Background: an optimization exercise with open tools, aiming at small area. Do not read the settings as production practice.
In this exercise RTL edits were held to simulation tests only and were not proved equivalent to the original.
Some runs may be left out. An edit can pass the tests and still lose a function that they never use.

[flow/design.v]
`timescale 1ns / 1ps
module flexible_clock(input basys_clock, input rst, input [31:0] m, output reg slow_clock, output tick);
    reg [31:0] count;
    assign tick = (count == 0) && !slow_clock;
    always @ (posedge basys_clock) begin
        if (rst) begin
            count <= 0;
            slow_clock <= 0;
        end else begin
            count <= (count == m) ? 0 : count + 1;
            slow_clock <= (count == 0) ? ~slow_clock : slow_clock;
        end
    end
endmodule
`timescale 1ns / 1ps
module lsfr_32bit(input clk, input rst, input en, output reg [3:0] out);
    reg [31:0] tempOut;
    wire random = tempOut[31] ^ tempOut[21] ^ tempOut[1] ^ tempOut[0];
    always @ (*) begin
        out = tempOut % 11;
    end
    always @ (posedge clk) begin
        if (rst) begin
            tempOut <= 1;
        end else if (en) begin
            tempOut <= {tempOut[30:0], random};
        end
    end
endmodule
`timescale 1ns / 1ps
module lfsr_12(
    input RST,
    input CLK,
    input EN,
    output reg [11:0] Q
    );
    always @ (posedge CLK) begin
        if (RST) begin
            Q <= 0;
        end    
        else if (EN) begin
            Q <= { Q[10:6], ~(Q[5]^Q[11]), Q[4], ~(Q[3]^Q[11]), Q[2:0], Q[11] };
        end
    end
endmodule
`timescale 1ns / 1ps
module get_shot_result(
    input rng_rst,
    input clr,
    input en_10hz,
    input clk_25m,
    input [6:0] ball_x,
    output reg scored
    );
    wire [11:0] random_num;
    lfsr_12 ran_gen (rng_rst, clk_25m, en_10hz, random_num);
    always @ (posedge clk_25m) begin
        if (clr) begin
            scored <= 0;
        end
        else begin
            scored <= (ball_x / 10) >= (random_num % 10) ? 1 : 0;
        end
    end
endmodule
`timescale 1ns / 1ps
module left_right_toggler(
    input btnL,
    input btnR,
    input clk,
    input rst,
    input started,
    output reg [1:0] state
    );
    reg [32:0] debounce_counter;  
    always @(posedge clk) begin
      if (rst) begin
        debounce_counter <= 0;
        state <= 0;
      end else begin
        if (btnL || btnR)
        debounce_counter <= debounce_counter + 1;
        else
        debounce_counter <= 0;
        if (debounce_counter == 20_00) begin
        if (btnL && state > 0 && started ==0)
            state <= state - 1;
        else if (btnR && state < 2 && started == 0)
            state <= state + 1;
        end
      end
    end
endmodule
`timescale 1ns / 1ps
module start_screen(
    input [63:0] x,
    input [63:0] y,
    input clk,
    input btnL,
    input btnR,
    input btnC,
    input reset,
    input rst,
    output reg [15:0] oled_data,
    output reg started,
    output reg [1:0] difficulty
    );
    localparam [15:0] orange = 16'b11101_011110_00001;
    localparam [15:0] white = 16'b11111_111111_11111;
    localparam [15:0] green = 16'b00010_100101_00001;
    localparam [15:0] yellow = 16'b11010_110110_00001;
    localparam [15:0] red = 16'b11100_000111_00010;
    localparam [15:0] black = 16'b00000_000000_00000;
    wire [1:0]difficulty_state;
    left_right_toggler difficulty_menu (.btnL(btnL),.btnR(btnR),.clk(clk),.rst(rst),.state(difficulty_state),.started(started));
    reg [32:0] debounce_counter;
    wire signed [40:0] circle_formula;
    assign circle_formula = (x-47)*(x-47) + (y-31)*(y-31);
    wire shouldDisplayCircle;
    assign shouldDisplayCircle = (circle_formula > 60 && circle_formula <68);
    wire signed [40:0] circle_formula_left;
    assign circle_formula_left = (x-0)*(x-0) + (y-31)*(y-31);
    wire shouldDisplayCircleLeft;
    assign shouldDisplayCircleLeft = (circle_formula_left > 390 && circle_formula_left <410);
    wire signed [40:0] circle_formula_right;
    assign circle_formula_right = (x-95)*(x-95) + (y-31)*(y-31);
    wire shouldDisplayCircleRight;
    assign shouldDisplayCircleRight = (circle_formula_right > 390 && circle_formula_right <410);
    always @ (posedge clk) begin
      if (rst) begin
        oled_data <= 0;
        started <= 0;
        debounce_counter <= 0;
        difficulty = 0;
      end else begin
        oled_data <= orange;
        if ( x >46 && x < 48 && y>9 && y< 52) begin
            oled_data <= white;
        end
        if (shouldDisplayCircle) begin
            oled_data <= white;
        end
        if (shouldDisplayCircleLeft) begin
            oled_data <= white;
        end
        if (shouldDisplayCircleRight) begin
            oled_data <= white;
        end
        if (x>0 && x < 10 && y >22 && y < 24) begin
            oled_data <= white;
        end
        else if ( x> 0 && x <10 && y>40 && y<42) begin
            oled_data <= white;
        end
        else if ( x > 8 && x < 11 && y >22 && y <42) begin
            oled_data <= white;
        end
        if (x>85 && x<95 && y>22 && y<24) begin
            oled_data <= white;
        end
        else if ( x>85 && x<95 && y>40 && y <42) begin
            oled_data <= white;
        end
        else if ( x>82 && x<85 && y >22 && y<42) begin
            oled_data <= white;
        end
        if (x > 30 && x <37 && y >50 && y < 52)begin
            oled_data <= green;
        end
        else if (x > 30 && x<37 && y >54 && y < 56)begin
            oled_data <= green;
        end
        else if (x > 30 && x<37 && y >58 && y < 60)begin
            oled_data <= green;
        end
        else if (x > 30 && x <33 && y >50 && y <60) begin
            oled_data <= green;
        end 
        if ( x > 42 && x<45 && y >50 && y <60) begin
            oled_data <= yellow;
        end
        else if ($signed(x - y) > -10&& $signed(x - y)<-6 && x>42 && x<47)begin
            oled_data <= yellow;
        end 
        else if ($signed(x + y) > 100 && $signed(x + y)<104 && x>47 && x<52) begin
            oled_data <= yellow;
        end
        else if ( x >50 && x <53  && y > 50 && y <60) begin
            oled_data <= yellow;
        end
        if ( x >58 && x < 61 && y > 50 && y < 60) begin
            oled_data <= red;
        end
        else if ( x > 65 && x<68 && y > 50 && y< 60 ) begin
            oled_data <= red;
        end
        else if (x>58 && x < 68 && y >54 && y < 56) begin 
            oled_data <= red;
        end
        if ( x > 30 && x <37 && y > 60 && y<63 && difficulty_state == 0) begin
           oled_data <= black ;
        end
        else if (x > 42 && x<53 && y > 60 && y<63 && difficulty_state ==1) begin
           oled_data <= black;
        end 
        else if ( x> 58 && x<68 && y > 60 && y<63 && difficulty_state == 2) begin 
            oled_data <= black;
        end
        if (reset) started <= 0;
        if (started == 0) begin
            if (btnC)
                debounce_counter <= debounce_counter + 1;
            else
                debounce_counter <= 0;
             if (debounce_counter == 20_00) begin
                started <= started+1;
             end
        end
        difficulty = difficulty_state;
      end
    end
endmodule
`timescale 1ns / 1ps
module end_screen(
    input [63:0] x,
    input [63:0] y,
    input clk,
    input btnC,
    input win,
    input reset,
    input rst,
    output reg [15:0] oled_data,
    output reg restart
    );
    reg [31:0] debounce;
    localparam [63:0] centerx = 47;
    localparam [63:0] centery = 31;
    localparam [15:0] brown = 16'b10100_011001_00001;
    localparam [15:0] black = 16'b00000_000000_00000;
    localparam [15:0] red = 16'b11100_000111_00010;
    localparam [15:0] green = 16'b00010_100101_00001;
    always @ (posedge clk) begin
      if (rst) begin
        oled_data <= 0;
        restart <= 0;
        debounce <= 0;
      end else begin
        oled_data <= brown;
        if (x>centerx - 20 && x< centerx-10 && y >10 && y< 13) begin
            oled_data <= black;
        end
        else if (x >centerx-20 && x < centerx-17 && y>10 && y<20) begin
            oled_data <= black;
        end
        else if (x > centerx-20 && x < centerx-10 && y>18 && y<20) begin
            oled_data <= black;
        end
        else if (x > centerx-13 && x < centerx-10 && y>15 && y <20) begin
            oled_data <= black;
        end
        else if ( x>centerx-15 && x<centerx-10 && y>15 && y<18) begin
            oled_data <= black;
        end
        if ($signed(2*x + y) > 90 && $signed(2*x + y) <96 && x>centerx-10 && x<centerx-5 ) begin
            oled_data <= black;
        end
        else if ($signed(y-2*x)< -72 && $signed(y-2*x)>-76 && x>=centerx-5 && x<centerx) begin
            oled_data <= black;
        end
        else if (x>centerx-10&& x<centerx && y>13 && y<15) begin
            oled_data <= black;
        end
        if (x > centerx && x < centerx +3 && y >10 && y <20) begin
            oled_data <= black;
        end
        else if ( x > centerx+7 && x<centerx+10 && y>10 && y<20) begin
            oled_data <= black;
        end
        else if ( $signed(y-x) < -35 &&$signed(y-x)>-39 && x>centerx && x<centerx+5) begin
            oled_data <= black;
        end
        else if ( $signed(x+y) > 65 && $signed(x+y) < 69 && x>centerx+5&& x<centerx+10) begin
            oled_data <= black;
        end
        if (x>centerx+10 && x<centerx+20 && y>10 && y<13) begin
            oled_data <= black;
        end
        else if (x>centerx+10 && x<centerx +13 && y>10 && y<20) begin
            oled_data <= black;
        end
        else if (x> centerx+10 && x <centerx+20 && y>14&& y<17) begin
            oled_data<= black;
        end
        else if (x> centerx+10 && x<centerx+20 && y>18 && y<20) begin
            oled_data <= black;
        end
        if ( x> centerx-20 && x <centerx-11 && y > 21 && y<23) begin
            oled_data <= black;
        end
        else if ( x>centerx-20 && x <centerx - 18 && y>21 && y<30) begin
            oled_data <= black;
        end
        else if ( x> centerx-20 && x < centerx -11 && y >27 && y<30 ) begin
            oled_data <= black;
        end
        else if (x > centerx -13 && x<centerx-11 && y>21 && y<30) begin
            oled_data <= black;
        end
        if ( $signed(y - 2*x) > -54 && $signed(y - 2*x) < -50 && x> centerx-11 && x <centerx-5) begin
            oled_data <= black;
        end
        else if ( $signed(y +2*x) > 112 && $signed(y +2*x) <116 && x>centerx-6 && x<centerx-1) begin
            oled_data <= black;
        end
        if ( x > centerx+1 && x< centerx+10 && y> 21 && y <24) begin
            oled_data <= black;
        end
        else if ( x > centerx+1 && x< centerx+10 && y>24 && y <26) begin
            oled_data <= black;
        end
        else if ( x > centerx+1 && x< centerx+10 && y>28 && y<30) begin
            oled_data <= black;
        end
        else if (x >centerx+1 && x<centerx+3 && y>21 && y<30) begin
            oled_data <= black;
        end
        if ( x > centerx+11 && x < centerx+20 && y>21 && y<24) begin
            oled_data <= black;
        end
        else if (x > centerx+11 && x< centerx+13 && y>21&& y<30) begin
            oled_data <= black;
        end
        else if ( x> centerx+11 && x<centerx+20 && y>24&& y<26) begin
            oled_data <= black;
        end
        else if (x > centerx+18 && x<centerx+20 && y>21 && y<26 ) begin
            oled_data <= black;
        end
        else if ($signed(y - x) < -31 && $signed(y - x)> -35 && x > centerx+11 && x<centerx+20 ) begin
            oled_data <= black;
        end
        if ( win) begin
            if ($signed(y-x) > 11 &&$signed(y-x) < 15 && x >27&& x<37) begin
            oled_data <= green;
            end
            else if ($signed(y+x) > 85 && $signed(y+x) < 89 &&x>37 && x<47) begin
            oled_data <= green;
            end
            else if ( $signed(y-x) > -9 &&$signed(y-x) < -5&& x>47&& x<57) begin
            oled_data <= green;
            end
            else if ( $signed(y+x) > 105&& $signed(y+x) < 109 && x >57 && x<67) begin
            oled_data <= green;
            end
        end
        else if (win == 0) begin 
            if (x > centerx-2 && x < centerx+2&& y > 40 && y <50) begin
                oled_data <= red;
            end
            else if ( x> centerx -2 && x < centerx+8 && y >47 && y<50) begin
                oled_data <= red;
            end
        end
        if (reset) begin
            if (btnC) debounce <= debounce + 1;
            else debounce <= 0;
            if (debounce >= 2000) restart <= 1;
        end else restart <= 0;
      end
    end
endmodule
`timescale 1ns / 1ps
module score_tracker(
    input show_top_score,  
    input clk_25Mhz_seg,  
    input rst,
    input en,  
    output reg [6:0] seg,
    output reg [3:0] an,
    input [5:0] score_player,
    input [5:0] score_ai
    );
    reg [5:0] highScore;
    localparam zero = 7'b1000000;
    localparam one = 7'b1111001;
    localparam two = 7'b0100100;
    localparam three = 7'b0110000;
    localparam four = 7'b0011001;
    localparam five = 7'b0010010;
    localparam six = 7'b0000010;
    localparam seven = 7'b1111000;
    localparam eight = 7'b0000000;
    localparam nine = 7'b0010000;
    reg [2:0] an_state;
    always @ (posedge clk_25Mhz_seg) begin
      if (rst) begin
        seg <= 7'b1111111;
        an <= 4'b1111;
        highScore <= 0;
        an_state <= 3;
      end else if (en) begin
        an_state <= an_state - 1;
        if (score_player > highScore) highScore <= score_player;
        if (show_top_score) begin
            if (an_state == 2) begin
                an <= 4'b1011;
                case (highScore / 10)
                    0: seg <= zero;
                    1: seg <= one;
                    2: seg <= two;
                    3: seg <= three;
                    4: seg <= four;
                    5: seg <= five;
                    6: seg <= six;
                    7: seg <= seven;
                    8: seg <= eight;
                    9: seg <= nine;
                endcase
            end
            if (an_state == 1) begin
                an <= 4'b1101;
                case (highScore % 10)
                    0: seg <= zero;
                    1: seg <= one;
                    2: seg <= two;
                    3: seg <= three;
                    4: seg <= four;
                    5: seg <= five;
                    6: seg <= six;
                    7: seg <= seven;
                    8: seg <= eight;
                    9: seg <= nine;
                endcase
            end
        end
        else if (an_state == 3) begin
            an <= 4'b0111;
            case (score_player / 10)
                0: seg <= zero;
                1: seg <= one;
                2: seg <= two;
                3: seg <= three;
                4: seg <= four;
                5: seg <= five;
                6: seg <= six;
                7: seg <= seven;
                8: seg <= eight;
                9: seg <= nine;
            endcase
        end
        else if (an_state == 2) begin
            an <= 4'b1011;
            case (score_player % 10)
                0: seg <= zero;
                1: seg <= one;
                2: seg <= two;
                3: seg <= three;
                4: seg <= four;
                5: seg <= five;
                6: seg <= six;
                7: seg <= seven;
                8: seg <= eight;
                9: seg <= nine;
            endcase
        end
        else if (an_state == 1) begin
            an <= 4'b1101;
            case (score_ai / 10)
                0: seg <= zero;
                1: seg <= one;
                2: seg <= two;
                3: seg <= three;
                4: seg <= four;
                5: seg <= five;
                6: seg <= six;
                7: seg <= seven;
                8: seg <= eight;
                9: seg <= nine;
            endcase
        end
        else if (an_state == 0) begin
            an <= 4'b1110;
            case (score_ai % 10)
                0: seg <= zero;
                1: seg <= one;
                2: seg <= two;
                3: seg <= three;
                4: seg <= four;
                5: seg <= five;
                6: seg <= six;
                7: seg <= seven;
                8: seg <= eight;
                9: seg <= nine;
            endcase
        end
      end
    end   
endmodule
`timescale 1ns / 1ps
module display_bball_court(
    input [63:0] x,
    input [63:0] y,
    input clk,
    input rst,
    output reg [15:0] oled_data
    );
    localparam [15:0] orange = 16'b11101_011110_00001;
    localparam [15:0] white = 16'b11111_111111_11111;
    localparam [15:0] green = 16'b00010_100101_00001;
    localparam [15:0] yellow = 16'b11010_110110_00001;
    localparam [15:0] red = 16'b11100_000111_00010;
    localparam [15:0] black = 16'b00000_000000_00000;
    localparam [15:0] blue = 16'b00001_101011_11010;
    always @ (posedge clk) begin
      if (rst) oled_data <= 0;
      else begin
        oled_data <= blue;
        if (y>60 && y<=63) begin
            oled_data <= orange;
        end
        else if ( x>=0 && x <2 && y>40 && y<=60) begin
            oled_data <= white;
        end
        else if ( x>=0 && x<2 && y>30 && y<=40) begin
            oled_data <= black;
        end
        else if (x>=0 && x <6 && y>38 && y<42) begin
            oled_data <= red;
        end
        if ( x>93 && x<=95 && y>40 && y<=60) begin
            oled_data <= white;
        end
        else if(x>93 && x <=95 && y>30&& y<=40) begin
            oled_data <= black;
        end
        else if(x>89&& x<=95 && y>38 && y<42) begin
            oled_data <= red;
        end
      end
    end
endmodule
`timescale 1ns / 1ps
module dunk_animation(
    input [63:0] x,
    input [63:0] y,
    input clk,
    input run,
    input rst,
    output reg [15:0] oled_data,
    output reg [1:0] animation_frame
    );
    localparam [15:0] orange = 16'b11101_011110_00001;
    localparam [15:0] black = 16'b00000_000000_00000;
    localparam [15:0] red = 16'b11100_000111_00010;
    localparam [15:0] blue = 16'b00001_101011_11010;
    localparam [15:0] white = 16'b11111_111111_11111;
    reg [63:0] frame_rate_counter;
    always @ (posedge clk) begin
      if (rst) begin
        oled_data <= 0;
        frame_rate_counter = 0;
        animation_frame <= 0;
      end else begin
        oled_data <= blue;
        if (run) begin
            frame_rate_counter = frame_rate_counter + 1;
            if (frame_rate_counter == 5_000) begin
                animation_frame <= animation_frame +1;
                frame_rate_counter = 0;
            end
        end
        else begin
            frame_rate_counter = 0;
            animation_frame <= 0;
        end
        case (run ? animation_frame : 2'd0)
            0: if (x>35 && x < 45 && y>0 && y <10) begin
                oled_data <= orange;
               end
            1: if (x >35 && x<45 && y >10 && y<20) begin
                oled_data <= orange;
               end 
            2: if (x >35 && x<45 && y>20 && y<30) begin
                oled_data <= orange;
               end 
            3: if (x > 35 && x<45 && y>30 && y<40) begin
                 oled_data <= orange;
               end
            default:if (x>35 && x < 45 && y>0 && y <10) begin
                oled_data <= orange;
               end
        endcase
        if (x > 30 && x <50 && y > 20 && y<25) begin
            oled_data <= red;
        end
        else if (x>50&& x<53 && y >0 && y <22) begin
            oled_data <= black;
        end
        else if ( x> 48 && x <50 && y >22 && y < 40) begin
            oled_data <= black;
        end
        else if ( x>40 && x < 43 && y >22 && y<40) begin
            oled_data <= black;
        end
        else if ( x>30 && x <33 && y>22 && y<40) begin
            oled_data <= black;
        end
        else if (x>30 && x <53 && y >28 && y<30) begin
            oled_data <= black;
        end
        else if (x>30 && x <53 && y>34 && y<37) begin
            oled_data <= black;
        end
        else if (x>50&& x<53 && y >22 && y <63)begin
            oled_data <= white;
        end
      end
    end
endmodule
`timescale 1ns / 1ps
module miss_animation(
    input [63:0] x,
    input [63:0] y,
    input clk,
    input run,
    input rst,
    output reg [15:0] oled_data,
    output reg [1:0] animation_frame
    );
    localparam [15:0] orange = 16'b11101_011110_00001;
    localparam [15:0] black = 16'b00000_000000_00000;
    localparam [15:0] red = 16'b11100_000111_00010;
    localparam [15:0] blue = 16'b00001_101011_11010;
    localparam [15:0] white = 16'b11111_111111_11111;
    reg [63:0] frame_rate_counter;
    always @ (posedge clk) begin
      if (rst) begin
        oled_data <= 0;
        frame_rate_counter = 0;
        animation_frame = 0;
      end else begin
        oled_data <= blue;
        if ( run) begin
            frame_rate_counter = frame_rate_counter + 1;
            if (frame_rate_counter == 10_000) begin
                animation_frame = animation_frame +1;
                frame_rate_counter = 0;
            end
        end
        else begin
            frame_rate_counter = 0;
            animation_frame = 0;
        end
        case (animation_frame)
            0: if (x>5 && x < 15 && y>10 && y <20) begin
                oled_data <= orange;
               end
            1: if (x >15 && x<25 && y >0 && y<10) begin
                oled_data <= orange;
               end 
            2: if (x >25 && x<35 && y>10 && y<20) begin
                oled_data <= orange;
               end 
            3: if (x > 15 && x<25 && y>0 && y<10) begin
                 oled_data <= orange;
               end
            default:if (x>5 && x < 15 && y>10 && y <20) begin
                oled_data <= orange;
               end
        endcase
        if (x > 30 && x <50 && y > 20 && y<25) begin
            oled_data <= red;
        end
        else if (x>50&& x<53 && y >0 && y <22) begin
            oled_data <= black;
        end
        else if ( x> 48 && x <50 && y >22 && y < 40) begin
            oled_data <= black;
        end
        else if ( x>40 && x < 43 && y >22 && y<40) begin
            oled_data <= black;
        end
        else if ( x>30 && x <33 && y>22 && y<40) begin
            oled_data <= black;
        end
        else if (x>30 && x <53 && y >28 && y<30) begin
            oled_data <= black;
        end
        else if (x>30 && x <53 && y>34 && y<37) begin
            oled_data <= black;
        end
        else if (x>50&& x<53 && y >22 && y <63)begin
            oled_data <= white;
        end
      end
    end
endmodule
`timescale 1ns / 1ps
module score_animation(
    input [63:0] x,
    input [63:0] y,
    input clk,
    input run,
    input rst,
    output reg [15:0] oled_data,
    output reg [1:0] animation_frame
    );
    localparam [15:0] orange = 16'b11101_011110_00001;
    localparam [15:0] black = 16'b00000_000000_00000;
    localparam [15:0] red = 16'b11100_000111_00010;
    localparam [15:0] blue = 16'b00001_101011_11010;
    localparam [15:0] white = 16'b11111_111111_11111;
    reg [63:0] frame_rate_counter;
    always @ (posedge clk) begin
      if (rst) begin
        oled_data <= 0;
        frame_rate_counter = 0;
        animation_frame = 0;
      end else begin
        oled_data <= blue;
        if (run) begin
            frame_rate_counter = frame_rate_counter + 1;
            if (frame_rate_counter == 10_000) begin
                animation_frame = animation_frame +1;
                frame_rate_counter = 0;
            end
        end
        else begin
            frame_rate_counter = 0;
            animation_frame = 0;
        end
        case (animation_frame)
            0: if (x>15 && x < 25 && y>10 && y <20) begin
                oled_data <= orange;
               end
            1: if (x >25 && x<35 && y >0 && y<10) begin
                oled_data <= orange;
               end 
            2: if (x >35 && x<45 && y>10 && y<20) begin
                oled_data <= orange;
               end 
            3: if (x > 35 && x<45 && y>30 && y<40) begin
                 oled_data <= orange;
               end
            default:if (x>15 && x < 25 && y>10 && y <20) begin
                oled_data <= orange;
               end
        endcase
        if (x > 30 && x <50 && y > 20 && y<25) begin
            oled_data <= red;
        end
        else if (x>50&& x<53 && y >0 && y <22) begin
            oled_data <= black;
        end
        else if ( x> 48 && x <50 && y >22 && y < 40) begin
            oled_data <= black;
        end
        else if ( x>40 && x < 43 && y >22 && y<40) begin
            oled_data <= black;
        end
        else if ( x>30 && x <33 && y>22 && y<40) begin
            oled_data <= black;
        end
        else if (x>30 && x <53 && y >28 && y<30) begin
            oled_data <= black;
        end
        else if (x>30 && x <53 && y>34 && y<37) begin
            oled_data <= black;
        end
        else if (x>50&& x<53 && y >22 && y <63)begin
            oled_data <= white;
        end
      end
    end
endmodule
`timescale 1ns / 1ps
module player(
    input [63:0] x,
    input [63:0] y,
    input [63:0]player_locx,
    input [63:0] player_locy,
    input [15:0] player_jersey_color,
    input clk,
    input rst,
    output reg [15:0] oled_data
    );
    localparam [15:0] beige = 16'b11110_110101_10101;
    localparam [15:0] white = 16'b11111_111111_11111;
    always @(posedge clk) begin
        if (rst) oled_data <= 0; else
        if (x >=player_locx && x<=player_locx+2 && y>=player_locy && y<=player_locy+2) begin
           oled_data <= beige;
        end 
        else if (x >= player_locx && x<=player_locx +2 && y>=player_locy+3 && y<player_locy+8) begin
            oled_data <=player_jersey_color;
        end
    end
endmodule
`timescale 1ns / 1ps
module Top_Student (input clk, input rst, input btnC, btnU, btnL, btnR, btnD, input [12:0] pixel_index,
    output [15:0] pixel_data, output reg [9:0] led, output [6:0] seg, output [3:0] an);
    wire clk_25m = clk;
    wire en_1h;
    wire en_10h;
    wire en_1k;
    wire slow_1h, slow_10h, slow_1k;
    reg [31:0] oled_data;
    assign pixel_data = oled_data[15:0];
    wire [5:0] row;
    wire [6:0] col;
    reg [5:0] game_timer;
    wire [31:0] start_screen_data;
    wire [31:0] end_screen_data;
    wire [31:0] bball_court_data;
    wire [31:0] scored_screen_data;
    wire [31:0] missed_screen_data;
    wire [31:0] dunked_screen_data;
    wire game_started;
    wire game_restart;
    wire [7:0] x;
    wire [7:0] y;
    wire [7:0] JX;
    wire [7:0] JY;
    wire [25:0] gravity = 90;
    wire [5:0] arc_max_height = (63 - 40);
    reg [25:0] player_speed;
    reg [25:0] ball_initial_grav;
    reg [5:0] player_row;
    reg [5:0] player_row_cur;  
    reg [6:0] player_col;
    wire [5:0] hoop_height = (63 - 20);
    wire [6:0] hoop_width = 3;
    wire [5:0] player_jump_max_height = 20;
    reg [5:0] player_curr_jump;
    wire [3:0] player_height = 8;
    wire [1:0] player_width = 2;
    reg [5:0] player_hand_row; 
    wire [1:0] ball_height = 1;
    wire [1:0] ball_width = 1;
    reg [6:0] ball_col;
    reg [5:0] ball_posvert_difference;
    reg [5:0] ball_negvert_difference;
    reg [6:0] initial_ball_col;
    reg [6:0] initial_ball_row;
    reg [5:0] ball_posvert_counter;
    reg [11:0] ball_row;
    wire [6:0] ball_row_offscreen = 0;
    reg [6:0] distance_to_basket;
    reg is_shot;
    reg playerHasBall;
    reg player_is_jumping;
    reg [25:0] player_jump_speed;
    reg [25:0] player_grav;
    reg [25:0] ball_grav;
    reg player_direction;  
    reg playerHasScored;
    wire playerHasScoredTemp;
    wire [1:0] aiState;
    wire [1:0] diffLevel;
    wire [6:0] shootingRange;
    wire [6:0] defendRange;
    wire [6:0] attackRange;
    wire [6:0] aggressiveness;
    wire isAggressive;
    wire canSteal;
    wire [2:0] stealChance;
    reg aiHasBall, isLooseBall, reset, canScore;
    reg aiDirection;  
    reg [6:0] aiLeft;
    reg [6:0] aiRight;
    reg [5:0] aiTop;
    reg [5:0] aiBottom;
    reg [6:0] aiDistanceToBasket;
    reg aiShotBall;
    reg aiScoreChance;
    wire aiHasScored;
    reg aiIsJumping;
    reg aiShotResult;
    wire [5:0] aiMaxJumpHeight;
    reg [5:0] aiCurrHeight;
    reg [25:0] aiJumpSpeed;
    reg [25:0] aiGrav;
    wire lsfrReset = rst;
    reg [31:0] counter;
    wire [3:0] randomCounter;
    wire [31:0] aiSpeed;
    wire [31:0] boost;
    wire [4:0] shotCorrection;
    parameter defending = 2'b00;
    parameter attacking = 2'b01;
    parameter shooting = 2'b10;
    parameter waiting = 2'b11;
    parameter easy = 2'b00;
    parameter normal = 2'b01;
    parameter hard = 2'b10;
    parameter left = 1;
    parameter right = 0;
    reg [31:0] ballSpeed;
    reg [5:0] aiScore;
    reg [5:0] playerScore;
    reg outcome;  
    reg game_end;
    reg resetGame;
    wire scoreUnitReset = rst;
    reg isDunkAni;
    reg isShootAni;
    reg isMissAni;
    wire [1:0] dunkFrame;
    wire [1:0] missFrame;
    wire [1:0] shootFrame;
    wire [31:0] player_data;
    wire [31:0] ai_data;
    reg playerShotResult;
    reg [6:0] playerShotPos;
    flexible_clock clk_1h_unit (.basys_clock(clk), .rst(rst), .m(12499), .slow_clock(slow_1h), .tick(en_1h));
    flexible_clock clk_10h_unit (.basys_clock(clk), .rst(rst), .m(1249), .slow_clock(slow_10h), .tick(en_10h));
    flexible_clock clk_1k_unit (.basys_clock(clk), .rst(rst), .m(12), .slow_clock(slow_1k), .tick(en_1k));
    lsfr_32bit ai_rng_unit (.clk(clk), .rst(lsfrReset), .en(en_1h), .out(randomCounter));
    start_screen start_unit (.x(col), .y(row), .clk(clk_25m), .rst(rst), .btnL(btnL), .btnR(btnR), .btnC(btnD), .oled_data(start_screen_data),
                             .started(game_started), .difficulty(diffLevel), .reset(resetGame));
    end_screen end_unit (.x(col), .y(row), .clk(clk_25m), .rst(rst), .btnC(btnD), .win(outcome), .oled_data(end_screen_data), .restart(game_restart), .reset(game_end));
    score_tracker score_tracker_unit (.show_top_score(!game_started), .clk_25Mhz_seg(clk), .rst(rst), .en(en_1k), .seg(seg[6:0]), .an(an), .score_player(playerScore), .score_ai(aiScore));
    get_shot_result score_unit (.rng_rst(scoreUnitReset), .clr(scoreUnitReset), .en_10hz(en_10h), .clk_25m(clk_25m),
                                .ball_x(player_col), .scored(playerHasScoredTemp));
    display_bball_court bball_court (.x(col), .y(row), .clk(clk_25m), .rst(rst), .oled_data(bball_court_data));
    dunk_animation dunk (.x(col), .y(row), .clk(clk_25m), .rst(rst), .run(isDunkAni), .oled_data(dunked_screen_data), .animation_frame(dunkFrame));
    miss_animation miss (.x(col), .y(row), .clk(clk_25m), .rst(rst), .run(isMissAni), .oled_data(missed_screen_data), .animation_frame(missFrame));
    score_animation score (.x(col), .y(row), .clk(clk_25m), .rst(rst), .run(isShootAni), .oled_data(scored_screen_data), .animation_frame(shootFrame));
    player player_unit (.x(col), .y(row), .player_locx(player_col), .player_locy(player_row), .clk(clk_25m), .rst(rst), .player_jersey_color(16'b00000_000000_11111), .oled_data(player_data));
    player ai_unit (.x(col), .y(row), .player_locx(aiLeft), .player_locy(aiTop), .clk(clk_25m), .rst(rst), .player_jersey_color(16'b00000_111111_00000), .oled_data(ai_data));
    assign col = pixel_index % 96;
    assign row = pixel_index / 96;
    always @ (posedge clk) begin
      if (rst) begin
        game_timer <= 59;
        led = 10'b0;
      end else if (en_1h) begin
        if (!game_started) begin
            game_timer <= 59;
            led[9:0] = 10'b1111111111;
        end
        else if (game_timer < 0) begin
            led[9:0] = 10'b0000000000;
        end
        else begin
            if (game_timer <= 9) begin
                led[game_timer] = 1'b0;
            end
            if (game_timer > 0) begin
                game_timer <= game_timer - 1;
            end
        end
      end
    end
    always @ (posedge clk_25m) begin
      player_row_cur = player_row;
      if (rst) begin
        player_speed <= 0;
        ball_initial_grav <= 0;
        player_row <= 52;
        player_col <= 15;
        player_curr_jump <= 0;
        player_hand_row <= 0;
        ball_col <= 0;
        ball_posvert_difference <= 0;
        ball_negvert_difference <= 0;
        initial_ball_col <= 0;
        initial_ball_row <= 0;
        ball_posvert_counter <= 0;
        ball_row <= 0;
        distance_to_basket <= 0;
        is_shot <= 0;
        playerHasBall <= 1;
        player_is_jumping <= 0;
        player_jump_speed <= 0;
        player_grav <= 0;
        ball_grav <= 0;
        player_direction <= 0;
        aiLeft <= 90;
        aiRight <= 92;
        aiTop <= 52;
        aiBottom <= 60;
        aiDistanceToBasket <= 0;
        aiShotBall <= 0;
        aiIsJumping <= 0;
        aiShotResult <= 0;
        aiCurrHeight <= 0;
        aiJumpSpeed <= 0;
        aiGrav <= 0;
        counter <= 0;
        ballSpeed <= 0;
        aiScore <= 0;
        playerScore <= 0;
        outcome <= 0;
        game_end <= 0;
        resetGame <= 0;
        isDunkAni <= 0;
        isShootAni <= 0;
        isMissAni <= 0;
        playerShotResult <= 0;
        playerShotPos <= 0;
        playerHasScored <= 0;
        aiHasBall <= 0;
        isLooseBall <= 0;
        reset <= 0;
        canScore <= 0;
        aiDirection <= 0;
        oled_data <= 0;
      end else begin
        counter <= counter + 1;
        player_jump_speed <= (player_jump_speed == 10 + player_grav) ? 0 : player_jump_speed + 1;
        ballSpeed <= (ballSpeed == 1 + ball_grav) ? 0 : ballSpeed + 1;
        aiJumpSpeed <= (aiJumpSpeed == 10 + aiGrav) ? 0 : aiJumpSpeed + 1;
        player_speed <= (player_speed == 1033) ? 0 : player_speed + 1;
        player_hand_row <= player_row + 2;
        if (~game_started && ~game_end) begin
            oled_data <= start_screen_data;
            resetGame <= 0;
            aiScore <= 0;
            playerScore <= 0;
            reset <= 1;
            playerHasBall <= 1;
            is_shot <= 0;
            aiIsJumping <= 0;
            aiShotBall <= 0;
            aiHasBall <= 0;
            isLooseBall <= 0;
            aiShotResult <= 0;
            ball_grav <= 0;
            player_grav <= 0;
            aiGrav <= 0;
            distance_to_basket <= 0;
            ball_posvert_counter <= 0;
            ball_negvert_difference <= 0;
            ball_posvert_difference <= 0;
            ball_initial_grav <= 0;
            playerShotResult <= 0;
        end
        else if (game_started && !game_end) begin
            if (game_timer == 0 && !is_shot && !aiShotBall && !aiCurrHeight && !player_curr_jump && !aiIsJumping && !player_is_jumping) begin
                outcome <= aiScore > playerScore ? 0 : 1;
                game_end <= 1;
            end
            if (reset) begin
                reset <= 0;
                aiLeft <= 90;
                aiRight <= 92;
                player_col <= 15;
                isLooseBall <= 0;
                isDunkAni <= 0;
                isShootAni <= 0;
                isMissAni <= 0;
                canScore <= 0;
                aiShotResult <= 0;
                playerShotResult <= 0;
                player_row <= 52;
            end
            if (!reset) begin
                oled_data <= bball_court_data;
                if (row >= player_row && row <= player_row + player_height && col >= player_col && col <= player_col + player_width) begin
                    oled_data <= player_data;
                end    
                if (row >= player_hand_row && row <= player_hand_row + ball_height && col >= player_col + player_width && col <= player_col + player_width + ball_width && player_direction == 0 && playerHasBall) begin
                    ball_col <= player_col + player_width;
                    initial_ball_col <= ball_col;
                    ball_row <= player_hand_row;
                    initial_ball_row <= ball_row;
                    distance_to_basket <= (95 - ball_col);
                    oled_data <= 16'b11111_100000_00000;
                end
                else if (row >= player_hand_row && row <= player_hand_row + ball_height && col >= player_col - ball_width && col <= player_col && player_direction == 1 && playerHasBall) begin
                    ball_col <= player_col + player_width;
                    initial_ball_col <= ball_col;
                    ball_row <= player_hand_row;
                    initial_ball_row <= ball_row;
                    distance_to_basket <= (95 - ball_col);            
                    oled_data <= 16'b11111_100000_00000;
                end
                else if (is_shot && row >= ball_row && row <= ball_row + ball_height && col >= ball_col && col <= ball_col + ball_width) begin
                    oled_data <= 16'b11111_100000_00000;
                end
                if (btnR && btnL) begin
                end
                else if (player_speed == 1033 && btnR) begin
                    player_col <= (player_col + player_width + ball_width == 95) ? 92 : player_col + 1;
                    player_direction <= 0;
                end
                else if (player_speed == 1033 && btnL) begin
                    player_col <= (player_col - ball_width == 0) ? 1 : player_col - 1;
                    player_direction <= 1;
                end
                if (btnU && player_curr_jump == 0) begin
                    player_is_jumping <= 1;
                end
                if (player_is_jumping) begin
                    if (player_jump_speed == 0) begin
                        player_grav <= player_grav + gravity;
                        player_curr_jump <= player_curr_jump + 1;
                        player_row <= (player_row == 0) ? 0 : player_row - 1;
                    end     
                    if (player_curr_jump == player_jump_max_height) begin
                        player_is_jumping <= 0;
                    end
                end
                else if (player_jump_speed == 0 && ~player_is_jumping) begin
                    player_grav <= (player_grav == 0) ? 0 : player_grav - gravity;
                    player_row_cur = (player_row + player_height == 60) ? 52 : player_row + 1;
                    player_row <= player_row_cur;
                    if (player_row_cur == 52) begin
                        player_curr_jump <= 0;
                        player_grav <= 0;
                    end
                end
                if (btnC && playerHasBall) begin
                    is_shot <= 1;
                    if (playerHasScoredTemp) begin
                        playerHasScored <= 1;
                        playerShotPos <= player_col + player_width;
                    end else begin
                        playerHasScored <= 0;
                    end
                    playerHasBall <= 0;
                    isLooseBall <= 1;
                    aiHasBall <= 0;
                end
                if (is_shot) begin
                    if (ballSpeed == 0) begin
                        ball_posvert_difference <= (initial_ball_row < hoop_height) ? hoop_height - initial_ball_row : 0;
                        ball_initial_grav <= (initial_ball_row < hoop_height) ? (hoop_height - initial_ball_row) * gravity * 2 : 0;
                        ball_negvert_difference <= (initial_ball_row > hoop_height) ? initial_ball_row - hoop_height : 0;
                        if (ball_col < (distance_to_basket / 2) + initial_ball_col + ball_negvert_difference / 2 - ball_posvert_difference / 2) begin
                            ball_grav <= ball_initial_grav + gravity * ball_posvert_counter;
                            ball_posvert_counter <= ball_posvert_counter + 1;
                            ball_row <= ball_row - 1;
                        end
                        else begin
                            ball_grav <= (ball_grav <= 0) ? 0 : (ball_grav - gravity);
                            ball_row <= ball_row + 1;                
                        end
                    end
                    if (player_speed == 1033) begin
                        ball_col <= (ball_col + ball_width >= 92) ? 92 : ball_col + 1;
                    end
                    if (ball_col >= 92) begin
                        if (playerShotResult == 0) begin
                            playerShotResult <= 1;
                            if (playerHasScored) begin
                                if (playerShotPos > 85) isDunkAni <= 1;
                                else isShootAni <= 1;
                            end else isMissAni <= 1;
                        end
                        if (dunkFrame == 3 || shootFrame == 3 || missFrame == 3) begin
                            if (dunkFrame == 3 || shootFrame == 3) playerScore <= playerScore + 1;
                            playerHasBall <= 0;
                            aiHasBall <= 1;
                            is_shot <= 0;
                            ball_grav <= 0;
                            ball_posvert_counter <= 0;
                            isLooseBall <= 0;
                            reset <= 1;
                            isDunkAni <= 0;
                            isMissAni <= 0;
                            isShootAni <= 0;
                            playerShotResult <= 0;
                            playerHasScored <= 0;
                            if (game_timer == 0) begin
                                outcome <= aiScore > playerScore ? 0 : 1;
                                game_end <= 1;
                            end
                        end
                    end
                end
                if (~playerHasBall && ~is_shot && ~aiShotBall && btnD && player_row_cur + player_height >= ball_row && player_row_cur <= ball_row + ball_height && player_col <= ball_col + ball_width && player_col + player_width >= ball_col) begin
                    playerHasBall <= 1;
                    aiHasBall <= 0;
                end
                if (aiState == defending) begin
                    if (counter >= aiSpeed) begin  
                        counter <= 0;
                        if ((aiLeft < player_col + defendRange && aiRight < 95)) begin  
                            aiLeft <= aiLeft + 1;
                            aiRight <= aiRight + 1;
                            aiDirection <= right;
                        end else if ((aiLeft > player_col + player_width + defendRange && aiRight > 48) || (player_direction == left && player_col + player_width < 30)) begin
                            aiLeft <= aiLeft - 1;
                            aiRight <= aiRight - 1;
                            aiDirection <= left;
                        end
                    end
                    if (row >= aiTop && row <= aiBottom && col >= aiLeft && col <= aiRight) begin  
                        oled_data <= ai_data;
                    end
                    if (canSteal && (aiLeft <= player_col + player_width && aiLeft >= player_col || aiRight <= player_col + player_width && aiRight >= player_col) &&
                        aiTop <= ball_row)  
                    begin
                        playerHasBall <= 0;
                        aiHasBall <= 1;
                    end
                end else if (aiState == attacking) begin
                    if (row >= aiTop && row <= aiBottom && col >= aiLeft - 1 && col <= aiRight + 1) begin  
                        if (row >= aiTop && row <= aiBottom && col >= aiLeft && col <= aiRight) oled_data <= ai_data;
                        if (aiDirection == left && row >= aiTop + 2 && row <= aiTop + 3 && col >= aiLeft - 1 && col <= aiLeft && ~aiShotBall) begin
                            ball_col <= aiLeft - 1;
                            ball_row <= aiTop + 2;
                            initial_ball_col <= ball_col;
                            aiDistanceToBasket <= ball_col;
                            initial_ball_row <= ball_row;
                            oled_data <= 16'b11111_100000_00000;
                        end else if (aiDirection == right && row >= aiTop + 2 && row <= aiTop + 3 && col >= aiRight && col <= aiRight + 1 && ~aiShotBall) begin
                            ball_col <= aiRight;
                            ball_row <= aiTop + 2;
                            initial_ball_col <= ball_col;
                            aiDistanceToBasket <= ball_col;
                            initial_ball_row <= ball_row;                            
                            oled_data <= 16'b11111_100000_00000;
                        end
                    end
                    if (counter >= aiSpeed - boost * isAggressive) begin  
                        counter <= 0;
                        if (aiLeft < player_col + player_width + attackRange || aiLeft > 80 || player_col + player_width <= 50 || isAggressive) begin
                            aiLeft <= aiLeft - 1;
                            aiRight <= aiRight - 1;
                            aiDirection <= left;
                        end else begin
                            aiLeft <= aiLeft + 1;
                            aiRight <= aiRight + 1;
                            aiDirection <= right;
                        end
                    end
                    if ((aiLeft <= shootingRange && player_col + player_width < aiLeft - 2) && !isAggressive) begin  
                        canScore <= 1;
                        aiIsJumping <= 1;
                    end
                    else if (aiLeft <= 20 - attackRange) begin
                        canScore <= 1;
                    end
                end else if (aiState == shooting) begin
                    if (aiLeft <= 20 - attackRange) begin  
                        if (aiShotResult == 0) begin
                            aiShotResult <= 1;
                            if (aiHasScored) begin
                                aiScore <= aiScore + 1;
                                isDunkAni <= 1;
                            end else begin
                                isMissAni <= 1;
                            end
                        end
                        if (isDunkAni) oled_data <= dunked_screen_data;
                        else if (isMissAni) oled_data <= missed_screen_data;
                        if (dunkFrame == 3 || missFrame == 3) begin
                            canScore <= 0;
                            playerHasBall <= 1;
                            aiHasBall <= 0;
                            reset <= 1;
                            isDunkAni <= 0;
                            isMissAni <= 0;
                            aiShotResult <= 0;
                            if (game_timer == 0) begin
                                outcome <= aiScore > playerScore ? 0 : 1;
                                game_end <= 1;
                            end
                        end
                    end else begin  
                        if (row >= aiTop && row <= aiBottom && col >= aiLeft && col <= aiRight) oled_data <= ai_data;
                        if (row >= ball_row && row <= ball_row + ball_height && col >= ball_col && col <= ball_col + ball_width) oled_data <= 16'b11111_100000_00000;
                    end
                end else if (aiState == waiting) begin
                    if (row >= aiTop && row <= aiBottom && col >= aiLeft && col <= aiRight) oled_data <= ai_data;  
                end
                if (aiIsJumping) begin
                    if (aiJumpSpeed == 0) begin
                        aiGrav <= aiGrav + gravity;
                        aiTop <= aiTop - 1;
                        aiBottom <= aiBottom - 1;
                        ball_row <= aiTop + 2;
                        initial_ball_row <= ball_row;                            
                        ball_col <= aiLeft - 1;
                        aiDistanceToBasket <= ball_col;
                        aiCurrHeight <= aiCurrHeight + 1;
                    end
                    if (aiCurrHeight == aiMaxJumpHeight) begin
                        aiIsJumping <= 0;
                        if (aiHasBall) begin
                            aiShotBall <= 1;
                        end
                    end
                end else if (aiJumpSpeed == 0 && ~aiIsJumping) begin
                    aiGrav <= aiGrav <= 0 ? 0 : aiGrav - gravity;
                    if (aiTop < 52) begin
                        aiTop <= aiTop + 1;
                        aiBottom <= aiBottom + 1;
                    end else begin
                        aiGrav <= 0;
                        aiCurrHeight <= 0;
                    end
                end
                if (aiShotBall) begin
                    if (ballSpeed == 0) begin
                        ball_posvert_difference <= (initial_ball_row < hoop_height) ? hoop_height - initial_ball_row : 0;
                        ball_initial_grav <= (initial_ball_row < hoop_height) ? (hoop_height - initial_ball_row) * gravity * 2 : 0;
                        ball_negvert_difference <= (initial_ball_row > hoop_height) ? initial_ball_row - hoop_height : 0;
                        if (ball_col > (aiDistanceToBasket / 2) - ball_negvert_difference / 2 + ball_posvert_difference / 2) begin
                            ball_grav <= ball_initial_grav + gravity * ball_posvert_counter;
                            ball_posvert_counter <= ball_posvert_counter + 1;
                            ball_row <= ball_row - 1;
                        end
                        else begin
                            ball_grav <= (ball_grav <= 0) ? 0 : (ball_grav - gravity);
                            ball_row <= ball_row + 1;                
                        end
                    end
                    if (player_speed == 1033) begin
                        ball_col <= (ball_col == 0) ? 0 : ball_col - 1;
                    end                
                        if (ball_col <= 3) begin
                            if (aiShotResult == 0) begin
                                aiShotResult <= 1;
                                if (aiHasScored) begin
                                    aiScore <= aiScore + 1;
                                    isShootAni <= 1;
                                end else begin
                                    isMissAni <= 1;
                                end
                            end
                            if (shootFrame == 3 || missFrame == 3) begin
                                playerHasBall <= 1;
                                aiHasBall <= 0;
                                aiShotBall <= 0;
                                canScore <= 0;
                                ball_grav <= 0;
                                ball_posvert_counter <= 0;                                
                                reset <= 1;
                                isShootAni <= 0;
                                isMissAni <= 0;
                                aiShotResult <= 0;
                                if (game_timer == 0) begin
                                    outcome <= aiScore > playerScore ? 0 : 1;
                                    game_end <= 1;
                                end
                            end
                        end
                    if (isShootAni) oled_data <= scored_screen_data;
                    else if (isMissAni) oled_data <= missed_screen_data;
                end
                if (is_shot) begin
                    if (isShootAni) oled_data <= scored_screen_data;
                    else if (isDunkAni) oled_data <= dunked_screen_data;
                    else if (isMissAni) oled_data <= missed_screen_data;
                end
            end
        end
        else if (game_end) begin
            oled_data <= end_screen_data;
            if (game_restart) begin
                resetGame <= 1;
                game_end <= 0;
            end
        end
      end
    end
    assign shootingRange = diffLevel == easy ? 40 : diffLevel == normal ? 50 : diffLevel == hard ? 55 : 40;
    assign defendRange = diffLevel == easy ? 7 : diffLevel == normal ? 3 : diffLevel == hard ? 1 : 8;
    assign attackRange = diffLevel == easy ? 8 : diffLevel == normal ? 5 : diffLevel == hard ? 3 : 8;
    assign aiHasScored = canScore ? diffLevel == easy ? randomCounter <= 3 : diffLevel == normal ? randomCounter <= 6 :
                         diffLevel == hard ? randomCounter <= 9 : 0 : 0;
    assign aggressiveness = diffLevel == easy ? 0 : diffLevel == normal ? 3 : diffLevel == hard ? 6 : 0;
    assign isAggressive = diffLevel == easy ? 0 : randomCounter <= aggressiveness ? 1 : 0;
    assign stealChance = diffLevel == easy ? 0 : diffLevel == normal ? 3 : diffLevel == hard ? 6 : 0;
    assign canSteal = diffLevel == easy ? 0 : randomCounter <= stealChance ? 1 : 0;
    assign boost = diffLevel == easy ? 0 : diffLevel == normal ? 50 : diffLevel == hard ? 100 : 0;
    assign aiMaxJumpHeight = diffLevel == easy ? 15 : diffLevel == normal ? 18 : diffLevel == hard ? 22 : 15;
    assign shotCorrection = diffLevel == easy ? 0 : diffLevel == normal ? 1 : diffLevel == hard ? 2 : 0;
    assign aiSpeed = diffLevel == easy ? 1233 : diffLevel == normal ? 1033 : diffLevel == hard ? 833 : 1233;
    assign aiState = playerHasBall ? defending : aiHasBall ? canScore ? shooting : attacking : isLooseBall ? waiting : defending;
endmodule
[flow/run.sh]
#!/bin/bash
# synth_recipe.tcl (not shown) runs the flow's synth.tcl, then flattens the netlist and writes it again
# the make line also repeats each setting of config.mk as NAME=value (left out here)
make -C /OpenROAD-flow-scripts/flow DESIGN_CONFIG=/design/flow/config.mk WORK_HOME=/design/flow/orfs CLKGATE_MAP_FILE= SYNTH_SCRIPT=/design/flow/synth_recipe.tcl finish
[flow/config.mk]
export PLATFORM = sky130hd
export DESIGN_NAME = Top_Student
export DESIGN_NICKNAME = Top_Student
export VERILOG_FILES = /design/flow/design.v
export SDC_FILE = /design/flow/constraint.sdc
export NUM_CORES = 4
export LEC_CHECK = 0
export CAP_MARGIN = 20
export CORE_MARGIN = 2
export CORE_UTILIZATION = 40
export SLEW_MARGIN = 20
[flow/constraint.sdc]
create_clock -name core_clock -period 35.0 [get_ports {clk}]
set_input_delay 7.0000 -clock core_clock [delete_from_list [all_inputs] [get_ports {clk}]]
set_output_delay 7.0000 -clock core_clock [all_outputs]
set_load 0.01 [all_outputs]
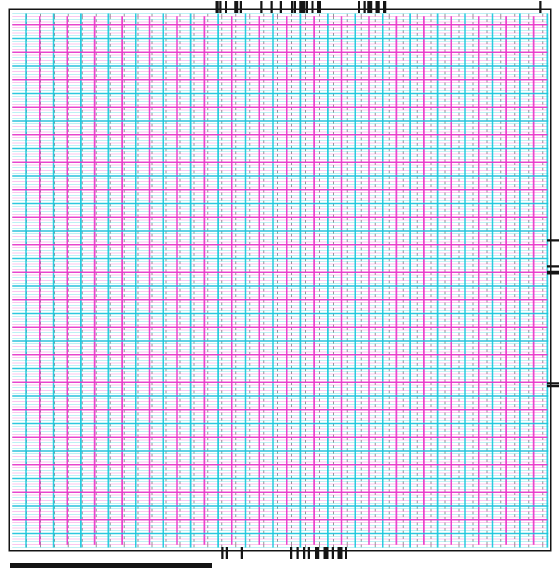
*Floorplan with the power grid, run 1*
Scale bar: 200 µm. Pins as bars on the die edge. Tap cells in grey.
colour	net
cyan	VSS
magenta	VDD
met5 straps	38
tap cells	3724
rows	194
Core Box Area: 279000 µm²
die span in x: 534 µm
Vert. Die Dim: 534 µm

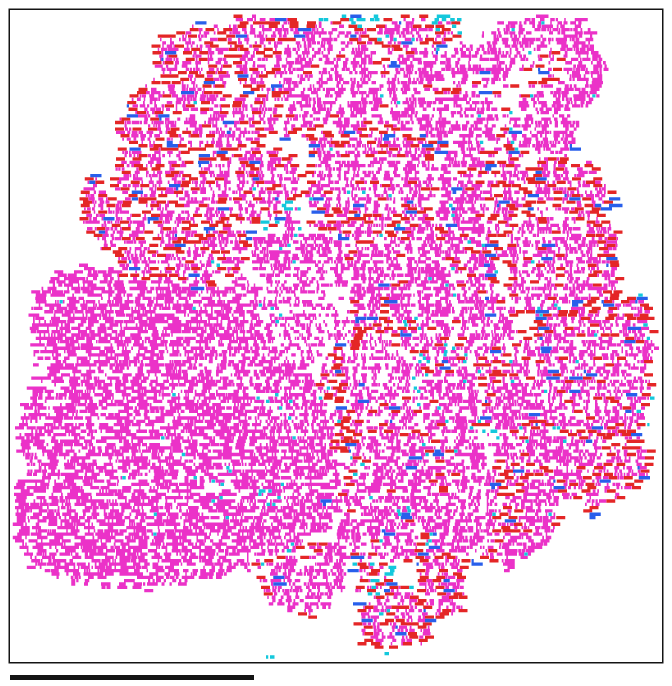
*Cell classes on the final placement, run 1*
Scale bar: 200 µm.
colour	class	cells	share of their area
blue	clock drivers and dummy loads	204	3.5%
red	registers	943	16%
cyan	remaining buffers and delay cells	202	1.4%
magenta	remaining logic cells	12484	79%
Seq area share: 15.7%
Rows: 194

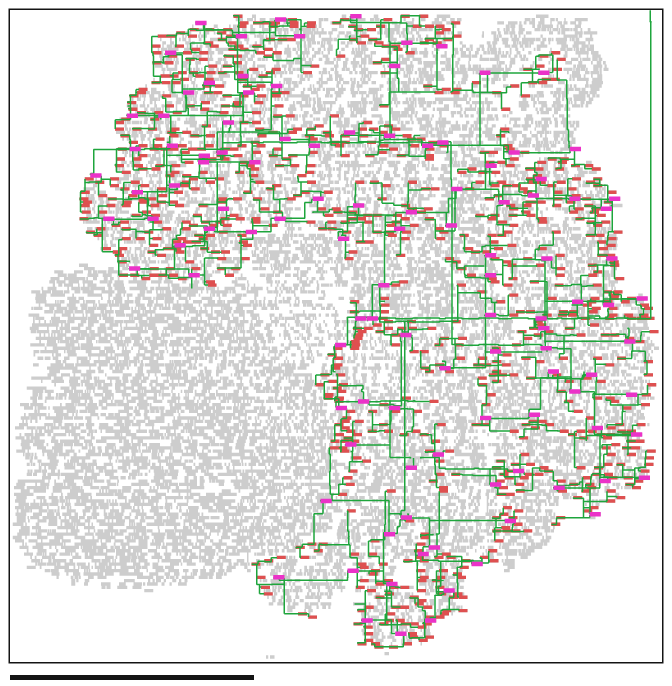
*Clock wires, drivers and flops, run 1*
Scale bar: 200 µm.
[red] flip-flops | count: 943
[magenta] clock-net drivers | count: 112
[green] clock wires | length: 15300 µm
routed clock nets	113

==> reports/results.txt, run 1 <==
Status -> no timing/DRC/antenna violations
Synth Area in Compound Gates -> 16.1%
Simple-Gate Fraction of Synth Area -> 19.7%
R2R Path End -> aiLeft[3]$_SDFFE_PP1P_
Commonest non-fill, non-tap cells in the layout -> 1648 x inv_1, 1502 x nor2_1, 1063 x ha_1
Seq/Total Area, Yosys -> 16.8%
1st-iter DRT viols -> 7434
CTS tree -> done
Yosys top cell by area -> fa_1
FF-to-FF setup slack -> 11.54 ns
Initial core utilization -> 40.2%
Unrepaired setup endpoints after global routing -> no
CTS clk-pin slew, worst paths -> 0.06 ns
Hold Crit Class -> flop to flop
Met1 wire length -> 141000 µm
Commonest non-fill, non-tap cell in the layout -> inv_1
Period utilization -> 88.7%
Gpl congestion -> 0.945
Worst hold stages -> 1
Via density -> 5.44
Grt ovf -> 0
Ports -> 57
CP Max Fanout -> 32
Tmin final -> 31.04 ns
Fmax achieved -> 32.2 MHz
Top sig layer -> met5
Largest family of logic cells by synthesized area -> adder cells
Hold-fix buffers, CTS -> 0
Final count of negative-setup-slack endpoints -> 0
DR DRC count -> 0
Hold slack -> 0.447 ns
PortBufs -> 56
Clock Sinks -> 943
Arrival time worst endpoint -> 31.63 ns
run 1: synthesized netlist by cell type (187+ instances only):
master and number:
a21oi_1 889, and3_1 187, clkbuf_1 513, dfxtp_1 943, fa_1 990, ha_1 1063
inv_1 1651, nand2_1 1030, nand3_1 454, nor2_1 1511, nor3_1 343, o21ai_0 652
xnor2_1 613, xor2_1 486
run 1: critical path: cells and delay by family:
family                   cells  cell delay, ns
XOR/XNOR                     6            2.43
buffers and inverters       21            4.48
AND/OR/NAND/NOR             14            1.85
AO/OA/AOI/OAI               37            6.39
adder cells (fa/ha/maj)     20            9.48
run 1: area by class of cell:
cell class	count	area, µm²
well taps	3724	4660
inverters	1692	6350
fillers	28200	159000
multi-input cells	10800	85000
flip-flops and latches	943	18900
clock inverters	47	757
clock buffers	157	3250
repair buffers	202	1650
diodes	4	10.0
run 1: metrics by stage:
| stage | instances | setup WS [ns] |
|---|---|---|
| final | 17600 | 3.96 |
| after global routing | 17600 | 1.89 |
| after CTS | 17600 | 4.08 |
| after detailed placement | 17400 | 3.35 |
| after global placement | 17400 | 3.69 |
| after floorplan | 14000 | 5.17 |
run 1: routing by layer:
metal,up-vias,track usage [%]
li1,47100,-
met1,45500,29.4
met2,2384,35.2
met3,479,2.80
met4,2,7.02
met5,-,0.0666
run 1: sequential cells by signal, indices dropped and copies added, names as in the netlist, 12 cells and up:
register and cells:
ball_initial_grav 26, player_speed 26, clk_10h_unit.count 32, clk_1h_unit.count 32, ballSpeed 32, start_unit.debounce_counter 33, player_grav 25, end_unit.debounce 32
start_unit.difficulty_menu.debounce_counter 33, player_jump_speed 26, oled_data 16, aiGrav 25, miss.frame_rate_counter 64, dunk.frame_rate_counter 64, score_unit.ran_gen.Q 12, counter 32
ball_row 12, ai_rng_unit.tempOut 32, aiJumpSpeed 26, ball_grav 26, score.frame_rate_counter 64, clk_1k_unit.count 32
--- run 2 (changed files replaced; the others as in run 1) ---
==> flow/design.v <==
`timescale 1ns / 1ps
module flexible_clock(input clk, input rst, output en_1h, output en_10h, output en_1k);
    reg [4:0] c26;
    reg [11:0] c2500;
    reg [3:0] c10;
    assign en_1k = (c26 == 5'd0);
    assign en_10h = (c2500 == 12'd0);
    assign en_1h = en_10h && (c10 == 4'd0);
    always @ (posedge clk) begin
        if (rst) begin
            c26 <= 0;
            c2500 <= 0;
            c10 <= 0;
        end else begin
            c26 <= (c26 == 5'd25) ? 5'd0 : c26 + 5'd1;
            c2500 <= (c2500 == 12'd2499) ? 12'd0 : c2500 + 12'd1;
            if (c2500 == 12'd2499) c10 <= (c10 == 4'd9) ? 4'd0 : c10 + 4'd1;
        end
    end
endmodule
`timescale 1ns / 1ps
module lsfr_32bit(input clk, input rst, input en, output reg [3:0] out);
    reg [31:0] tempOut;
    wire random = tempOut[31] ^ tempOut[21] ^ tempOut[1] ^ tempOut[0];
    wire [4:0] v = {out, 1'b0} + {4'd0, random} + (tempOut[31] ? 5'd7 : 5'd0);
    wire [4:0] v1 = (v >= 5'd22) ? v - 5'd22 : (v >= 5'd11) ? v - 5'd11 : v;
    always @ (posedge clk) begin
        if (rst) begin
            tempOut <= 1;
            out <= 1;
        end else if (en) begin
            tempOut <= {tempOut[30:0], random};
            out <= v1[3:0];
        end
    end
endmodule
`timescale 1ns / 1ps
module lfsr_12(
    input RST,
    input CLK,
    input EN,
    output reg [11:0] Q
    );
    always @ (posedge CLK) begin
        if (RST) begin
            Q <= 0;
        end
        else if (EN) begin
            Q <= { Q[10:6], ~(Q[5]^Q[11]), Q[4], ~(Q[3]^Q[11]), Q[2:0], Q[11] };
        end
    end
endmodule
`timescale 1ns / 1ps
module get_shot_result(
    input rng_rst,
    input en_10hz,
    input clk_25m,
    input [6:0] ball_x,
    output reg scored
    );
    wire [11:0] q;
    lfsr_12 ran_gen (rng_rst, clk_25m, en_10hz, q);
    wire [5:0] s = q[3:0] + q[7:4] + q[11:8];
    reg [2:0] m5;
    always @ (*) begin
        case (s)
            6'd0, 6'd5, 6'd10, 6'd15, 6'd20, 6'd25, 6'd30, 6'd35, 6'd40, 6'd45: m5 = 3'd0;
            6'd1, 6'd6, 6'd11, 6'd16, 6'd21, 6'd26, 6'd31, 6'd36, 6'd41: m5 = 3'd1;
            6'd2, 6'd7, 6'd12, 6'd17, 6'd22, 6'd27, 6'd32, 6'd37, 6'd42: m5 = 3'd2;
            6'd3, 6'd8, 6'd13, 6'd18, 6'd23, 6'd28, 6'd33, 6'd38, 6'd43: m5 = 3'd3;
            default: m5 = 3'd4;
        endcase
    end
    wire [3:0] r10 = (m5[0] == q[0]) ? {1'b0, m5} : {1'b0, m5} + 4'd5;
    reg [3:0] d10;
    always @ (*) begin
        if (ball_x >= 7'd120) d10 = 12;
        else if (ball_x >= 7'd110) d10 = 11;
        else if (ball_x >= 7'd100) d10 = 10;
        else if (ball_x >= 7'd90) d10 = 9;
        else if (ball_x >= 7'd80) d10 = 8;
        else if (ball_x >= 7'd70) d10 = 7;
        else if (ball_x >= 7'd60) d10 = 6;
        else if (ball_x >= 7'd50) d10 = 5;
        else if (ball_x >= 7'd40) d10 = 4;
        else if (ball_x >= 7'd30) d10 = 3;
        else if (ball_x >= 7'd20) d10 = 2;
        else if (ball_x >= 7'd10) d10 = 1;
        else d10 = 0;
    end
    always @ (posedge clk_25m) begin
        if (rng_rst) scored <= 0;
        else scored <= (d10 >= r10);
    end
endmodule
`timescale 1ns / 1ps
module left_right_toggler(
    input btnL,
    input btnR,
    input clk,
    input rst,
    input started,
    output reg [1:0] state
    );
    reg [32:0] debounce_counter;
    always @(posedge clk) begin
      if (rst) begin
        debounce_counter <= 0;
        state <= 0;
      end else begin
        if (btnL || btnR)
            debounce_counter <= debounce_counter + 1;
        else
            debounce_counter <= 0;
        if (debounce_counter == 33'd2000 && !started) begin
            if (btnL && state != 2'd0)
                state <= state - 2'd1;
            else if (btnR && state < 2'd2)
                state <= state + 2'd1;
        end
      end
    end
endmodule
`timescale 1ns / 1ps
module start_screen(
    input [6:0] x,
    input [5:0] y,
    input clk,
    input btnL,
    input btnR,
    input btnC,
    input reset,
    input rst,
    output reg [2:0] oled_data,
    output reg started,
    output reg [1:0] difficulty
    );
    localparam [2:0] black = 3'd0, white = 3'd1, orange = 3'd3, red = 3'd4, green = 3'd5, yellow = 3'd6;
    wire [1:0] difficulty_state;
    left_right_toggler difficulty_menu (.btnL(btnL),.btnR(btnR),.clk(clk),.rst(rst),.state(difficulty_state),.started(started));
    reg [32:0] debounce_counter;
    wire signed [8:0] sx = {2'b00, x};
    wire signed [8:0] sy = {3'b000, y};
    wire signed [8:0] dxc = sx - 9'sd47;
    wire signed [8:0] dxr = sx - 9'sd95;
    wire signed [8:0] dy = sy - 9'sd31;
    wire [13:0] dx2c = dxc * dxc;
    wire [13:0] dx2l = sx * sx;
    wire [13:0] dx2r = dxr * dxr;
    wire [13:0] dy2 = dy * dy;
    wire [14:0] fc = dx2c + dy2;
    wire [14:0] fl = dx2l + dy2;
    wire [14:0] fr = dx2r + dy2;
    wire circ = (fc > 60 && fc < 68) || (fl > 390 && fl < 410) || (fr > 390 && fr < 410);
    wire cline = (x == 7'd47) && y > 9 && y < 52;
    wire keys = (x > 0 && x < 10 && y > 22 && y < 24) || (x > 0 && x < 10 && y > 40 && y < 42) || (x > 8 && x < 11 && y > 22 && y < 42)
             || (x > 85 && x < 95 && y > 22 && y < 24) || (x > 85 && x < 95 && y > 40 && y < 42) || (x > 82 && x < 85 && y > 22 && y < 42);
    wire easy = (x > 30 && x < 37 && ((y > 50 && y < 52) || (y > 54 && y < 56) || (y > 58 && y < 60))) || (x > 30 && x < 33 && y > 50 && y < 60);
    wire signed [8:0] xmy = sx - sy;
    wire [7:0] xpy = x + y;
    wire mdm = (x > 42 && x < 45 && y > 50 && y < 60) || (xmy > -9'sd10 && xmy < -9'sd6 && x > 42 && x < 47)
               || (xpy > 100 && xpy < 104 && x > 47 && x < 52) || (x > 50 && x < 53 && y > 50 && y < 60);
    wire hard = (x > 58 && x < 61 && y > 50 && y < 60) || (x > 65 && x < 68 && y > 50 && y < 60) || (x > 58 && x < 68 && y > 54 && y < 56);
    wire sel = y > 60 && y < 63 && ((x > 30 && x < 37 && difficulty_state == 2'd0) || (x > 42 && x < 53 && difficulty_state == 2'd1)
                                   || (x > 58 && x < 68 && difficulty_state == 2'd2));
    always @ (posedge clk) begin
      if (rst) begin
        oled_data <= black;
        started <= 0;
        debounce_counter <= 0;
        difficulty <= 0;
      end else begin
        oled_data <= sel ? black : hard ? red : mdm ? yellow : easy ? green : (cline || circ || keys) ? white : orange;
        if (reset) started <= 0;
        if (started == 0) begin
            if (btnC)
                debounce_counter <= debounce_counter + 1;
            else
                debounce_counter <= 0;
            if (debounce_counter == 33'd2000)
                started <= 1;
        end
        difficulty <= difficulty_state;
      end
    end
endmodule
`timescale 1ns / 1ps
module end_screen(
    input [6:0] x,
    input [5:0] y,
    input clk,
    input btnC,
    input win,
    input reset,
    input rst,
    output reg [2:0] oled_data,
    output reg restart
    );
    localparam [2:0] black = 3'd0, red = 3'd4, green = 3'd5, brown = 3'd7;
    reg [31:0] debounce;
    wire signed [9:0] sx = {3'b000, x};
    wire signed [9:0] sy = {4'b0000, y};
    wire signed [9:0] x2py = 2*sx + sy;
    wire signed [9:0] ym2x = sy - 2*sx;
    wire signed [9:0] ymx = sy - sx;
    wire signed [9:0] ypx = sy + sx;
    wire G = (x > 27 && x < 37 && y > 10 && y < 13) || (x > 27 && x < 30 && y > 10 && y < 20) || (x > 27 && x < 37 && y > 18 && y < 20)
          || (x > 34 && x < 37 && y > 15 && y < 20) || (x > 32 && x < 37 && y > 15 && y < 18);
    wire A = (x2py > 90 && x2py < 96 && x > 37 && x < 42) || (ym2x < -72 && ym2x > -76 && x >= 42 && x < 47)
          || (x > 37 && x < 47 && y > 13 && y < 15);
    wire M = (x > 47 && x < 50 && y > 10 && y < 20) || (x > 54 && x < 57 && y > 10 && y < 20)
          || (ymx < -35 && ymx > -39 && x > 47 && x < 52) || (ypx > 65 && ypx < 69 && x > 52 && x < 57);
    wire E1 = (x > 57 && x < 67 && y > 10 && y < 13) || (x > 57 && x < 60 && y > 10 && y < 20)
           || (x > 57 && x < 67 && y > 14 && y < 17) || (x > 57 && x < 67 && y > 18 && y < 20);
    wire O = (x > 27 && x < 36 && y > 21 && y < 23) || (x > 27 && x < 29 && y > 21 && y < 30)
          || (x > 27 && x < 36 && y > 27 && y < 30) || (x > 34 && x < 36 && y > 21 && y < 30);
    wire V = (ym2x > -54 && ym2x < -50 && x > 36 && x < 42) || (x2py > 112 && x2py < 116 && x > 41 && x < 46);
    wire E2 = (x > 48 && x < 57 && y > 21 && y < 24) || (x > 48 && x < 57 && y > 24 && y < 26)
           || (x > 48 && x < 57 && y > 28 && y < 30) || (x > 48 && x < 50 && y > 21 && y < 30);
    wire R = (x > 58 && x < 67 && y > 21 && y < 24) || (x > 58 && x < 60 && y > 21 && y < 30)
          || (x > 58 && x < 67 && y > 24 && y < 26) || (x > 65 && x < 67 && y > 21 && y < 26)
          || (ymx < -31 && ymx > -35 && x > 58 && x < 67);
    wire W = (ymx > 11 && ymx < 15 && x > 27 && x < 37) || (ypx > 85 && ypx < 89 && x > 37 && x < 47)
          || (ymx > -9 && ymx < -5 && x > 47 && x < 57) || (ypx > 105 && ypx < 109 && x > 57 && x < 67);
    wire L = (x > 45 && x < 49 && y > 40 && y < 50) || (x > 45 && x < 55 && y > 47 && y < 50);
    always @ (posedge clk) begin
      if (rst) begin
        oled_data <= black;
        restart <= 0;
        debounce <= 0;
      end else begin
        if (win && W) oled_data <= green;
        else if (!win && L) oled_data <= red;
        else if (G || A || M || E1 || O || V || E2 || R) oled_data <= black;
        else oled_data <= brown;
        if (reset) begin
            if (btnC) debounce <= debounce + 1;
            else debounce <= 0;
            if (debounce >= 2000) restart <= 1;
        end else restart <= 0;
      end
    end
endmodule
`timescale 1ns / 1ps
module score_tracker(
    input show_top_score,
    input clk_25Mhz_seg,
    input rst,
    input en,
    output reg [6:0] seg,
    output reg [3:0] an,
    input [5:0] score_player,
    input [5:0] score_ai
    );
    reg [5:0] highScore;
    reg [2:0] an_state;
    function [6:0] seg7(input [3:0] d);
        case (d)
            4'd0: seg7 = 7'b1000000;
            4'd1: seg7 = 7'b1111001;
            4'd2: seg7 = 7'b0100100;
            4'd3: seg7 = 7'b0110000;
            4'd4: seg7 = 7'b0011001;
            4'd5: seg7 = 7'b0010010;
            4'd6: seg7 = 7'b0000010;
            4'd7: seg7 = 7'b1111000;
            4'd8: seg7 = 7'b0000000;
            default: seg7 = 7'b0010000;
        endcase
    endfunction
    function [7:0] bcd(input [5:0] v);
        reg [5:0] u;
        begin
            u = (v >= 60) ? v - 6'd60 : (v >= 50) ? v - 6'd50 : (v >= 40) ? v - 6'd40 :
                (v >= 30) ? v - 6'd30 : (v >= 20) ? v - 6'd20 : (v >= 10) ? v - 6'd10 : v;
            bcd[7:4] = (v >= 60) ? 4'd6 : (v >= 50) ? 4'd5 : (v >= 40) ? 4'd4 : (v >= 30) ? 4'd3 : (v >= 20) ? 4'd2 : (v >= 10) ? 4'd1 : 4'd0;
            bcd[3:0] = u[3:0];
        end
    endfunction
    wire top_digit = show_top_score ? (an_state == 3'd2 || an_state == 3'd1) : !an_state[2];
    wire [5:0] v = show_top_score ? highScore : an_state[1] ? score_player : score_ai;
    wire [7:0] b = bcd(v);
    wire tens = show_top_score ? an_state[1] : an_state[0];
    always @ (posedge clk_25Mhz_seg) begin
      if (rst) begin
        seg <= 7'b1111111;
        an <= 4'b1111;
        highScore <= 0;
        an_state <= 3;
      end else if (en) begin
        an_state <= an_state - 1;
        if (score_player > highScore) highScore <= score_player;
        if (top_digit) begin
            seg <= seg7(tens ? b[7:4] : b[3:0]);
            case (an_state[1:0])
                2'd3: an <= 4'b0111;
                2'd2: an <= 4'b1011;
                2'd1: an <= 4'b1101;
                default: an <= 4'b1110;
            endcase
        end
      end
    end
endmodule
`timescale 1ns / 1ps
module display_bball_court(
    input [6:0] x,
    input [5:0] y,
    input clk,
    input rst,
    output reg [2:0] oled_data
    );
    localparam [2:0] black = 3'd0, white = 3'd1, blue = 3'd2, orange = 3'd3, red = 3'd4;
    always @ (posedge clk) begin
      if (rst) oled_data <= black;
      else begin
        if (x > 93 && y > 40 && y <= 60) oled_data <= white;
        else if (x > 93 && y > 30 && y <= 40) oled_data <= black;
        else if (x > 89 && y > 38 && y < 42) oled_data <= red;
        else if (y > 60) oled_data <= orange;
        else if (x < 2 && y > 40) oled_data <= white;
        else if (x < 2 && y > 30) oled_data <= black;
        else if (x < 6 && y > 38 && y < 42) oled_data <= red;
        else oled_data <= blue;
      end
    end
endmodule
`timescale 1ns / 1ps
module dunk_animation(
    input [6:0] x,
    input [5:0] y,
    input clk,
    input run,
    input rst,
    output reg [2:0] oled_data,
    output reg [1:0] animation_frame
    );
    localparam [2:0] black = 3'd0, white = 3'd1, blue = 3'd2, orange = 3'd3, red = 3'd4;
    reg [12:0] frame_rate_counter;
    wire wrap = (frame_rate_counter == 5000 - 1);
    wire [1:0] frame_next = run ? (wrap ? animation_frame + 2'd1 : animation_frame) : 2'd0;
    wire [1:0] f = run ? animation_frame : 2'd0;
    reg ball;
    always @ (*) begin
        case (f)
            2'd0: ball = x > 35 && x < 45 && y > 0 && y < 10;
            2'd1: ball = x > 35 && x < 45 && y > 10 && y < 20;
            2'd2: ball = x > 35 && x < 45 && y > 20 && y < 30;
            default: ball = x > 35 && x < 45 && y > 30 && y < 40;
        endcase
    end
    wire hoop_red = x > 30 && x < 50 && y > 20 && y < 25;
    wire hoop_black = (x > 50 && x < 53 && y > 0 && y < 22) || (x > 48 && x < 50 && y > 22 && y < 40)
                   || (x > 40 && x < 43 && y > 22 && y < 40) || (x > 30 && x < 33 && y > 22 && y < 40)
                   || (x > 30 && x < 53 && y > 28 && y < 30) || (x > 30 && x < 53 && y > 34 && y < 37);
    wire hoop_white = x > 50 && x < 53 && y > 22 && y < 63;
    always @ (posedge clk) begin
      if (rst) begin
        oled_data <= black;
        frame_rate_counter <= 0;
        animation_frame <= 0;
      end else begin
        frame_rate_counter <= (run && !wrap) ? frame_rate_counter + 1'b1 : 0;
        animation_frame <= frame_next;
        oled_data <= hoop_red ? red : hoop_black ? black : hoop_white ? white : ball ? orange : blue;
      end
    end
endmodule
`timescale 1ns / 1ps
module miss_animation(
    input [6:0] x,
    input [5:0] y,
    input clk,
    input run,
    input rst,
    output reg [2:0] oled_data,
    output reg [1:0] animation_frame
    );
    localparam [2:0] black = 3'd0, white = 3'd1, blue = 3'd2, orange = 3'd3, red = 3'd4;
    reg [13:0] frame_rate_counter;
    wire wrap = (frame_rate_counter == 10000 - 1);
    wire [1:0] frame_next = run ? (wrap ? animation_frame + 2'd1 : animation_frame) : 2'd0;
    wire [1:0] f = frame_next;
    reg ball;
    always @ (*) begin
        case (f)
            2'd0: ball = x > 5 && x < 15 && y > 10 && y < 20;
            2'd1: ball = x > 15 && x < 25 && y > 0 && y < 10;
            2'd2: ball = x > 25 && x < 35 && y > 10 && y < 20;
            default: ball = x > 15 && x < 25 && y > 0 && y < 10;
        endcase
    end
    wire hoop_red = x > 30 && x < 50 && y > 20 && y < 25;
    wire hoop_black = (x > 50 && x < 53 && y > 0 && y < 22) || (x > 48 && x < 50 && y > 22 && y < 40)
                   || (x > 40 && x < 43 && y > 22 && y < 40) || (x > 30 && x < 33 && y > 22 && y < 40)
                   || (x > 30 && x < 53 && y > 28 && y < 30) || (x > 30 && x < 53 && y > 34 && y < 37);
    wire hoop_white = x > 50 && x < 53 && y > 22 && y < 63;
    always @ (posedge clk) begin
      if (rst) begin
        oled_data <= black;
        frame_rate_counter <= 0;
        animation_frame <= 0;
      end else begin
        frame_rate_counter <= (run && !wrap) ? frame_rate_counter + 1'b1 : 0;
        animation_frame <= frame_next;
        oled_data <= hoop_red ? red : hoop_black ? black : hoop_white ? white : ball ? orange : blue;
      end
    end
endmodule
`timescale 1ns / 1ps
module score_animation(
    input [6:0] x,
    input [5:0] y,
    input clk,
    input run,
    input rst,
    output reg [2:0] oled_data,
    output reg [1:0] animation_frame
    );
    localparam [2:0] black = 3'd0, white = 3'd1, blue = 3'd2, orange = 3'd3, red = 3'd4;
    reg [13:0] frame_rate_counter;
    wire wrap = (frame_rate_counter == 10000 - 1);
    wire [1:0] frame_next = run ? (wrap ? animation_frame + 2'd1 : animation_frame) : 2'd0;
    wire [1:0] f = frame_next;
    reg ball;
    always @ (*) begin
        case (f)
            2'd0: ball = x > 15 && x < 25 && y > 10 && y < 20;
            2'd1: ball = x > 25 && x < 35 && y > 0 && y < 10;
            2'd2: ball = x > 35 && x < 45 && y > 10 && y < 20;
            default: ball = x > 35 && x < 45 && y > 30 && y < 40;
        endcase
    end
    wire hoop_red = x > 30 && x < 50 && y > 20 && y < 25;
    wire hoop_black = (x > 50 && x < 53 && y > 0 && y < 22) || (x > 48 && x < 50 && y > 22 && y < 40)
                   || (x > 40 && x < 43 && y > 22 && y < 40) || (x > 30 && x < 33 && y > 22 && y < 40)
                   || (x > 30 && x < 53 && y > 28 && y < 30) || (x > 30 && x < 53 && y > 34 && y < 37);
    wire hoop_white = x > 50 && x < 53 && y > 22 && y < 63;
    always @ (posedge clk) begin
      if (rst) begin
        oled_data <= black;
        frame_rate_counter <= 0;
        animation_frame <= 0;
      end else begin
        frame_rate_counter <= (run && !wrap) ? frame_rate_counter + 1'b1 : 0;
        animation_frame <= frame_next;
        oled_data <= hoop_red ? red : hoop_black ? black : hoop_white ? white : ball ? orange : blue;
      end
    end
endmodule
`timescale 1ns / 1ps
module player(
    input [6:0] x,
    input [5:0] y,
    input [6:0] player_locx,
    input [5:0] player_locy,
    input clk,
    input rst,
    output reg [1:0] oled_data
    );
    wire inx = x >= player_locx && {1'b0, x} <= {1'b0, player_locx} + 8'd2;
    wire [6:0] ly = {1'b0, player_locy};
    always @(posedge clk) begin
        if (rst) oled_data <= 2'd0;
        else if (inx && y >= player_locy && {1'b0, y} <= ly + 7'd2) oled_data <= 2'd1;
        else if (inx && {1'b0, y} >= ly + 7'd3 && {1'b0, y} < ly + 7'd8) oled_data <= 2'd2;
    end
endmodule
`timescale 1ns / 1ps
module Top_Student (input clk, input rst, input btnC, btnU, btnL, btnR, btnD, input [12:0] pixel_index,
    output reg [15:0] pixel_data, output reg [9:0] led, output [6:0] seg, output [3:0] an);
    wire clk_25m = clk;
    wire en_1h;
    wire en_10h;
    wire en_1k;
    localparam [3:0] C_BLACK = 4'd0, C_ORANGE = 4'd11;
    reg [3:0] oled_data;
    always @ (*) begin
        case (oled_data)
            4'd0: pixel_data = 16'b00000_000000_00000;
            4'd1: pixel_data = 16'b11111_111111_11111;
            4'd2: pixel_data = 16'b00001_101011_11010;
            4'd3: pixel_data = 16'b11101_011110_00001;
            4'd4: pixel_data = 16'b11100_000111_00010;
            4'd5: pixel_data = 16'b00010_100101_00001;
            4'd6: pixel_data = 16'b11010_110110_00001;
            4'd7: pixel_data = 16'b10100_011001_00001;
            4'd8: pixel_data = 16'b11110_110101_10101;
            4'd9: pixel_data = 16'b00000_000000_11111;
            4'd10: pixel_data = 16'b00000_111111_00000;
            default: pixel_data = 16'b11111_100000_00000;
        endcase
    end
    wire [7:0] h = pixel_index[12:5];
    reg [5:0] row;
    reg [1:0] hm3;
    always @ (*) begin
        row = h / 3;
        hm3 = h - 3 * row;
    end
    wire [6:0] col = {hm3, pixel_index[4:0]};
    reg [5:0] game_timer;
    wire [2:0] start_screen_data;
    wire [2:0] end_screen_data;
    wire [2:0] bball_court_data;
    wire [2:0] scored_screen_data;
    wire [2:0] missed_screen_data;
    wire [2:0] dunked_screen_data;
    wire game_started;
    wire game_restart;
    wire [25:0] gravity = 90;
    wire [5:0] arc_max_height = (63 - 40);
    reg [10:0] player_speed;
    reg [12:0] ball_initial_grav;
    reg [5:0] player_row;
    reg [5:0] player_row_cur;  
    reg [6:0] player_col;
    wire [5:0] hoop_height = (63 - 20);
    wire [6:0] hoop_width = 3;
    wire [5:0] player_jump_max_height = 20;
    reg [4:0] player_curr_jump;
    wire [3:0] player_height = 8;
    wire [1:0] player_width = 2;
    reg [5:0] player_hand_row;
    wire [1:0] ball_height = 1;
    wire [1:0] ball_width = 1;
    reg [6:0] ball_col;
    reg [5:0] ball_posvert_difference;
    reg [5:0] ball_negvert_difference;
    reg [6:0] initial_ball_col;
    reg [6:0] initial_ball_row;
    reg [5:0] ball_posvert_counter;
    reg [11:0] ball_row;
    reg [6:0] distance_to_basket;
    reg is_shot;
    reg playerHasBall;
    reg player_is_jumping;
    reg [25:0] player_jump_speed;
    reg [10:0] player_grav;
    reg [13:0] ball_grav;
    reg player_direction;  
    reg playerHasScored;
    wire playerHasScoredTemp;
    wire [1:0] aiState;
    wire [1:0] diffLevel;
    wire [6:0] shootingRange;
    wire [6:0] defendRange;
    wire [6:0] attackRange;
    wire [6:0] aggressiveness;
    wire isAggressive;
    wire canSteal;
    wire [2:0] stealChance;
    reg aiHasBall, isLooseBall, reset, canScore;
    reg aiDirection;  
    reg [6:0] aiLeft;
    wire [6:0] aiRight = aiLeft + 7'd2;    
    reg [5:0] aiTop;
    wire [5:0] aiBottom = aiTop + 6'd8;    
    reg [6:0] aiDistanceToBasket;
    reg aiShotBall;
    wire aiHasScored;
    reg aiIsJumping;
    reg aiShotResult;
    wire [5:0] aiMaxJumpHeight;
    reg [5:0] aiCurrHeight;
    reg [25:0] aiJumpSpeed;
    reg [25:0] aiGrav;
    reg [31:0] counter;
    wire [3:0] randomCounter;
    wire [31:0] aiSpeed;
    wire [31:0] boost;
    parameter defending = 2'b00;
    parameter attacking = 2'b01;
    parameter shooting = 2'b10;
    parameter waiting = 2'b11;
    parameter easy = 2'b00;
    parameter normal = 2'b01;
    parameter hard = 2'b10;
    parameter left = 1;
    parameter right = 0;
    reg [31:0] ballSpeed;
    reg [5:0] aiScore;
    reg [5:0] playerScore;
    reg outcome;  
    reg game_end;
    reg resetGame;
    reg isDunkAni;
    reg isShootAni;
    reg isMissAni;
    wire [1:0] dunkFrame;
    wire [1:0] missFrame;
    wire [1:0] shootFrame;
    wire [1:0] player_data;
    wire [1:0] ai_data;
    wire [3:0] player_code = {|player_data, 2'b00, player_data[1]};    
    wire [3:0] ai_code = {|ai_data, 1'b0, ai_data[1], 1'b0};            
    reg playerShotResult;
    reg [6:0] playerShotPos;
    flexible_clock time_base (.clk(clk), .rst(rst), .en_1h(en_1h), .en_10h(en_10h), .en_1k(en_1k));
    lsfr_32bit ai_rng_unit (.clk(clk), .rst(rst), .en(en_1h), .out(randomCounter));
    start_screen start_unit (.x(col), .y(row), .clk(clk), .rst(rst), .btnL(btnL), .btnR(btnR), .btnC(btnD), .oled_data(start_screen_data),
                             .started(game_started), .difficulty(diffLevel), .reset(resetGame));
    end_screen end_unit (.x(col), .y(row), .clk(clk), .rst(rst), .btnC(btnD), .win(outcome), .oled_data(end_screen_data), .restart(game_restart), .reset(game_end));
    score_tracker score_tracker_unit (.show_top_score(!game_started), .clk_25Mhz_seg(clk), .rst(rst), .en(en_1k), .seg(seg[6:0]), .an(an), .score_player(playerScore), .score_ai(aiScore));
    get_shot_result score_unit (.rng_rst(rst), .en_10hz(en_10h), .clk_25m(clk), .ball_x(player_col), .scored(playerHasScoredTemp));
    display_bball_court bball_court (.x(col), .y(row), .clk(clk), .rst(rst), .oled_data(bball_court_data));
    dunk_animation dunk (.x(col), .y(row), .clk(clk), .rst(rst), .run(isDunkAni), .oled_data(dunked_screen_data), .animation_frame(dunkFrame));
    miss_animation miss (.x(col), .y(row), .clk(clk), .rst(rst), .run(isMissAni), .oled_data(missed_screen_data), .animation_frame(missFrame));
    score_animation score (.x(col), .y(row), .clk(clk), .rst(rst), .run(isShootAni), .oled_data(scored_screen_data), .animation_frame(shootFrame));
    player player_unit (.x(col), .y(row), .player_locx(player_col), .player_locy(player_row), .clk(clk), .rst(rst), .oled_data(player_data));
    player ai_unit (.x(col), .y(row), .player_locx(aiLeft), .player_locy(aiTop), .clk(clk), .rst(rst), .oled_data(ai_data));
    always @ (posedge clk) begin
      if (rst) begin
        game_timer <= 59;
        led = 10'b0;
      end else if (en_1h) begin
        if (!game_started) begin
            game_timer <= 59;
            led[9:0] = 10'b1111111111;
        end
        else begin
            if (game_timer <= 9) begin
                led[game_timer] = 1'b0;
            end
            if (game_timer > 0) begin
                game_timer <= game_timer - 1;
            end
        end
      end
    end
    always @ (posedge clk_25m) begin
      player_row_cur = player_row;
      if (rst) begin
        player_speed <= 0;
        ball_initial_grav <= 0;
        player_row <= 52;
        player_col <= 15;
        player_curr_jump <= 0;
        player_hand_row <= 0;
        ball_col <= 0;
        ball_posvert_difference <= 0;
        ball_negvert_difference <= 0;
        initial_ball_col <= 0;
        initial_ball_row <= 0;
        ball_posvert_counter <= 0;
        ball_row <= 0;
        distance_to_basket <= 0;
        is_shot <= 0;
        playerHasBall <= 1;
        player_is_jumping <= 0;
        player_jump_speed <= 0;
        player_grav <= 0;
        ball_grav <= 0;
        player_direction <= 0;
        aiLeft <= 90;
        aiTop <= 52;
        aiDistanceToBasket <= 0;
        aiShotBall <= 0;
        aiIsJumping <= 0;
        aiShotResult <= 0;
        aiCurrHeight <= 0;
        aiJumpSpeed <= 0;
        aiGrav <= 0;
        counter <= 0;
        ballSpeed <= 0;
        aiScore <= 0;
        playerScore <= 0;
        outcome <= 0;
        game_end <= 0;
        resetGame <= 0;
        isDunkAni <= 0;
        isShootAni <= 0;
        isMissAni <= 0;
        playerShotResult <= 0;
        playerShotPos <= 0;
        playerHasScored <= 0;
        aiHasBall <= 0;
        isLooseBall <= 0;
        reset <= 0;
        canScore <= 0;
        aiDirection <= 0;
        oled_data <= 0;
      end else begin
        counter <= counter + 1;
        player_jump_speed <= (player_jump_speed == 10 + player_grav) ? 0 : player_jump_speed + 1;
        ballSpeed <= (ballSpeed == 1 + ball_grav) ? 0 : ballSpeed + 1;
        aiJumpSpeed <= (aiJumpSpeed == 10 + aiGrav) ? 0 : aiJumpSpeed + 1;
        player_speed <= (player_speed == 1033) ? 0 : player_speed + 1;
        player_hand_row <= player_row + 2;
        if (~game_started && ~game_end) begin
            oled_data <= {1'b0, start_screen_data};
            resetGame <= 0;
            aiScore <= 0;
            playerScore <= 0;
            reset <= 1;
            playerHasBall <= 1;
            is_shot <= 0;
            aiIsJumping <= 0;
            aiShotBall <= 0;
            aiHasBall <= 0;
            isLooseBall <= 0;
            aiShotResult <= 0;
            ball_grav <= 0;
            player_grav <= 0;
            aiGrav <= 0;
            distance_to_basket <= 0;
            ball_posvert_counter <= 0;
            ball_negvert_difference <= 0;
            ball_posvert_difference <= 0;
            ball_initial_grav <= 0;
            playerShotResult <= 0;
        end
        else if (game_started && !game_end) begin
            if (game_timer == 0 && !is_shot && !aiShotBall && !aiCurrHeight && !player_curr_jump && !aiIsJumping && !player_is_jumping) begin
                outcome <= aiScore > playerScore ? 0 : 1;
                game_end <= 1;
            end
            if (reset) begin
                reset <= 0;
                aiLeft <= 90;
                player_col <= 15;
                isLooseBall <= 0;
                isDunkAni <= 0;
                isShootAni <= 0;
                isMissAni <= 0;
                canScore <= 0;
                aiShotResult <= 0;
                playerShotResult <= 0;
                player_row <= 52;
            end
            if (!reset) begin
                oled_data <= {1'b0, bball_court_data};
                if (row >= player_row && row <= player_row + player_height && col >= player_col && col <= player_col + player_width) begin
                    oled_data <= player_code;
                end    
                if (row >= player_hand_row && row <= player_hand_row + ball_height && col >= player_col + player_width && col <= player_col + player_width + ball_width && player_direction == 0 && playerHasBall) begin
                    ball_col <= player_col + player_width;
                    initial_ball_col <= ball_col;
                    ball_row <= player_hand_row;
                    initial_ball_row <= ball_row;
                    distance_to_basket <= (95 - ball_col);
                    oled_data <= C_ORANGE;
                end
                else if (row >= player_hand_row && row <= player_hand_row + ball_height && col >= player_col - ball_width && col <= player_col && player_direction == 1 && playerHasBall) begin
                    ball_col <= player_col + player_width;
                    initial_ball_col <= ball_col;
                    ball_row <= player_hand_row;
                    initial_ball_row <= ball_row;
                    distance_to_basket <= (95 - ball_col);            
                    oled_data <= C_ORANGE;
                end
                else if (is_shot && row >= ball_row && row <= ball_row + ball_height && col >= ball_col && col <= ball_col + ball_width) begin
                    oled_data <= C_ORANGE;
                end
                if (btnR && btnL) begin
                end
                else if (player_speed == 1033 && btnR) begin
                    player_col <= (player_col + player_width + ball_width == 95) ? 92 : player_col + 1;
                    player_direction <= 0;
                end
                else if (player_speed == 1033 && btnL) begin
                    player_col <= (player_col - ball_width == 0) ? 1 : player_col - 1;
                    player_direction <= 1;
                end
                if (btnU && player_curr_jump == 0) begin
                    player_is_jumping <= 1;
                end
                if (player_is_jumping) begin
                    if (player_jump_speed == 0) begin
                        player_grav <= player_grav + gravity;
                        player_curr_jump <= player_curr_jump + 1;
                        player_row <= (player_row == 0) ? 0 : player_row - 1;
                    end     
                    if (player_curr_jump == player_jump_max_height) begin
                        player_is_jumping <= 0;
                    end
                end
                else if (player_jump_speed == 0 && ~player_is_jumping) begin
                    player_grav <= (player_grav == 0) ? 0 : player_grav - gravity;
                    player_row_cur = (player_row + player_height == 60) ? 52 : player_row + 1;
                    player_row <= player_row_cur;
                    if (player_row_cur == 52) begin
                        player_curr_jump <= 0;
                        player_grav <= 0;
                    end
                end
                if (btnC && playerHasBall) begin
                    is_shot <= 1;
                    if (playerHasScoredTemp) begin
                        playerHasScored <= 1;
                        playerShotPos <= player_col + player_width;
                    end else begin
                        playerHasScored <= 0;
                    end
                    playerHasBall <= 0;
                    isLooseBall <= 1;
                    aiHasBall <= 0;
                end
                if (is_shot) begin
                    if (ballSpeed == 0) begin
                        ball_posvert_difference <= (initial_ball_row < hoop_height) ? hoop_height - initial_ball_row : 0;
                        ball_initial_grav <= (initial_ball_row < hoop_height) ? (hoop_height - initial_ball_row) * gravity * 2 : 0;
                        ball_negvert_difference <= (initial_ball_row > hoop_height) ? initial_ball_row - hoop_height : 0;
                        if (ball_col < (distance_to_basket / 2) + initial_ball_col + ball_negvert_difference / 2 - ball_posvert_difference / 2) begin
                            ball_grav <= ball_initial_grav + gravity * ball_posvert_counter;
                            ball_posvert_counter <= ball_posvert_counter + 1;
                            ball_row <= ball_row - 1;
                        end
                        else begin
                            ball_grav <= (ball_grav <= 0) ? 0 : (ball_grav - gravity);
                            ball_row <= ball_row + 1;                
                        end
                    end
                    if (player_speed == 1033) begin
                        ball_col <= (ball_col + ball_width >= 92) ? 92 : ball_col + 1;
                    end
                    if (ball_col >= 92) begin
                        if (playerShotResult == 0) begin
                            playerShotResult <= 1;
                            if (playerHasScored) begin
                                if (playerShotPos > 85) isDunkAni <= 1;
                                else isShootAni <= 1;
                            end else isMissAni <= 1;
                        end
                        if (dunkFrame == 3 || shootFrame == 3 || missFrame == 3) begin
                            if (dunkFrame == 3 || shootFrame == 3) playerScore <= playerScore + 1;
                            playerHasBall <= 0;
                            aiHasBall <= 1;
                            is_shot <= 0;
                            ball_grav <= 0;
                            ball_posvert_counter <= 0;
                            isLooseBall <= 0;
                            reset <= 1;
                            isDunkAni <= 0;
                            isMissAni <= 0;
                            isShootAni <= 0;
                            playerShotResult <= 0;
                            playerHasScored <= 0;
                            if (game_timer == 0) begin
                                outcome <= aiScore > playerScore ? 0 : 1;
                                game_end <= 1;
                            end
                        end
                    end
                end
                if (~playerHasBall && ~is_shot && ~aiShotBall && btnD && player_row_cur + player_height >= ball_row && player_row_cur <= ball_row + ball_height && player_col <= ball_col + ball_width && player_col + player_width >= ball_col) begin
                    playerHasBall <= 1;
                    aiHasBall <= 0;
                end
                if (aiState == defending) begin
                    if (counter >= aiSpeed) begin  
                        counter <= 0;
                        if ((aiLeft < player_col + defendRange && aiRight < 95)) begin  
                            aiLeft <= aiLeft + 1;
                            aiDirection <= right;
                        end else if ((aiLeft > player_col + player_width + defendRange && aiRight > 48) || (player_direction == left && player_col + player_width < 30)) begin
                            aiLeft <= aiLeft - 1;
                            aiDirection <= left;
                        end
                    end
                    if (row >= aiTop && row <= aiBottom && col >= aiLeft && col <= aiRight) begin  
                        oled_data <= ai_code;
                    end
                    if (canSteal && (aiLeft <= player_col + player_width && aiLeft >= player_col || aiRight <= player_col + player_width && aiRight >= player_col) &&
                        aiTop <= ball_row)  
                    begin
                        playerHasBall <= 0;
                        aiHasBall <= 1;
                    end
                end else if (aiState == attacking) begin
                    if (row >= aiTop && row <= aiBottom && col >= aiLeft - 1 && col <= aiRight + 1) begin  
                        if (row >= aiTop && row <= aiBottom && col >= aiLeft && col <= aiRight) oled_data <= ai_code;
                        if (aiDirection == left && row >= aiTop + 2 && row <= aiTop + 3 && col >= aiLeft - 1 && col <= aiLeft && ~aiShotBall) begin
                            ball_col <= aiLeft - 1;
                            ball_row <= aiTop + 2;
                            initial_ball_col <= ball_col;
                            aiDistanceToBasket <= ball_col;
                            initial_ball_row <= ball_row;
                            oled_data <= C_ORANGE;
                        end else if (aiDirection == right && row >= aiTop + 2 && row <= aiTop + 3 && col >= aiRight && col <= aiRight + 1 && ~aiShotBall) begin
                            ball_col <= aiRight;
                            ball_row <= aiTop + 2;
                            initial_ball_col <= ball_col;
                            aiDistanceToBasket <= ball_col;
                            initial_ball_row <= ball_row;                            
                            oled_data <= C_ORANGE;
                        end
                    end
                    if (counter >= aiSpeed - boost * isAggressive) begin  
                        counter <= 0;
                        if (aiLeft < player_col + player_width + attackRange || aiLeft > 80 || player_col + player_width <= 50 || isAggressive) begin
                            aiLeft <= aiLeft - 1;
                            aiDirection <= left;
                        end else begin
                            aiLeft <= aiLeft + 1;
                            aiDirection <= right;
                        end
                    end
                    if ((aiLeft <= shootingRange && player_col + player_width < aiLeft - 2) && !isAggressive) begin  
                        canScore <= 1;
                        aiIsJumping <= 1;
                    end
                    else if (aiLeft <= 20 - attackRange) begin
                        canScore <= 1;
                    end
                end else if (aiState == shooting) begin
                    if (aiLeft <= 20 - attackRange) begin  
                        if (aiShotResult == 0) begin
                            aiShotResult <= 1;
                            if (aiHasScored) begin
                                aiScore <= aiScore + 1;
                                isDunkAni <= 1;
                            end else begin
                                isMissAni <= 1;
                            end
                        end
                        if (isDunkAni) oled_data <= {1'b0, dunked_screen_data};
                        else if (isMissAni) oled_data <= {1'b0, missed_screen_data};
                        if (dunkFrame == 3 || missFrame == 3) begin
                            canScore <= 0;
                            playerHasBall <= 1;
                            aiHasBall <= 0;
                            reset <= 1;
                            isDunkAni <= 0;
                            isMissAni <= 0;
                            aiShotResult <= 0;
                            if (game_timer == 0) begin
                                outcome <= aiScore > playerScore ? 0 : 1;
                                game_end <= 1;
                            end
                        end
                    end else begin  
                        if (row >= aiTop && row <= aiBottom && col >= aiLeft && col <= aiRight) oled_data <= ai_code;
                        if (row >= ball_row && row <= ball_row + ball_height && col >= ball_col && col <= ball_col + ball_width) oled_data <= C_ORANGE;
                    end
                end else if (aiState == waiting) begin
                    if (row >= aiTop && row <= aiBottom && col >= aiLeft && col <= aiRight) oled_data <= ai_code;  
                end
                if (aiIsJumping) begin
                    if (aiJumpSpeed == 0) begin
                        aiGrav <= aiGrav + gravity;
                        aiTop <= aiTop - 1;
                        ball_row <= aiTop + 2;
                        initial_ball_row <= ball_row;                            
                        ball_col <= aiLeft - 1;
                        aiDistanceToBasket <= ball_col;
                        aiCurrHeight <= aiCurrHeight + 1;
                    end
                    if (aiCurrHeight == aiMaxJumpHeight) begin
                        aiIsJumping <= 0;
                        if (aiHasBall) begin
                            aiShotBall <= 1;
                        end
                    end
                end else if (aiJumpSpeed == 0 && ~aiIsJumping) begin
                    aiGrav <= aiGrav <= 0 ? 0 : aiGrav - gravity;
                    if (aiTop < 52) begin
                        aiTop <= aiTop + 1;
                    end else begin
                        aiGrav <= 0;
                        aiCurrHeight <= 0;
                    end
                end
                if (aiShotBall) begin
                    if (ballSpeed == 0) begin
                        ball_posvert_difference <= (initial_ball_row < hoop_height) ? hoop_height - initial_ball_row : 0;
                        ball_initial_grav <= (initial_ball_row < hoop_height) ? (hoop_height - initial_ball_row) * gravity * 2 : 0;
                        ball_negvert_difference <= (initial_ball_row > hoop_height) ? initial_ball_row - hoop_height : 0;
                        if (ball_col > (aiDistanceToBasket / 2) - ball_negvert_difference / 2 + ball_posvert_difference / 2) begin
                            ball_grav <= ball_initial_grav + gravity * ball_posvert_counter;
                            ball_posvert_counter <= ball_posvert_counter + 1;
                            ball_row <= ball_row - 1;
                        end
                        else begin
                            ball_grav <= (ball_grav <= 0) ? 0 : (ball_grav - gravity);
                            ball_row <= ball_row + 1;                
                        end
                    end
                    if (player_speed == 1033) begin
                        ball_col <= (ball_col == 0) ? 0 : ball_col - 1;
                    end                
                        if (ball_col <= 3) begin
                            if (aiShotResult == 0) begin
                                aiShotResult <= 1;
                                if (aiHasScored) begin
                                    aiScore <= aiScore + 1;
                                    isShootAni <= 1;
                                end else begin
                                    isMissAni <= 1;
                                end
                            end
                            if (shootFrame == 3 || missFrame == 3) begin
                                playerHasBall <= 1;
                                aiHasBall <= 0;
                                aiShotBall <= 0;
                                canScore <= 0;
                                ball_grav <= 0;
                                ball_posvert_counter <= 0;                                
                                reset <= 1;
                                isShootAni <= 0;
                                isMissAni <= 0;
                                aiShotResult <= 0;
                                if (game_timer == 0) begin
                                    outcome <= aiScore > playerScore ? 0 : 1;
                                    game_end <= 1;
                                end
                            end
                        end
                    if (isShootAni) oled_data <= {1'b0, scored_screen_data};
                    else if (isMissAni) oled_data <= {1'b0, missed_screen_data};
                end
                if (is_shot) begin
                    if (isShootAni) oled_data <= {1'b0, scored_screen_data};
                    else if (isDunkAni) oled_data <= {1'b0, dunked_screen_data};
                    else if (isMissAni) oled_data <= {1'b0, missed_screen_data};
                end
            end
        end
        else if (game_end) begin
            oled_data <= {1'b0, end_screen_data};
            if (game_restart) begin
                resetGame <= 1;
                game_end <= 0;
            end
        end
      end
    end
    assign shootingRange = diffLevel == easy ? 40 : diffLevel == normal ? 50 : diffLevel == hard ? 55 : 40;
    assign defendRange = diffLevel == easy ? 7 : diffLevel == normal ? 3 : diffLevel == hard ? 1 : 8;
    assign attackRange = diffLevel == easy ? 8 : diffLevel == normal ? 5 : diffLevel == hard ? 3 : 8;
    assign aiHasScored = canScore ? diffLevel == easy ? randomCounter <= 3 : diffLevel == normal ? randomCounter <= 6 :
                         diffLevel == hard ? randomCounter <= 9 : 0 : 0;
    assign aggressiveness = diffLevel == easy ? 0 : diffLevel == normal ? 3 : diffLevel == hard ? 6 : 0;
    assign isAggressive = diffLevel == easy ? 0 : randomCounter <= aggressiveness ? 1 : 0;
    assign stealChance = diffLevel == easy ? 0 : diffLevel == normal ? 3 : diffLevel == hard ? 6 : 0;
    assign canSteal = diffLevel == easy ? 0 : randomCounter <= stealChance ? 1 : 0;
    assign boost = diffLevel == easy ? 0 : diffLevel == normal ? 50 : diffLevel == hard ? 100 : 0;
    assign aiMaxJumpHeight = diffLevel == easy ? 15 : diffLevel == normal ? 18 : diffLevel == hard ? 22 : 15;
    assign aiSpeed = diffLevel == easy ? 1233 : diffLevel == normal ? 1033 : diffLevel == hard ? 833 : 1233;
    assign aiState = playerHasBall ? defending : aiHasBall ? canScore ? shooting : attacking : isLooseBall ? waiting : defending;
endmodule
==> flow/config.mk <==
export PLATFORM = sky130hd
export DESIGN_NAME = Top_Student
export DESIGN_NICKNAME = Top_Student
export VERILOG_FILES = /design/flow/design.v
export SDC_FILE = /design/flow/constraint.sdc
export NUM_CORES = 4
export LEC_CHECK = 0
export ABC_AREA = 1
export CAP_MARGIN = 20
export CORE_MARGIN = 2
export CORE_UTILIZATION = 40
export CTS_BUF_LIST = sky130_fd_sc_hd__clkbuf_8
export CTS_CLUSTER_SIZE = 20
export SLEW_MARGIN = 20
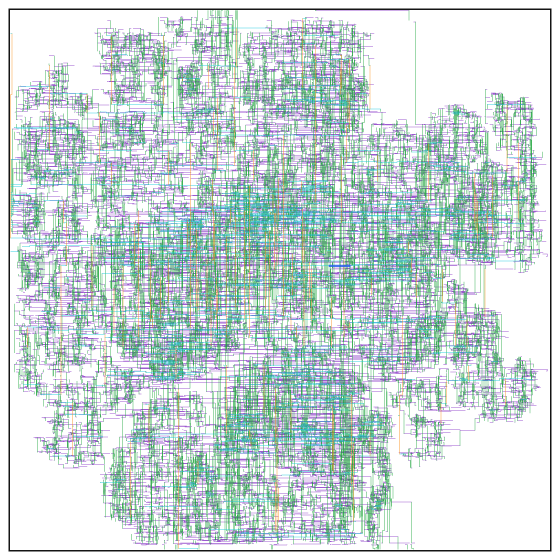
*Signal wires by layer, run 2*
colour	layer	wire length
cyan	M3	11900 µm
blue	M5	13.8 µm
green	M2	78.4 mm
orange	M4	4480 µm
purple	M1	81.9 mm
drt total wl: 177000 µm
routed len/inst: 17.0 µm

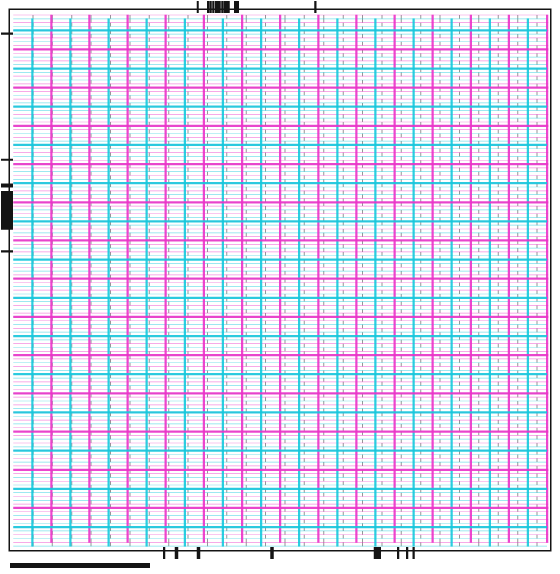
*Floorplan with the power grid, run 2*
Scale bar: 100 µm. Pins as bars on the die edge. Tap cells in grey.
colour	net
cyan	VSS
magenta	VDD
met4 straps	28
met5 straps	27
Core Box Area: 144000 µm²
die span in x: 384 µm

==> run 2 against run 1 <==
  * Register-to-register slack better by 16 ns
  * Highest routed layer unchanged
  * Die area shrank 48%
  * First-iteration DRC count fell by 39%
  * Worst setup slack better by 11 ns
  * Critical path type unchanged
  * Cell count fell by 41%
  * Sequential cell count down 333
  * Synthesized cell count fell by 40%
  * Global-route usage rose by 2.0 points
  * Clock skew decreased by 0.038 ns
  * Critical path depth decreased by 27
  * Cell area down 48%
==> reports/results.txt, run 2 <==
Status -> no timing/DRC/antenna violations
CP Max Fanout -> 30
Top-count cell post-synth -> inv_1
PortBufs -> 56
Non-filler instance count after layout -> 10400
Pins Over Slew Limit -> 0
WP depth -> 71
DP Worst Slack -> 14.03 ns
Hold Crit Class -> flop to flop
Largest family of logic cells by synthesized area -> simple AND/OR/NAND/NOR gates
CP bufs+invs -> 11
Detailed placement HPWL -> 134000 µm
Synth Area in Compound Gates -> 18.5%
Fmax achieved -> 49.6 MHz
Synth cell count leaders -> 1403 x inv_1, 1176 x nand2_1, 940 x nor2_1
Period utilization -> 57.6%
Hold-fix buffers, CTS -> 0
Worst-Skew Late Latency -> 0.86 ns
Hold slack -> 0.452 ns
CTS tree -> done
Clock Sinks -> 610
Tmin final -> 20.16 ns
CTS clk-pin slew, worst paths -> 0.07 ns
Placed cells -> 10200
Post-CTS Setup Bufs -> 0
Worst hold stages -> 1
Initial core utilization -> 40.3%
CP top delay family -> simple AND/OR/NAND/NOR gates
Rows -> 139
Seq/Total Area, Yosys -> 21.1%
Grt ovf -> 0
Simple-Gate Fraction of Synth Area -> 23.3%
Via density -> 5.38
Commonest non-fill, non-tap cells in the layout -> 1425 x inv_1, 1176 x nand2_1, 938 x nor2_1
Yosys top cell by area -> dfxtp_1
Setup ws final -> 14.84 ns
Gpl congestion -> 0.970
Ports -> 57
Unrepaired setup endpoints after global routing -> no
Final count of negative-setup-slack endpoints -> 0
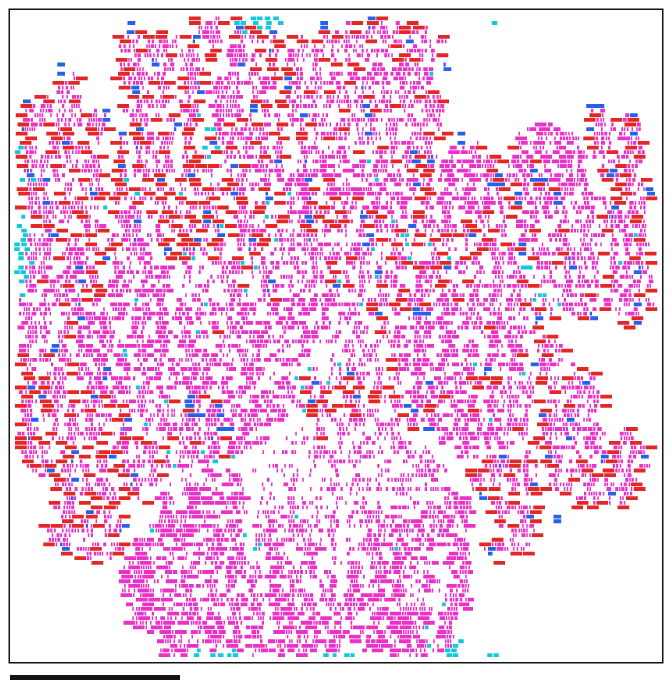
*Cell classes on the final placement, run 2*
Scale bar: 100 µm.
colour	class	cells	share of their area
blue	clock drivers and dummy loads	197	3.9%
magenta	remaining logic cells	7554	74%
red	registers	610	20%
cyan	remaining buffers and delay cells	126	1.8%
Final Core Density: 43.8%
Seq area share: 19.4%

## run 2: layout make-up
cell class                 count  area [µm²]
multi-input combinational   6117       39400
fill                       15000       80700
sequential                   610       12200
timing repair buffer         126        1100
antenna                        5        12.5
clock inverter                58         473
inverter                    1437        5400
tap                         1903        2380
clock buffer                 139        1910
## run 2: path summary, 6_finish.rpt
kind / to / slack [ns]
max: start_unit.oled_data[1]$_SDFF_PP0_ / 14.84
min: start_unit.debounce_counter[32]$_SDFFE_PP0N_ / 0.45
max reg2reg: ball_row[4]$_SDFFE_PP0P_ / 28.01
min reg2reg: start_unit.debounce_counter[32]$_SDFFE_PP0N_ / 0.45
## run 2: kinds of logic after synthesis
logic type | count (synthesis)
adder cells (fa/ha/maj) | 851
AND/OR/NAND/NOR | 3074
flip-flops | 610
XOR/XNOR | 366
multiplexers | 2
buffers and inverters | 1658
AO/OA/AOI/OAI | 1822
other | 1
## run 2: per-stage QoR
| stage | instance area, µm² |
|---|---|
| CTS | 62900 |
| finish | 62900 |
| global placement | 60500 |
| global route | 62900 |
| floorplan | 57900 |
| detailed placement | 60500 |
## run 2: routing by layer
layer | vias to the layer above | wire [µm] | track usage [%]
met5 | - | 13 | 0
met4 | 2 | 4480 | 6.32
met3 | 290 | 11900 | 4.13
met1 | 26100 | 81900 | 31.9
li1 | 28000 | - | -
met2 | 1617 | 78400 | 38.3
==> inputs of run 3 (changes only) <==
--- a/flow/config.mk
+++ b/flow/config.mk
@@ -6,9 +6,6 @@
 export NUM_CORES = 4
 export LEC_CHECK = 0
-export ABC_AREA = 1
 export CAP_MARGIN = 20
 export CORE_MARGIN = 2
 export CORE_UTILIZATION = 40
-export CTS_BUF_LIST = sky130_fd_sc_hd__clkbuf_8
-export CTS_CLUSTER_SIZE = 20
 export SLEW_MARGIN = 20
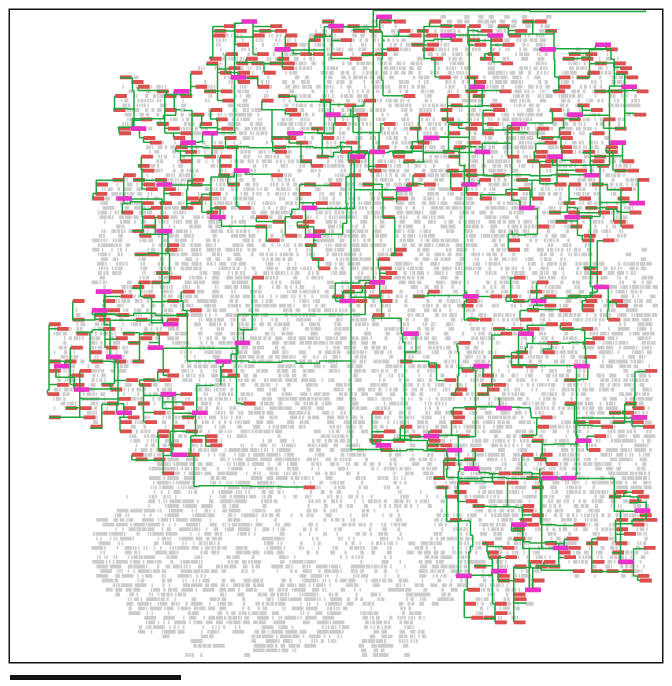
*Clock wires, drivers and flops, run 3*
Scale bar: 100 µm.
[red] flip-flops | count: 610
[green] clock wires | length: 9960 µm
[magenta] clock-net drivers | count: 76
routed clock nets	77
Clock Skews: 0.0345 ns
Worst-Skew Late Latency: 0.68 ns

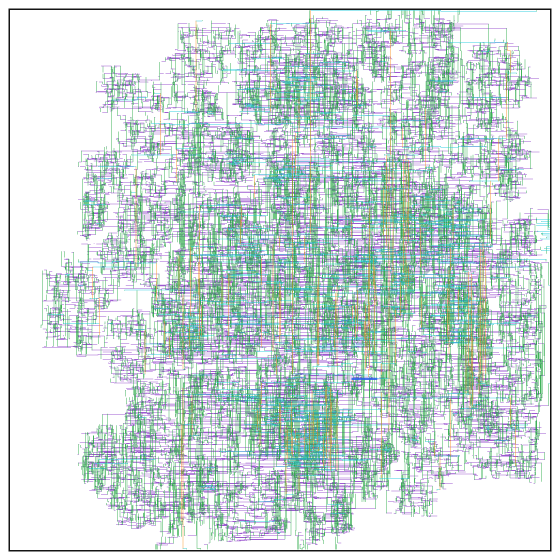
*Signal wires by layer, run 3*
colour	layer	wire length
cyan	M3	10100 µm
green	M2	75.5 mm
purple	M1	76.9 mm
blue	M5	16.6 µm
orange	M4	4920 µm
routed len/inst: 18.3 µm
drt total wl: 167000 µm
routed via count: 51700
All-Layer GR Usage: 22.4%

==> run 3 against run 2 <==
  * Routed wire length decreased by 5.2%
  * Synthesized cell count down 13%
  * Register-to-register slack better by 0.38 ns
  * Cell count down 12%
  * Largest cell class unchanged
==> reports/results.txt, run 3 <==
Top sig layer -> met5
Yosys top cell by area -> dfxtp_1
Commonest non-fill, non-tap cell in the layout -> nor2_1
Non-filler instance count after layout -> 9159
DR DRC count -> 0
Grt ovf -> 0
Die span in x -> 381 µm
CP bufs+invs -> 6
CP Max Fanout -> 17
FF-to-FF setup slack -> 28.39 ns
Initial core utilization -> 40.2%
M2 GR Usage -> 36.7%
Gpl congestion -> 0.979
CTS clk-pin slew, worst paths -> 0.06 ns
Met3 Resource Use GR -> 3.21%
Area of the multi-input gates -> 41100 µm²
Met1 wire length -> 76900 µm
DR WL met3 -> 10100 µm
Seq/Total Area, Yosys -> 21.5%
Core Box Area -> 141000 µm²
Rows -> 138
Placed cells -> 9025
Hold-fix buffers, CTS -> 0
Via density -> 5.65
Tmin final -> 18.57 ns
Status -> no timing/DRC/antenna violations
Clock Sinks -> 610
R2R Path End -> aiLeft[6]$_SDFFE_PP1P_
Detailed placement HPWL -> 124000 µm
Grt peak-use layer -> met2
Hold Path End -> ai_rng_unit.tempOut[11]$_SDFFE_PP0P_
Worst hold stages -> 2
Final count of negative-setup-slack endpoints -> 0
Top-count cell post-synth -> nor2_1
Period utilization -> 53.1%
Register area -> 12200 µm²
Wire length on met2 -> 75500 µm
Fill cell count -> 14300
Unrepaired setup endpoints after global routing -> no
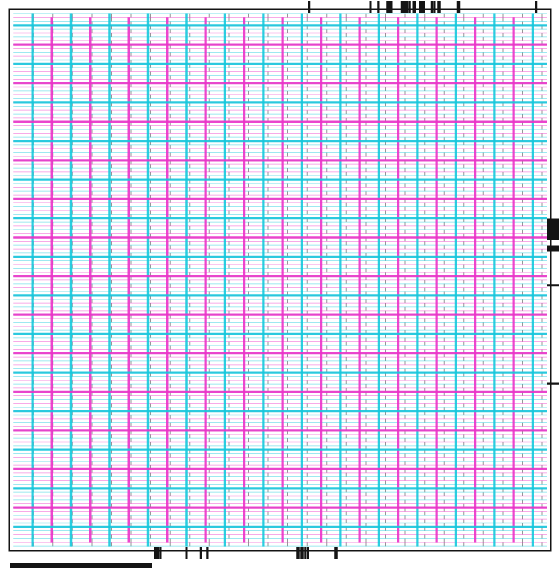
*Floorplan with the power grid, run 3*
Scale bar: 100 µm. Pins as bars on the die edge. Tap cells in grey.
colour	net
cyan	VSS
magenta	VDD
met1 rails	139
met5 straps	27
signal pins	57
met4 straps	27
tap cells	1890

-- run 3: cell count changes after synthesis, sizes merged, moves of 58 or more --
cell,previous run,this run
inv,1411,609
nand2,1189,615
xnor2,85,354
o21ai,591,330
a21oi,672,523
nand3,380,266
a21o,20,115
mux2i,2,97
and3,8,96
clkbuf,192,280
nor2,951,863
nor2b,0,87
nand2b,0,72
o211ai,100,42
-- run 3: worst max-delay path by stage --
stage                               start                                 end  slack, ns  cells after the start
after floorplan           pixel_index[11]  start_unit.oled_data[1]$_SDFF_PP0_      17.26                     44
final                     pixel_index[12]  start_unit.oled_data[1]$_SDFF_PP0_      16.43                     41
after global routing      pixel_index[12]  start_unit.oled_data[1]$_SDFF_PP0_      15.68                     42
after global placement    pixel_index[12]  start_unit.oled_data[1]$_SDFF_PP0_      15.98                     42
after CTS                 pixel_index[12]  start_unit.oled_data[1]$_SDFF_PP0_      16.52                     42
after detailed placement  pixel_index[12]  start_unit.oled_data[1]$_SDFF_PP0_      15.82                     42
-- run 3: final cells by class --
class | count | share of cell area (%)
Inverter | 619 | 3.77
Timing Repair Buffer | 133 | 1.82
Clock inverter | 32 | 0.671
Clock buffer | 100 | 3.44
Multi-Input combinational cell | 5773 | 66.7
Tap cell | 1890 | 3.83
Sequential cell | 610 | 19.8
Antenna cell | 2 | 0.00811
-- run 3: cell families (layout without fill, tap and decap cells) --
family / after synthesis / in the layout / share of synthesized area [%]
simple gates: 2584 / 2584 / 21.5
compound gates: 1595 / 1595 / 17.9
buf+inv: 927 / 884 / 6.16
fa+ha+maj: 851 / 851 / 21.1
xor+xnor: 622 / 622 / 9.64
flops: 610 / 610 / 21.5
mux: 119 / 119 / 2.17
other cells: 1 / 4 / 0.00661
-- run 3: through the flow --
step	setup slack, ns	area (µm²)	util, %	hold WS [ns]
6_report	16.43	61700	43.7	0.440
5_1_grt	15.68	61700	43.7	0.468
4_1_cts	16.52	61700	43.7	0.441
3_5_place_dp	15.82	59100	41.9	0.443
3_3_place_gp	15.98	59100	41.9	0.425
2_1_floorplan	17.26	56800	-	0.413
==> run 4: a larger rewrite; changed files in full <==
removed: flow/run.sh
==> flow/design.v <==
`timescale 1ns / 1ps
module flexible_clock(input clk, input rst, output en_1h, output en_10h, output en_1k);
    reg [4:0] c26;       
    reg [11:0] c2500;    
    reg [3:0] c10;       
    wire c26_end = (c26 == 5'h09);
    wire c2500_end = (c2500 == 12'h206);
    wire c10_end = (c10 == 4'h9);
    assign en_1k = (c26 == 5'd0);
    assign en_10h = (c2500 == 12'd0);
    assign en_1h = en_10h && (c10 == 4'd0);
    always @ (posedge clk) begin
        if (rst) begin
            c26 <= 0;
            c2500 <= 0;
            c10 <= 0;
        end else begin
            c26 <= c26_end ? 5'd0 : {c26[3:0], ~(c26[4] ^ c26[2])};
            c2500 <= c2500_end ? 12'd0 : {c2500[10:0], ~(c2500[11] ^ c2500[5] ^ c2500[3] ^ c2500[0])};
            if (c2500_end) c10 <= c10_end ? 4'd0 : {c10[2:0], ~(c10[3] ^ c10[2])};
        end
    end
endmodule
`timescale 1ns / 1ps
module lsfr_32bit(input clk, input rst, input en, output reg [3:0] out);
    reg [31:0] tempOut;
    wire random = tempOut[31] ^ tempOut[21] ^ tempOut[1] ^ tempOut[0];
    wire [4:0] v = {out, 1'b0} + {4'd0, random} + (tempOut[31] ? 5'd7 : 5'd0);
    wire [4:0] v1 = (v >= 5'd22) ? v - 5'd22 : (v >= 5'd11) ? v - 5'd11 : v;
    always @ (posedge clk) begin
        if (rst) begin
            tempOut <= 1;
            out <= 1;
        end else if (en) begin
            tempOut <= {tempOut[30:0], random};
            out <= v1[3:0];
        end
    end
endmodule
`timescale 1ns / 1ps
module lfsr_12(
    input RST,
    input CLK,
    input EN,
    output reg [11:0] Q
    );
    always @ (posedge CLK) begin
        if (RST) begin
            Q <= 0;
        end
        else if (EN) begin
            Q <= { Q[10:6], ~(Q[5]^Q[11]), Q[4], ~(Q[3]^Q[11]), Q[2:0], Q[11] };
        end
    end
endmodule
`timescale 1ns / 1ps
module get_shot_result(
    input rng_rst,
    input en_10hz,
    input clk_25m,
    input [6:0] ball_x,
    output reg scored
    );
    wire [11:0] q;
    lfsr_12 ran_gen (rng_rst, clk_25m, en_10hz, q);
    wire [5:0] s = q[3:0] + q[7:4] + q[11:8];
    reg [2:0] m5;
    always @ (*) begin
        case (s)
            6'd0, 6'd5, 6'd10, 6'd15, 6'd20, 6'd25, 6'd30, 6'd35, 6'd40, 6'd45: m5 = 3'd0;
            6'd1, 6'd6, 6'd11, 6'd16, 6'd21, 6'd26, 6'd31, 6'd36, 6'd41: m5 = 3'd1;
            6'd2, 6'd7, 6'd12, 6'd17, 6'd22, 6'd27, 6'd32, 6'd37, 6'd42: m5 = 3'd2;
            6'd3, 6'd8, 6'd13, 6'd18, 6'd23, 6'd28, 6'd33, 6'd38, 6'd43: m5 = 3'd3;
            default: m5 = 3'd4;
        endcase
    end
    wire [3:0] r10 = (m5[0] == q[0]) ? {1'b0, m5} : {1'b0, m5} + 4'd5;
    reg [3:0] d10;
    always @ (*) begin
        if (ball_x >= 7'd120) d10 = 12;
        else if (ball_x >= 7'd110) d10 = 11;
        else if (ball_x >= 7'd100) d10 = 10;
        else if (ball_x >= 7'd90) d10 = 9;
        else if (ball_x >= 7'd80) d10 = 8;
        else if (ball_x >= 7'd70) d10 = 7;
        else if (ball_x >= 7'd60) d10 = 6;
        else if (ball_x >= 7'd50) d10 = 5;
        else if (ball_x >= 7'd40) d10 = 4;
        else if (ball_x >= 7'd30) d10 = 3;
        else if (ball_x >= 7'd20) d10 = 2;
        else if (ball_x >= 7'd10) d10 = 1;
        else d10 = 0;
    end
    always @ (posedge clk_25m) begin
        if (rng_rst) scored <= 0;
        else scored <= (d10 >= r10);
    end
endmodule
`timescale 1ns / 1ps
module left_right_toggler(
    input btnL,
    input btnR,
    input clk,
    input rst,
    input started,
    output reg [1:0] state
    );
    reg [32:0] debounce_counter;
    wire db_fb = debounce_counter[32] ^ debounce_counter[19] ^ (debounce_counter[31:0] == 32'd0);
    localparam [32:0] DB_2000 = 33'h0768b168;
    always @(posedge clk) begin
      if (rst) begin
        debounce_counter <= 0;
        state <= 0;
      end else begin
        if (btnL || btnR)
            debounce_counter <= {debounce_counter[31:0], db_fb};
        else
            debounce_counter <= 0;
        if (debounce_counter == DB_2000 && !started) begin
            if (btnL && state != 2'd0)
                state <= state - 2'd1;
            else if (btnR && state < 2'd2)
                state <= state + 2'd1;
        end
      end
    end
endmodule
`timescale 1ns / 1ps
module start_screen(
    input [6:0] x,
    input [5:0] y,
    input clk,
    input btnL,
    input btnR,
    input btnC,
    input reset,
    input rst,
    output reg [2:0] oled_data,
    output reg started,
    output reg [1:0] difficulty
    );
    localparam [2:0] black = 3'd0, white = 3'd1, orange = 3'd3, red = 3'd4, green = 3'd5, yellow = 3'd6;
    wire [1:0] difficulty_state;
    left_right_toggler difficulty_menu (.btnL(btnL),.btnR(btnR),.clk(clk),.rst(rst),.state(difficulty_state),.started(started));
    reg [32:0] debounce_counter;
    wire db_fb = debounce_counter[32] ^ debounce_counter[19] ^ (debounce_counter[31:0] == 32'd0);
    localparam [32:0] DB_2000 = 33'h0768b168;
    wire signed [8:0] sx = {2'b00, x};
    wire signed [8:0] sy = {3'b000, y};
    wire [6:0] adx = (x >= 7'd47) ? x - 7'd47 : 7'd47 - x;
    wire [5:0] ady = (y >= 6'd31) ? y - 6'd31 : 6'd31 - y;
    wire [6:0] u = (x < 7'd48) ? x : 7'd95 - x;
    reg circ;
    always @ (*) begin
        case (ady)
            6'd0, 6'd1: circ = (adx == 7'd8) || (u == 7'd20);
            6'd2, 6'd3: circ = (u == 7'd20);
            6'd4: circ = (adx == 7'd7);
            6'd5: circ = (adx == 7'd6);
            6'd6: circ = (adx == 7'd5) || (u == 7'd19);
            6'd7: circ = (adx == 7'd4);
            6'd8: circ = (adx <= 7'd1);
            6'd9: circ = (u == 7'd18);
            6'd12: circ = (u == 7'd16);
            6'd13: circ = (u == 7'd15);
            6'd14: circ = (u == 7'd14);
            6'd15: circ = (u == 7'd13);
            6'd16: circ = (u == 7'd12);
            6'd18: circ = (u == 7'd9);
            6'd19: circ = (u == 7'd6);
            6'd20: circ = (u <= 7'd3);
            default: circ = 1'b0;
        endcase
    end
    wire cline = (x == 7'd47) && y > 9 && y < 52;
    wire keys = (x > 0 && x < 10 && y > 22 && y < 24) || (x > 0 && x < 10 && y > 40 && y < 42) || (x > 8 && x < 11 && y > 22 && y < 42)
             || (x > 85 && x < 95 && y > 22 && y < 24) || (x > 85 && x < 95 && y > 40 && y < 42) || (x > 82 && x < 85 && y > 22 && y < 42);
    wire easy = (x > 30 && x < 37 && ((y > 50 && y < 52) || (y > 54 && y < 56) || (y > 58 && y < 60))) || (x > 30 && x < 33 && y > 50 && y < 60);
    wire signed [8:0] xmy = sx - sy;
    wire [7:0] xpy = x + y;
    wire mdm = (x > 42 && x < 45 && y > 50 && y < 60) || (xmy > -9'sd10 && xmy < -9'sd6 && x > 42 && x < 47)
               || (xpy > 100 && xpy < 104 && x > 47 && x < 52) || (x > 50 && x < 53 && y > 50 && y < 60);
    wire hard = (x > 58 && x < 61 && y > 50 && y < 60) || (x > 65 && x < 68 && y > 50 && y < 60) || (x > 58 && x < 68 && y > 54 && y < 56);
    wire sel = y > 60 && y < 63 && ((x > 30 && x < 37 && difficulty_state == 2'd0) || (x > 42 && x < 53 && difficulty_state == 2'd1)
                                   || (x > 58 && x < 68 && difficulty_state == 2'd2));
    always @ (posedge clk) begin
      if (rst) begin
        oled_data <= black;
        started <= 0;
        debounce_counter <= 0;
        difficulty <= 0;
      end else begin
        oled_data <= sel ? black : hard ? red : mdm ? yellow : easy ? green : (cline || circ || keys) ? white : orange;
        if (reset) started <= 0;
        if (started == 0) begin
            if (btnC)
                debounce_counter <= {debounce_counter[31:0], db_fb};
            else
                debounce_counter <= 0;
            if (debounce_counter == DB_2000)
                started <= 1;
        end
        difficulty <= difficulty_state;
      end
    end
endmodule
`timescale 1ns / 1ps
module end_screen(
    input [6:0] x,
    input [5:0] y,
    input clk,
    input btnC,
    input win,
    input reset,
    input rst,
    output reg [2:0] oled_data,
    output reg restart
    );
    localparam [2:0] black = 3'd0, red = 3'd4, green = 3'd5, brown = 3'd7;
    reg [31:0] debounce;
    reg debounce_ge;
    wire db_fb = debounce[31] ^ debounce[21] ^ debounce[1] ^ debounce[0] ^ (debounce[30:0] == 31'd0);
    localparam [31:0] DB_1999 = 32'h91a947ae;    
    localparam [31:0] DB_LAST = 32'h80000000;    
    wire signed [9:0] sx = {3'b000, x};
    wire signed [9:0] sy = {4'b0000, y};
    wire signed [9:0] x2py = 2*sx + sy;
    wire signed [9:0] ym2x = sy - 2*sx;
    wire signed [9:0] ymx = sy - sx;
    wire signed [9:0] ypx = sy + sx;
    wire G = (x > 27 && x < 37 && y > 10 && y < 13) || (x > 27 && x < 30 && y > 10 && y < 20) || (x > 27 && x < 37 && y > 18 && y < 20)
          || (x > 34 && x < 37 && y > 15 && y < 20) || (x > 32 && x < 37 && y > 15 && y < 18);
    wire A = (x2py > 90 && x2py < 96 && x > 37 && x < 42) || (ym2x < -72 && ym2x > -76 && x >= 42 && x < 47)
          || (x > 37 && x < 47 && y > 13 && y < 15);
    wire M = (x > 47 && x < 50 && y > 10 && y < 20) || (x > 54 && x < 57 && y > 10 && y < 20)
          || (ymx < -35 && ymx > -39 && x > 47 && x < 52) || (ypx > 65 && ypx < 69 && x > 52 && x < 57);
    wire E1 = (x > 57 && x < 67 && y > 10 && y < 13) || (x > 57 && x < 60 && y > 10 && y < 20)
           || (x > 57 && x < 67 && y > 14 && y < 17) || (x > 57 && x < 67 && y > 18 && y < 20);
    wire O = (x > 27 && x < 36 && y > 21 && y < 23) || (x > 27 && x < 29 && y > 21 && y < 30)
          || (x > 27 && x < 36 && y > 27 && y < 30) || (x > 34 && x < 36 && y > 21 && y < 30);
    wire V = (ym2x > -54 && ym2x < -50 && x > 36 && x < 42) || (x2py > 112 && x2py < 116 && x > 41 && x < 46);
    wire E2 = (x > 48 && x < 57 && y > 21 && y < 24) || (x > 48 && x < 57 && y > 24 && y < 26)
           || (x > 48 && x < 57 && y > 28 && y < 30) || (x > 48 && x < 50 && y > 21 && y < 30);
    wire R = (x > 58 && x < 67 && y > 21 && y < 24) || (x > 58 && x < 60 && y > 21 && y < 30)
          || (x > 58 && x < 67 && y > 24 && y < 26) || (x > 65 && x < 67 && y > 21 && y < 26)
          || (ymx < -31 && ymx > -35 && x > 58 && x < 67);
    wire W = (ymx > 11 && ymx < 15 && x > 27 && x < 37) || (ypx > 85 && ypx < 89 && x > 37 && x < 47)
          || (ymx > -9 && ymx < -5 && x > 47 && x < 57) || (ypx > 105 && ypx < 109 && x > 57 && x < 67);
    wire L = (x > 45 && x < 49 && y > 40 && y < 50) || (x > 45 && x < 55 && y > 47 && y < 50);
    always @ (posedge clk) begin
      if (rst) begin
        oled_data <= black;
        restart <= 0;
        debounce <= 0;
        debounce_ge <= 0;
      end else begin
        if (win && W) oled_data <= green;
        else if (!win && L) oled_data <= red;
        else if (G || A || M || E1 || O || V || E2 || R) oled_data <= black;
        else oled_data <= brown;
        if (reset) begin
            if (btnC) begin
                debounce <= {debounce[30:0], db_fb};
                if (debounce == DB_1999) debounce_ge <= 1;
                else if (debounce == DB_LAST) debounce_ge <= 0;
            end else begin
                debounce <= 0;
                debounce_ge <= 0;
            end
            if (debounce_ge) restart <= 1;
        end else restart <= 0;
      end
    end
endmodule
`timescale 1ns / 1ps
module score_tracker(
    input show_top_score,
    input clk_25Mhz_seg,
    input rst,
    input en,
    output [6:0] seg,
    output [3:0] an,
    input [5:0] score_player,
    input [5:0] score_ai
    );
    reg [5:0] highScore;
    reg [2:0] an_state;
    reg [3:0] seg_digit;
    reg [2:0] an_pos;
    wire [5:0] v;
    reg [3:0] v_tens;
    reg [5:0] v_units;
    always @ (*) begin
        if (v >= 6'd60) begin v_tens = 4'd6; v_units = v - 6'd60; end
        else if (v >= 6'd50) begin v_tens = 4'd5; v_units = v - 6'd50; end
        else if (v >= 6'd40) begin v_tens = 4'd4; v_units = v - 6'd40; end
        else if (v >= 6'd30) begin v_tens = 4'd3; v_units = v - 6'd30; end
        else if (v >= 6'd20) begin v_tens = 4'd2; v_units = v - 6'd20; end
        else if (v >= 6'd10) begin v_tens = 4'd1; v_units = v - 6'd10; end
        else begin v_tens = 4'd0; v_units = v; end
    end
    reg [6:0] seg_r;
    always @ (*) begin
        case (seg_digit)
            4'd0: seg_r = 7'b1000000;
            4'd1: seg_r = 7'b1111001;
            4'd2: seg_r = 7'b0100100;
            4'd3: seg_r = 7'b0110000;
            4'd4: seg_r = 7'b0011001;
            4'd5: seg_r = 7'b0010010;
            4'd6: seg_r = 7'b0000010;
            4'd7: seg_r = 7'b1111000;
            4'd8: seg_r = 7'b0000000;
            4'd9: seg_r = 7'b0010000;
            default: seg_r = 7'b1111111;
        endcase
    end
    assign seg = seg_r;
    wire top_digit = show_top_score ? (an_state == 3'd2 || an_state == 3'd1) : !an_state[2];
    assign v = show_top_score ? highScore : an_state[1] ? score_player : score_ai;
    wire tens = show_top_score ? an_state[1] : an_state[0];
    assign an = an_pos[2] ? 4'b1111 : ~(4'b0001 << an_pos[1:0]);
    always @ (posedge clk_25Mhz_seg) begin
      if (rst) begin
        seg_digit <= 4'd15;
        an_pos <= 3'd4;
        highScore <= 0;
        an_state <= 3;
      end else if (en) begin
        an_state <= an_state - 1;
        if (score_player > highScore) highScore <= score_player;
        if (top_digit) begin
            seg_digit <= tens ? v_tens : v_units[3:0];
            an_pos <= {1'b0, an_state[1:0]};
        end
      end
    end
endmodule
`timescale 1ns / 1ps
module display_bball_court(
    input [6:0] x,
    input [5:0] y,
    input clk,
    input rst,
    output reg [2:0] oled_data
    );
    localparam [2:0] black = 3'd0, white = 3'd1, blue = 3'd2, orange = 3'd3, red = 3'd4;
    always @ (posedge clk) begin
      if (rst) oled_data <= black;
      else begin
        if (x > 93 && y > 40 && y <= 60) oled_data <= white;
        else if (x > 93 && y > 30 && y <= 40) oled_data <= black;
        else if (x > 89 && y > 38 && y < 42) oled_data <= red;
        else if (y > 60) oled_data <= orange;
        else if (x < 2 && y > 40) oled_data <= white;
        else if (x < 2 && y > 30) oled_data <= black;
        else if (x < 6 && y > 38 && y < 42) oled_data <= red;
        else oled_data <= blue;
      end
    end
endmodule
`timescale 1ns / 1ps
module dunk_animation(
    input [6:0] x,
    input [5:0] y,
    input clk,
    input run,
    input rst,
    output reg [2:0] oled_data,
    output reg [1:0] animation_frame
    );
    localparam [2:0] black = 3'd0, white = 3'd1, blue = 3'd2, orange = 3'd3, red = 3'd4;
    reg [12:0] frame_rate_counter;
    wire wrap = (frame_rate_counter == 13'h6c1);
    wire [1:0] frame_next = run ? (wrap ? animation_frame + 2'd1 : animation_frame) : 2'd0;
    wire [1:0] f = run ? animation_frame : 2'd0;
    reg ball;
    always @ (*) begin
        case (f)
            2'd0: ball = x > 35 && x < 45 && y > 0 && y < 10;
            2'd1: ball = x > 35 && x < 45 && y > 10 && y < 20;
            2'd2: ball = x > 35 && x < 45 && y > 20 && y < 30;
            default: ball = x > 35 && x < 45 && y > 30 && y < 40;
        endcase
    end
    wire hoop_red = x > 30 && x < 50 && y > 20 && y < 25;
    wire hoop_black = (x > 50 && x < 53 && y > 0 && y < 22) || (x > 48 && x < 50 && y > 22 && y < 40)
                   || (x > 40 && x < 43 && y > 22 && y < 40) || (x > 30 && x < 33 && y > 22 && y < 40)
                   || (x > 30 && x < 53 && y > 28 && y < 30) || (x > 30 && x < 53 && y > 34 && y < 37);
    wire hoop_white = x > 50 && x < 53 && y > 22 && y < 63;
    always @ (posedge clk) begin
      if (rst) begin
        oled_data <= black;
        frame_rate_counter <= 0;
        animation_frame <= 0;
      end else begin
        frame_rate_counter <= (run && !wrap) ? {frame_rate_counter[11:0], ~(frame_rate_counter[12] ^ frame_rate_counter[3] ^ frame_rate_counter[2] ^ frame_rate_counter[0])} : 0;
        animation_frame <= frame_next;
        oled_data <= hoop_red ? red : hoop_black ? black : hoop_white ? white : ball ? orange : blue;
      end
    end
endmodule
`timescale 1ns / 1ps
module miss_animation(
    input [6:0] x,
    input [5:0] y,
    input clk,
    input run,
    input rst,
    output reg [2:0] oled_data,
    output reg [1:0] animation_frame
    );
    localparam [2:0] black = 3'd0, white = 3'd1, blue = 3'd2, orange = 3'd3, red = 3'd4;
    reg [13:0] frame_rate_counter;
    wire wrap = (frame_rate_counter == 14'h3ff3);
    wire [1:0] frame_next = run ? (wrap ? animation_frame + 2'd1 : animation_frame) : 2'd0;
    wire [1:0] f = frame_next;
    reg ball;
    always @ (*) begin
        case (f)
            2'd0: ball = x > 5 && x < 15 && y > 10 && y < 20;
            2'd1: ball = x > 15 && x < 25 && y > 0 && y < 10;
            2'd2: ball = x > 25 && x < 35 && y > 10 && y < 20;
            default: ball = x > 15 && x < 25 && y > 0 && y < 10;
        endcase
    end
    wire hoop_red = x > 30 && x < 50 && y > 20 && y < 25;
    wire hoop_black = (x > 50 && x < 53 && y > 0 && y < 22) || (x > 48 && x < 50 && y > 22 && y < 40)
                   || (x > 40 && x < 43 && y > 22 && y < 40) || (x > 30 && x < 33 && y > 22 && y < 40)
                   || (x > 30 && x < 53 && y > 28 && y < 30) || (x > 30 && x < 53 && y > 34 && y < 37);
    wire hoop_white = x > 50 && x < 53 && y > 22 && y < 63;
    always @ (posedge clk) begin
      if (rst) begin
        oled_data <= black;
        frame_rate_counter <= 0;
        animation_frame <= 0;
      end else begin
        frame_rate_counter <= (run && !wrap) ? {frame_rate_counter[12:0], ~(frame_rate_counter[13] ^ frame_rate_counter[4] ^ frame_rate_counter[2] ^ frame_rate_counter[0])} : 0;
        animation_frame <= frame_next;
        oled_data <= hoop_red ? red : hoop_black ? black : hoop_white ? white : ball ? orange : blue;
      end
    end
endmodule
`timescale 1ns / 1ps
module score_animation(
    input [6:0] x,
    input [5:0] y,
    input clk,
    input run,
    input rst,
    output reg [2:0] oled_data,
    output reg [1:0] animation_frame
    );
    localparam [2:0] black = 3'd0, white = 3'd1, blue = 3'd2, orange = 3'd3, red = 3'd4;
    reg [13:0] frame_rate_counter;
    wire wrap = (frame_rate_counter == 14'h3ff3);
    wire [1:0] frame_next = run ? (wrap ? animation_frame + 2'd1 : animation_frame) : 2'd0;
    wire [1:0] f = frame_next;
    reg ball;
    always @ (*) begin
        case (f)
            2'd0: ball = x > 15 && x < 25 && y > 10 && y < 20;
            2'd1: ball = x > 25 && x < 35 && y > 0 && y < 10;
            2'd2: ball = x > 35 && x < 45 && y > 10 && y < 20;
            default: ball = x > 35 && x < 45 && y > 30 && y < 40;
        endcase
    end
    wire hoop_red = x > 30 && x < 50 && y > 20 && y < 25;
    wire hoop_black = (x > 50 && x < 53 && y > 0 && y < 22) || (x > 48 && x < 50 && y > 22 && y < 40)
                   || (x > 40 && x < 43 && y > 22 && y < 40) || (x > 30 && x < 33 && y > 22 && y < 40)
                   || (x > 30 && x < 53 && y > 28 && y < 30) || (x > 30 && x < 53 && y > 34 && y < 37);
    wire hoop_white = x > 50 && x < 53 && y > 22 && y < 63;
    always @ (posedge clk) begin
      if (rst) begin
        oled_data <= black;
        frame_rate_counter <= 0;
        animation_frame <= 0;
      end else begin
        frame_rate_counter <= (run && !wrap) ? {frame_rate_counter[12:0], ~(frame_rate_counter[13] ^ frame_rate_counter[4] ^ frame_rate_counter[2] ^ frame_rate_counter[0])} : 0;
        animation_frame <= frame_next;
        oled_data <= hoop_red ? red : hoop_black ? black : hoop_white ? white : ball ? orange : blue;
      end
    end
endmodule
`timescale 1ns / 1ps
module player(
    input signed [7:0] dx,
    input signed [6:0] dy,
    input clk,
    input rst,
    output reg [1:0] oled_data
    );
    wire inx = dx >= 0 && dx <= 2;
    always @(posedge clk) begin
        if (rst) oled_data <= 2'd0;
        else if (inx && dy >= 0 && dy <= 2) oled_data <= 2'd1;
        else if (inx && dy >= 3 && dy <= 7) oled_data <= 2'd2;
    end
endmodule
`timescale 1ns / 1ps
module Top_Student (input clk, input rst, input btnC, btnU, btnL, btnR, btnD, input [12:0] pixel_index,
    output reg [15:0] pixel_data, output reg [9:0] led, output [6:0] seg, output [3:0] an);
    wire clk_25m = clk;
    wire en_1h;
    wire en_10h;
    wire en_1k;
    localparam [3:0] C_BLACK = 4'd0, C_ORANGE = 4'd11;
    reg [3:0] oled_data;
    always @ (*) begin
        case (oled_data)
            4'd0: pixel_data = 16'b00000_000000_00000;
            4'd1: pixel_data = 16'b11111_111111_11111;
            4'd2: pixel_data = 16'b00001_101011_11010;
            4'd3: pixel_data = 16'b11101_011110_00001;
            4'd4: pixel_data = 16'b11100_000111_00010;
            4'd5: pixel_data = 16'b00010_100101_00001;
            4'd6: pixel_data = 16'b11010_110110_00001;
            4'd7: pixel_data = 16'b10100_011001_00001;
            4'd8: pixel_data = 16'b11110_110101_10101;
            4'd9: pixel_data = 16'b00000_000000_11111;
            4'd10: pixel_data = 16'b00000_111111_00000;
            default: pixel_data = 16'b11111_100000_00000;
        endcase
    end
    wire [7:0] h = pixel_index[12:5];
    reg [5:0] row;
    reg [1:0] hm3;
    always @ (*) begin
        row = h / 3;
        hm3 = h - 3 * row;
    end
    wire [6:0] col = {hm3, pixel_index[4:0]};
    reg [5:0] game_timer;
    wire [2:0] start_screen_data;
    wire [2:0] end_screen_data;
    wire [2:0] bball_court_data;
    wire [2:0] scored_screen_data;
    wire [2:0] missed_screen_data;
    wire [2:0] dunked_screen_data;
    wire game_started;
    wire game_restart;
    wire [25:0] gravity = 90;
    wire [5:0] arc_max_height = (63 - 40);
    reg [10:0] player_speed;    
    wire ps_end = (player_speed == 11'h7ef);
    reg [6:0] ball_initial_grav;    
    reg [5:0] player_row;
    reg [5:0] player_row_cur;  
    reg [6:0] player_col;
    wire [5:0] hoop_height = (63 - 20);
    wire [6:0] hoop_width = 3;
    wire [5:0] player_jump_max_height = 20;
    reg [4:0] player_curr_jump;
    wire [3:0] player_height = 8;
    wire [1:0] player_width = 2;
    reg [5:0] player_hand_row;
    wire [1:0] ball_height = 1;
    wire [1:0] ball_width = 1;
    reg [6:0] ball_col;
    reg [5:0] ball_posvert_difference;
    reg [5:0] ball_negvert_difference;
    reg [6:0] initial_ball_col;
    reg [6:0] initial_ball_row;
    reg [5:0] ball_posvert_counter;
    reg [11:0] ball_row;
    reg [6:0] distance_to_basket;
    reg is_shot;
    reg playerHasBall;
    reg player_is_jumping;
    reg [25:0] player_jump_speed;
    reg [4:0] player_grav;          
    reg [7:0] ball_grav;            
    wire [11:0] player_grav_v = 12'd10 + player_grav * 7'd90;
    wire [14:0] ball_grav_v = 15'd1 + ball_grav * 7'd90;
    reg player_direction;  
    reg playerHasScored;
    wire playerHasScoredTemp;
    wire [1:0] aiState;
    wire [1:0] diffLevel;
    wire [6:0] shootingRange;
    wire [6:0] defendRange;
    wire [6:0] attackRange;
    wire [6:0] aggressiveness;
    wire isAggressive;
    wire canSteal;
    wire [2:0] stealChance;
    reg aiHasBall, isLooseBall, reset, canScore;
    reg aiDirection;  
    reg [6:0] aiLeft;
    wire [6:0] aiRight = aiLeft + 7'd2;    
    reg [5:0] aiTop;
    wire [5:0] aiBottom = aiTop + 6'd8;    
    reg [6:0] aiDistanceToBasket;
    reg aiShotBall;
    wire aiHasScored;
    reg aiIsJumping;
    reg aiShotResult;
    wire [5:0] aiMaxJumpHeight;
    reg [5:0] aiCurrHeight;
    reg [25:0] aiJumpSpeed;
    reg [25:0] aiGrav;
    reg [31:0] counter;
    wire [3:0] randomCounter;
    wire [31:0] aiSpeed;
    wire [31:0] boost;
    parameter defending = 2'b00;
    parameter attacking = 2'b01;
    parameter shooting = 2'b10;
    parameter waiting = 2'b11;
    parameter easy = 2'b00;
    parameter normal = 2'b01;
    parameter hard = 2'b10;
    parameter left = 1;
    parameter right = 0;
    reg [31:0] ballSpeed;
    reg [5:0] aiScore;
    reg [5:0] playerScore;
    reg outcome;  
    reg game_end;
    reg resetGame;
    reg isDunkAni;
    reg isShootAni;
    reg isMissAni;
    wire [1:0] dunkFrame;
    wire [1:0] missFrame;
    wire [1:0] shootFrame;
    wire [1:0] player_data;
    wire [1:0] ai_data;
    wire [3:0] player_code = {|player_data, 2'b00, player_data[1]};    
    wire [3:0] ai_code = {|ai_data, 1'b0, ai_data[1], 1'b0};            
    reg playerShotResult;
    reg playerShotPos_gt85;    
    flexible_clock time_base (.clk(clk), .rst(rst), .en_1h(en_1h), .en_10h(en_10h), .en_1k(en_1k));
    lsfr_32bit ai_rng_unit (.clk(clk), .rst(rst), .en(en_1h), .out(randomCounter));
    start_screen start_unit (.x(col), .y(row), .clk(clk), .rst(rst), .btnL(btnL), .btnR(btnR), .btnC(btnD), .oled_data(start_screen_data),
                             .started(game_started), .difficulty(diffLevel), .reset(resetGame));
    end_screen end_unit (.x(col), .y(row), .clk(clk), .rst(rst), .btnC(btnD), .win(outcome), .oled_data(end_screen_data), .restart(game_restart), .reset(game_end));
    score_tracker score_tracker_unit (.show_top_score(!game_started), .clk_25Mhz_seg(clk), .rst(rst), .en(en_1k), .seg(seg[6:0]), .an(an), .score_player(playerScore), .score_ai(aiScore));
    get_shot_result score_unit (.rng_rst(rst), .en_10hz(en_10h), .clk_25m(clk), .ball_x(player_col), .scored(playerHasScoredTemp));
    display_bball_court bball_court (.x(col), .y(row), .clk(clk), .rst(rst), .oled_data(bball_court_data));
    dunk_animation dunk (.x(col), .y(row), .clk(clk), .rst(rst), .run(isDunkAni), .oled_data(dunked_screen_data), .animation_frame(dunkFrame));
    miss_animation miss (.x(col), .y(row), .clk(clk), .rst(rst), .run(isMissAni), .oled_data(missed_screen_data), .animation_frame(missFrame));
    score_animation score (.x(col), .y(row), .clk(clk), .rst(rst), .run(isShootAni), .oled_data(scored_screen_data), .animation_frame(shootFrame));
    player player_unit (.dx(dc_p), .dy(dr_p), .clk(clk), .rst(rst), .oled_data(player_data));
    player ai_unit (.dx(dc_a), .dy(dr_a), .clk(clk), .rst(rst), .oled_data(ai_data));
    wire signed [7:0] dc_p = $signed({1'b0, col}) - $signed({1'b0, player_col});
    wire signed [6:0] dr_p = $signed({1'b0, row}) - $signed({1'b0, player_row});
    wire signed [6:0] dr_h = $signed({1'b0, row}) - $signed({1'b0, player_hand_row});
    wire signed [7:0] dc_a = $signed({1'b0, col}) - $signed({1'b0, aiLeft});
    wire signed [6:0] dr_a = $signed({1'b0, row}) - $signed({1'b0, aiTop});
    wire signed [7:0] dc_ar = $signed({1'b0, col}) - $signed({1'b0, aiRight});
    wire signed [7:0] dc_b = $signed({1'b0, col}) - $signed({1'b0, ball_col});
    wire signed [12:0] dr_b = $signed({7'd0, row}) - $signed({1'b0, ball_row});
    wire in_player = dr_p >= 0 && dr_p <= 8 && dc_p >= 0 && dc_p <= 2;
    wire in_hand_r = dr_h >= 0 && dr_h <= 1 && dc_p >= 2 && dc_p <= 3;
    wire in_hand_l = dr_h >= 0 && dr_h <= 1 && dc_p >= -1 && dc_p <= 0;
    wire in_ball = dr_b >= 0 && dr_b <= 1 && dc_b >= 0 && dc_b <= 1;                     
    wire ai_rows = aiTop <= 6'd55 && dr_a >= 0 && dr_a <= 8;                              
    wire in_ai = ai_rows && aiLeft <= 7'd125 && dc_a >= 0 && dc_a <= 2;                    
    wire in_ai_wide = ai_rows && aiLeft >= 7'd1 && aiLeft <= 7'd125 && dc_a >= -1 && dc_a <= 3;
    wire ai_hand_rows = dr_a >= 2 && dr_a <= 3;
    wire in_ai_hand_l = ai_hand_rows && aiLeft >= 7'd1 && dc_a >= -1 && dc_a <= 0;
    wire in_ai_hand_r = ai_hand_rows && dc_ar >= 0 && dc_ar <= 1;
    wire signed [9:0] p_bound = $signed({3'd0, distance_to_basket[6:1]}) + $signed({3'd0, initial_ball_col}) + $signed({4'd0, ball_negvert_difference[5:1]}) - $signed({4'd0, ball_posvert_difference[5:1]});
    wire p_up = p_bound[9] || ($signed({3'd0, ball_col}) < p_bound);
    wire signed [9:0] a_bound = $signed({4'd0, aiDistanceToBasket[6:1]}) - $signed({4'd0, ball_negvert_difference[5:1]}) + $signed({4'd0, ball_posvert_difference[5:1]});
    wire a_up = !a_bound[9] && ($signed({3'd0, ball_col}) > a_bound);
    wire cnt_hi = |counter[31:11];
    wire [10:0] cnt_lo = counter[10:0];
    wire ai_move_def = cnt_hi || (diffLevel == 2'd1 ? cnt_lo >= 11'd1033 : diffLevel == 2'd2 ? cnt_lo >= 11'd833 : cnt_lo >= 11'd1233);
    wire ai_move_att = cnt_hi || (diffLevel == 2'd1 ? (isAggressive ? cnt_lo >= 11'd983 : cnt_lo >= 11'd1033) :
                                  diffLevel == 2'd2 ? (isAggressive ? cnt_lo >= 11'd733 : cnt_lo >= 11'd833) : cnt_lo >= 11'd1233);
    wire ai_shoot_cond = (diffLevel == 2'd1 ? aiLeft <= 7'd50 : diffLevel == 2'd2 ? aiLeft <= 7'd55 : aiLeft <= 7'd40)
                         && (aiLeft < 7'd2 || {1'b0, player_col} + 8'd4 < {1'b0, aiLeft});
    wire ai_dunk_cond = (diffLevel == 2'd1 ? aiLeft <= 7'd15 : diffLevel == 2'd2 ? aiLeft <= 7'd17 : aiLeft <= 7'd12);
    reg led_off, led0_clr;
    wire [25:0] aiGrav_step = aiGrav + (aiIsJumping ? 26'd90 : -26'd90);
    wire ball_up = aiShotBall ? a_up : p_up;
    wire [11:0] ball_row_step = ball_row + (ball_up ? 12'hfff : 12'd1);
    always @ (posedge clk) begin
      if (rst) begin
        game_timer <= 59;
        led_off <= 1;
        led0_clr <= 0;
      end else if (en_1h) begin
        led_off <= 0;
        if (!game_started) begin
            game_timer <= 59;
            led0_clr <= 0;
        end
        else begin
            if (game_timer == 0) led0_clr <= 1;
            if (game_timer > 0) begin
                game_timer <= game_timer - 1;
            end
        end
      end
    end
    always @ (*) begin
        led[0] = !led_off && !led0_clr;
        led[1] = !led_off && game_timer >= 6'd1;
        led[2] = !led_off && game_timer >= 6'd2;
        led[3] = !led_off && game_timer >= 6'd3;
        led[4] = !led_off && game_timer >= 6'd4;
        led[5] = !led_off && game_timer >= 6'd5;
        led[6] = !led_off && game_timer >= 6'd6;
        led[7] = !led_off && game_timer >= 6'd7;
        led[8] = !led_off && game_timer >= 6'd8;
        led[9] = !led_off && game_timer >= 6'd9;
    end
    always @ (posedge clk_25m) begin
      player_row_cur = player_row;
      if (rst) begin
        player_speed <= 0;
        ball_initial_grav <= 0;
        player_row <= 52;
        player_col <= 15;
        player_curr_jump <= 0;
        player_hand_row <= 0;
        ball_col <= 0;
        ball_posvert_difference <= 0;
        ball_negvert_difference <= 0;
        initial_ball_col <= 0;
        initial_ball_row <= 0;
        ball_posvert_counter <= 0;
        ball_row <= 0;
        distance_to_basket <= 0;
        is_shot <= 0;
        playerHasBall <= 1;
        player_is_jumping <= 0;
        player_jump_speed <= 0;
        player_grav <= 0;
        ball_grav <= 0;
        player_direction <= 0;
        aiLeft <= 90;
        aiTop <= 52;
        aiDistanceToBasket <= 0;
        aiShotBall <= 0;
        aiIsJumping <= 0;
        aiShotResult <= 0;
        aiCurrHeight <= 0;
        aiJumpSpeed <= 0;
        aiGrav <= 0;
        counter <= 0;
        ballSpeed <= 0;
        aiScore <= 0;
        playerScore <= 0;
        outcome <= 0;
        game_end <= 0;
        resetGame <= 0;
        isDunkAni <= 0;
        isShootAni <= 0;
        isMissAni <= 0;
        playerShotResult <= 0;
        playerShotPos_gt85 <= 0;
        playerHasScored <= 0;
        aiHasBall <= 0;
        isLooseBall <= 0;
        reset <= 0;
        canScore <= 0;
        aiDirection <= 0;
        oled_data <= 0;
      end else begin
        counter <= counter + 1;
        player_jump_speed <= (player_jump_speed == {14'd0, player_grav_v}) ? 0 : player_jump_speed + 1;
        ballSpeed <= (ballSpeed == {17'd0, ball_grav_v}) ? 0 : ballSpeed + 1;
        aiJumpSpeed <= (aiJumpSpeed == 10 + aiGrav) ? 0 : aiJumpSpeed + 1;
        player_speed <= ps_end ? 11'd0 : {player_speed[9:0], ~(player_speed[10] ^ player_speed[8])};
        player_hand_row <= player_row + 2;
        if (~game_started && ~game_end) begin
            oled_data <= {1'b0, start_screen_data};
            resetGame <= 0;
            aiScore <= 0;
            playerScore <= 0;
            reset <= 1;
            playerHasBall <= 1;
            is_shot <= 0;
            aiIsJumping <= 0;
            aiShotBall <= 0;
            aiHasBall <= 0;
            isLooseBall <= 0;
            aiShotResult <= 0;
            ball_grav <= 0;
            player_grav <= 0;
            aiGrav <= 0;
            distance_to_basket <= 0;
            ball_posvert_counter <= 0;
            ball_negvert_difference <= 0;
            ball_posvert_difference <= 0;
            ball_initial_grav <= 0;
            playerShotResult <= 0;
        end
        else if (game_started && !game_end) begin
            if (game_timer == 0 && !is_shot && !aiShotBall && !aiCurrHeight && !player_curr_jump && !aiIsJumping && !player_is_jumping) begin
                outcome <= aiScore > playerScore ? 0 : 1;
                game_end <= 1;
            end
            if (reset) begin
                reset <= 0;
                aiLeft <= 90;
                player_col <= 15;
                isLooseBall <= 0;
                isDunkAni <= 0;
                isShootAni <= 0;
                isMissAni <= 0;
                canScore <= 0;
                aiShotResult <= 0;
                playerShotResult <= 0;
                player_row <= 52;
            end
            if (!reset) begin
                oled_data <= {1'b0, bball_court_data};
                if (in_player) begin
                    oled_data <= player_code;
                end    
                if (in_hand_r && player_direction == 0 && playerHasBall) begin
                    ball_col <= player_col + player_width;
                    initial_ball_col <= ball_col;
                    ball_row <= player_hand_row;
                    initial_ball_row <= ball_row;
                    distance_to_basket <= (95 - ball_col);
                    oled_data <= C_ORANGE;
                end
                else if (in_hand_l && player_direction == 1 && playerHasBall) begin
                    ball_col <= player_col + player_width;
                    initial_ball_col <= ball_col;
                    ball_row <= player_hand_row;
                    initial_ball_row <= ball_row;
                    distance_to_basket <= (95 - ball_col);            
                    oled_data <= C_ORANGE;
                end
                else if (is_shot && in_ball) begin
                    oled_data <= C_ORANGE;
                end
                if (btnR && btnL) begin
                end
                else if (ps_end && btnR) begin
                    player_col <= (player_col + player_width + ball_width == 95) ? 92 : player_col + 1;
                    player_direction <= 0;
                end
                else if (ps_end && btnL) begin
                    player_col <= (player_col - ball_width == 0) ? 1 : player_col - 1;
                    player_direction <= 1;
                end
                if (btnU && player_curr_jump == 0) begin
                    player_is_jumping <= 1;
                end
                if (player_is_jumping) begin
                    if (player_jump_speed == 0) begin
                        player_grav <= player_grav + 5'd1;
                        player_curr_jump <= player_curr_jump + 1;
                        player_row <= (player_row == 0) ? 0 : player_row - 1;
                    end     
                    if (player_curr_jump == player_jump_max_height) begin
                        player_is_jumping <= 0;
                    end
                end
                else if (player_jump_speed == 0 && ~player_is_jumping) begin
                    player_grav <= (player_grav == 0) ? 5'd0 : player_grav - 5'd1;
                    player_row_cur = (player_row + player_height == 60) ? 52 : player_row + 1;
                    player_row <= player_row_cur;
                    if (player_row_cur == 52) begin
                        player_curr_jump <= 0;
                        player_grav <= 0;
                    end
                end
                if (btnC && playerHasBall) begin
                    is_shot <= 1;
                    if (playerHasScoredTemp) begin
                        playerHasScored <= 1;
                        playerShotPos_gt85 <= (player_col + 7'd2) > 7'd85;
                    end else begin
                        playerHasScored <= 0;
                    end
                    playerHasBall <= 0;
                    isLooseBall <= 1;
                    aiHasBall <= 0;
                end
                if (is_shot) begin
                    if (ballSpeed == 0) begin
                        ball_posvert_difference <= (initial_ball_row < hoop_height) ? hoop_height - initial_ball_row : 0;
                        ball_initial_grav <= (initial_ball_row < 7'd43) ? {6'd43 - initial_ball_row[5:0], 1'b0} : 7'd0;
                        ball_negvert_difference <= (initial_ball_row > hoop_height) ? initial_ball_row - hoop_height : 0;
                        if (p_up) begin
                            ball_grav <= ball_initial_grav + ball_posvert_counter;
                            ball_posvert_counter <= ball_posvert_counter + 1;
                            ball_row <= ball_row_step;
                        end
                        else begin
                            ball_grav <= (ball_grav == 0) ? 8'd0 : ball_grav - 8'd1;
                            ball_row <= ball_row_step;                
                        end
                    end
                    if (ps_end) begin
                        ball_col <= (ball_col + ball_width >= 92) ? 92 : ball_col + 1;
                    end
                    if (ball_col >= 92) begin
                        if (playerShotResult == 0) begin
                            playerShotResult <= 1;
                            if (playerHasScored) begin
                                if (playerShotPos_gt85) isDunkAni <= 1;
                                else isShootAni <= 1;
                            end else isMissAni <= 1;
                        end
                        if (dunkFrame == 3 || shootFrame == 3 || missFrame == 3) begin
                            if (dunkFrame == 3 || shootFrame == 3) playerScore <= playerScore + 1;
                            playerHasBall <= 0;
                            aiHasBall <= 1;
                            is_shot <= 0;
                            ball_grav <= 0;
                            ball_posvert_counter <= 0;
                            isLooseBall <= 0;
                            reset <= 1;
                            isDunkAni <= 0;
                            isMissAni <= 0;
                            isShootAni <= 0;
                            playerShotResult <= 0;
                            playerHasScored <= 0;
                            if (game_timer == 0) begin
                                outcome <= aiScore > playerScore ? 0 : 1;
                                game_end <= 1;
                            end
                        end
                    end
                end
                if (~playerHasBall && ~is_shot && ~aiShotBall && btnD && player_row_cur + player_height >= ball_row && player_row_cur <= ball_row + ball_height && player_col <= ball_col + ball_width && player_col + player_width >= ball_col) begin
                    playerHasBall <= 1;
                    aiHasBall <= 0;
                end
                if (aiState == defending) begin
                    if (ai_move_def) begin  
                        counter <= 0;
                        if ((aiLeft < player_col + defendRange && aiRight < 95)) begin  
                            aiLeft <= aiLeft + 1;
                            aiDirection <= right;
                        end else if ((aiLeft > player_col + player_width + defendRange && aiRight > 48) || (player_direction == left && player_col + player_width < 30)) begin
                            aiLeft <= aiLeft - 1;
                            aiDirection <= left;
                        end
                    end
                    if (in_ai) begin  
                        oled_data <= ai_code;
                    end
                    if (canSteal && (aiLeft <= player_col + player_width && aiLeft >= player_col || aiRight <= player_col + player_width && aiRight >= player_col) &&
                        aiTop <= ball_row)  
                    begin
                        playerHasBall <= 0;
                        aiHasBall <= 1;
                    end
                end else if (aiState == attacking) begin
                    if (in_ai_wide) begin  
                        if (in_ai) oled_data <= ai_code;
                        if (aiDirection == left && in_ai_hand_l && ~aiShotBall) begin
                            ball_col <= aiLeft - 1;
                            ball_row <= aiTop + 2;
                            initial_ball_col <= ball_col;
                            aiDistanceToBasket <= ball_col;
                            initial_ball_row <= ball_row;
                            oled_data <= C_ORANGE;
                        end else if (aiDirection == right && in_ai_hand_r && ~aiShotBall) begin
                            ball_col <= aiRight;
                            ball_row <= aiTop + 2;
                            initial_ball_col <= ball_col;
                            aiDistanceToBasket <= ball_col;
                            initial_ball_row <= ball_row;                            
                            oled_data <= C_ORANGE;
                        end
                    end
                    if (ai_move_att) begin  
                        counter <= 0;
                        if (aiLeft < player_col + player_width + attackRange || aiLeft > 80 || player_col + player_width <= 50 || isAggressive) begin
                            aiLeft <= aiLeft - 1;
                            aiDirection <= left;
                        end else begin
                            aiLeft <= aiLeft + 1;
                            aiDirection <= right;
                        end
                    end
                    if (ai_shoot_cond && !isAggressive) begin  
                        canScore <= 1;
                        aiIsJumping <= 1;
                    end
                    else if (ai_dunk_cond) begin
                        canScore <= 1;
                    end
                end else if (aiState == shooting) begin
                    if (ai_dunk_cond) begin  
                        if (aiShotResult == 0) begin
                            aiShotResult <= 1;
                            if (aiHasScored) begin
                                aiScore <= aiScore + 1;
                                isDunkAni <= 1;
                            end else begin
                                isMissAni <= 1;
                            end
                        end
                        if (isDunkAni) oled_data <= {1'b0, dunked_screen_data};
                        else if (isMissAni) oled_data <= {1'b0, missed_screen_data};
                        if (dunkFrame == 3 || missFrame == 3) begin
                            canScore <= 0;
                            playerHasBall <= 1;
                            aiHasBall <= 0;
                            reset <= 1;
                            isDunkAni <= 0;
                            isMissAni <= 0;
                            aiShotResult <= 0;
                            if (game_timer == 0) begin
                                outcome <= aiScore > playerScore ? 0 : 1;
                                game_end <= 1;
                            end
                        end
                    end else begin  
                        if (in_ai) oled_data <= ai_code;
                        if (in_ball) oled_data <= C_ORANGE;
                    end
                end else if (aiState == waiting) begin
                    if (in_ai) oled_data <= ai_code;  
                end
                if (aiIsJumping) begin
                    if (aiJumpSpeed == 0) begin
                        aiGrav <= aiGrav_step;
                        aiTop <= aiTop - 1;
                        ball_row <= aiTop + 2;
                        initial_ball_row <= ball_row;                            
                        ball_col <= aiLeft - 1;
                        aiDistanceToBasket <= ball_col;
                        aiCurrHeight <= aiCurrHeight + 1;
                    end
                    if (aiCurrHeight == aiMaxJumpHeight) begin
                        aiIsJumping <= 0;
                        if (aiHasBall) begin
                            aiShotBall <= 1;
                        end
                    end
                end else if (aiJumpSpeed == 0 && ~aiIsJumping) begin
                    aiGrav <= (aiGrav == 26'd0) ? 26'd0 : aiGrav_step;
                    if (aiTop < 52) begin
                        aiTop <= aiTop + 1;
                    end else begin
                        aiGrav <= 0;
                        aiCurrHeight <= 0;
                    end
                end
                if (aiShotBall) begin
                    if (ballSpeed == 0) begin
                        ball_posvert_difference <= (initial_ball_row < hoop_height) ? hoop_height - initial_ball_row : 0;
                        ball_initial_grav <= (initial_ball_row < 7'd43) ? {6'd43 - initial_ball_row[5:0], 1'b0} : 7'd0;
                        ball_negvert_difference <= (initial_ball_row > hoop_height) ? initial_ball_row - hoop_height : 0;
                        if (a_up) begin
                            ball_grav <= ball_initial_grav + ball_posvert_counter;
                            ball_posvert_counter <= ball_posvert_counter + 1;
                            ball_row <= ball_row_step;
                        end
                        else begin
                            ball_grav <= (ball_grav == 0) ? 8'd0 : ball_grav - 8'd1;
                            ball_row <= ball_row_step;                
                        end
                    end
                    if (ps_end) begin
                        ball_col <= (ball_col == 0) ? 0 : ball_col - 1;
                    end                
                        if (ball_col <= 3) begin
                            if (aiShotResult == 0) begin
                                aiShotResult <= 1;
                                if (aiHasScored) begin
                                    aiScore <= aiScore + 1;
                                    isShootAni <= 1;
                                end else begin
                                    isMissAni <= 1;
                                end
                            end
                            if (shootFrame == 3 || missFrame == 3) begin
                                playerHasBall <= 1;
                                aiHasBall <= 0;
                                aiShotBall <= 0;
                                canScore <= 0;
                                ball_grav <= 0;
                                ball_posvert_counter <= 0;                                
                                reset <= 1;
                                isShootAni <= 0;
                                isMissAni <= 0;
                                aiShotResult <= 0;
                                if (game_timer == 0) begin
                                    outcome <= aiScore > playerScore ? 0 : 1;
                                    game_end <= 1;
                                end
                            end
                        end
                    if (isShootAni) oled_data <= {1'b0, scored_screen_data};
                    else if (isMissAni) oled_data <= {1'b0, missed_screen_data};
                end
                if (is_shot) begin
                    if (isShootAni) oled_data <= {1'b0, scored_screen_data};
                    else if (isDunkAni) oled_data <= {1'b0, dunked_screen_data};
                    else if (isMissAni) oled_data <= {1'b0, missed_screen_data};
                end
            end
        end
        else if (game_end) begin
            oled_data <= {1'b0, end_screen_data};
            if (game_restart) begin
                resetGame <= 1;
                game_end <= 0;
            end
        end
      end
    end
    assign shootingRange = diffLevel == easy ? 40 : diffLevel == normal ? 50 : diffLevel == hard ? 55 : 40;
    assign defendRange = diffLevel == easy ? 7 : diffLevel == normal ? 3 : diffLevel == hard ? 1 : 8;
    assign attackRange = diffLevel == easy ? 8 : diffLevel == normal ? 5 : diffLevel == hard ? 3 : 8;
    assign aiHasScored = canScore ? diffLevel == easy ? randomCounter <= 3 : diffLevel == normal ? randomCounter <= 6 :
                         diffLevel == hard ? randomCounter <= 9 : 0 : 0;
    assign aggressiveness = diffLevel == easy ? 0 : diffLevel == normal ? 3 : diffLevel == hard ? 6 : 0;
    assign isAggressive = diffLevel == easy ? 0 : randomCounter <= aggressiveness ? 1 : 0;
    assign stealChance = diffLevel == easy ? 0 : diffLevel == normal ? 3 : diffLevel == hard ? 6 : 0;
    assign canSteal = diffLevel == easy ? 0 : randomCounter <= stealChance ? 1 : 0;
    assign boost = diffLevel == easy ? 0 : diffLevel == normal ? 50 : diffLevel == hard ? 100 : 0;
    assign aiMaxJumpHeight = diffLevel == easy ? 15 : diffLevel == normal ? 18 : diffLevel == hard ? 22 : 15;
    assign aiSpeed = diffLevel == easy ? 1233 : diffLevel == normal ? 1033 : diffLevel == hard ? 833 : 1233;
    assign aiState = playerHasBall ? defending : aiHasBall ? canScore ? shooting : attacking : isLooseBall ? waiting : defending;
endmodule
==> flow/flow/run.sh <==
#!/bin/bash
# Own layout flow: the standard synthesis, then the combinational logic
# between the registers is re-mapped with a stronger ABC script (registers,
# their names and cell types are kept as the standard synthesis made them),
# then the standard layout from the re-mapped netlist.
set -euo pipefail
W=$(pwd)
P=${FLOW_PLATFORM:-sky130hd}
R=$W/orfs/results/$P/Top_Student/base
L=$W/orfs/logs/$P/Top_Student/base
LIB=$FLOW_HOME/platforms/$P/lib/sky130_fd_sc_hd__tt_025C_1v80.lib
YOSYS=$FLOW_HOME/../tools/install/yosys/bin/yosys
[ -x "$YOSYS" ] || YOSYS=yosys

bash standard.sh synth > std_synth.log 2>&1

cp $R/1_2_yosys.v $W/std_1_2_yosys.v
DU=$(grep -o -- "-dont_use [A-Za-z0-9_]*" $L/1_2_yosys.log | sort -u | tr '\n' ' ')
SEQ=$(grep -o "sky130_fd_sc_hd__[a-z0-9_]*" $W/std_1_2_yosys.v | sort -u | grep -E "__(df|ed|sd|dl|conb)" | tr '\n' ' ')
sed -e "s#@LIB@#$LIB#g" -e "s#@DU@#$DU#g" -e "s#@SEQ@#$SEQ#g" -e "s#@IN@#$W/std_1_2_yosys.v#g" -e "s#@OUT@#$W/reopt.v#g" \
    $W/flow/reopt.ys.in > $W/reopt.ys
$YOSYS -l $W/reopt.log $W/reopt.ys > /dev/null 2>&1

cp $W/reopt.v $R/1_2_yosys.v
rm -f $R/1_synth.odb $R/1_synth.sdc
bash standard.sh finish > std_finish.log 2>&1
==> flow/flow/reopt.ys.in <==
read_liberty -ignore_miss_func @LIB@
read_verilog @IN@
hierarchy -top Top_Student
setattr -mod -set keep_hierarchy 1 @SEQ@
flatten
opt -full
abc -liberty @LIB@ @DU@ -script +strash;&get,-n;&fraig,-x;&put;scorr;dc2;strash;&get,-n;&deepsyn,-T,150;&put;&get,-n;&dch,-f;&nf,-R,1000;&put
opt_clean -purge
hilomap -singleton -hicell sky130_fd_sc_hd__conb_1 HI -locell sky130_fd_sc_hd__conb_1 LO
splitnets
insbuf -buf sky130_fd_sc_hd__buf_4 A X
opt_clean -purge
stat -liberty @LIB@
select Top_Student
write_verilog -noattr -noexpr -nohex -nodec -selected @OUT@
==> flow/standard.sh <==
#!/bin/bash
# synth_recipe.tcl (not shown) runs the flow's synth.tcl, then flattens the netlist and writes it again
# the make line also repeats each setting of config.mk as NAME=value (left out here)
make -C /OpenROAD-flow-scripts/flow DESIGN_CONFIG=/design/flow/config.mk WORK_HOME=/design/flow/orfs CLKGATE_MAP_FILE= SYNTH_SCRIPT=/design/flow/synth_recipe.tcl "${@:-finish}"
==> flow/config.mk <==
export PLATFORM = sky130hd
export DESIGN_NAME = Top_Student
export DESIGN_NICKNAME = Top_Student
export VERILOG_FILES = /design/flow/design.v
export SDC_FILE = /design/flow/constraint.sdc
export NUM_CORES = 4
export LEC_CHECK = 0
export CAP_MARGIN = 20
export CORE_MARGIN = 2
export CORE_UTILIZATION = 40
export CTS_CLUSTER_DIAMETER = 100
export CTS_CLUSTER_SIZE = 25
export SLEW_MARGIN = 20
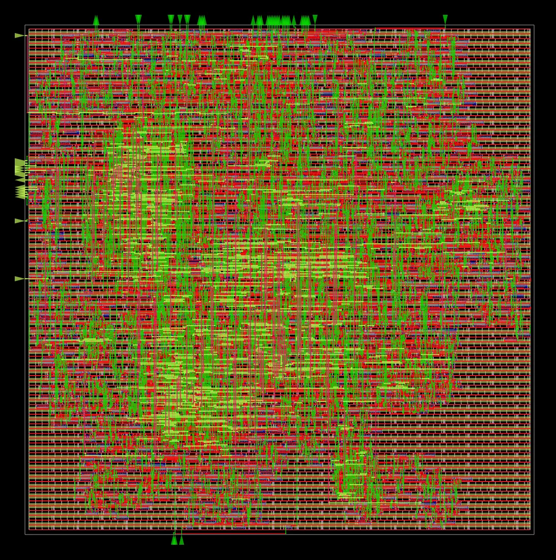
*Routing view, run 4*
wire length on met2: 45200 µm
routed len/inst: 19.6 µm
top sig layer: met4
routed via count: 32100
All-Layer GR Usage: 24.7%

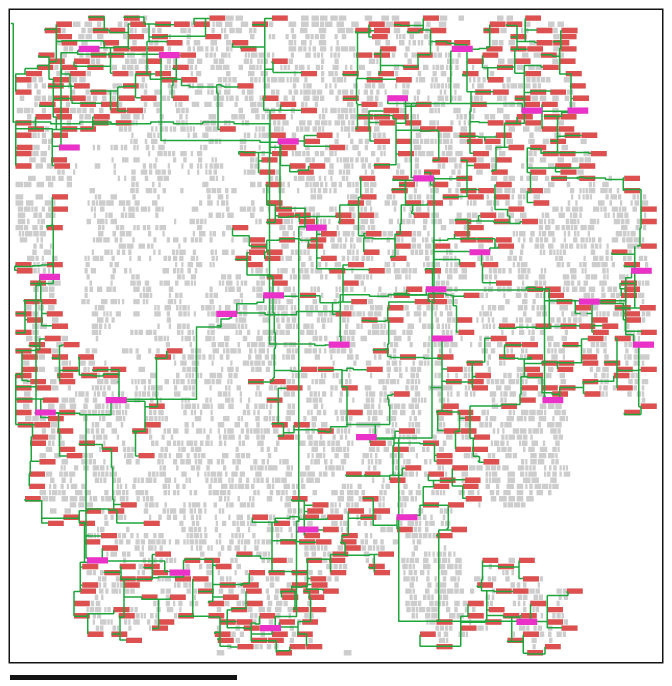
*Clock wires, drivers and flops, run 4*
Scale bar: 100 µm.
[red] flip-flops | count: 584
[magenta] clock-net drivers | count: 30
[green] clock wires | length: 7140 µm
flops lie	widely spread
Worst-Skew Late Latency: 0.65 ns

==> run 4 against run 3 <==
  * Global-route usage is 2.3 points higher
  * Non-clock buffer count down 17
  * Synthesized area fell by 43%
  * Worst hold slack better by 0.0073 ns
  * Cell area is 42% lower
  * Register-to-register slack better by 0.57 ns
  * Largest cell class unchanged
  * First-iteration DRC count is 17% lower
  * Die area decreased by 43%
  * Clock-buffer cell count is 69 lower
  * Synthesized cell count shrank 43%
==> reports/results.txt, run 4 <==
Fill cell count -> 8243
Commonest non-fill, non-tap cell in the layout -> dfxtp_1
Unrepaired setup endpoints after global routing -> no
Hold-fix buffers, CTS -> 0
Pins Over Slew Limit -> 0
Placed Area -> 34600 µm²
Die span in x -> 288 µm
Clock buffer depth -> 3
Max Cap Viol -> 0
Die Area -> 82800 µm²
Period utilization -> 40.4%
Worst Hold Launch -> miss.frame_rate_counter[10]$_SDFF_PP0_
Rows -> 104
Grt ovf -> 0
Status -> no timing/DRC/antenna violations
Initial core utilization -> 40.2%
Tmin final -> 14.12 ns
CP Max Fanout -> 16
Ports -> 57
Final count of negative-setup-slack endpoints -> 0
1st-iter DRT viols -> 3287
Hold Crit Class -> flop to flop
First-pass GRT wire length -> 166000 µm
Vert. Die Dim -> 288 µm
Hold slack -> 0.447 ns
Clock Sinks -> 584
Fmax achieved -> 70.8 MHz
Clock Skews -> 0.0327 ns
Core Box Area -> 80200 µm²
Via density -> 5.97
Final Core Density -> 44.3%
Share of cells above drive strength 1 -> 2.62%
FF-to-FF setup slack -> 28.96 ns
Arrival time worst endpoint -> 14.66 ns
DR DRC count -> 0
Gpl congestion -> 0.999
PortBufs -> 56
Synthesized area -> 32200 µm²
Critical Path Start -> pixel_index[10]
Post-CTS Setup Bufs -> 0
Post-synthesis cell count -> 4162
Finished Cell Area -> 35500 µm²
Setup crit start kind -> input port
CP dominant cell by count -> a21oi_1
Detailed placement HPWL -> 77500 µm
Area of the multi-input gates -> 20200 µm²
CTS tree -> done
Commonest non-fill, non-tap cells in the layout -> 584 x dfxtp_1, 501 x nor2_1, 443 x nand2_1
Least-Margin Pin Slew -> 1.09 ns
CTS clk-pin slew, worst paths -> 0.10 ns
Yosys warns -> 14
Register area -> 11700 µm²
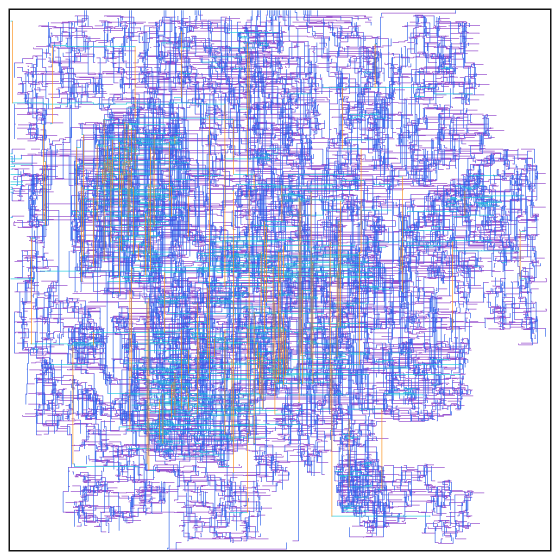
*Signal wires by layer, run 4*
colour	layer	wire length
orange	M4	4640 µm
blue	M2	45.2 mm
purple	M1	48.2 mm
cyan	M3	7350 µm
drt total wl: 105000 µm

## run 4: area by class of cell
class / instances / share of cell area (%)
Multi-Input combinational cell: 3479 / 56.8
Sequential cell: 584 / 32.9
Tap cell: 1060 / 3.73
Timing Repair Buffer: 116 / 2.84
Clock buffer: 31 / 2.18
Inverter: 99 / 1.05
Clock inverter: 10 / 0.472
Antenna cell: 1 / 0.00704
## run 4: critical path, delay by kind of cell
family	cells	cell delay [ns]
AO/OA/AOI/OAI	9	2.70
multiplexers	1	0.34
AND/OR/NAND/NOR	9	2.47
buffers and inverters	4	1.34
XOR/XNOR	2	0.78
## run 4: routing by layer
layer	track usage (%)	up-vias	wire length (µm)
met5	0	-	0
met4	10.2	0	4640
met3	3.24	243	7350
met2	38.1	1176	45200
met1	34.6	15000	48200
li1	-	15600	-
## run 4: final timing paths
| kind | end | cells past startpoint |
|---|---|---|
| hold / removal | miss.frame_rate_counter[11]$_SDFF_PP0_ | 1 |
| hold reg to reg | miss.frame_rate_counter[11]$_SDFF_PP0_ | 1 |
| setup / recovery | ball_row[8]$_SDFFE_PP0P_ | 25 |
| setup reg to reg | ball_row[8]$_SDFFE_PP0P_ | 19 |
## run 4: stage by stage
step / setup WS, ns / instances
final: 20.88 / 5380
after CTS: 21.13 / 5379
after detailed placement: 20.47 / 5338
after floorplan: 22.45 / 4162
after global placement: 20.48 / 5338
after global routing: 20.21 / 5379
==> inputs of run 5 (changes only) <==
--- a/flow/config.mk
+++ b/flow/config.mk
@@ -9,5 +9,3 @@
 export CORE_MARGIN = 2
 export CORE_UTILIZATION = 40
-export CTS_CLUSTER_DIAMETER = 100
-export CTS_CLUSTER_SIZE = 25
 export SLEW_MARGIN = 20
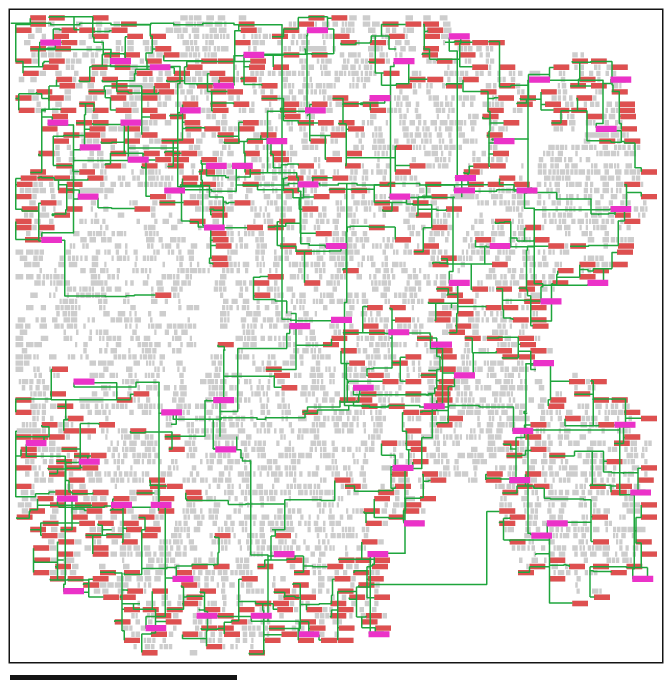
*Clock wires, drivers and flops, run 5*
Scale bar: 100 µm.
[red] flip-flops | count: 584
[magenta] clock-net drivers | count: 72
[green] clock wires | length: 8660 µm
flops lie	widely spread
routed clock nets	73
Clock Skews: 0.0223 ns
Worst-Skew Late Latency: 0.64 ns

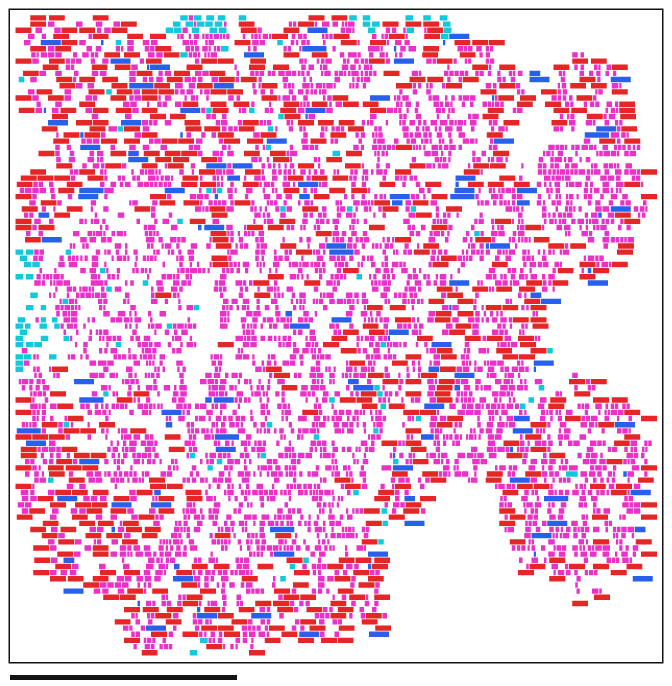
*Cell classes on the final placement, run 5*
Scale bar: 100 µm.
colour	class	cells	share of their area
cyan	remaining buffers and delay cells	116	2.8%
blue	clock drivers and dummy loads	130	7.0%
magenta	remaining logic cells	3545	57%
red	registers	584	33%
Rows: 104
Core Box Area: 80200 µm²
Finished Cell Area: 37100 µm²
Final Core Density: 46.3%

==> run 5 against run 4 <==
  * Still clean on timing, DRC and antenna
  * Sequential cell count is the same
  * Cell count increased by 1.0%
  * Die area is essentially flat
  * Critical endpoint is now ball_row[10]$_SDFFE_PP0P_
  * Largest cell class unchanged
==> reports/results.txt, run 5 <==
Status -> no timing/DRC/antenna violations
PortBufs -> 56
Post-synthesis cell count -> 4129
CP dominant cell by count -> a21oi_1
Final count of negative-setup-slack endpoints -> 0
Pins Over Slew Limit -> 0
Commonest non-fill, non-tap cell in the layout -> dfxtp_1
CP Max Fanout -> 16
Initial core utilization -> 40.2%
Least-Margin Pin Slew -> 1.10 ns
Antenna diodes -> 0
Tmin final -> 13.86 ns
Max Cap Viol -> 0
Die Area -> 82800 µm²
Non-filler instance count after layout -> 5435
Detailed placement HPWL -> 73600 µm
Post-CTS Setup Bufs -> 0
CTS tree -> done
CTS clk-pin slew, worst paths -> 0.06 ns
Setup crit start kind -> input port
Clock Sinks -> 584
Arrival time worst endpoint -> 14.36 ns
Placed cells -> 5304
Synthesized area -> 32200 µm²
Commonest non-fill, non-tap cells in the layout -> 584 x dfxtp_1, 495 x nor2_1, 413 x nand2_1
Grt ovf -> 0
All-Layer GR Usage -> 24.1%
Hold Crit Class -> flop to flop
Vert. Die Dim -> 288 µm
Hold-fix buffers, CTS -> 0
Via density -> 5.94
Gpl congestion -> 1.04
Die span in x -> 288 µm
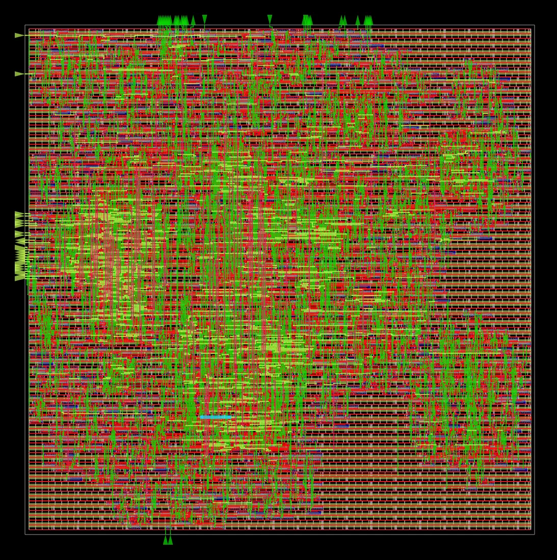
*Routing view, run 5*
routed len/inst: 19.0 µm
wire length on met2: 44600 µm

run 5: worst max-delay path: cells and delay by family:
family	cells	cell delay, ns
AND/OR/NAND/NOR	9	1.94
XOR/XNOR	3	0.90
buffers and inverters	3	1.23
adder cells (fa/ha/maj)	1	0.26
AO/OA/AOI/OAI	12	3.04
run 5: metrics by stage:
| stage | hold slack (ns) |
|---|---|
| final | 0.453 |
| after global routing | 0.470 |
| after CTS | 0.457 |
| after detailed placement | 0.439 |
| after global placement | 0.432 |
| after floorplan | 0.401 |
run 5: per-layer routing:
metal / wire [µm] / part of all wire, % / vias to the layer above / global-route usage (%)
met5: 15 / 0.015 / - / 0
met4: 4970 / 4.8 / 2 / 11.0
met3: 6870 / 6.7 / 288 / 4.02
met2: 44600 / 43 / 1209 / 37.3
met1: 46800 / 45 / 15000 / 32.9
li1: - / - / 15700 / -
run 5: layout make-up:
cell class	instances	area (µm²)
Sequential cell	584	11700
Fill cell	8115	43000
Inverter	107	402
Clock buffer	97	2010
Clock inverter	33	509
Timing Repair Buffer	116	1020
Multi-Input combinational cell	3438	20200
Tap cell	1060	1330
run 5: worst min-delay path by stage:
stage                                                       from  slack [ns]                                      to  cells after the start
final                                 player_speed[5]$_SDFF_PP0_        0.45              player_speed[6]$_SDFF_PP0_                      1
after global placement    score.frame_rate_counter[3]$_SDFF_PP0_        0.43  score.frame_rate_counter[4]$_SDFF_PP0_                      1
after floorplan                 end_unit.oled_data[2]$_SDFF_PP0_        0.40               oled_data[2]$_SDFFE_PP0P_                      2
after CTS                             player_speed[5]$_SDFF_PP0_        0.46              player_speed[6]$_SDFF_PP0_                      1
after global routing               time_base.c2500[4]$_SDFF_PP0_        0.47           time_base.c2500[5]$_SDFF_PP0_                      1
after detailed placement  score.frame_rate_counter[3]$_SDFF_PP0_        0.44  score.frame_rate_counter[4]$_SDFF_PP0_                      1
==> inputs of run 6 (changes only) <==
--- a/flow/design.v
+++ b/flow/design.v
@@ -93,6 +93,5 @@
     end
     always @ (posedge clk_25m) begin
-        if (rng_rst) scored <= 0;
-        else scored <= (d10 >= r10);
+        scored <= (d10 >= r10);
     end
 endmodule
@@ -185,4 +184,5 @@
     wire sel = y > 60 && y < 63 && ((x > 30 && x < 37 && difficulty_state == 2'd0) || (x > 42 && x < 53 && difficulty_state == 2'd1)
                                    || (x > 58 && x < 68 && difficulty_state == 2'd2));
+    always @ (posedge clk) difficulty <= difficulty_state;
     always @ (posedge clk) begin
       if (rst) begin
@@ -190,5 +190,4 @@
         started <= 0;
         debounce_counter <= 0;
-        difficulty <= 0;
       end else begin
         oled_data <= sel ? black : hard ? red : mdm ? yellow : easy ? green : (cline || circ || keys) ? white : orange;
@@ -202,5 +201,4 @@
                 started <= 1;
         end
-        difficulty <= difficulty_state;
       end
     end
@@ -250,14 +248,15 @@
     wire L = (x > 45 && x < 49 && y > 40 && y < 50) || (x > 45 && x < 55 && y > 47 && y < 50);
     always @ (posedge clk) begin
+        if (win && W) oled_data <= green;
+        else if (!win && L) oled_data <= red;
+        else if (G || A || M || E1 || O || V || E2 || R) oled_data <= black;
+        else oled_data <= brown;
+    end
+    always @ (posedge clk) begin
       if (rst) begin
-        oled_data <= black;
         restart <= 0;
         debounce <= 0;
         debounce_ge <= 0;
       end else begin
-        if (win && W) oled_data <= green;
-        else if (!win && L) oled_data <= red;
-        else if (G || A || M || E1 || O || V || E2 || R) oled_data <= black;
-        else oled_data <= brown;
         if (reset) begin
             if (btnC) begin
@@ -348,6 +347,5 @@
     localparam [2:0] black = 3'd0, white = 3'd1, blue = 3'd2, orange = 3'd3, red = 3'd4;
     always @ (posedge clk) begin
-      if (rst) oled_data <= black;
-      else begin
+      begin
         if (x > 93 && y > 40 && y <= 60) oled_data <= white;
         else if (x > 93 && y > 30 && y <= 40) oled_data <= black;
@@ -391,9 +389,5 @@
     wire hoop_white = x > 50 && x < 53 && y > 22 && y < 63;
     always @ (posedge clk) begin
-      if (rst) begin
-        oled_data <= black;
-        frame_rate_counter <= 0;
-        animation_frame <= 0;
-      end else begin
+      begin
         frame_rate_counter <= (run && !wrap) ? {frame_rate_counter[11:0], ~(frame_rate_counter[12] ^ frame_rate_counter[3] ^ frame_rate_counter[2] ^ frame_rate_counter[0])} : 0;
         animation_frame <= frame_next;
@@ -432,9 +426,5 @@
     wire hoop_white = x > 50 && x < 53 && y > 22 && y < 63;
     always @ (posedge clk) begin
-      if (rst) begin
-        oled_data <= black;
-        frame_rate_counter <= 0;
-        animation_frame <= 0;
-      end else begin
+      begin
         frame_rate_counter <= (run && !wrap) ? {frame_rate_counter[12:0], ~(frame_rate_counter[13] ^ frame_rate_counter[4] ^ frame_rate_counter[2] ^ frame_rate_counter[0])} : 0;
         animation_frame <= frame_next;
@@ -473,9 +463,5 @@
     wire hoop_white = x > 50 && x < 53 && y > 22 && y < 63;
     always @ (posedge clk) begin
-      if (rst) begin
-        oled_data <= black;
-        frame_rate_counter <= 0;
-        animation_frame <= 0;
-      end else begin
+      begin
         frame_rate_counter <= (run && !wrap) ? {frame_rate_counter[12:0], ~(frame_rate_counter[13] ^ frame_rate_counter[4] ^ frame_rate_counter[2] ^ frame_rate_counter[0])} : 0;
         animation_frame <= frame_next;
@@ -710,4 +696,5 @@
         led[9] = !led_off && game_timer >= 6'd9;
     end
+    always @ (posedge clk) player_hand_row <= player_row + 2;
     always @ (posedge clk_25m) begin
       player_row_cur = player_row;
@@ -718,5 +705,4 @@
         player_col <= 15;
         player_curr_jump <= 0;
-        player_hand_row <= 0;
         ball_col <= 0;
         ball_posvert_difference <= 0;
@@ -768,5 +754,4 @@
         aiJumpSpeed <= (aiJumpSpeed == 10 + aiGrav) ? 0 : aiJumpSpeed + 1;
         player_speed <= ps_end ? 11'd0 : {player_speed[9:0], ~(player_speed[10] ^ player_speed[8])};
-        player_hand_row <= player_row + 2;
         if (~game_started && ~game_end) begin
             oled_data <= {1'b0, start_screen_data};
--- a/flow/flow/run.sh
+++ b/flow/flow/run.sh
@@ -18,9 +18,20 @@
 DU=$(grep -o -- "-dont_use [A-Za-z0-9_]*" $L/1_2_yosys.log | sort -u | tr '\n' ' ')
 SEQ=$(grep -o "sky130_fd_sc_hd__[a-z0-9_]*" $W/std_1_2_yosys.v | sort -u | grep -E "__(df|ed|sd|dl|conb)" | tr '\n' ' ')
-sed -e "s#@LIB@#$LIB#g" -e "s#@DU@#$DU#g" -e "s#@SEQ@#$SEQ#g" -e "s#@IN@#$W/std_1_2_yosys.v#g" -e "s#@OUT@#$W/reopt.v#g" \
-    $W/flow/reopt.ys.in > $W/reopt.ys
-$YOSYS -l $W/reopt.log $W/reopt.ys > /dev/null 2>&1
 
-cp $W/reopt.v $R/1_2_yosys.v
+# three ABC runs with different seeds for its deepsyn step; the smallest is kept
+for S in 1 2 3; do
+  sed -e "s#@LIB@#$LIB#g" -e "s#@DU@#$DU#g" -e "s#@SEQ@#$SEQ#g" -e "s#@IN@#$W/std_1_2_yosys.v#g" \
+      -e "s#@OUT@#$W/reopt_$S.v#g" -e "s#@SEED@#$S#g" $W/flow/reopt.ys.in > $W/reopt_$S.ys
+  $YOSYS -l $W/reopt_$S.log $W/reopt_$S.ys > /dev/null 2>&1 &
+done
+wait
+BEST=""; BESTA=""
+for S in 1 2 3; do
+  A=$(grep "Chip area for top module" $W/reopt_$S.log | tail -1 | awk '{print $NF}')
+  [ -n "$A" ] && [ -s $W/reopt_$S.v ] || continue
+  if [ -z "$BEST" ] || awk "BEGIN{exit !($A < $BESTA)}"; then BEST=$S; BESTA=$A; fi
+done
+echo "kept ABC run $BEST, area $BESTA" > $W/reopt_choice.log
+cp $W/reopt_$BEST.v $R/1_2_yosys.v
 rm -f $R/1_synth.odb $R/1_synth.sdc
 bash standard.sh finish > std_finish.log 2>&1
--- a/flow/flow/reopt.ys.in
+++ b/flow/flow/reopt.ys.in
@@ -5,5 +5,5 @@
 flatten
 opt -full
-abc -liberty @LIB@ @DU@ -script +strash;&get,-n;&fraig,-x;&put;scorr;dc2;strash;&get,-n;&deepsyn,-T,150;&put;&get,-n;&dch,-f;&nf,-R,1000;&put
+abc -liberty @LIB@ @DU@ -script +strash;&get,-n;&fraig,-x;&put;scorr;dc2;strash;&get,-n;&deepsyn,-T,150,-S,@SEED@;&put;&get,-n;&dch,-f;&nf,-R,1000;&put
 opt_clean -purge
 hilomap -singleton -hicell sky130_fd_sc_hd__conb_1 HI -locell sky130_fd_sc_hd__conb_1 LO
--- a/flow/config.mk
+++ b/flow/config.mk
@@ -8,4 +8,7 @@
 export CAP_MARGIN = 20
 export CORE_MARGIN = 2
-export CORE_UTILIZATION = 40
+export CORE_UTILIZATION = 60
+export CTS_CLUSTER_DIAMETER = 100
+export CTS_CLUSTER_SIZE = 25
+export GPL_TIMING_DRIVEN = 0
 export SLEW_MARGIN = 20
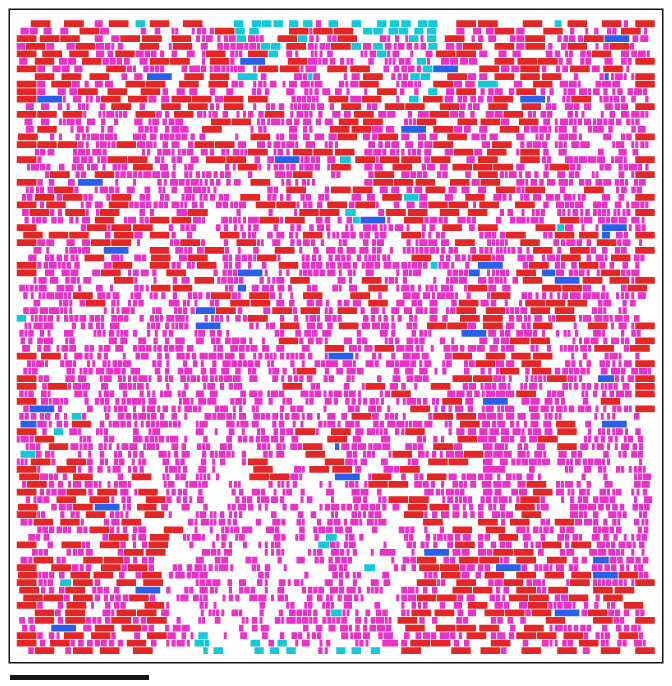
*Cell classes on the final placement, run 6*
Scale bar: 50 µm.
colour	class	cells	share of their area
blue	clock drivers and dummy loads	39	2.5%
cyan	remaining buffers and delay cells	71	2.2%
red	registers	584	35%
magenta	remaining logic cells	3506	61%

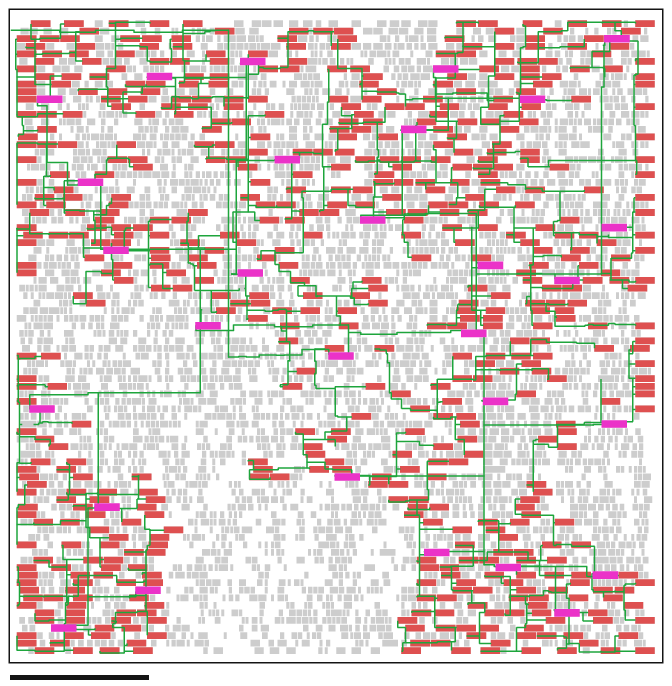
*Clock wires, drivers and flops, run 6*
Scale bar: 50 µm.
[magenta] clock-net drivers | count: 29
[green] clock wires | length: 6180 µm
[red] flip-flops | count: 584
flops lie	widely spread
Clock Skews: 0.0284 ns

==> run 6 against run 5 <==
  * Maximum frequency decreased by 9.8%
  * Sequential share of layout area up 2.4 points
  * Worst hold slack better by 0.0085 ns
  * Sequential cell count unchanged
  * Die area down 33%
  * Clock-buffer cell count decreased by 67
  * Core utilization up 19 points
  * Synthesized cell count fell by 0.94%
  * Still clean on timing, DRC and antenna
  * Global-route usage increased by 7.5 points
  * Non-clock buffer count is 45 lower
==> reports/results.txt, run 6 <==
Final count of negative-setup-slack endpoints -> 0
CTS tree -> done
Rows -> 84
DR DRC count -> 0
Setup ws final -> 19.63 ns
Core Box Area -> 52600 µm²
Worst-Skew Late Latency -> 0.64 ns
Antenna diodes -> 0
Clock Sinks -> 584
Die Area -> 55100 µm²
Yosys warns -> 14
Status -> no timing/DRC/antenna violations
Post-CTS Setup Bufs -> 0
All-Layer GR Usage -> 31.6%
Period utilization -> 43.9%
Tmin final -> 15.37 ns
Via density -> 6.39
Hold-fix buffers, CTS -> 0
Synthesized area -> 31900 µm²
Grt ovf -> 0
R2R cell count -> 26
Least-Margin Pin Slew -> 1.17 ns
Die span in x -> 235 µm
Hold Crit Class -> flop to flop
First-pass GRT wire length -> 147000 µm
Unrepaired setup endpoints after global routing -> no
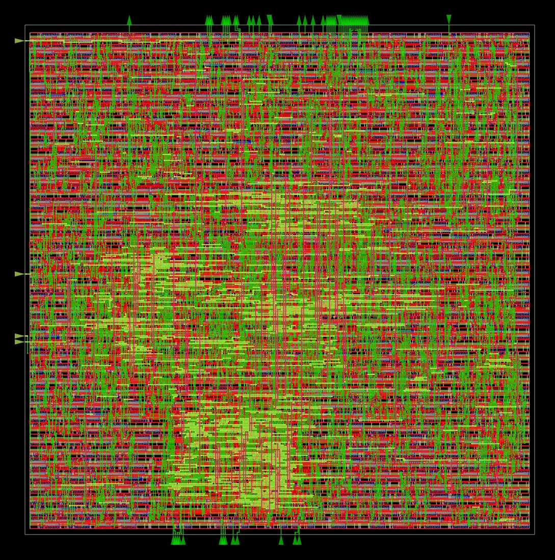
*Routing view, run 6*
routed via count: 31200
drt total wl: 91100 µm
routed len/inst: 18.6 µm
met1 wire length: 40700 µm
wire length on met2: 39700 µm

==> run 6: per-layer routing <==
layer	global-route usage (%)	up-vias
li1	-	15400
met1	43.8	14400
met2	49.6	1195
met3	5.27	247
met4	11.4	0
met5	0	-
==> run 6: area by class of cell <==
class                      count  area, µm²
multi-input combinational   3409      20000
fill                        4740      18100
inverter                      97        365
clock buffer                  30        739
sequential                   584      11700
clock inverter                 9        108
timing repair buffer          71        724
tap                          688        861
==> run 6: critical path: cells and delay by family <==
kind / cells / cell delay, ns
and+or+nand+nor: 14 / 4.10
AOI/OAI and AO/OA: 7 / 3.46
buffers and inverters: 1 / 0.49
xor gates and xnor gates: 3 / 0.81
==> run 6: path summary, 6_finish.rpt <==
path	startpoint	to	slack, ns
worst max-delay path	pixel_index[11]	ball_row[9]$_SDFFE_PP0P_	19.63
worst min-delay path	start_unit.difficulty_menu.debounce_counter[0]$_SDFF_PP0_	start_unit.difficulty_menu.debounce_counter[1]$_SDFF_PP0_	0.46
worst max register to register	ball_negvert_difference[2]$_SDFFE_PP0P_	ball_row[9]$_SDFFE_PP0P_	28.70
worst min register to register	start_unit.difficulty_menu.debounce_counter[0]$_SDFF_PP0_	start_unit.difficulty_menu.debounce_counter[1]$_SDFF_PP0_	0.46
==> run 6: per-stage QoR <==
stage	hold slack [ns]	std cells	utilization [%]	cell area, µm²
floorplan	0.392	4090	-	31900
global placement	0.434	4834	63.5	33400
detailed placement	0.443	4846	63.9	33600
CTS	0.458	4885	65.6	34500
global route	0.479	4888	65.6	34500
finish	0.461	4888	65.6	34500
==> inputs of run 7 (changes only) <==
--- a/flow/config.mk
+++ b/flow/config.mk
@@ -8,7 +8,6 @@
 export CAP_MARGIN = 20
 export CORE_MARGIN = 2
-export CORE_UTILIZATION = 60
+export CORE_UTILIZATION = 40
 export CTS_CLUSTER_DIAMETER = 100
 export CTS_CLUSTER_SIZE = 25
-export GPL_TIMING_DRIVEN = 0
 export SLEW_MARGIN = 20
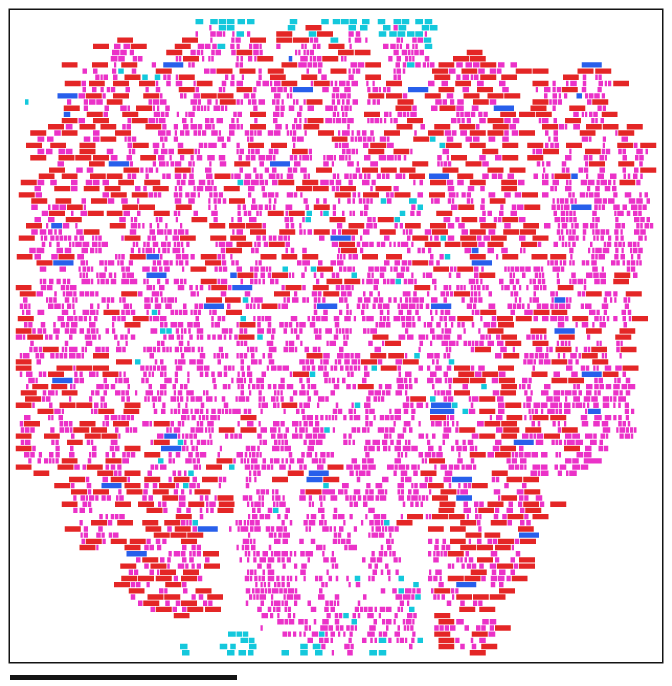
*Cell classes on the final placement, run 7*
Scale bar: 100 µm.
colour	class	cells	share of their area
red	registers	584	34%
magenta	remaining logic cells	3506	60%
cyan	remaining buffers and delay cells	116	3.0%
blue	clock drivers and dummy loads	45	2.9%
Finished Cell Area: 35300 µm²
Rows: 103

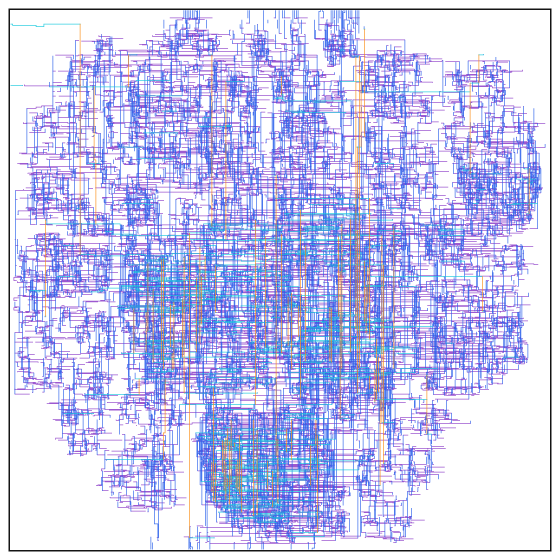
*Signal wires by layer, run 7*
colour	layer	wire length
cyan	M3	6620 µm
blue	M2	42.3 mm
purple	M1	46.3 mm
orange	M4	3980 µm

==> run 7 against run 6 <==
  * Still clean
  * Clock-buffer cell count up 3
  * Maximum frequency is 11% higher
  * Cell area rose by 2.3%
  * Cell count is 8.5% higher
  * Core utilization is 21 points lower
  * Critical path depth increased by 3
  * Critical path type unchanged
  * Critical endpoint unchanged
  * Largest cell class unchanged
==> reports/results.txt, run 7 <==
Placed cells -> 5256
DR DRC count -> 0
Status -> no timing/DRC/antenna violations
Via density -> 5.92
Hold-fix buffers, CTS -> 0
First-pass GRT wire length -> 157000 µm
Arrival time worst endpoint -> 14.35 ns
Grt ovf -> 0
Gpl congestion -> 1.01
Setup crit start kind -> input port
CTS clk-pin slew, worst paths -> 0.10 ns
Yosys warns -> 14
Area of the multi-input gates -> 19900 µm²
Least-Margin Pin Slew -> 1.15 ns
Share of cells above drive strength 1 -> 2.75%
Register area -> 11700 µm²
PortBufs -> 56
1st-iter DRT viols -> 2930
Max Cap Viol -> 0
Core Box Area -> 79000 µm²
Initial core utilization -> 40.4%
Die span in x -> 287 µm
Tmin final -> 13.82 ns
Clock Sinks -> 584
Unrepaired setup endpoints after global routing -> no
Fmax achieved -> 72.4 MHz
Fill cell count -> 7974
Period utilization -> 39.5%
Final count of negative-setup-slack endpoints -> 0
Ports -> 57
Clock buffer depth -> 3
Hold Crit Class -> flop to flop
Worst-Skew Late Latency -> 0.63 ns
Synthesized area -> 31900 µm²
Die Area -> 82100 µm²
Non-filler instance count after layout -> 5302
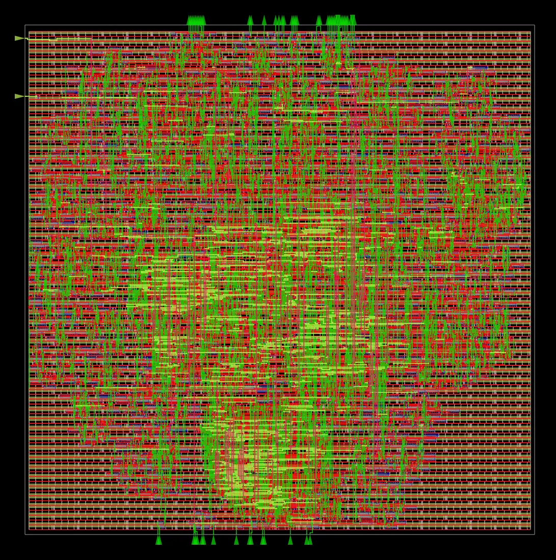
*Routing view, run 7*
routed via count: 31400
All-Layer GR Usage: 23.2%
routed len/inst: 18.7 µm
DR WL met3: 6620 µm
drt total wl: 99200 µm

-- run 7: worst max-delay path: stages --
cell             delay (ns)
clkdlybuf4s50_1        0.43
nor2b_1                0.14
buf_4                  0.19
a21oi_1                0.16
buf_4                  0.27
o21ai_0                0.15
o21ai_0                0.68
nand2_1                0.16
nand2_1                0.13
nor3_1                 0.06
nor3b_1                0.54
nand2b_1               0.19
and2_0                 0.17
buf_4                  0.20
a21oi_1                0.78
xnor2_2                0.28
xnor2_1                0.28
a2111oi_0              0.11
o21ai_0                0.50
nor2_1                 0.14
nor2_1                 0.31
nand2_1                0.31
a211oi_1               0.32
buf_4                  0.20
nor2b_1                0.23
nor2_1                 0.09
xor2_1                 0.14
and2_0                 0.15
-- run 7: final cells by class --
class                   count  area share [%]
inverters                  97            1.03
diodes                      1         0.00709
clock buffers              33            2.28
clock inverters            12           0.472
well taps                1050            3.72
repair buffers            116            2.85
multi-input cells        3409            56.5
flip-flops and latches    584            33.1
-- run 7: worst paths after layout --
kind | from | to | slack (ns) | cells past startpoint
worst min-delay path | start_unit.difficulty_menu.state[0]$_SDFFE_PP0P_ | start_unit.difficulty[0]$_DFF_P_ | 0.45 | 0
worst max register to register | ball_negvert_difference[2]$_SDFFE_PP0P_ | ball_row[9]$_SDFFE_PP0P_ | 28.65 | 26
worst max-delay path | pixel_index[11] | ball_row[9]$_SDFFE_PP0P_ | 21.18 | 28
worst min register to register | start_unit.difficulty_menu.state[0]$_SDFFE_PP0P_ | start_unit.difficulty[0]$_DFF_P_ | 0.45 | 0
-- run 7: metal layers --
| layer | track usage [%] | up-vias | wire length, µm |
|---|---|---|---|
| met4 | 8.63 | 0 | 3980 |
| li1 | - | 15400 | - |
| met1 | 33.1 | 14700 | 46300 |
| met3 | 2.68 | 207 | 6620 |
| met5 | 0 | - | 0 |
| met2 | 35.8 | 1065 | 42300 |
-- run 7: per-stage QoR --
step	setup WS (ns)	hold WS [ns]	instance area, µm²	util [%]
floorplan	21.22	0.392	31900	-
global route	20.54	0.459	35300	44.6
global placement	20.78	0.429	34300	43.4
detailed placement	20.71	0.423	34300	43.4
CTS	21.36	0.441	35300	44.6
finish	21.18	0.446	35300	44.6
==> inputs of run 8 (changes only) <==
--- a/flow/flow/run.sh
+++ b/flow/flow/run.sh
@@ -35,3 +35,5 @@
 cp $W/reopt_$BEST.v $R/1_2_yosys.v
 rm -f $R/1_synth.odb $R/1_synth.sdc
-bash standard.sh finish > std_finish.log 2>&1
+# every port still gets a buffer (buffer_ports in global placement), the
+# smallest one, which is plenty for these ports at this clock period
+bash standard.sh finish "BUFFER_PORTS_ARGS=-buffer_cell sky130_fd_sc_hd__buf_1" > std_finish.log 2>&1
--- a/flow/flow/reopt.ys.in
+++ b/flow/flow/reopt.ys.in
@@ -5,5 +5,5 @@
 flatten
 opt -full
-abc -liberty @LIB@ @DU@ -script +strash;&get,-n;&fraig,-x;&put;scorr;dc2;strash;&get,-n;&deepsyn,-T,150,-S,@SEED@;&put;&get,-n;&dch,-f;&nf,-R,1000;&put
+abc -liberty @LIB@ @DU@ -script +strash;&get,-n;&fraig,-x;&put;scorr;dc2;strash;&get,-n;&deepsyn,-T,300,-S,@SEED@;&put;&get,-n;&dch,-f;&nf,-R,1000;&put
 opt_clean -purge
 hilomap -singleton -hicell sky130_fd_sc_hd__conb_1 HI -locell sky130_fd_sc_hd__conb_1 LO
--- a/flow/config.mk
+++ b/flow/config.mk
@@ -8,6 +8,7 @@
 export CAP_MARGIN = 20
 export CORE_MARGIN = 2
-export CORE_UTILIZATION = 40
-export CTS_CLUSTER_DIAMETER = 100
-export CTS_CLUSTER_SIZE = 25
+export CORE_UTILIZATION = 75
+export CTS_CLUSTER_DIAMETER = 80
+export CTS_CLUSTER_SIZE = 30
+export GPL_TIMING_DRIVEN = 0
 export SLEW_MARGIN = 20
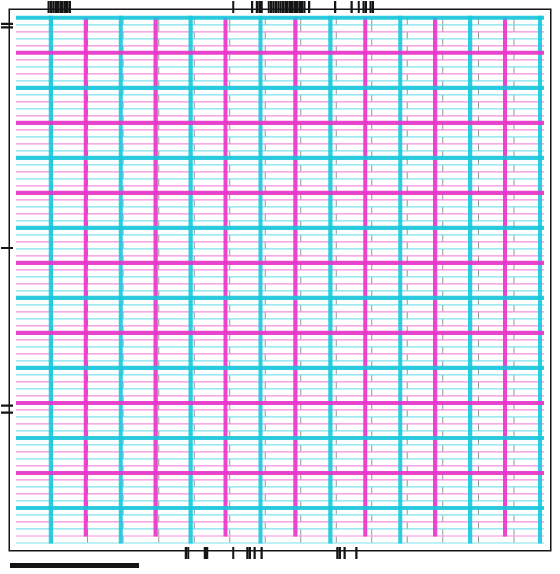
*Floorplan with the power grid, run 8*
Scale bar: 50 µm. Pins as bars on the die edge. Tap cells in grey.
colour	net
magenta	VDD
cyan	VSS
met4 straps	15
signal pins	57
met1 rails	76

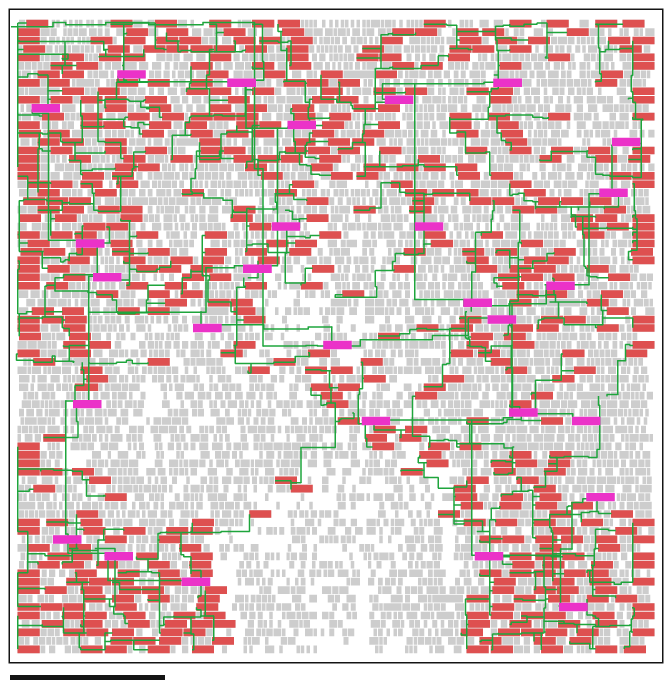
*Clock wires, drivers and flops, run 8*
Scale bar: 50 µm.
[magenta] clock-net drivers | count: 28
[red] flip-flops | count: 584
[green] clock wires | length: 5720 µm
routed clock nets	29
flops lie	widely spread
Worst-Skew Late Latency: 0.61 ns
Clock Skews: 0.0254 ns

==> run 8 against run 7 <==
  * Cell area is 3.4% lower
  * Register-to-register slack worse by 0.22 ns
  * Via count is 4.9% higher
  * Synthesized area is 0.63% lower
  * Critical endpoint is now ball_row[3]$_SDFFE_PP0P_
  * Largest cell class unchanged
==> reports/results.txt, run 8 <==
Core Box Area -> 41900 µm²
Pins Over Slew Limit -> 0
Unrepaired setup endpoints after global routing -> no
Vert. Die Dim -> 210 µm
CTS tree -> done
Hold-fix buffers, CTS -> 0
Ports -> 57
CP Max Fanout -> 23
Commonest non-fill, non-tap cell in the layout -> dfxtp_1
All-Layer GR Usage -> 41.3%
DP Worst Slack -> 18.54 ns
Arrival time worst endpoint -> 17.09 ns
Yosys warns -> 14
Critical R2R Launch -> ball_negvert_difference[1]$_SDFFE_PP0P_
Worst hold stages -> 0
Hold Crit Class -> flop to flop
R2R cell count -> 26
Gpl congestion -> 1.04
Max Cap Viol -> 0
Least-Margin Pin Slew -> 1.19 ns
Via density -> 7.00
Setup crit start kind -> input port
Register area -> 11700 µm²
Detailed placement HPWL -> 66500 µm
Synthesized area -> 31700 µm²
DR DRC count -> 0
Die span in x -> 210 µm
Share of cells above drive strength 1 -> 2.21%
Fill cell count -> 2739
Worst Hold Launch -> start_unit.difficulty_menu.state[1]$_SDFFE_PP0P_
Status -> no timing/DRC/antenna violations
Post-CTS Setup Bufs -> 0
Fmax achieved -> 60.3 MHz
CTS clk-pin slew, worst paths -> 0.11 ns
Period utilization -> 47.4%
Setup ws final -> 18.43 ns
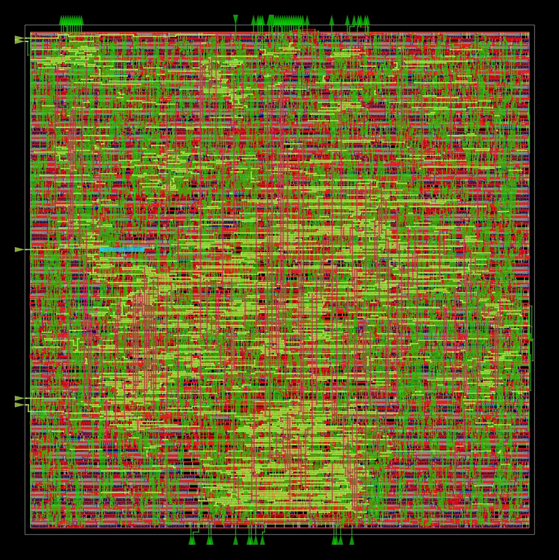
*Routing view, run 8*
wire length on met2: 42400 µm
met1 wire length: 37300 µm
routed len/inst: 20.2 µm

-- run 8: cell count changes in the layout (fill, tap and decap cells not counted), sizes merged, moves of 12 or more --
cell           change
buf               +13
nor3              -22
or3               +16
and3              -13
clkdlybuf4s50     -55
xnor2             +12
nor2b             -15
nand2             -29
-- run 8: worst max-delay path, cell delays in order --
cell and delay [ns]:
buf_1 0.73, o21ai_0 0.64, nand2_1 0.25, and2_0 0.74, nand2_1 0.17, mux2i_1 0.83
a21oi_1 0.22, a211oi_1 0.36, a21boi_0 0.63, a21oi_4 0.12, buf_16 0.21, nand2_1 0.23
nand2_1 0.33, xnor2_1 0.97, xnor2_1 0.23, nor4b_1 0.74, nor2_1 0.14, nor2_1 0.18
and3_1 0.20, and2_0 0.16, nor2_1 0.15, and2_0 0.49, o21ai_0 0.45, nor2_1 0.20
nor2_1 0.42, a21oi_1 0.11, nand2_1 0.10, nand3_1 0.07
-- run 8: final cells by class --
class	count	share of cell area, %
multi-input cells	3351	58.0
flip-flops and latches	584	34.3
clock buffers	32	2.25
well taps	539	1.98
repair buffers	75	1.53
inverters	106	1.17
clock inverters	13	0.709
-- run 8: per-stage QoR --
step	cells	utilization [%]	hold slack [ns]	cell area (µm²)
global placement	4636	78.0	0.398	32600
floorplan	4041	-	0.378	31700
detailed placement	4654	78.9	0.404	33000
finish	4700	81.4	0.419	34100
CTS	4699	81.4	0.419	34100
global route	4700	81.4	0.443	34100
-- run 8: how the worst max path moves through the flow --
| stage | to | slack (ns) | depth (start not counted) |
|---|---|---|---|
| after global routing | ball_row[6]$_SDFFE_PP0P_ | 18.15 | 26 |
| after CTS | ball_row[3]$_SDFFE_PP0P_ | 19.16 | 28 |
| after floorplan | ball_row[0]$_SDFFE_PP0P_ | 20.74 | 26 |
| after detailed placement | ball_row[3]$_SDFFE_PP0P_ | 18.54 | 28 |
| final | ball_row[3]$_SDFFE_PP0P_ | 18.43 | 28 |
| after global placement | ball_row[3]$_SDFFE_PP0P_ | 15.83 | 26 |
-- run 8: metal layers --
layer	up-vias	GRT usage [%]
met5	-	0
li1	15200	-
met4	2	19.7
met3	447	7.42
met1	15200	53.6
met2	2073	67.1
==> inputs of run 9 (changes only) <==
--- a/flow/config.mk
+++ b/flow/config.mk
@@ -8,7 +8,7 @@
 export CAP_MARGIN = 20
 export CORE_MARGIN = 2
-export CORE_UTILIZATION = 75
-export CTS_CLUSTER_DIAMETER = 80
-export CTS_CLUSTER_SIZE = 30
+export CORE_UTILIZATION = 60
+export CTS_CLUSTER_DIAMETER = 100
+export CTS_CLUSTER_SIZE = 25
 export GPL_TIMING_DRIVEN = 0
 export SLEW_MARGIN = 20
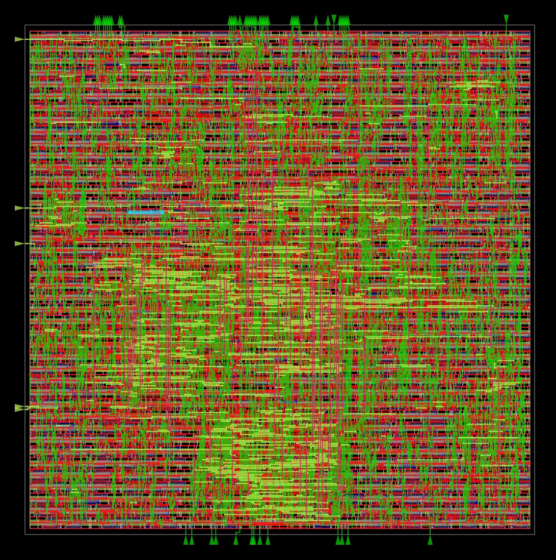
*Routing view, run 9*
met1 wire length: 39900 µm
drt total wl: 90700 µm

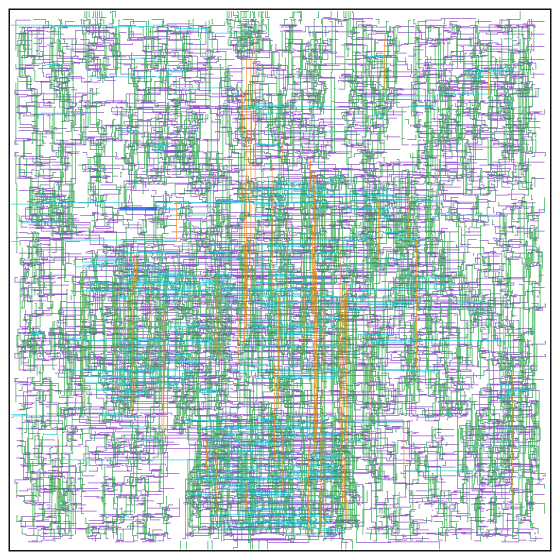
*Signal wires by layer, run 9*
colour	layer	wire length
orange	M4	3210 µm
blue	M5	14.7 µm
green	M2	40.6 mm
cyan	M3	7070 µm
purple	M1	39.9 mm
routed len/inst: 18.7 µm
routed via count: 30900
All-Layer GR Usage: 32.1%

==> run 9 against run 8 <==
  * Synthesized cell count is the same
  * Sequential cell count is the same
  * First-iteration DRC count shrank 37%
  * Worst hold slack gained 0.033 ns
  * Non-clock buffer count grew 1
  * Core utilization shrank 16 points
  * Routed wire length shrank 4.2%
==> reports/results.txt, run 9 <==
PortBufs -> 56
Share of cells above drive strength 1 -> 2.24%
First-pass GRT wire length -> 144000 µm
Fill cell count -> 4701
Finished Cell Area -> 34200 µm²
Detailed placement HPWL -> 65600 µm
Max Cap Viol -> 0
Unrepaired setup endpoints after global routing -> no
Initial core utilization -> 60.5%
M2 GR Usage -> 52.0%
DR DRC count -> 0
CTS tree -> done
Core Box Area -> 52400 µm²
R2R Path End -> ball_row[10]$_SDFFE_PP0P_
Commonest non-fill, non-tap cells in the layout -> 582 x dfxtp_1, 474 x nor2_1, 383 x nand2_1
Clock Skews -> 0.0176 ns
CP Max Fanout -> 18
Arrival time worst endpoint -> 16.68 ns
Die span in x -> 234 µm
Synthesized area -> 31700 µm²
Fmax achieved -> 61.9 MHz
Hold Path End -> time_base.c26[2]$_SDFF_PP0_
Vert. Die Dim -> 234 µm
Worst hold stages -> 2
Commonest non-fill, non-tap cell in the layout -> dfxtp_1
Hold slack -> 0.452 ns
Placed Area -> 33300 µm²
Via density -> 6.37
Clock Sinks -> 584
DP Worst Slack -> 18.60 ns
Worst-Skew Late Latency -> 0.62 ns
Pins Over Slew Limit -> 0
Yosys warns -> 14
Final count of negative-setup-slack endpoints -> 0
Tmin final -> 16.16 ns
Critical R2R Launch -> ball_posvert_difference[3]$_SDFFE_PP0P_
Worst Hold Launch -> time_base.c26[1]$_SDFF_PP0_
Hold Crit Class -> flop to flop
Gpl congestion -> 0.989
Post-CTS Setup Bufs -> 0
Routing usage on met1 -> 44.0%
Post-synthesis cell count -> 4041
CTS clk-pin slew, worst paths -> 0.10 ns
Period utilization -> 46.2%
Status -> no timing/DRC/antenna violations
Ports -> 57
Grt peak-use layer -> met2
Met3 Resource Use GR -> 4.17%
Rows -> 84
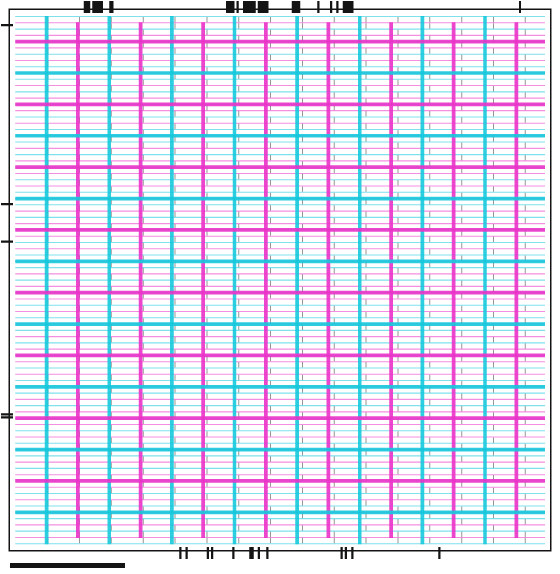
*Floorplan with the power grid, run 9*
Scale bar: 50 µm. Pins as bars on the die edge. Tap cells in grey.
colour	net
magenta	VDD
cyan	VSS
met4 straps	16
met1 rails	85
met5 straps	16
tap cells	688

-- run 9: worst max-delay path, cell delays in order --
cell	delay, ns
buf_1	0.76
nand2_1	0.25
nand2_1	0.38
and2_0	0.73
nand2_1	0.18
mux2i_2	0.71
a21oi_1	0.21
a211oi_1	0.38
a21boi_0	0.61
o21ai_2	0.15
buf_6	0.21
nand2_1	0.29
nand3_1	0.14
and3_1	0.27
a211oi_4	0.60
xnor2_1	0.18
xnor2_1	0.23
nand4_1	0.16
o311ai_0	0.79
nand3_1	0.57
a31oi_2	0.87
nor4_1	0.28
nor2_1	0.43
a21oi_1	0.12
nand2_1	0.10
nand3_1	0.06
-- run 9: worst max-delay path by stage --
stage	startpoint	end	slack (ns)
after floorplan	pixel_index[11]	ball_row[0]$_SDFFE_PP0P_	20.74
after global placement	pixel_index[9]	ball_row[3]$_SDFFE_PP0P_	15.23
after detailed placement	pixel_index[9]	ball_row[3]$_SDFFE_PP0P_	18.60
after CTS	pixel_index[9]	ball_row[3]$_SDFFE_PP0P_	19.23
after global routing	pixel_index[9]	ball_row[3]$_SDFFE_PP0P_	18.57
final	pixel_index[9]	ball_row[3]$_SDFFE_PP0P_	18.84
-- run 9: area by class of cell --
class                      instances  area [µm²]  area share [%]
multi-input combinational       3351       19800            57.9
sequential                       584       11700            34.2
tap                              688         861            2.52
clock buffer                      32         779            2.28
timing repair buffer              76         536            1.57
inverter                         106         398            1.16
clock inverter                    10         110           0.322
antenna                            1        2.50         0.00732
-- run 9: metal layers --
| metal | routed length, µm | up-vias |
|---|---|---|
| li1 | - | 15100 |
| met1 | 39900 | 14400 |
| met2 | 40600 | 1177 |
| met5 | 14 | - |
| met4 | 3210 | 2 |
| met3 | 7070 | 187 |
-- run 9: stage by stage --
stage | utilization (%) | instances
finish | 65.2 | 4848
global route | 65.2 | 4847
CTS | 65.1 | 4846
detailed placement | 63.4 | 4804
global placement | 62.6 | 4785
floorplan | - | 4041
==> inputs of run 10 (changes only) <==
==> flow/flow/run.sh (replaced) <==
#!/bin/bash
# Own layout flow: the standard synthesis, then the combinational logic
# between the registers is re-mapped with a stronger ABC script (registers,
# their names and cell types are kept as the standard synthesis made them),
# then the standard layout from the re-mapped netlist.
set -euo pipefail
W=$(pwd)
P=${FLOW_PLATFORM:-sky130hd}
R=$W/orfs/results/$P/Top_Student/base
L=$W/orfs/logs/$P/Top_Student/base
LIB=$FLOW_HOME/platforms/$P/lib/sky130_fd_sc_hd__tt_025C_1v80.lib
YOSYS=$FLOW_HOME/../tools/install/yosys/bin/yosys
[ -x "$YOSYS" ] || YOSYS=yosys

bash standard.sh synth > std_synth.log 2>&1

cp $R/1_2_yosys.v $W/std_1_2_yosys.v
DU=$(grep -o -- "-dont_use [A-Za-z0-9_]*" $L/1_2_yosys.log | sort -u | tr '\n' ' ')
SEQ="$(grep -o "sky130_fd_sc_hd__[a-z0-9_]*" $W/std_1_2_yosys.v | sort -u | grep -E "__(df|ed|sd|dl)" | tr '\n' ' ') sky130_fd_sc_hd__conb_1"

# reopt ROUND IN SEED...: one ABC run per seed (its deepsyn step is seeded),
# in parallel; the smallest result becomes $W/best_ROUND.v
reopt() {
  local round=$1 in=$2; shift 2
  for S in "$@"; do
    sed -e "s#@LIB@#$LIB#g" -e "s#@DU@#$DU#g" -e "s#@SEQ@#$SEQ#g" -e "s#@IN@#$in#g" \
        -e "s#@OUT@#$W/reopt_${round}_$S.v#g" -e "s#@SEED@#$S#g" $W/flow/reopt.ys.in > $W/reopt_${round}_$S.ys
    $YOSYS -l $W/reopt_${round}_$S.log $W/reopt_${round}_$S.ys > /dev/null 2>&1 &
  done
  wait
  local best="" besta=""
  for S in "$@"; do
    local a
    a=$(grep "Chip area for top module" $W/reopt_${round}_$S.log | tail -1 | awk '{print $NF}')
    [ -n "$a" ] && [ -s $W/reopt_${round}_$S.v ] || continue
    if [ -z "$best" ] || awk "BEGIN{exit !($a < $besta)}"; then best=$S; besta=$a; fi
  done
  echo "round $round: kept ABC run $best, area $besta" >> $W/reopt_choice.log
  cp $W/reopt_${round}_$best.v $W/best_$round.v
  echo "$besta" > $W/best_$round.area
}
reopt 1 $W/std_1_2_yosys.v 1 2 3
reopt 2 $W/best_1.v 4 5 6

FINAL=$W/best_2.v
if awk "BEGIN{exit !($(cat $W/best_1.area) < $(cat $W/best_2.area))}"; then FINAL=$W/best_1.v; fi
echo "using $FINAL" >> $W/reopt_choice.log
cp $FINAL $R/1_2_yosys.v
rm -f $R/1_synth.odb $R/1_synth.sdc
# every port still gets a buffer (buffer_ports in global placement), the
# smallest one, which is plenty for these ports at this clock period
bash standard.sh finish "BUFFER_PORTS_ARGS=-buffer_cell sky130_fd_sc_hd__buf_1" > std_finish.log 2>&1
--- a/flow/config.mk
+++ b/flow/config.mk
@@ -10,5 +10,5 @@
 export CORE_UTILIZATION = 60
 export CTS_CLUSTER_DIAMETER = 100
-export CTS_CLUSTER_SIZE = 25
+export CTS_CLUSTER_SIZE = 30
 export GPL_TIMING_DRIVEN = 0
 export SLEW_MARGIN = 20
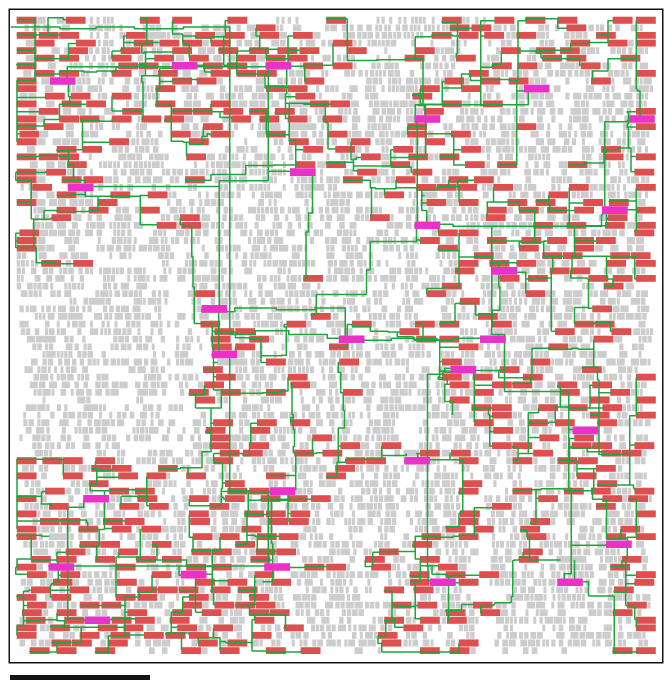
*Clock wires, drivers and flops, run 10*
Scale bar: 50 µm.
[green] clock wires | length: 6310 µm
[magenta] clock-net drivers | count: 27
[red] flip-flops | count: 584
flops lie	widely spread

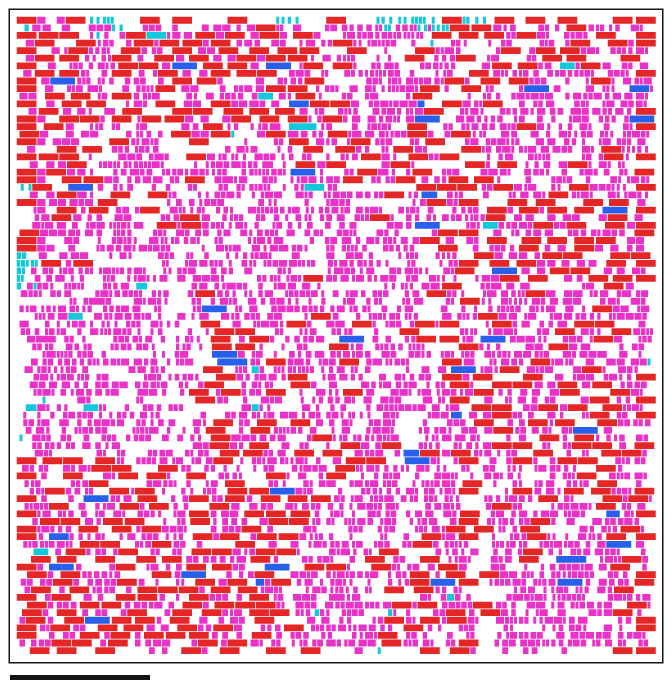
*Cell classes on the final placement, run 10*
Scale bar: 50 µm.
colour	class	cells	share of their area
magenta	remaining logic cells	3463	61%
blue	clock drivers and dummy loads	38	2.6%
red	registers	584	35%
cyan	remaining buffers and delay cells	72	1.3%
Core Box Area: 52300 µm²
Rows: 84

==> run 10 against run 9 <==
  * Cell area shrank 0.88%
  * Worst hold slack worse by 0.0098 ns
  * Sequential share of layout area is 0.30 points higher
  * First-iteration DRC count rose by 10%
  * Critical endpoint unchanged
  * Worst setup slack improved by 0.73 ns
==> reports/results.txt, run 10 <==
All-Layer GR Usage -> 32.5%
Routed len/inst -> 18.8 µm
Commonest non-fill, non-tap cell in the layout -> dfxtp_1
Least-Margin Pin Slew -> 1.25 ns
Fill cell count -> 4743
Via density -> 6.37
Setup crit start kind -> input port
Critical R2R Launch -> player_col[0]$_SDFFE_PP1P_
Unrepaired setup endpoints after global routing -> no
Clock Skews -> 0.0266 ns
Ports -> 57
Delay of the slowest cell on the worst path -> 1.09 ns
CP Max Fanout -> 11
Commonest non-fill, non-tap cells in the layout -> 584 x dfxtp_1, 465 x nor2_1, 433 x nand2_1
Drt total wl -> 91100 µm
Worst-path cell chain -> buf_1 > nor2b_1 > nor2_1 > nor2_2 > a21oi_2 > xnor2_1 > nor3_1 > nand2b_1 > a32o_1 > o21ai_1 > nand2_1 > a32oi_1 > xnor2_1 > nand3b_1 > a21oi_1 > nand3_1 > nor2_1 > nor2_1 > a21oi_1 > nor2_1 > and3_1 > nor2_1 > a21oi_1 > a21o_1
Area of the multi-input gates -> 19700 µm²
Hold Crit Class -> flop to flop
Placed cells -> 4807
Clock Sinks -> 584
Register area -> 11700 µm²
Gpl congestion -> 1.05
R2R cell count -> 19
Hold-fix buffers, CTS -> 0
Initial core utilization -> 60.4%
CP dominant cell by count -> nor2_1
R2R Path End -> ball_row[3]$_SDFFE_PP0P_
Yosys warns -> 14
Fmax achieved -> 64.8 MHz
Hold slack -> 0.443 ns
Non-filler instance count after layout -> 4846
DR DRC count -> 0
Detailed placement HPWL -> 66500 µm
Max Cap Viol -> 0
Clock buffer depth -> 3
Share of cells above drive strength 1 -> 1.97%
Die Area -> 54500 µm²
Worst-Skew Late Latency -> 0.61 ns
Worst hold stages -> 0
Tmin final -> 15.43 ns
Status -> no timing/DRC/antenna violations
CP bufs+invs -> 1
Arrival time worst endpoint -> 15.93 ns
Period utilization -> 44.1%
First-pass GRT wire length -> 145000 µm
Hold Path End -> start_unit.difficulty[0]$_DFF_P_
FF-to-FF setup slack -> 28.19 ns
CTS clk-pin slew, worst paths -> 0.12 ns
CP max stage cell -> a32oi_1
Final count of negative-setup-slack endpoints -> 0
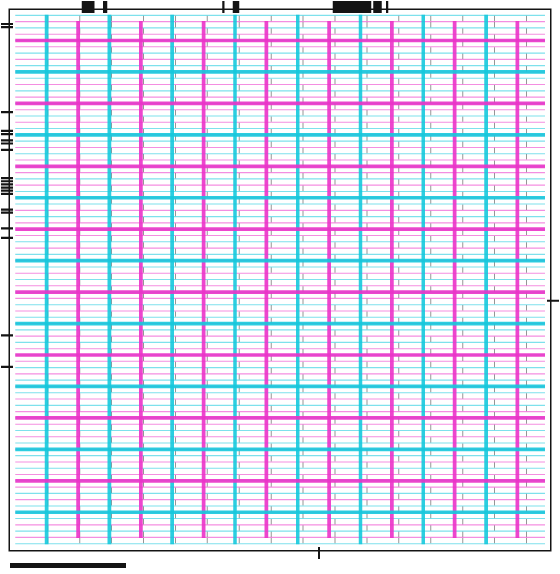
*Floorplan with the power grid, run 10*
Scale bar: 50 µm. Pins as bars on the die edge. Tap cells in grey.
colour	net
cyan	VSS
magenta	VDD
met5 straps	16
rows	84
tap cells	688
die span in x: 234 µm
Vert. Die Dim: 234 µm

run 10: layer usage:
metal | wire length (µm) | part of all wire (%) | vias to the layer above | GRT usage [%]
li1 | - | - | 15100 | -
met1 | 41300 | 45 | 14300 | 45.8
met2 | 38300 | 42 | 1215 | 49.5
met3 | 7300 | 8.0 | 244 | 4.91
met4 | 4250 | 4.7 | 2 | 13.4
met5 | 13 | 0.014 | - | 0
run 10: worst max-delay path by stage:
stage / startpoint / end / slack (ns) / depth (start not counted)
finish: pixel_index[12] / ball_row[3]$_SDFFE_PP0P_ / 19.57 / 24
global route: pixel_index[12] / ball_row[6]$_SDFFE_PP0P_ / 19.31 / 26
CTS: pixel_index[12] / ball_row[3]$_SDFFE_PP0P_ / 20.03 / 24
detailed placement: pixel_index[12] / ball_row[6]$_SDFFE_PP0P_ / 19.42 / 25
global placement: pixel_index[11] / ball_row[3]$_SDFFE_PP0P_ / 15.20 / 23
floorplan: pixel_index[11] / ball_row[3]$_SDFFE_PP0P_ / 20.61 / 22
run 10: per-stage QoR:
stage | cell area, µm² | setup WS (ns) | util (%)
finish | 33900 | 19.57 | 64.7
global placement | 32700 | 15.20 | 62.4
global route | 33900 | 19.31 | 64.7
CTS | 33900 | 20.03 | 64.7
floorplan | 31600 | 20.61 | -
detailed placement | 33000 | 19.42 | 63.1
run 10: final cells by class:
type | count | share of cell area [%]
timing repair buffer | 72 | 1.27
sequential | 584 | 34.5
antenna | 1 | 0.00739
tap | 688 | 2.54
inverter | 95 | 1.06
multi-input combinational | 3368 | 58.1
clock inverter | 10 | 0.532
clock buffer | 28 | 2.03
==> inputs of run 11 (changes only) <==
--- a/flow/config.mk
+++ b/flow/config.mk
@@ -10,5 +10,5 @@
 export CORE_UTILIZATION = 60
 export CTS_CLUSTER_DIAMETER = 100
-export CTS_CLUSTER_SIZE = 30
+export CTS_CLUSTER_SIZE = 25
 export GPL_TIMING_DRIVEN = 0
 export SLEW_MARGIN = 20
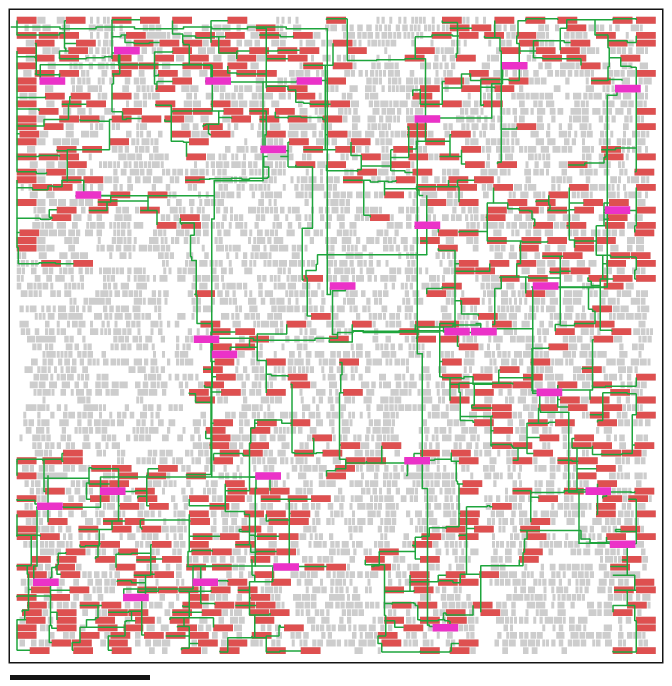
*Clock wires, drivers and flops, run 11*
Scale bar: 50 µm.
[magenta] clock-net drivers | count: 29
[green] clock wires | length: 6330 µm
[red] flip-flops | count: 584
flops lie	widely spread
routed clock nets	30

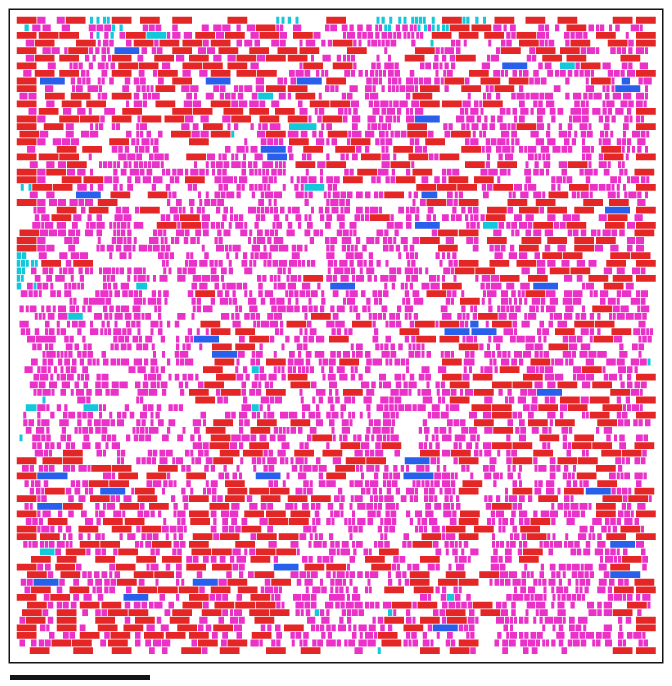
*Cell classes on the final placement, run 11*
Scale bar: 50 µm.
colour	class	cells	share of their area
magenta	remaining logic cells	3463	61%
red	registers	584	35%
blue	clock drivers and dummy loads	36	2.6%
cyan	remaining buffers and delay cells	72	1.3%

==> run 11 against run 10 <==
  * First-iteration DRC count is 8.1% lower
  * Critical path depth unchanged
  * Cell area unchanged
  * Non-clock buffer count is the same
  * Highest routed layer unchanged
  * Largest cell class unchanged
  * Global-route usage up 0.10 points
==> reports/results.txt, run 11 <==
PortBufs -> 56
Commonest non-fill, non-tap cells in the layout -> 584 x dfxtp_1, 464 x nor2_1, 433 x nand2_1
Period utilization -> 44.0%
Fill cell count -> 4745
DR DRC count -> 0
Yosys warns -> 14
Detailed placement HPWL -> 66500 µm
Antenna diodes -> 0
CP dominant cell by count -> nor2_1
Status -> no timing/DRC/antenna violations
Initial core utilization -> 60.4%
CP Max Fanout -> 11
CP max stage cell -> a32oi_1
Setup crit start kind -> input port
Hold Crit Class -> flop to flop
Pins Over Slew Limit -> 0
Least-Margin Pin Slew -> 1.24 ns
Grt ovf -> 0
Arrival time worst endpoint -> 15.90 ns
Commonest non-fill, non-tap cell in the layout -> dfxtp_1
Core Box Area -> 52300 µm²
Share of cells above drive strength 1 -> 1.95%
Max Cap Viol -> 0
Ports -> 57
Fmax achieved -> 65.0 MHz
Clock Sinks -> 584
1st-iter DRT viols -> 3055
Clock Skews -> 0.0237 ns
Tmin final -> 15.39 ns
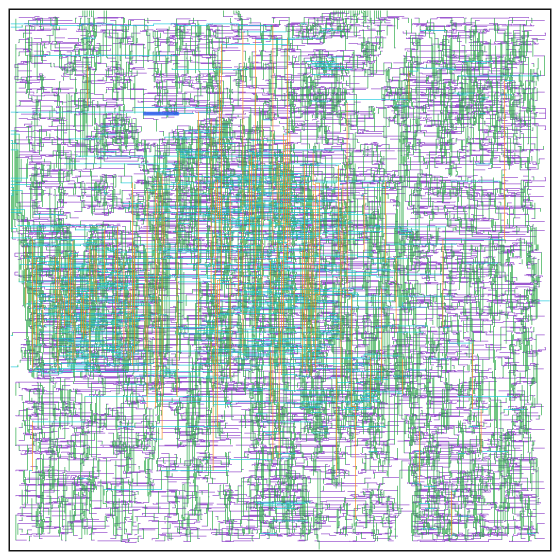
*Signal wires by layer, run 11*
colour	layer	wire length
blue	M5	13.8 µm
orange	M4	4250 µm
green	M2	38.3 mm
cyan	M3	7600 µm
purple	M1	41.2 mm
routed via count: 30700
routed len/inst: 18.9 µm
drt total wl: 91400 µm
All-Layer GR Usage: 32.6%

==> run 11: path summary, 6_finish.rpt <==
path                                          from                         to  slack, ns  depth (start not counted)
hold / removal    end_unit.oled_data[1]$_SDFF_PP0_  oled_data[1]$_SDFFE_PP0P_       0.45                          2
setup / recovery                   pixel_index[12]   ball_row[3]$_SDFFE_PP0P_      19.61                         24
hold reg to reg   end_unit.oled_data[1]$_SDFF_PP0_  oled_data[1]$_SDFFE_PP0P_       0.45                          2
setup reg to reg        player_col[0]$_SDFFE_PP1P_   ball_row[3]$_SDFFE_PP0P_      28.26                         19
==> run 11: stage by stage <==
| stage | cell area, µm² | setup WS [ns] | hold slack [ns] | util, % | instances |
|---|---|---|---|---|---|
| 2_1_floorplan | 31600 | 20.61 | 0.376 | - | 4047 |
| 3_3_place_gp | 32700 | 15.20 | 0.429 | 62.4 | 4791 |
| 3_5_place_dp | 33000 | 19.42 | 0.434 | 63.1 | 4807 |
| 4_1_cts | 33900 | 20.07 | 0.448 | 64.7 | 4843 |
| 5_1_grt | 33900 | 19.32 | 0.469 | 64.7 | 4843 |
| 6_report | 33900 | 19.61 | 0.448 | 64.7 | 4843 |
==> run 11: critical path: cells and delay by family <==
family / cells / cell delay [ns]
and+or+nand+nor: 13 / 4.14
AOI/OAI and AO/OA: 8 / 3.54
xor gates and xnor gates: 2 / 0.96
buffers and inverters: 1 / 0.24
==> run 11: routing by layer <==
| metal | GRT usage (%) | routed length, µm |
|---|---|---|
| met1 | 45.9 | 41200 |
| met2 | 49.8 | 38300 |
| met3 | 4.80 | 7600 |
| met4 | 13.4 | 4250 |
| met5 | 0 | 13 |
==> run 11: layout make-up <==
type / count / area (µm²) / share of cell area (%)
clock buffer: 29 / 726 / 2.14
clock inverter: 7 / 144 / 0.425
inverter: 95 / 358 / 1.06
multi-input combinational: 3368 / 19700 / 58.1
sequential: 584 / 11700 / 34.5
tap: 688 / 861 / 2.54
timing repair buffer: 72 / 430 / 1.27
==> inputs of run 12 (changes only) <==
--- a/flow/flow/run.sh
+++ b/flow/flow/run.sh
@@ -42,7 +42,10 @@
 reopt 1 $W/std_1_2_yosys.v 1 2 3
 reopt 2 $W/best_1.v 4 5 6
+reopt 3 $W/best_2.v 7 8 9
 
-FINAL=$W/best_2.v
-if awk "BEGIN{exit !($(cat $W/best_1.area) < $(cat $W/best_2.area))}"; then FINAL=$W/best_1.v; fi
+FINAL=$W/best_1.v; FA=$(cat $W/best_1.area)
+for r in 2 3; do
+  if awk "BEGIN{exit !($(cat $W/best_$r.area) < $FA)}"; then FINAL=$W/best_$r.v; FA=$(cat $W/best_$r.area); fi
+done
 echo "using $FINAL" >> $W/reopt_choice.log
 cp $FINAL $R/1_2_yosys.v
--- a/flow/config.mk
+++ b/flow/config.mk
@@ -10,5 +10,5 @@
 export CORE_UTILIZATION = 60
 export CTS_CLUSTER_DIAMETER = 100
-export CTS_CLUSTER_SIZE = 25
+export CTS_CLUSTER_SIZE = 30
 export GPL_TIMING_DRIVEN = 0
 export SLEW_MARGIN = 20
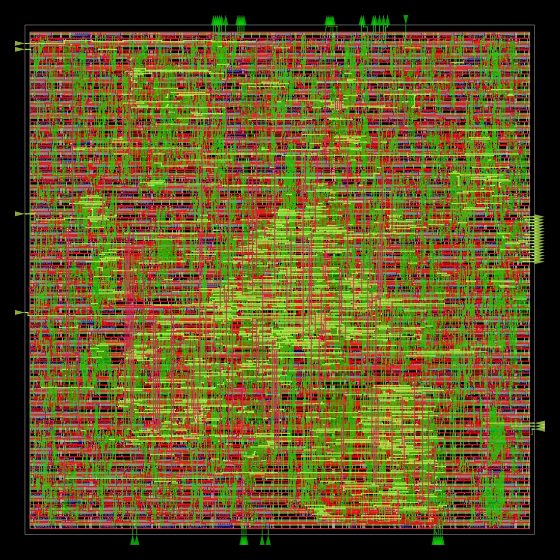
*Routing view, run 12*
met1 wire length: 40500 µm
All-Layer GR Usage: 34.0%
DR WL met3: 8220 µm
routed len/inst: 20.0 µm
drt total wl: 94800 µm

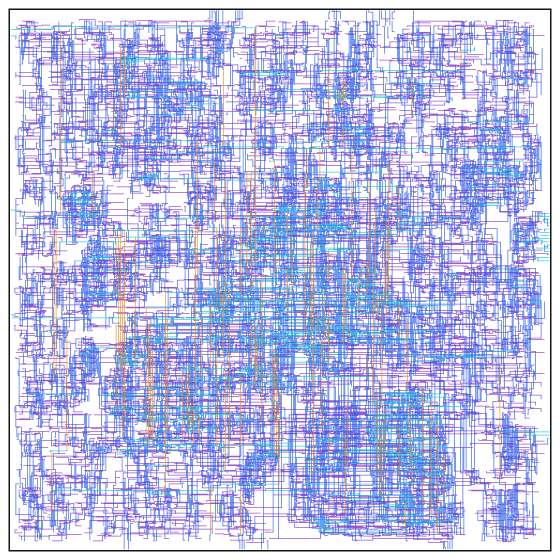
*Signal wires by layer, run 12*
colour	layer	wire length
orange	M4	3860 µm
cyan	M3	8220 µm
purple	M1	40.5 mm
blue	M2	42.2 mm
routed via count: 31300

==> run 12 against run 11 <==
  * Clock-buffer cell count fell by 3
  * Critical endpoint unchanged
  * Largest cell class unchanged
  * Worst setup slack got worse by 2.3 ns
  * Sequential cell count did not move
  * Global-route usage increased by 1.4 points
  * Core utilization about the same
  * Still clean on timing, DRC and antenna
  * First-iteration DRC count increased by 26%
==> reports/results.txt, run 12 <==
DP Worst Slack -> 16.68 ns
FF-to-FF setup slack -> 28.28 ns
Tmin final -> 17.65 ns
Post-synthesis cell count -> 3945
Ports -> 57
Hold-fix buffers, CTS -> 0
Arrival time worst endpoint -> 18.15 ns
Worst hold stages -> 2
Clock Sinks -> 584
Clock buffer depth -> 3
Delay of the slowest cell on the worst path -> 0.79 ns
CP max stage cell -> xor2_1
Unrepaired setup endpoints after global routing -> no
Worst-Skew Late Latency -> 0.63 ns
Synthesized area -> 31100 µm²
R2R Path End -> ball_row[3]$_SDFFE_PP0P_
Status -> no timing/DRC/antenna violations
Hold Crit Class -> flop to flop
Period utilization -> 50.4%
Hold slack -> 0.449 ns
CTS clk-pin slew, worst paths -> 0.12 ns
Commonest non-fill, non-tap cell in the layout -> dfxtp_1
DR DRC count -> 0
CTS tree -> done
First-pass GRT wire length -> 150000 µm
Hold Path End -> oled_data[2]$_SDFFE_PP0P_
Met3 Resource Use GR -> 4.14%
M2 GR Usage -> 54.0%
Vert. Die Dim -> 232 µm
Clock Skews -> 0.0521 ns
Final count of negative-setup-slack endpoints -> 0
Yosys warns -> 14
Rows -> 83
Fmax achieved -> 56.7 MHz
Routing usage on met1 -> 47.0%
Gpl congestion -> 1.06
Commonest non-fill, non-tap cells in the layout -> 584 x dfxtp_1, 443 x nor2_1, 421 x nand2_1
Grt ovf -> 0
Detailed placement HPWL -> 68900 µm
1st-iter DRT viols -> 3847
Critical Path Start -> pixel_index[12]
Via density -> 6.61
CP Max Fanout -> 24
Die span in x -> 232 µm
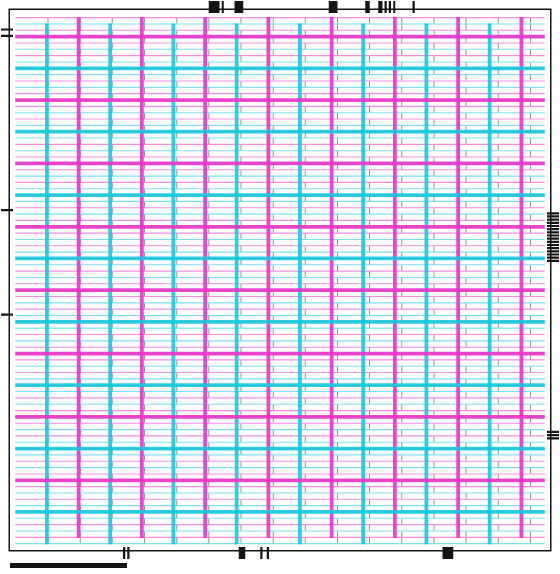
*Floorplan with the power grid, run 12*
Scale bar: 50 µm. Pins as bars on the die edge. Tap cells in grey.
colour	net
magenta	VDD
cyan	VSS
signal pins	57
met1 rails	84
met4 straps	16
tap cells	680

==> run 12: worst max path at each step <==
stage	end	slack, ns
3_3_place_gp	ball_row[3]$_SDFFE_PP0P_	14.92
4_1_cts	ball_row[3]$_SDFFE_PP0P_	17.30
5_1_grt	ball_row[3]$_SDFFE_PP0P_	16.47
3_5_place_dp	ball_row[3]$_SDFFE_PP0P_	16.68
2_1_floorplan	ball_row[3]$_SDFFE_PP0P_	20.28
6_report	ball_row[3]$_SDFFE_PP0P_	17.35
==> run 12: area by class of cell <==
class,instances,area (µm²)
Timing Repair Buffer,69,400
Inverter,108,407
Tap cell,680,851
Clock buffer,26,639
Sequential cell,584,11700
Fill cell,4530,18100
Multi-Input combinational cell,3253,19100
Clock inverter,7,93.8
Antenna cell,1,2.50
==> run 12: routing by layer <==
layer / vias to the layer above / part of all wire, %
met5: - / 0
met4: 0 / 4.1
met1: 14700 / 43
li1: 14700 / -
met2: 1539 / 45
met3: 263 / 8.7
==> run 12: worst max-delay path, delay by kind of cell <==
| family | cells | cell delay [ns] |
|---|---|---|
| buf+inv | 4 | 1.07 |
| simple gates | 12 | 4.79 |
| xor+xnor | 2 | 1.01 |
| compound gates | 12 | 4.25 |
==> run 12: per-stage QoR <==
step           cells  instance area (µm²)  util (%)
2_1_floorplan   3945                31100         -
3_3_place_gp    4681                32200      62.7
3_5_place_dp    4692                32500      63.3
4_1_cts         4725                33200      64.7
5_1_grt         4727                33200      64.7
6_report        4728                33200      64.7
==> inputs of run 13 (changes only) <==
--- a/flow/flow/run.sh
+++ b/flow/flow/run.sh
@@ -43,7 +43,9 @@
 reopt 2 $W/best_1.v 4 5 6
 reopt 3 $W/best_2.v 7 8 9
+reopt 4 $W/best_3.v 10 11 12
+reopt 5 $W/best_4.v 13 14 15
 
 FINAL=$W/best_1.v; FA=$(cat $W/best_1.area)
-for r in 2 3; do
+for r in 2 3 4 5; do
   if awk "BEGIN{exit !($(cat $W/best_$r.area) < $FA)}"; then FINAL=$W/best_$r.v; FA=$(cat $W/best_$r.area); fi
 done
--- a/flow/flow/reopt.ys.in
+++ b/flow/flow/reopt.ys.in
@@ -5,5 +5,5 @@
 flatten
 opt -full
-abc -liberty @LIB@ @DU@ -script +strash;&get,-n;&fraig,-x;&put;scorr;dc2;strash;&get,-n;&deepsyn,-T,300,-S,@SEED@;&put;&get,-n;&dch,-f;&nf,-R,1000;&put
+abc -liberty @LIB@ @DU@ -script +strash;&get,-n;&fraig,-x;&put;scorr;dc2;strash;&get,-n;&deepsyn,-T,240,-S,@SEED@;&put;&get,-n;&dch,-f;&nf,-R,1000;&put
 opt_clean -purge
 hilomap -singleton -hicell sky130_fd_sc_hd__conb_1 HI -locell sky130_fd_sc_hd__conb_1 LO
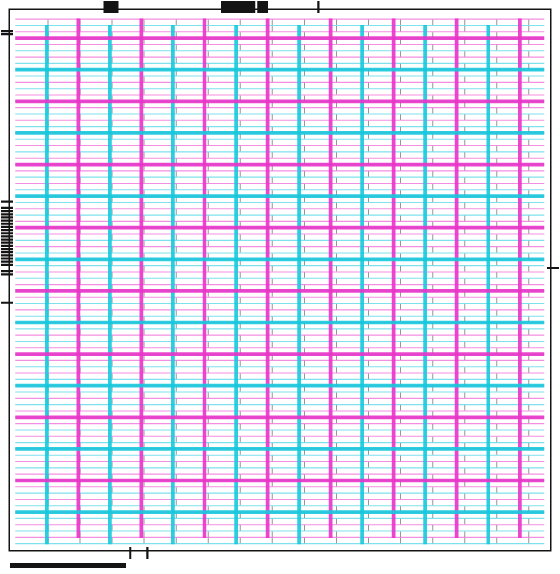
*Floorplan with the power grid, run 13*
Scale bar: 50 µm. Pins as bars on the die edge. Tap cells in grey.
colour	net
magenta	VDD
cyan	VSS
met1 rails	84
rows	83
met5 straps	16
signal pins	57
Core Box Area: 51400 µm²
Vert. Die Dim: 232 µm
die span in x: 232 µm

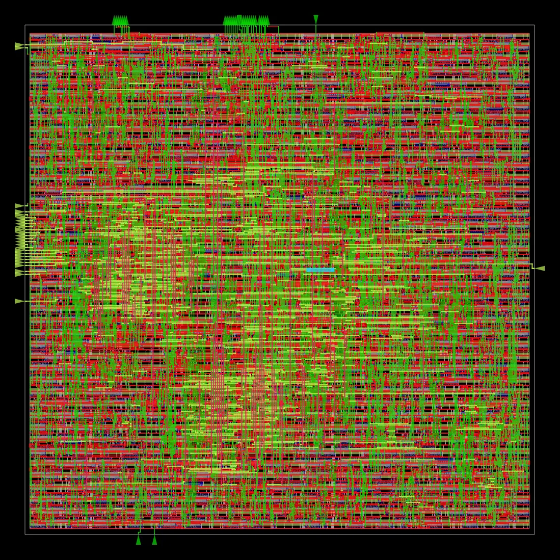
*Routing view, run 13*
drt total wl: 89400 µm
wire length on met2: 38600 µm
routed len/inst: 18.7 µm
DR WL met3: 7340 µm
routed via count: 30400

==> run 13 against run 12 <==
  * Maximum frequency up 0.43%
  * Sequential cell count unchanged
  * Sequential share of layout area decreased by 0.26 points
  * Die area rose by 0.59%
  * Still clean
  * Clock skew down 0.017 ns
==> reports/results.txt, run 13 <==
Status -> no timing/DRC/antenna violations
Period utilization -> 50.2%
CP dominant cell by count -> nand2_1
Unrepaired setup endpoints after global routing -> no
Grt ovf -> 0
Clock buffer depth -> 3
Yosys warns -> 14
DR DRC count -> 0
Arrival time worst endpoint -> 18.09 ns
Hold slack -> 0.455 ns
Worst hold stages -> 1
Rows -> 83
Pins Over Slew Limit -> 0
CP bufs+invs -> 1
Detailed placement HPWL -> 64700 µm
Fill cell count -> 4662
Delay of the slowest cell on the worst path -> 0.85 ns
First-pass GRT wire length -> 142000 µm
Final count of negative-setup-slack endpoints -> 0
FF-to-FF setup slack -> 27.60 ns
Root buf cell -> clkbuf_16
Least-Margin Pin Slew -> 1.23 ns
Placed cells -> 4742
Commonest non-fill, non-tap cell in the layout -> dfxtp_1
Hold Crit Class -> flop to flop
CP max stage cell -> nor4_2
H-tree Lvls -> 1
Hold-fix buffers, CTS -> 0
Tmin final -> 17.58 ns
CP top delay family -> simple AND/OR/NAND/NOR gates
Commonest non-fill, non-tap cells in the layout -> 584 x dfxtp_1, 472 x nor2_1, 433 x nand2_1
Clock Sinks -> 584
Via density -> 6.36
Synthesized area -> 31300 µm²
Gpl congestion -> 1.01
Clock Skews -> 0.0348 ns
Die Area -> 54000 µm²
CTS tree -> done
1st-iter DRT viols -> 3031
R2R cell count -> 17
Antenna diodes -> 0
Post-CTS Setup Bufs -> 0
Worst-Skew Late Latency -> 0.64 ns
Fmax achieved -> 56.9 MHz
Hold Path End -> time_base.c2500[7]$_SDFF_PP0_
Critical R2R Launch -> player_col[1]$_SDFFE_PP1P_
Final Core Density -> 65.1%
Max Cap Viol -> 0
Post-synthesis cell count -> 3996
Setup crit start kind -> input port
Initial core utilization -> 60.9%
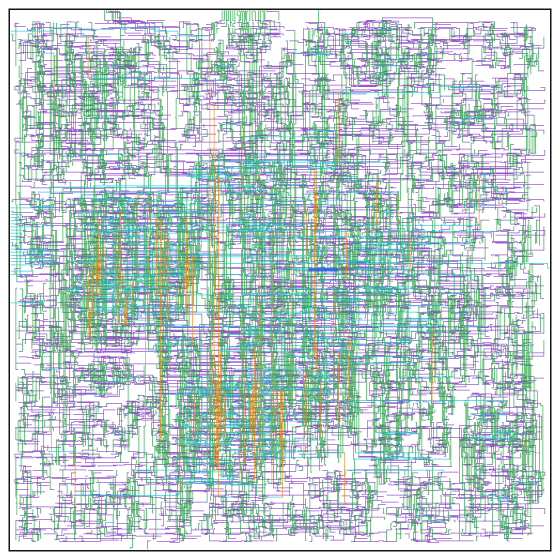
*Signal wires by layer, run 13*
colour	layer	wire length
green	M2	38.6 mm
purple	M1	40.2 mm
blue	M5	11.0 µm
cyan	M3	7340 µm
orange	M4	3200 µm
All-Layer GR Usage: 31.8%

==> run 13: worst max path at each step <==
stage | slack [ns] | cells past startpoint | endpoint | from
after global routing | 16.95 | 29 | ball_row[6]$_SDFFE_PP0P_ | pixel_index[10]
after CTS | 17.84 | 28 | ball_row[6]$_SDFFE_PP0P_ | pixel_index[11]
after global placement | 15.65 | 27 | ball_row[6]$_SDFFE_PP0P_ | pixel_index[11]
after floorplan | 20.54 | 27 | ball_row[6]$_SDFFE_PP0P_ | pixel_index[11]
after detailed placement | 17.24 | 27 | ball_row[6]$_SDFFE_PP0P_ | pixel_index[11]
final | 17.42 | 28 | ball_row[6]$_SDFFE_PP0P_ | pixel_index[10]
==> run 13: layout make-up <==
class                           instances  area, µm²  area share [%]
Sequential cell                       584      11700            34.9
Tap cell                              680        851            2.54
Inverter                              105        394            1.18
Clock inverter                          7        139           0.415
Clock buffer                           26        629            1.88
Timing Repair Buffer                   67        398            1.19
Multi-Input combinational cell       3307      19400            57.8
==> run 13: worst reg2reg max path, delay by kind of cell (launching register included) <==
kind,cells,cell delay (ns)
and+or+nand+nor,6,2.57
AOI/OAI and AO/OA,6,2.04
adders and majority gates,2,0.92
DFF,1,0.81
buffers and inverters,1,0.59
xor gates and xnor gates,2,0.36
==> run 13: stage by stage <==
step	instance area (µm²)	setup slack, ns
2_1_floorplan	31300	20.54
3_3_place_gp	32400	15.65
3_5_place_dp	32700	17.24
4_1_cts	33400	17.84
5_1_grt	33500	16.95
6_report	33500	17.42
==> run 13: metal layers <==
metal | up-vias | GRT usage (%) | part of all wire (%)
met3 | 228 | 5.04 | 8.2
met1 | 14100 | 44.5 | 45
met4 | 2 | 11.2 | 3.6
met2 | 1182 | 49.4 | 43
li1 | 14900 | - | -
met5 | - | 0 | 0.012

==> layout pictures side by side <==
Floorplan with the power grid.
image #1
Scale bar: 100 µm. Pins as bars on the die edge. Tap cells in grey.
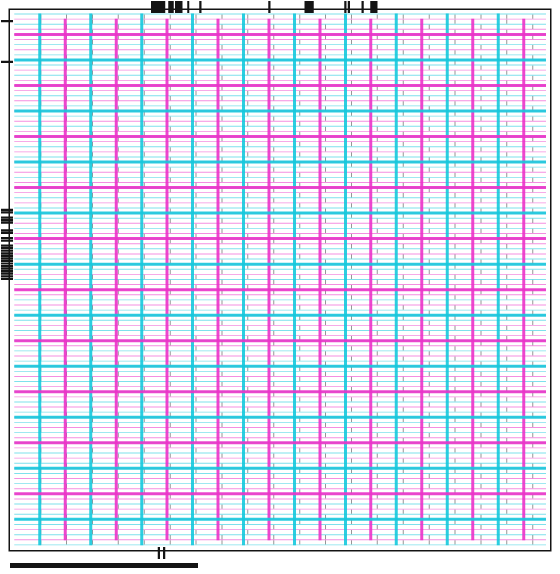
image #2
Scale bar: 100 µm. Pins as bars on the die edge. Tap cells in grey.
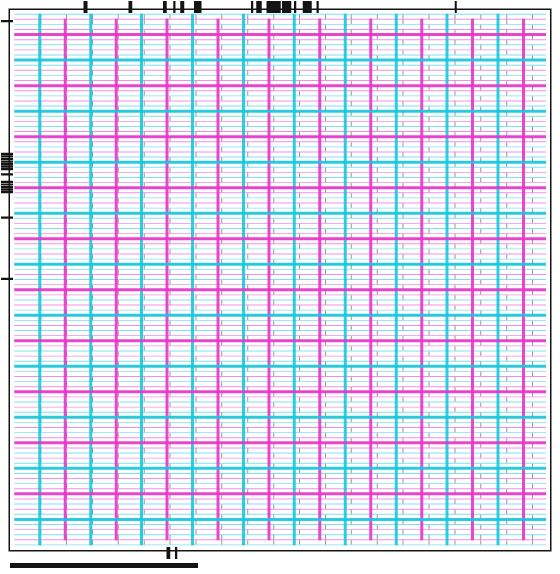
image #3
Scale bar: 50 µm. Pins as bars on the die edge. Tap cells in grey.
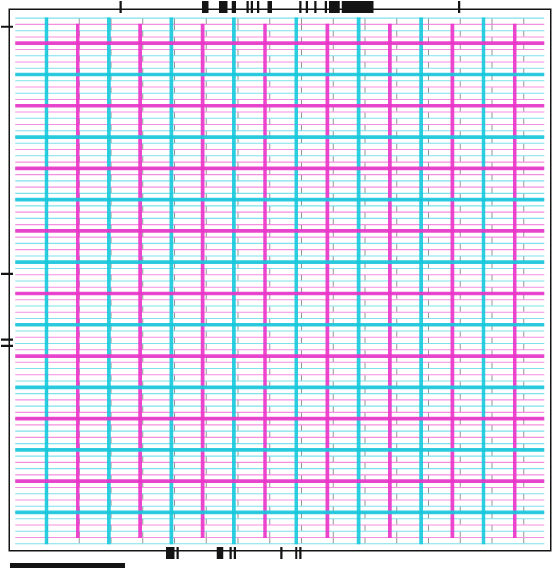
image #3: run 6
image #2: run 4
image #1: run 5

Key to image #3:
colour	net
cyan	VSS
magenta	VDD
met4 straps	16
tap cells	688
signal pins	57
met5 straps	16


==> screenshots <==
Routing view.
Plate I
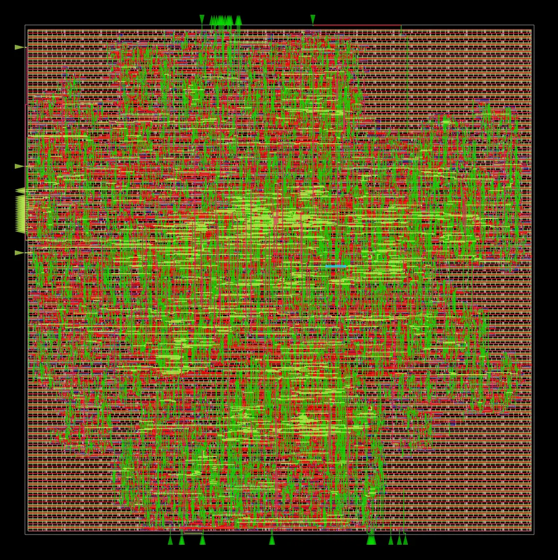
Plate II
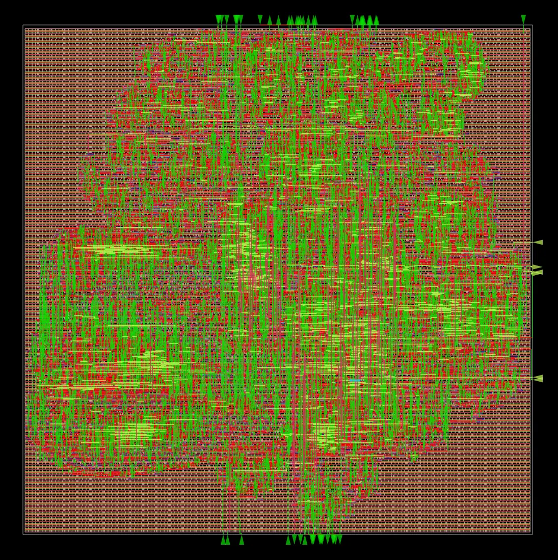
Plate III
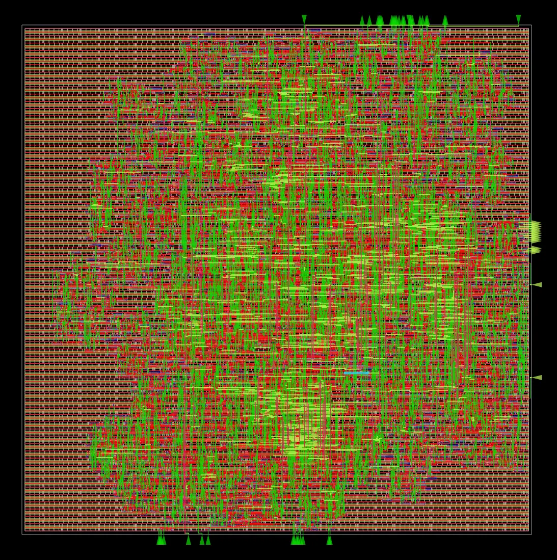
Plate IV
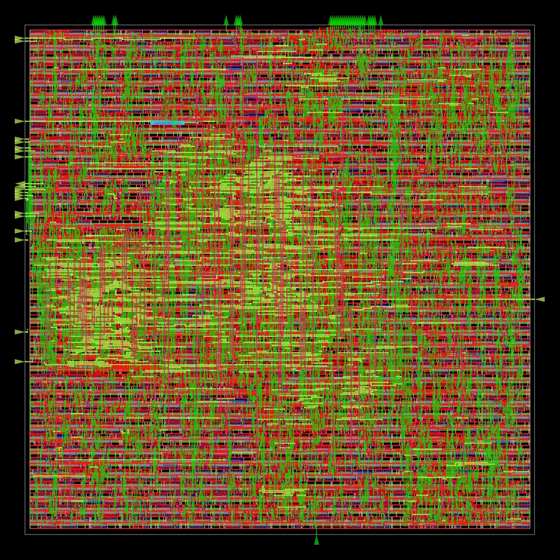
- highest track usage: Plate IV
- least wire: Plate IV
- run 3 = Plate III
- run 2 = Plate I
- run 10 = Plate IV
- run 1 = Plate II

## port drivers added, routing unchanged
In the flow no input, the clock included, has a driving cell. The finished layouts below were timed again as built, in two steps. Step 1 (the two cells are an assumption about what drives the block):
set clk [get_ports {clk}]
set_driving_cell -lib_cell sky130_fd_sc_hd__clkbuf_16 $clk
set_driving_cell -lib_cell sky130_fd_sc_hd__buf_2 [delete_from_list [all_inputs] $clk]
Step 2 adds t to the input delays and takes it off the output delays; t is the mean of the earliest and latest rising clock arrival at the registers after step 1. Input paths then give back, and output paths get back, about the clock's delay inside the block. a / b / c = ideal ports / drivers / drivers and shift; a / b = the first two.
run | shift t [ns] | slack for setup (ns) | worst register clock-pin slew, ns
run 1 | 0.831 | 3.964 / 3.971 / 3.140 | 0.07 / 0.07
run 2 | 0.909 | 14.842 / 14.891 / 13.981 | 0.08 / 0.08
run 3 | 0.748 | 16.426 / 16.481 / 15.733 | 0.07 / 0.07
run 4 | 0.703 | 20.876 / 20.902 / 20.200 | 0.11 / 0.11
run 5 | 0.694 | 21.138 / 21.181 / 20.487 | 0.07 / 0.07
run 6 | 0.693 | 19.627 / 19.665 / 18.973 | 0.11 / 0.11
run 7 | 0.693 | 21.182 / 21.227 / 20.534 | 0.10 / 0.10
run 8 | 0.663 | 18.425 / 18.458 / 17.794 | 0.11 / 0.11
run 9 | 0.673 | 18.840 / 18.872 / 18.199 | 0.10 / 0.10
run 10 | 0.661 | 19.573 / 19.609 / 18.948 | 0.12 / 0.12
run 11 | 0.667 | 19.612 / 19.639 / 18.972 | 0.10 / 0.10
run 12 | 0.670 | 17.349 / 17.382 / 16.712 | 0.12 / 0.12
run 13 | 0.681 | 17.423 / 17.453 / 16.772 | 0.13 / 0.13
After both steps every run listed still meets setup and hold. The setup slack of run 2, which loses most, moves by +0.049 ns with the drivers and by -0.861 ns with both steps.
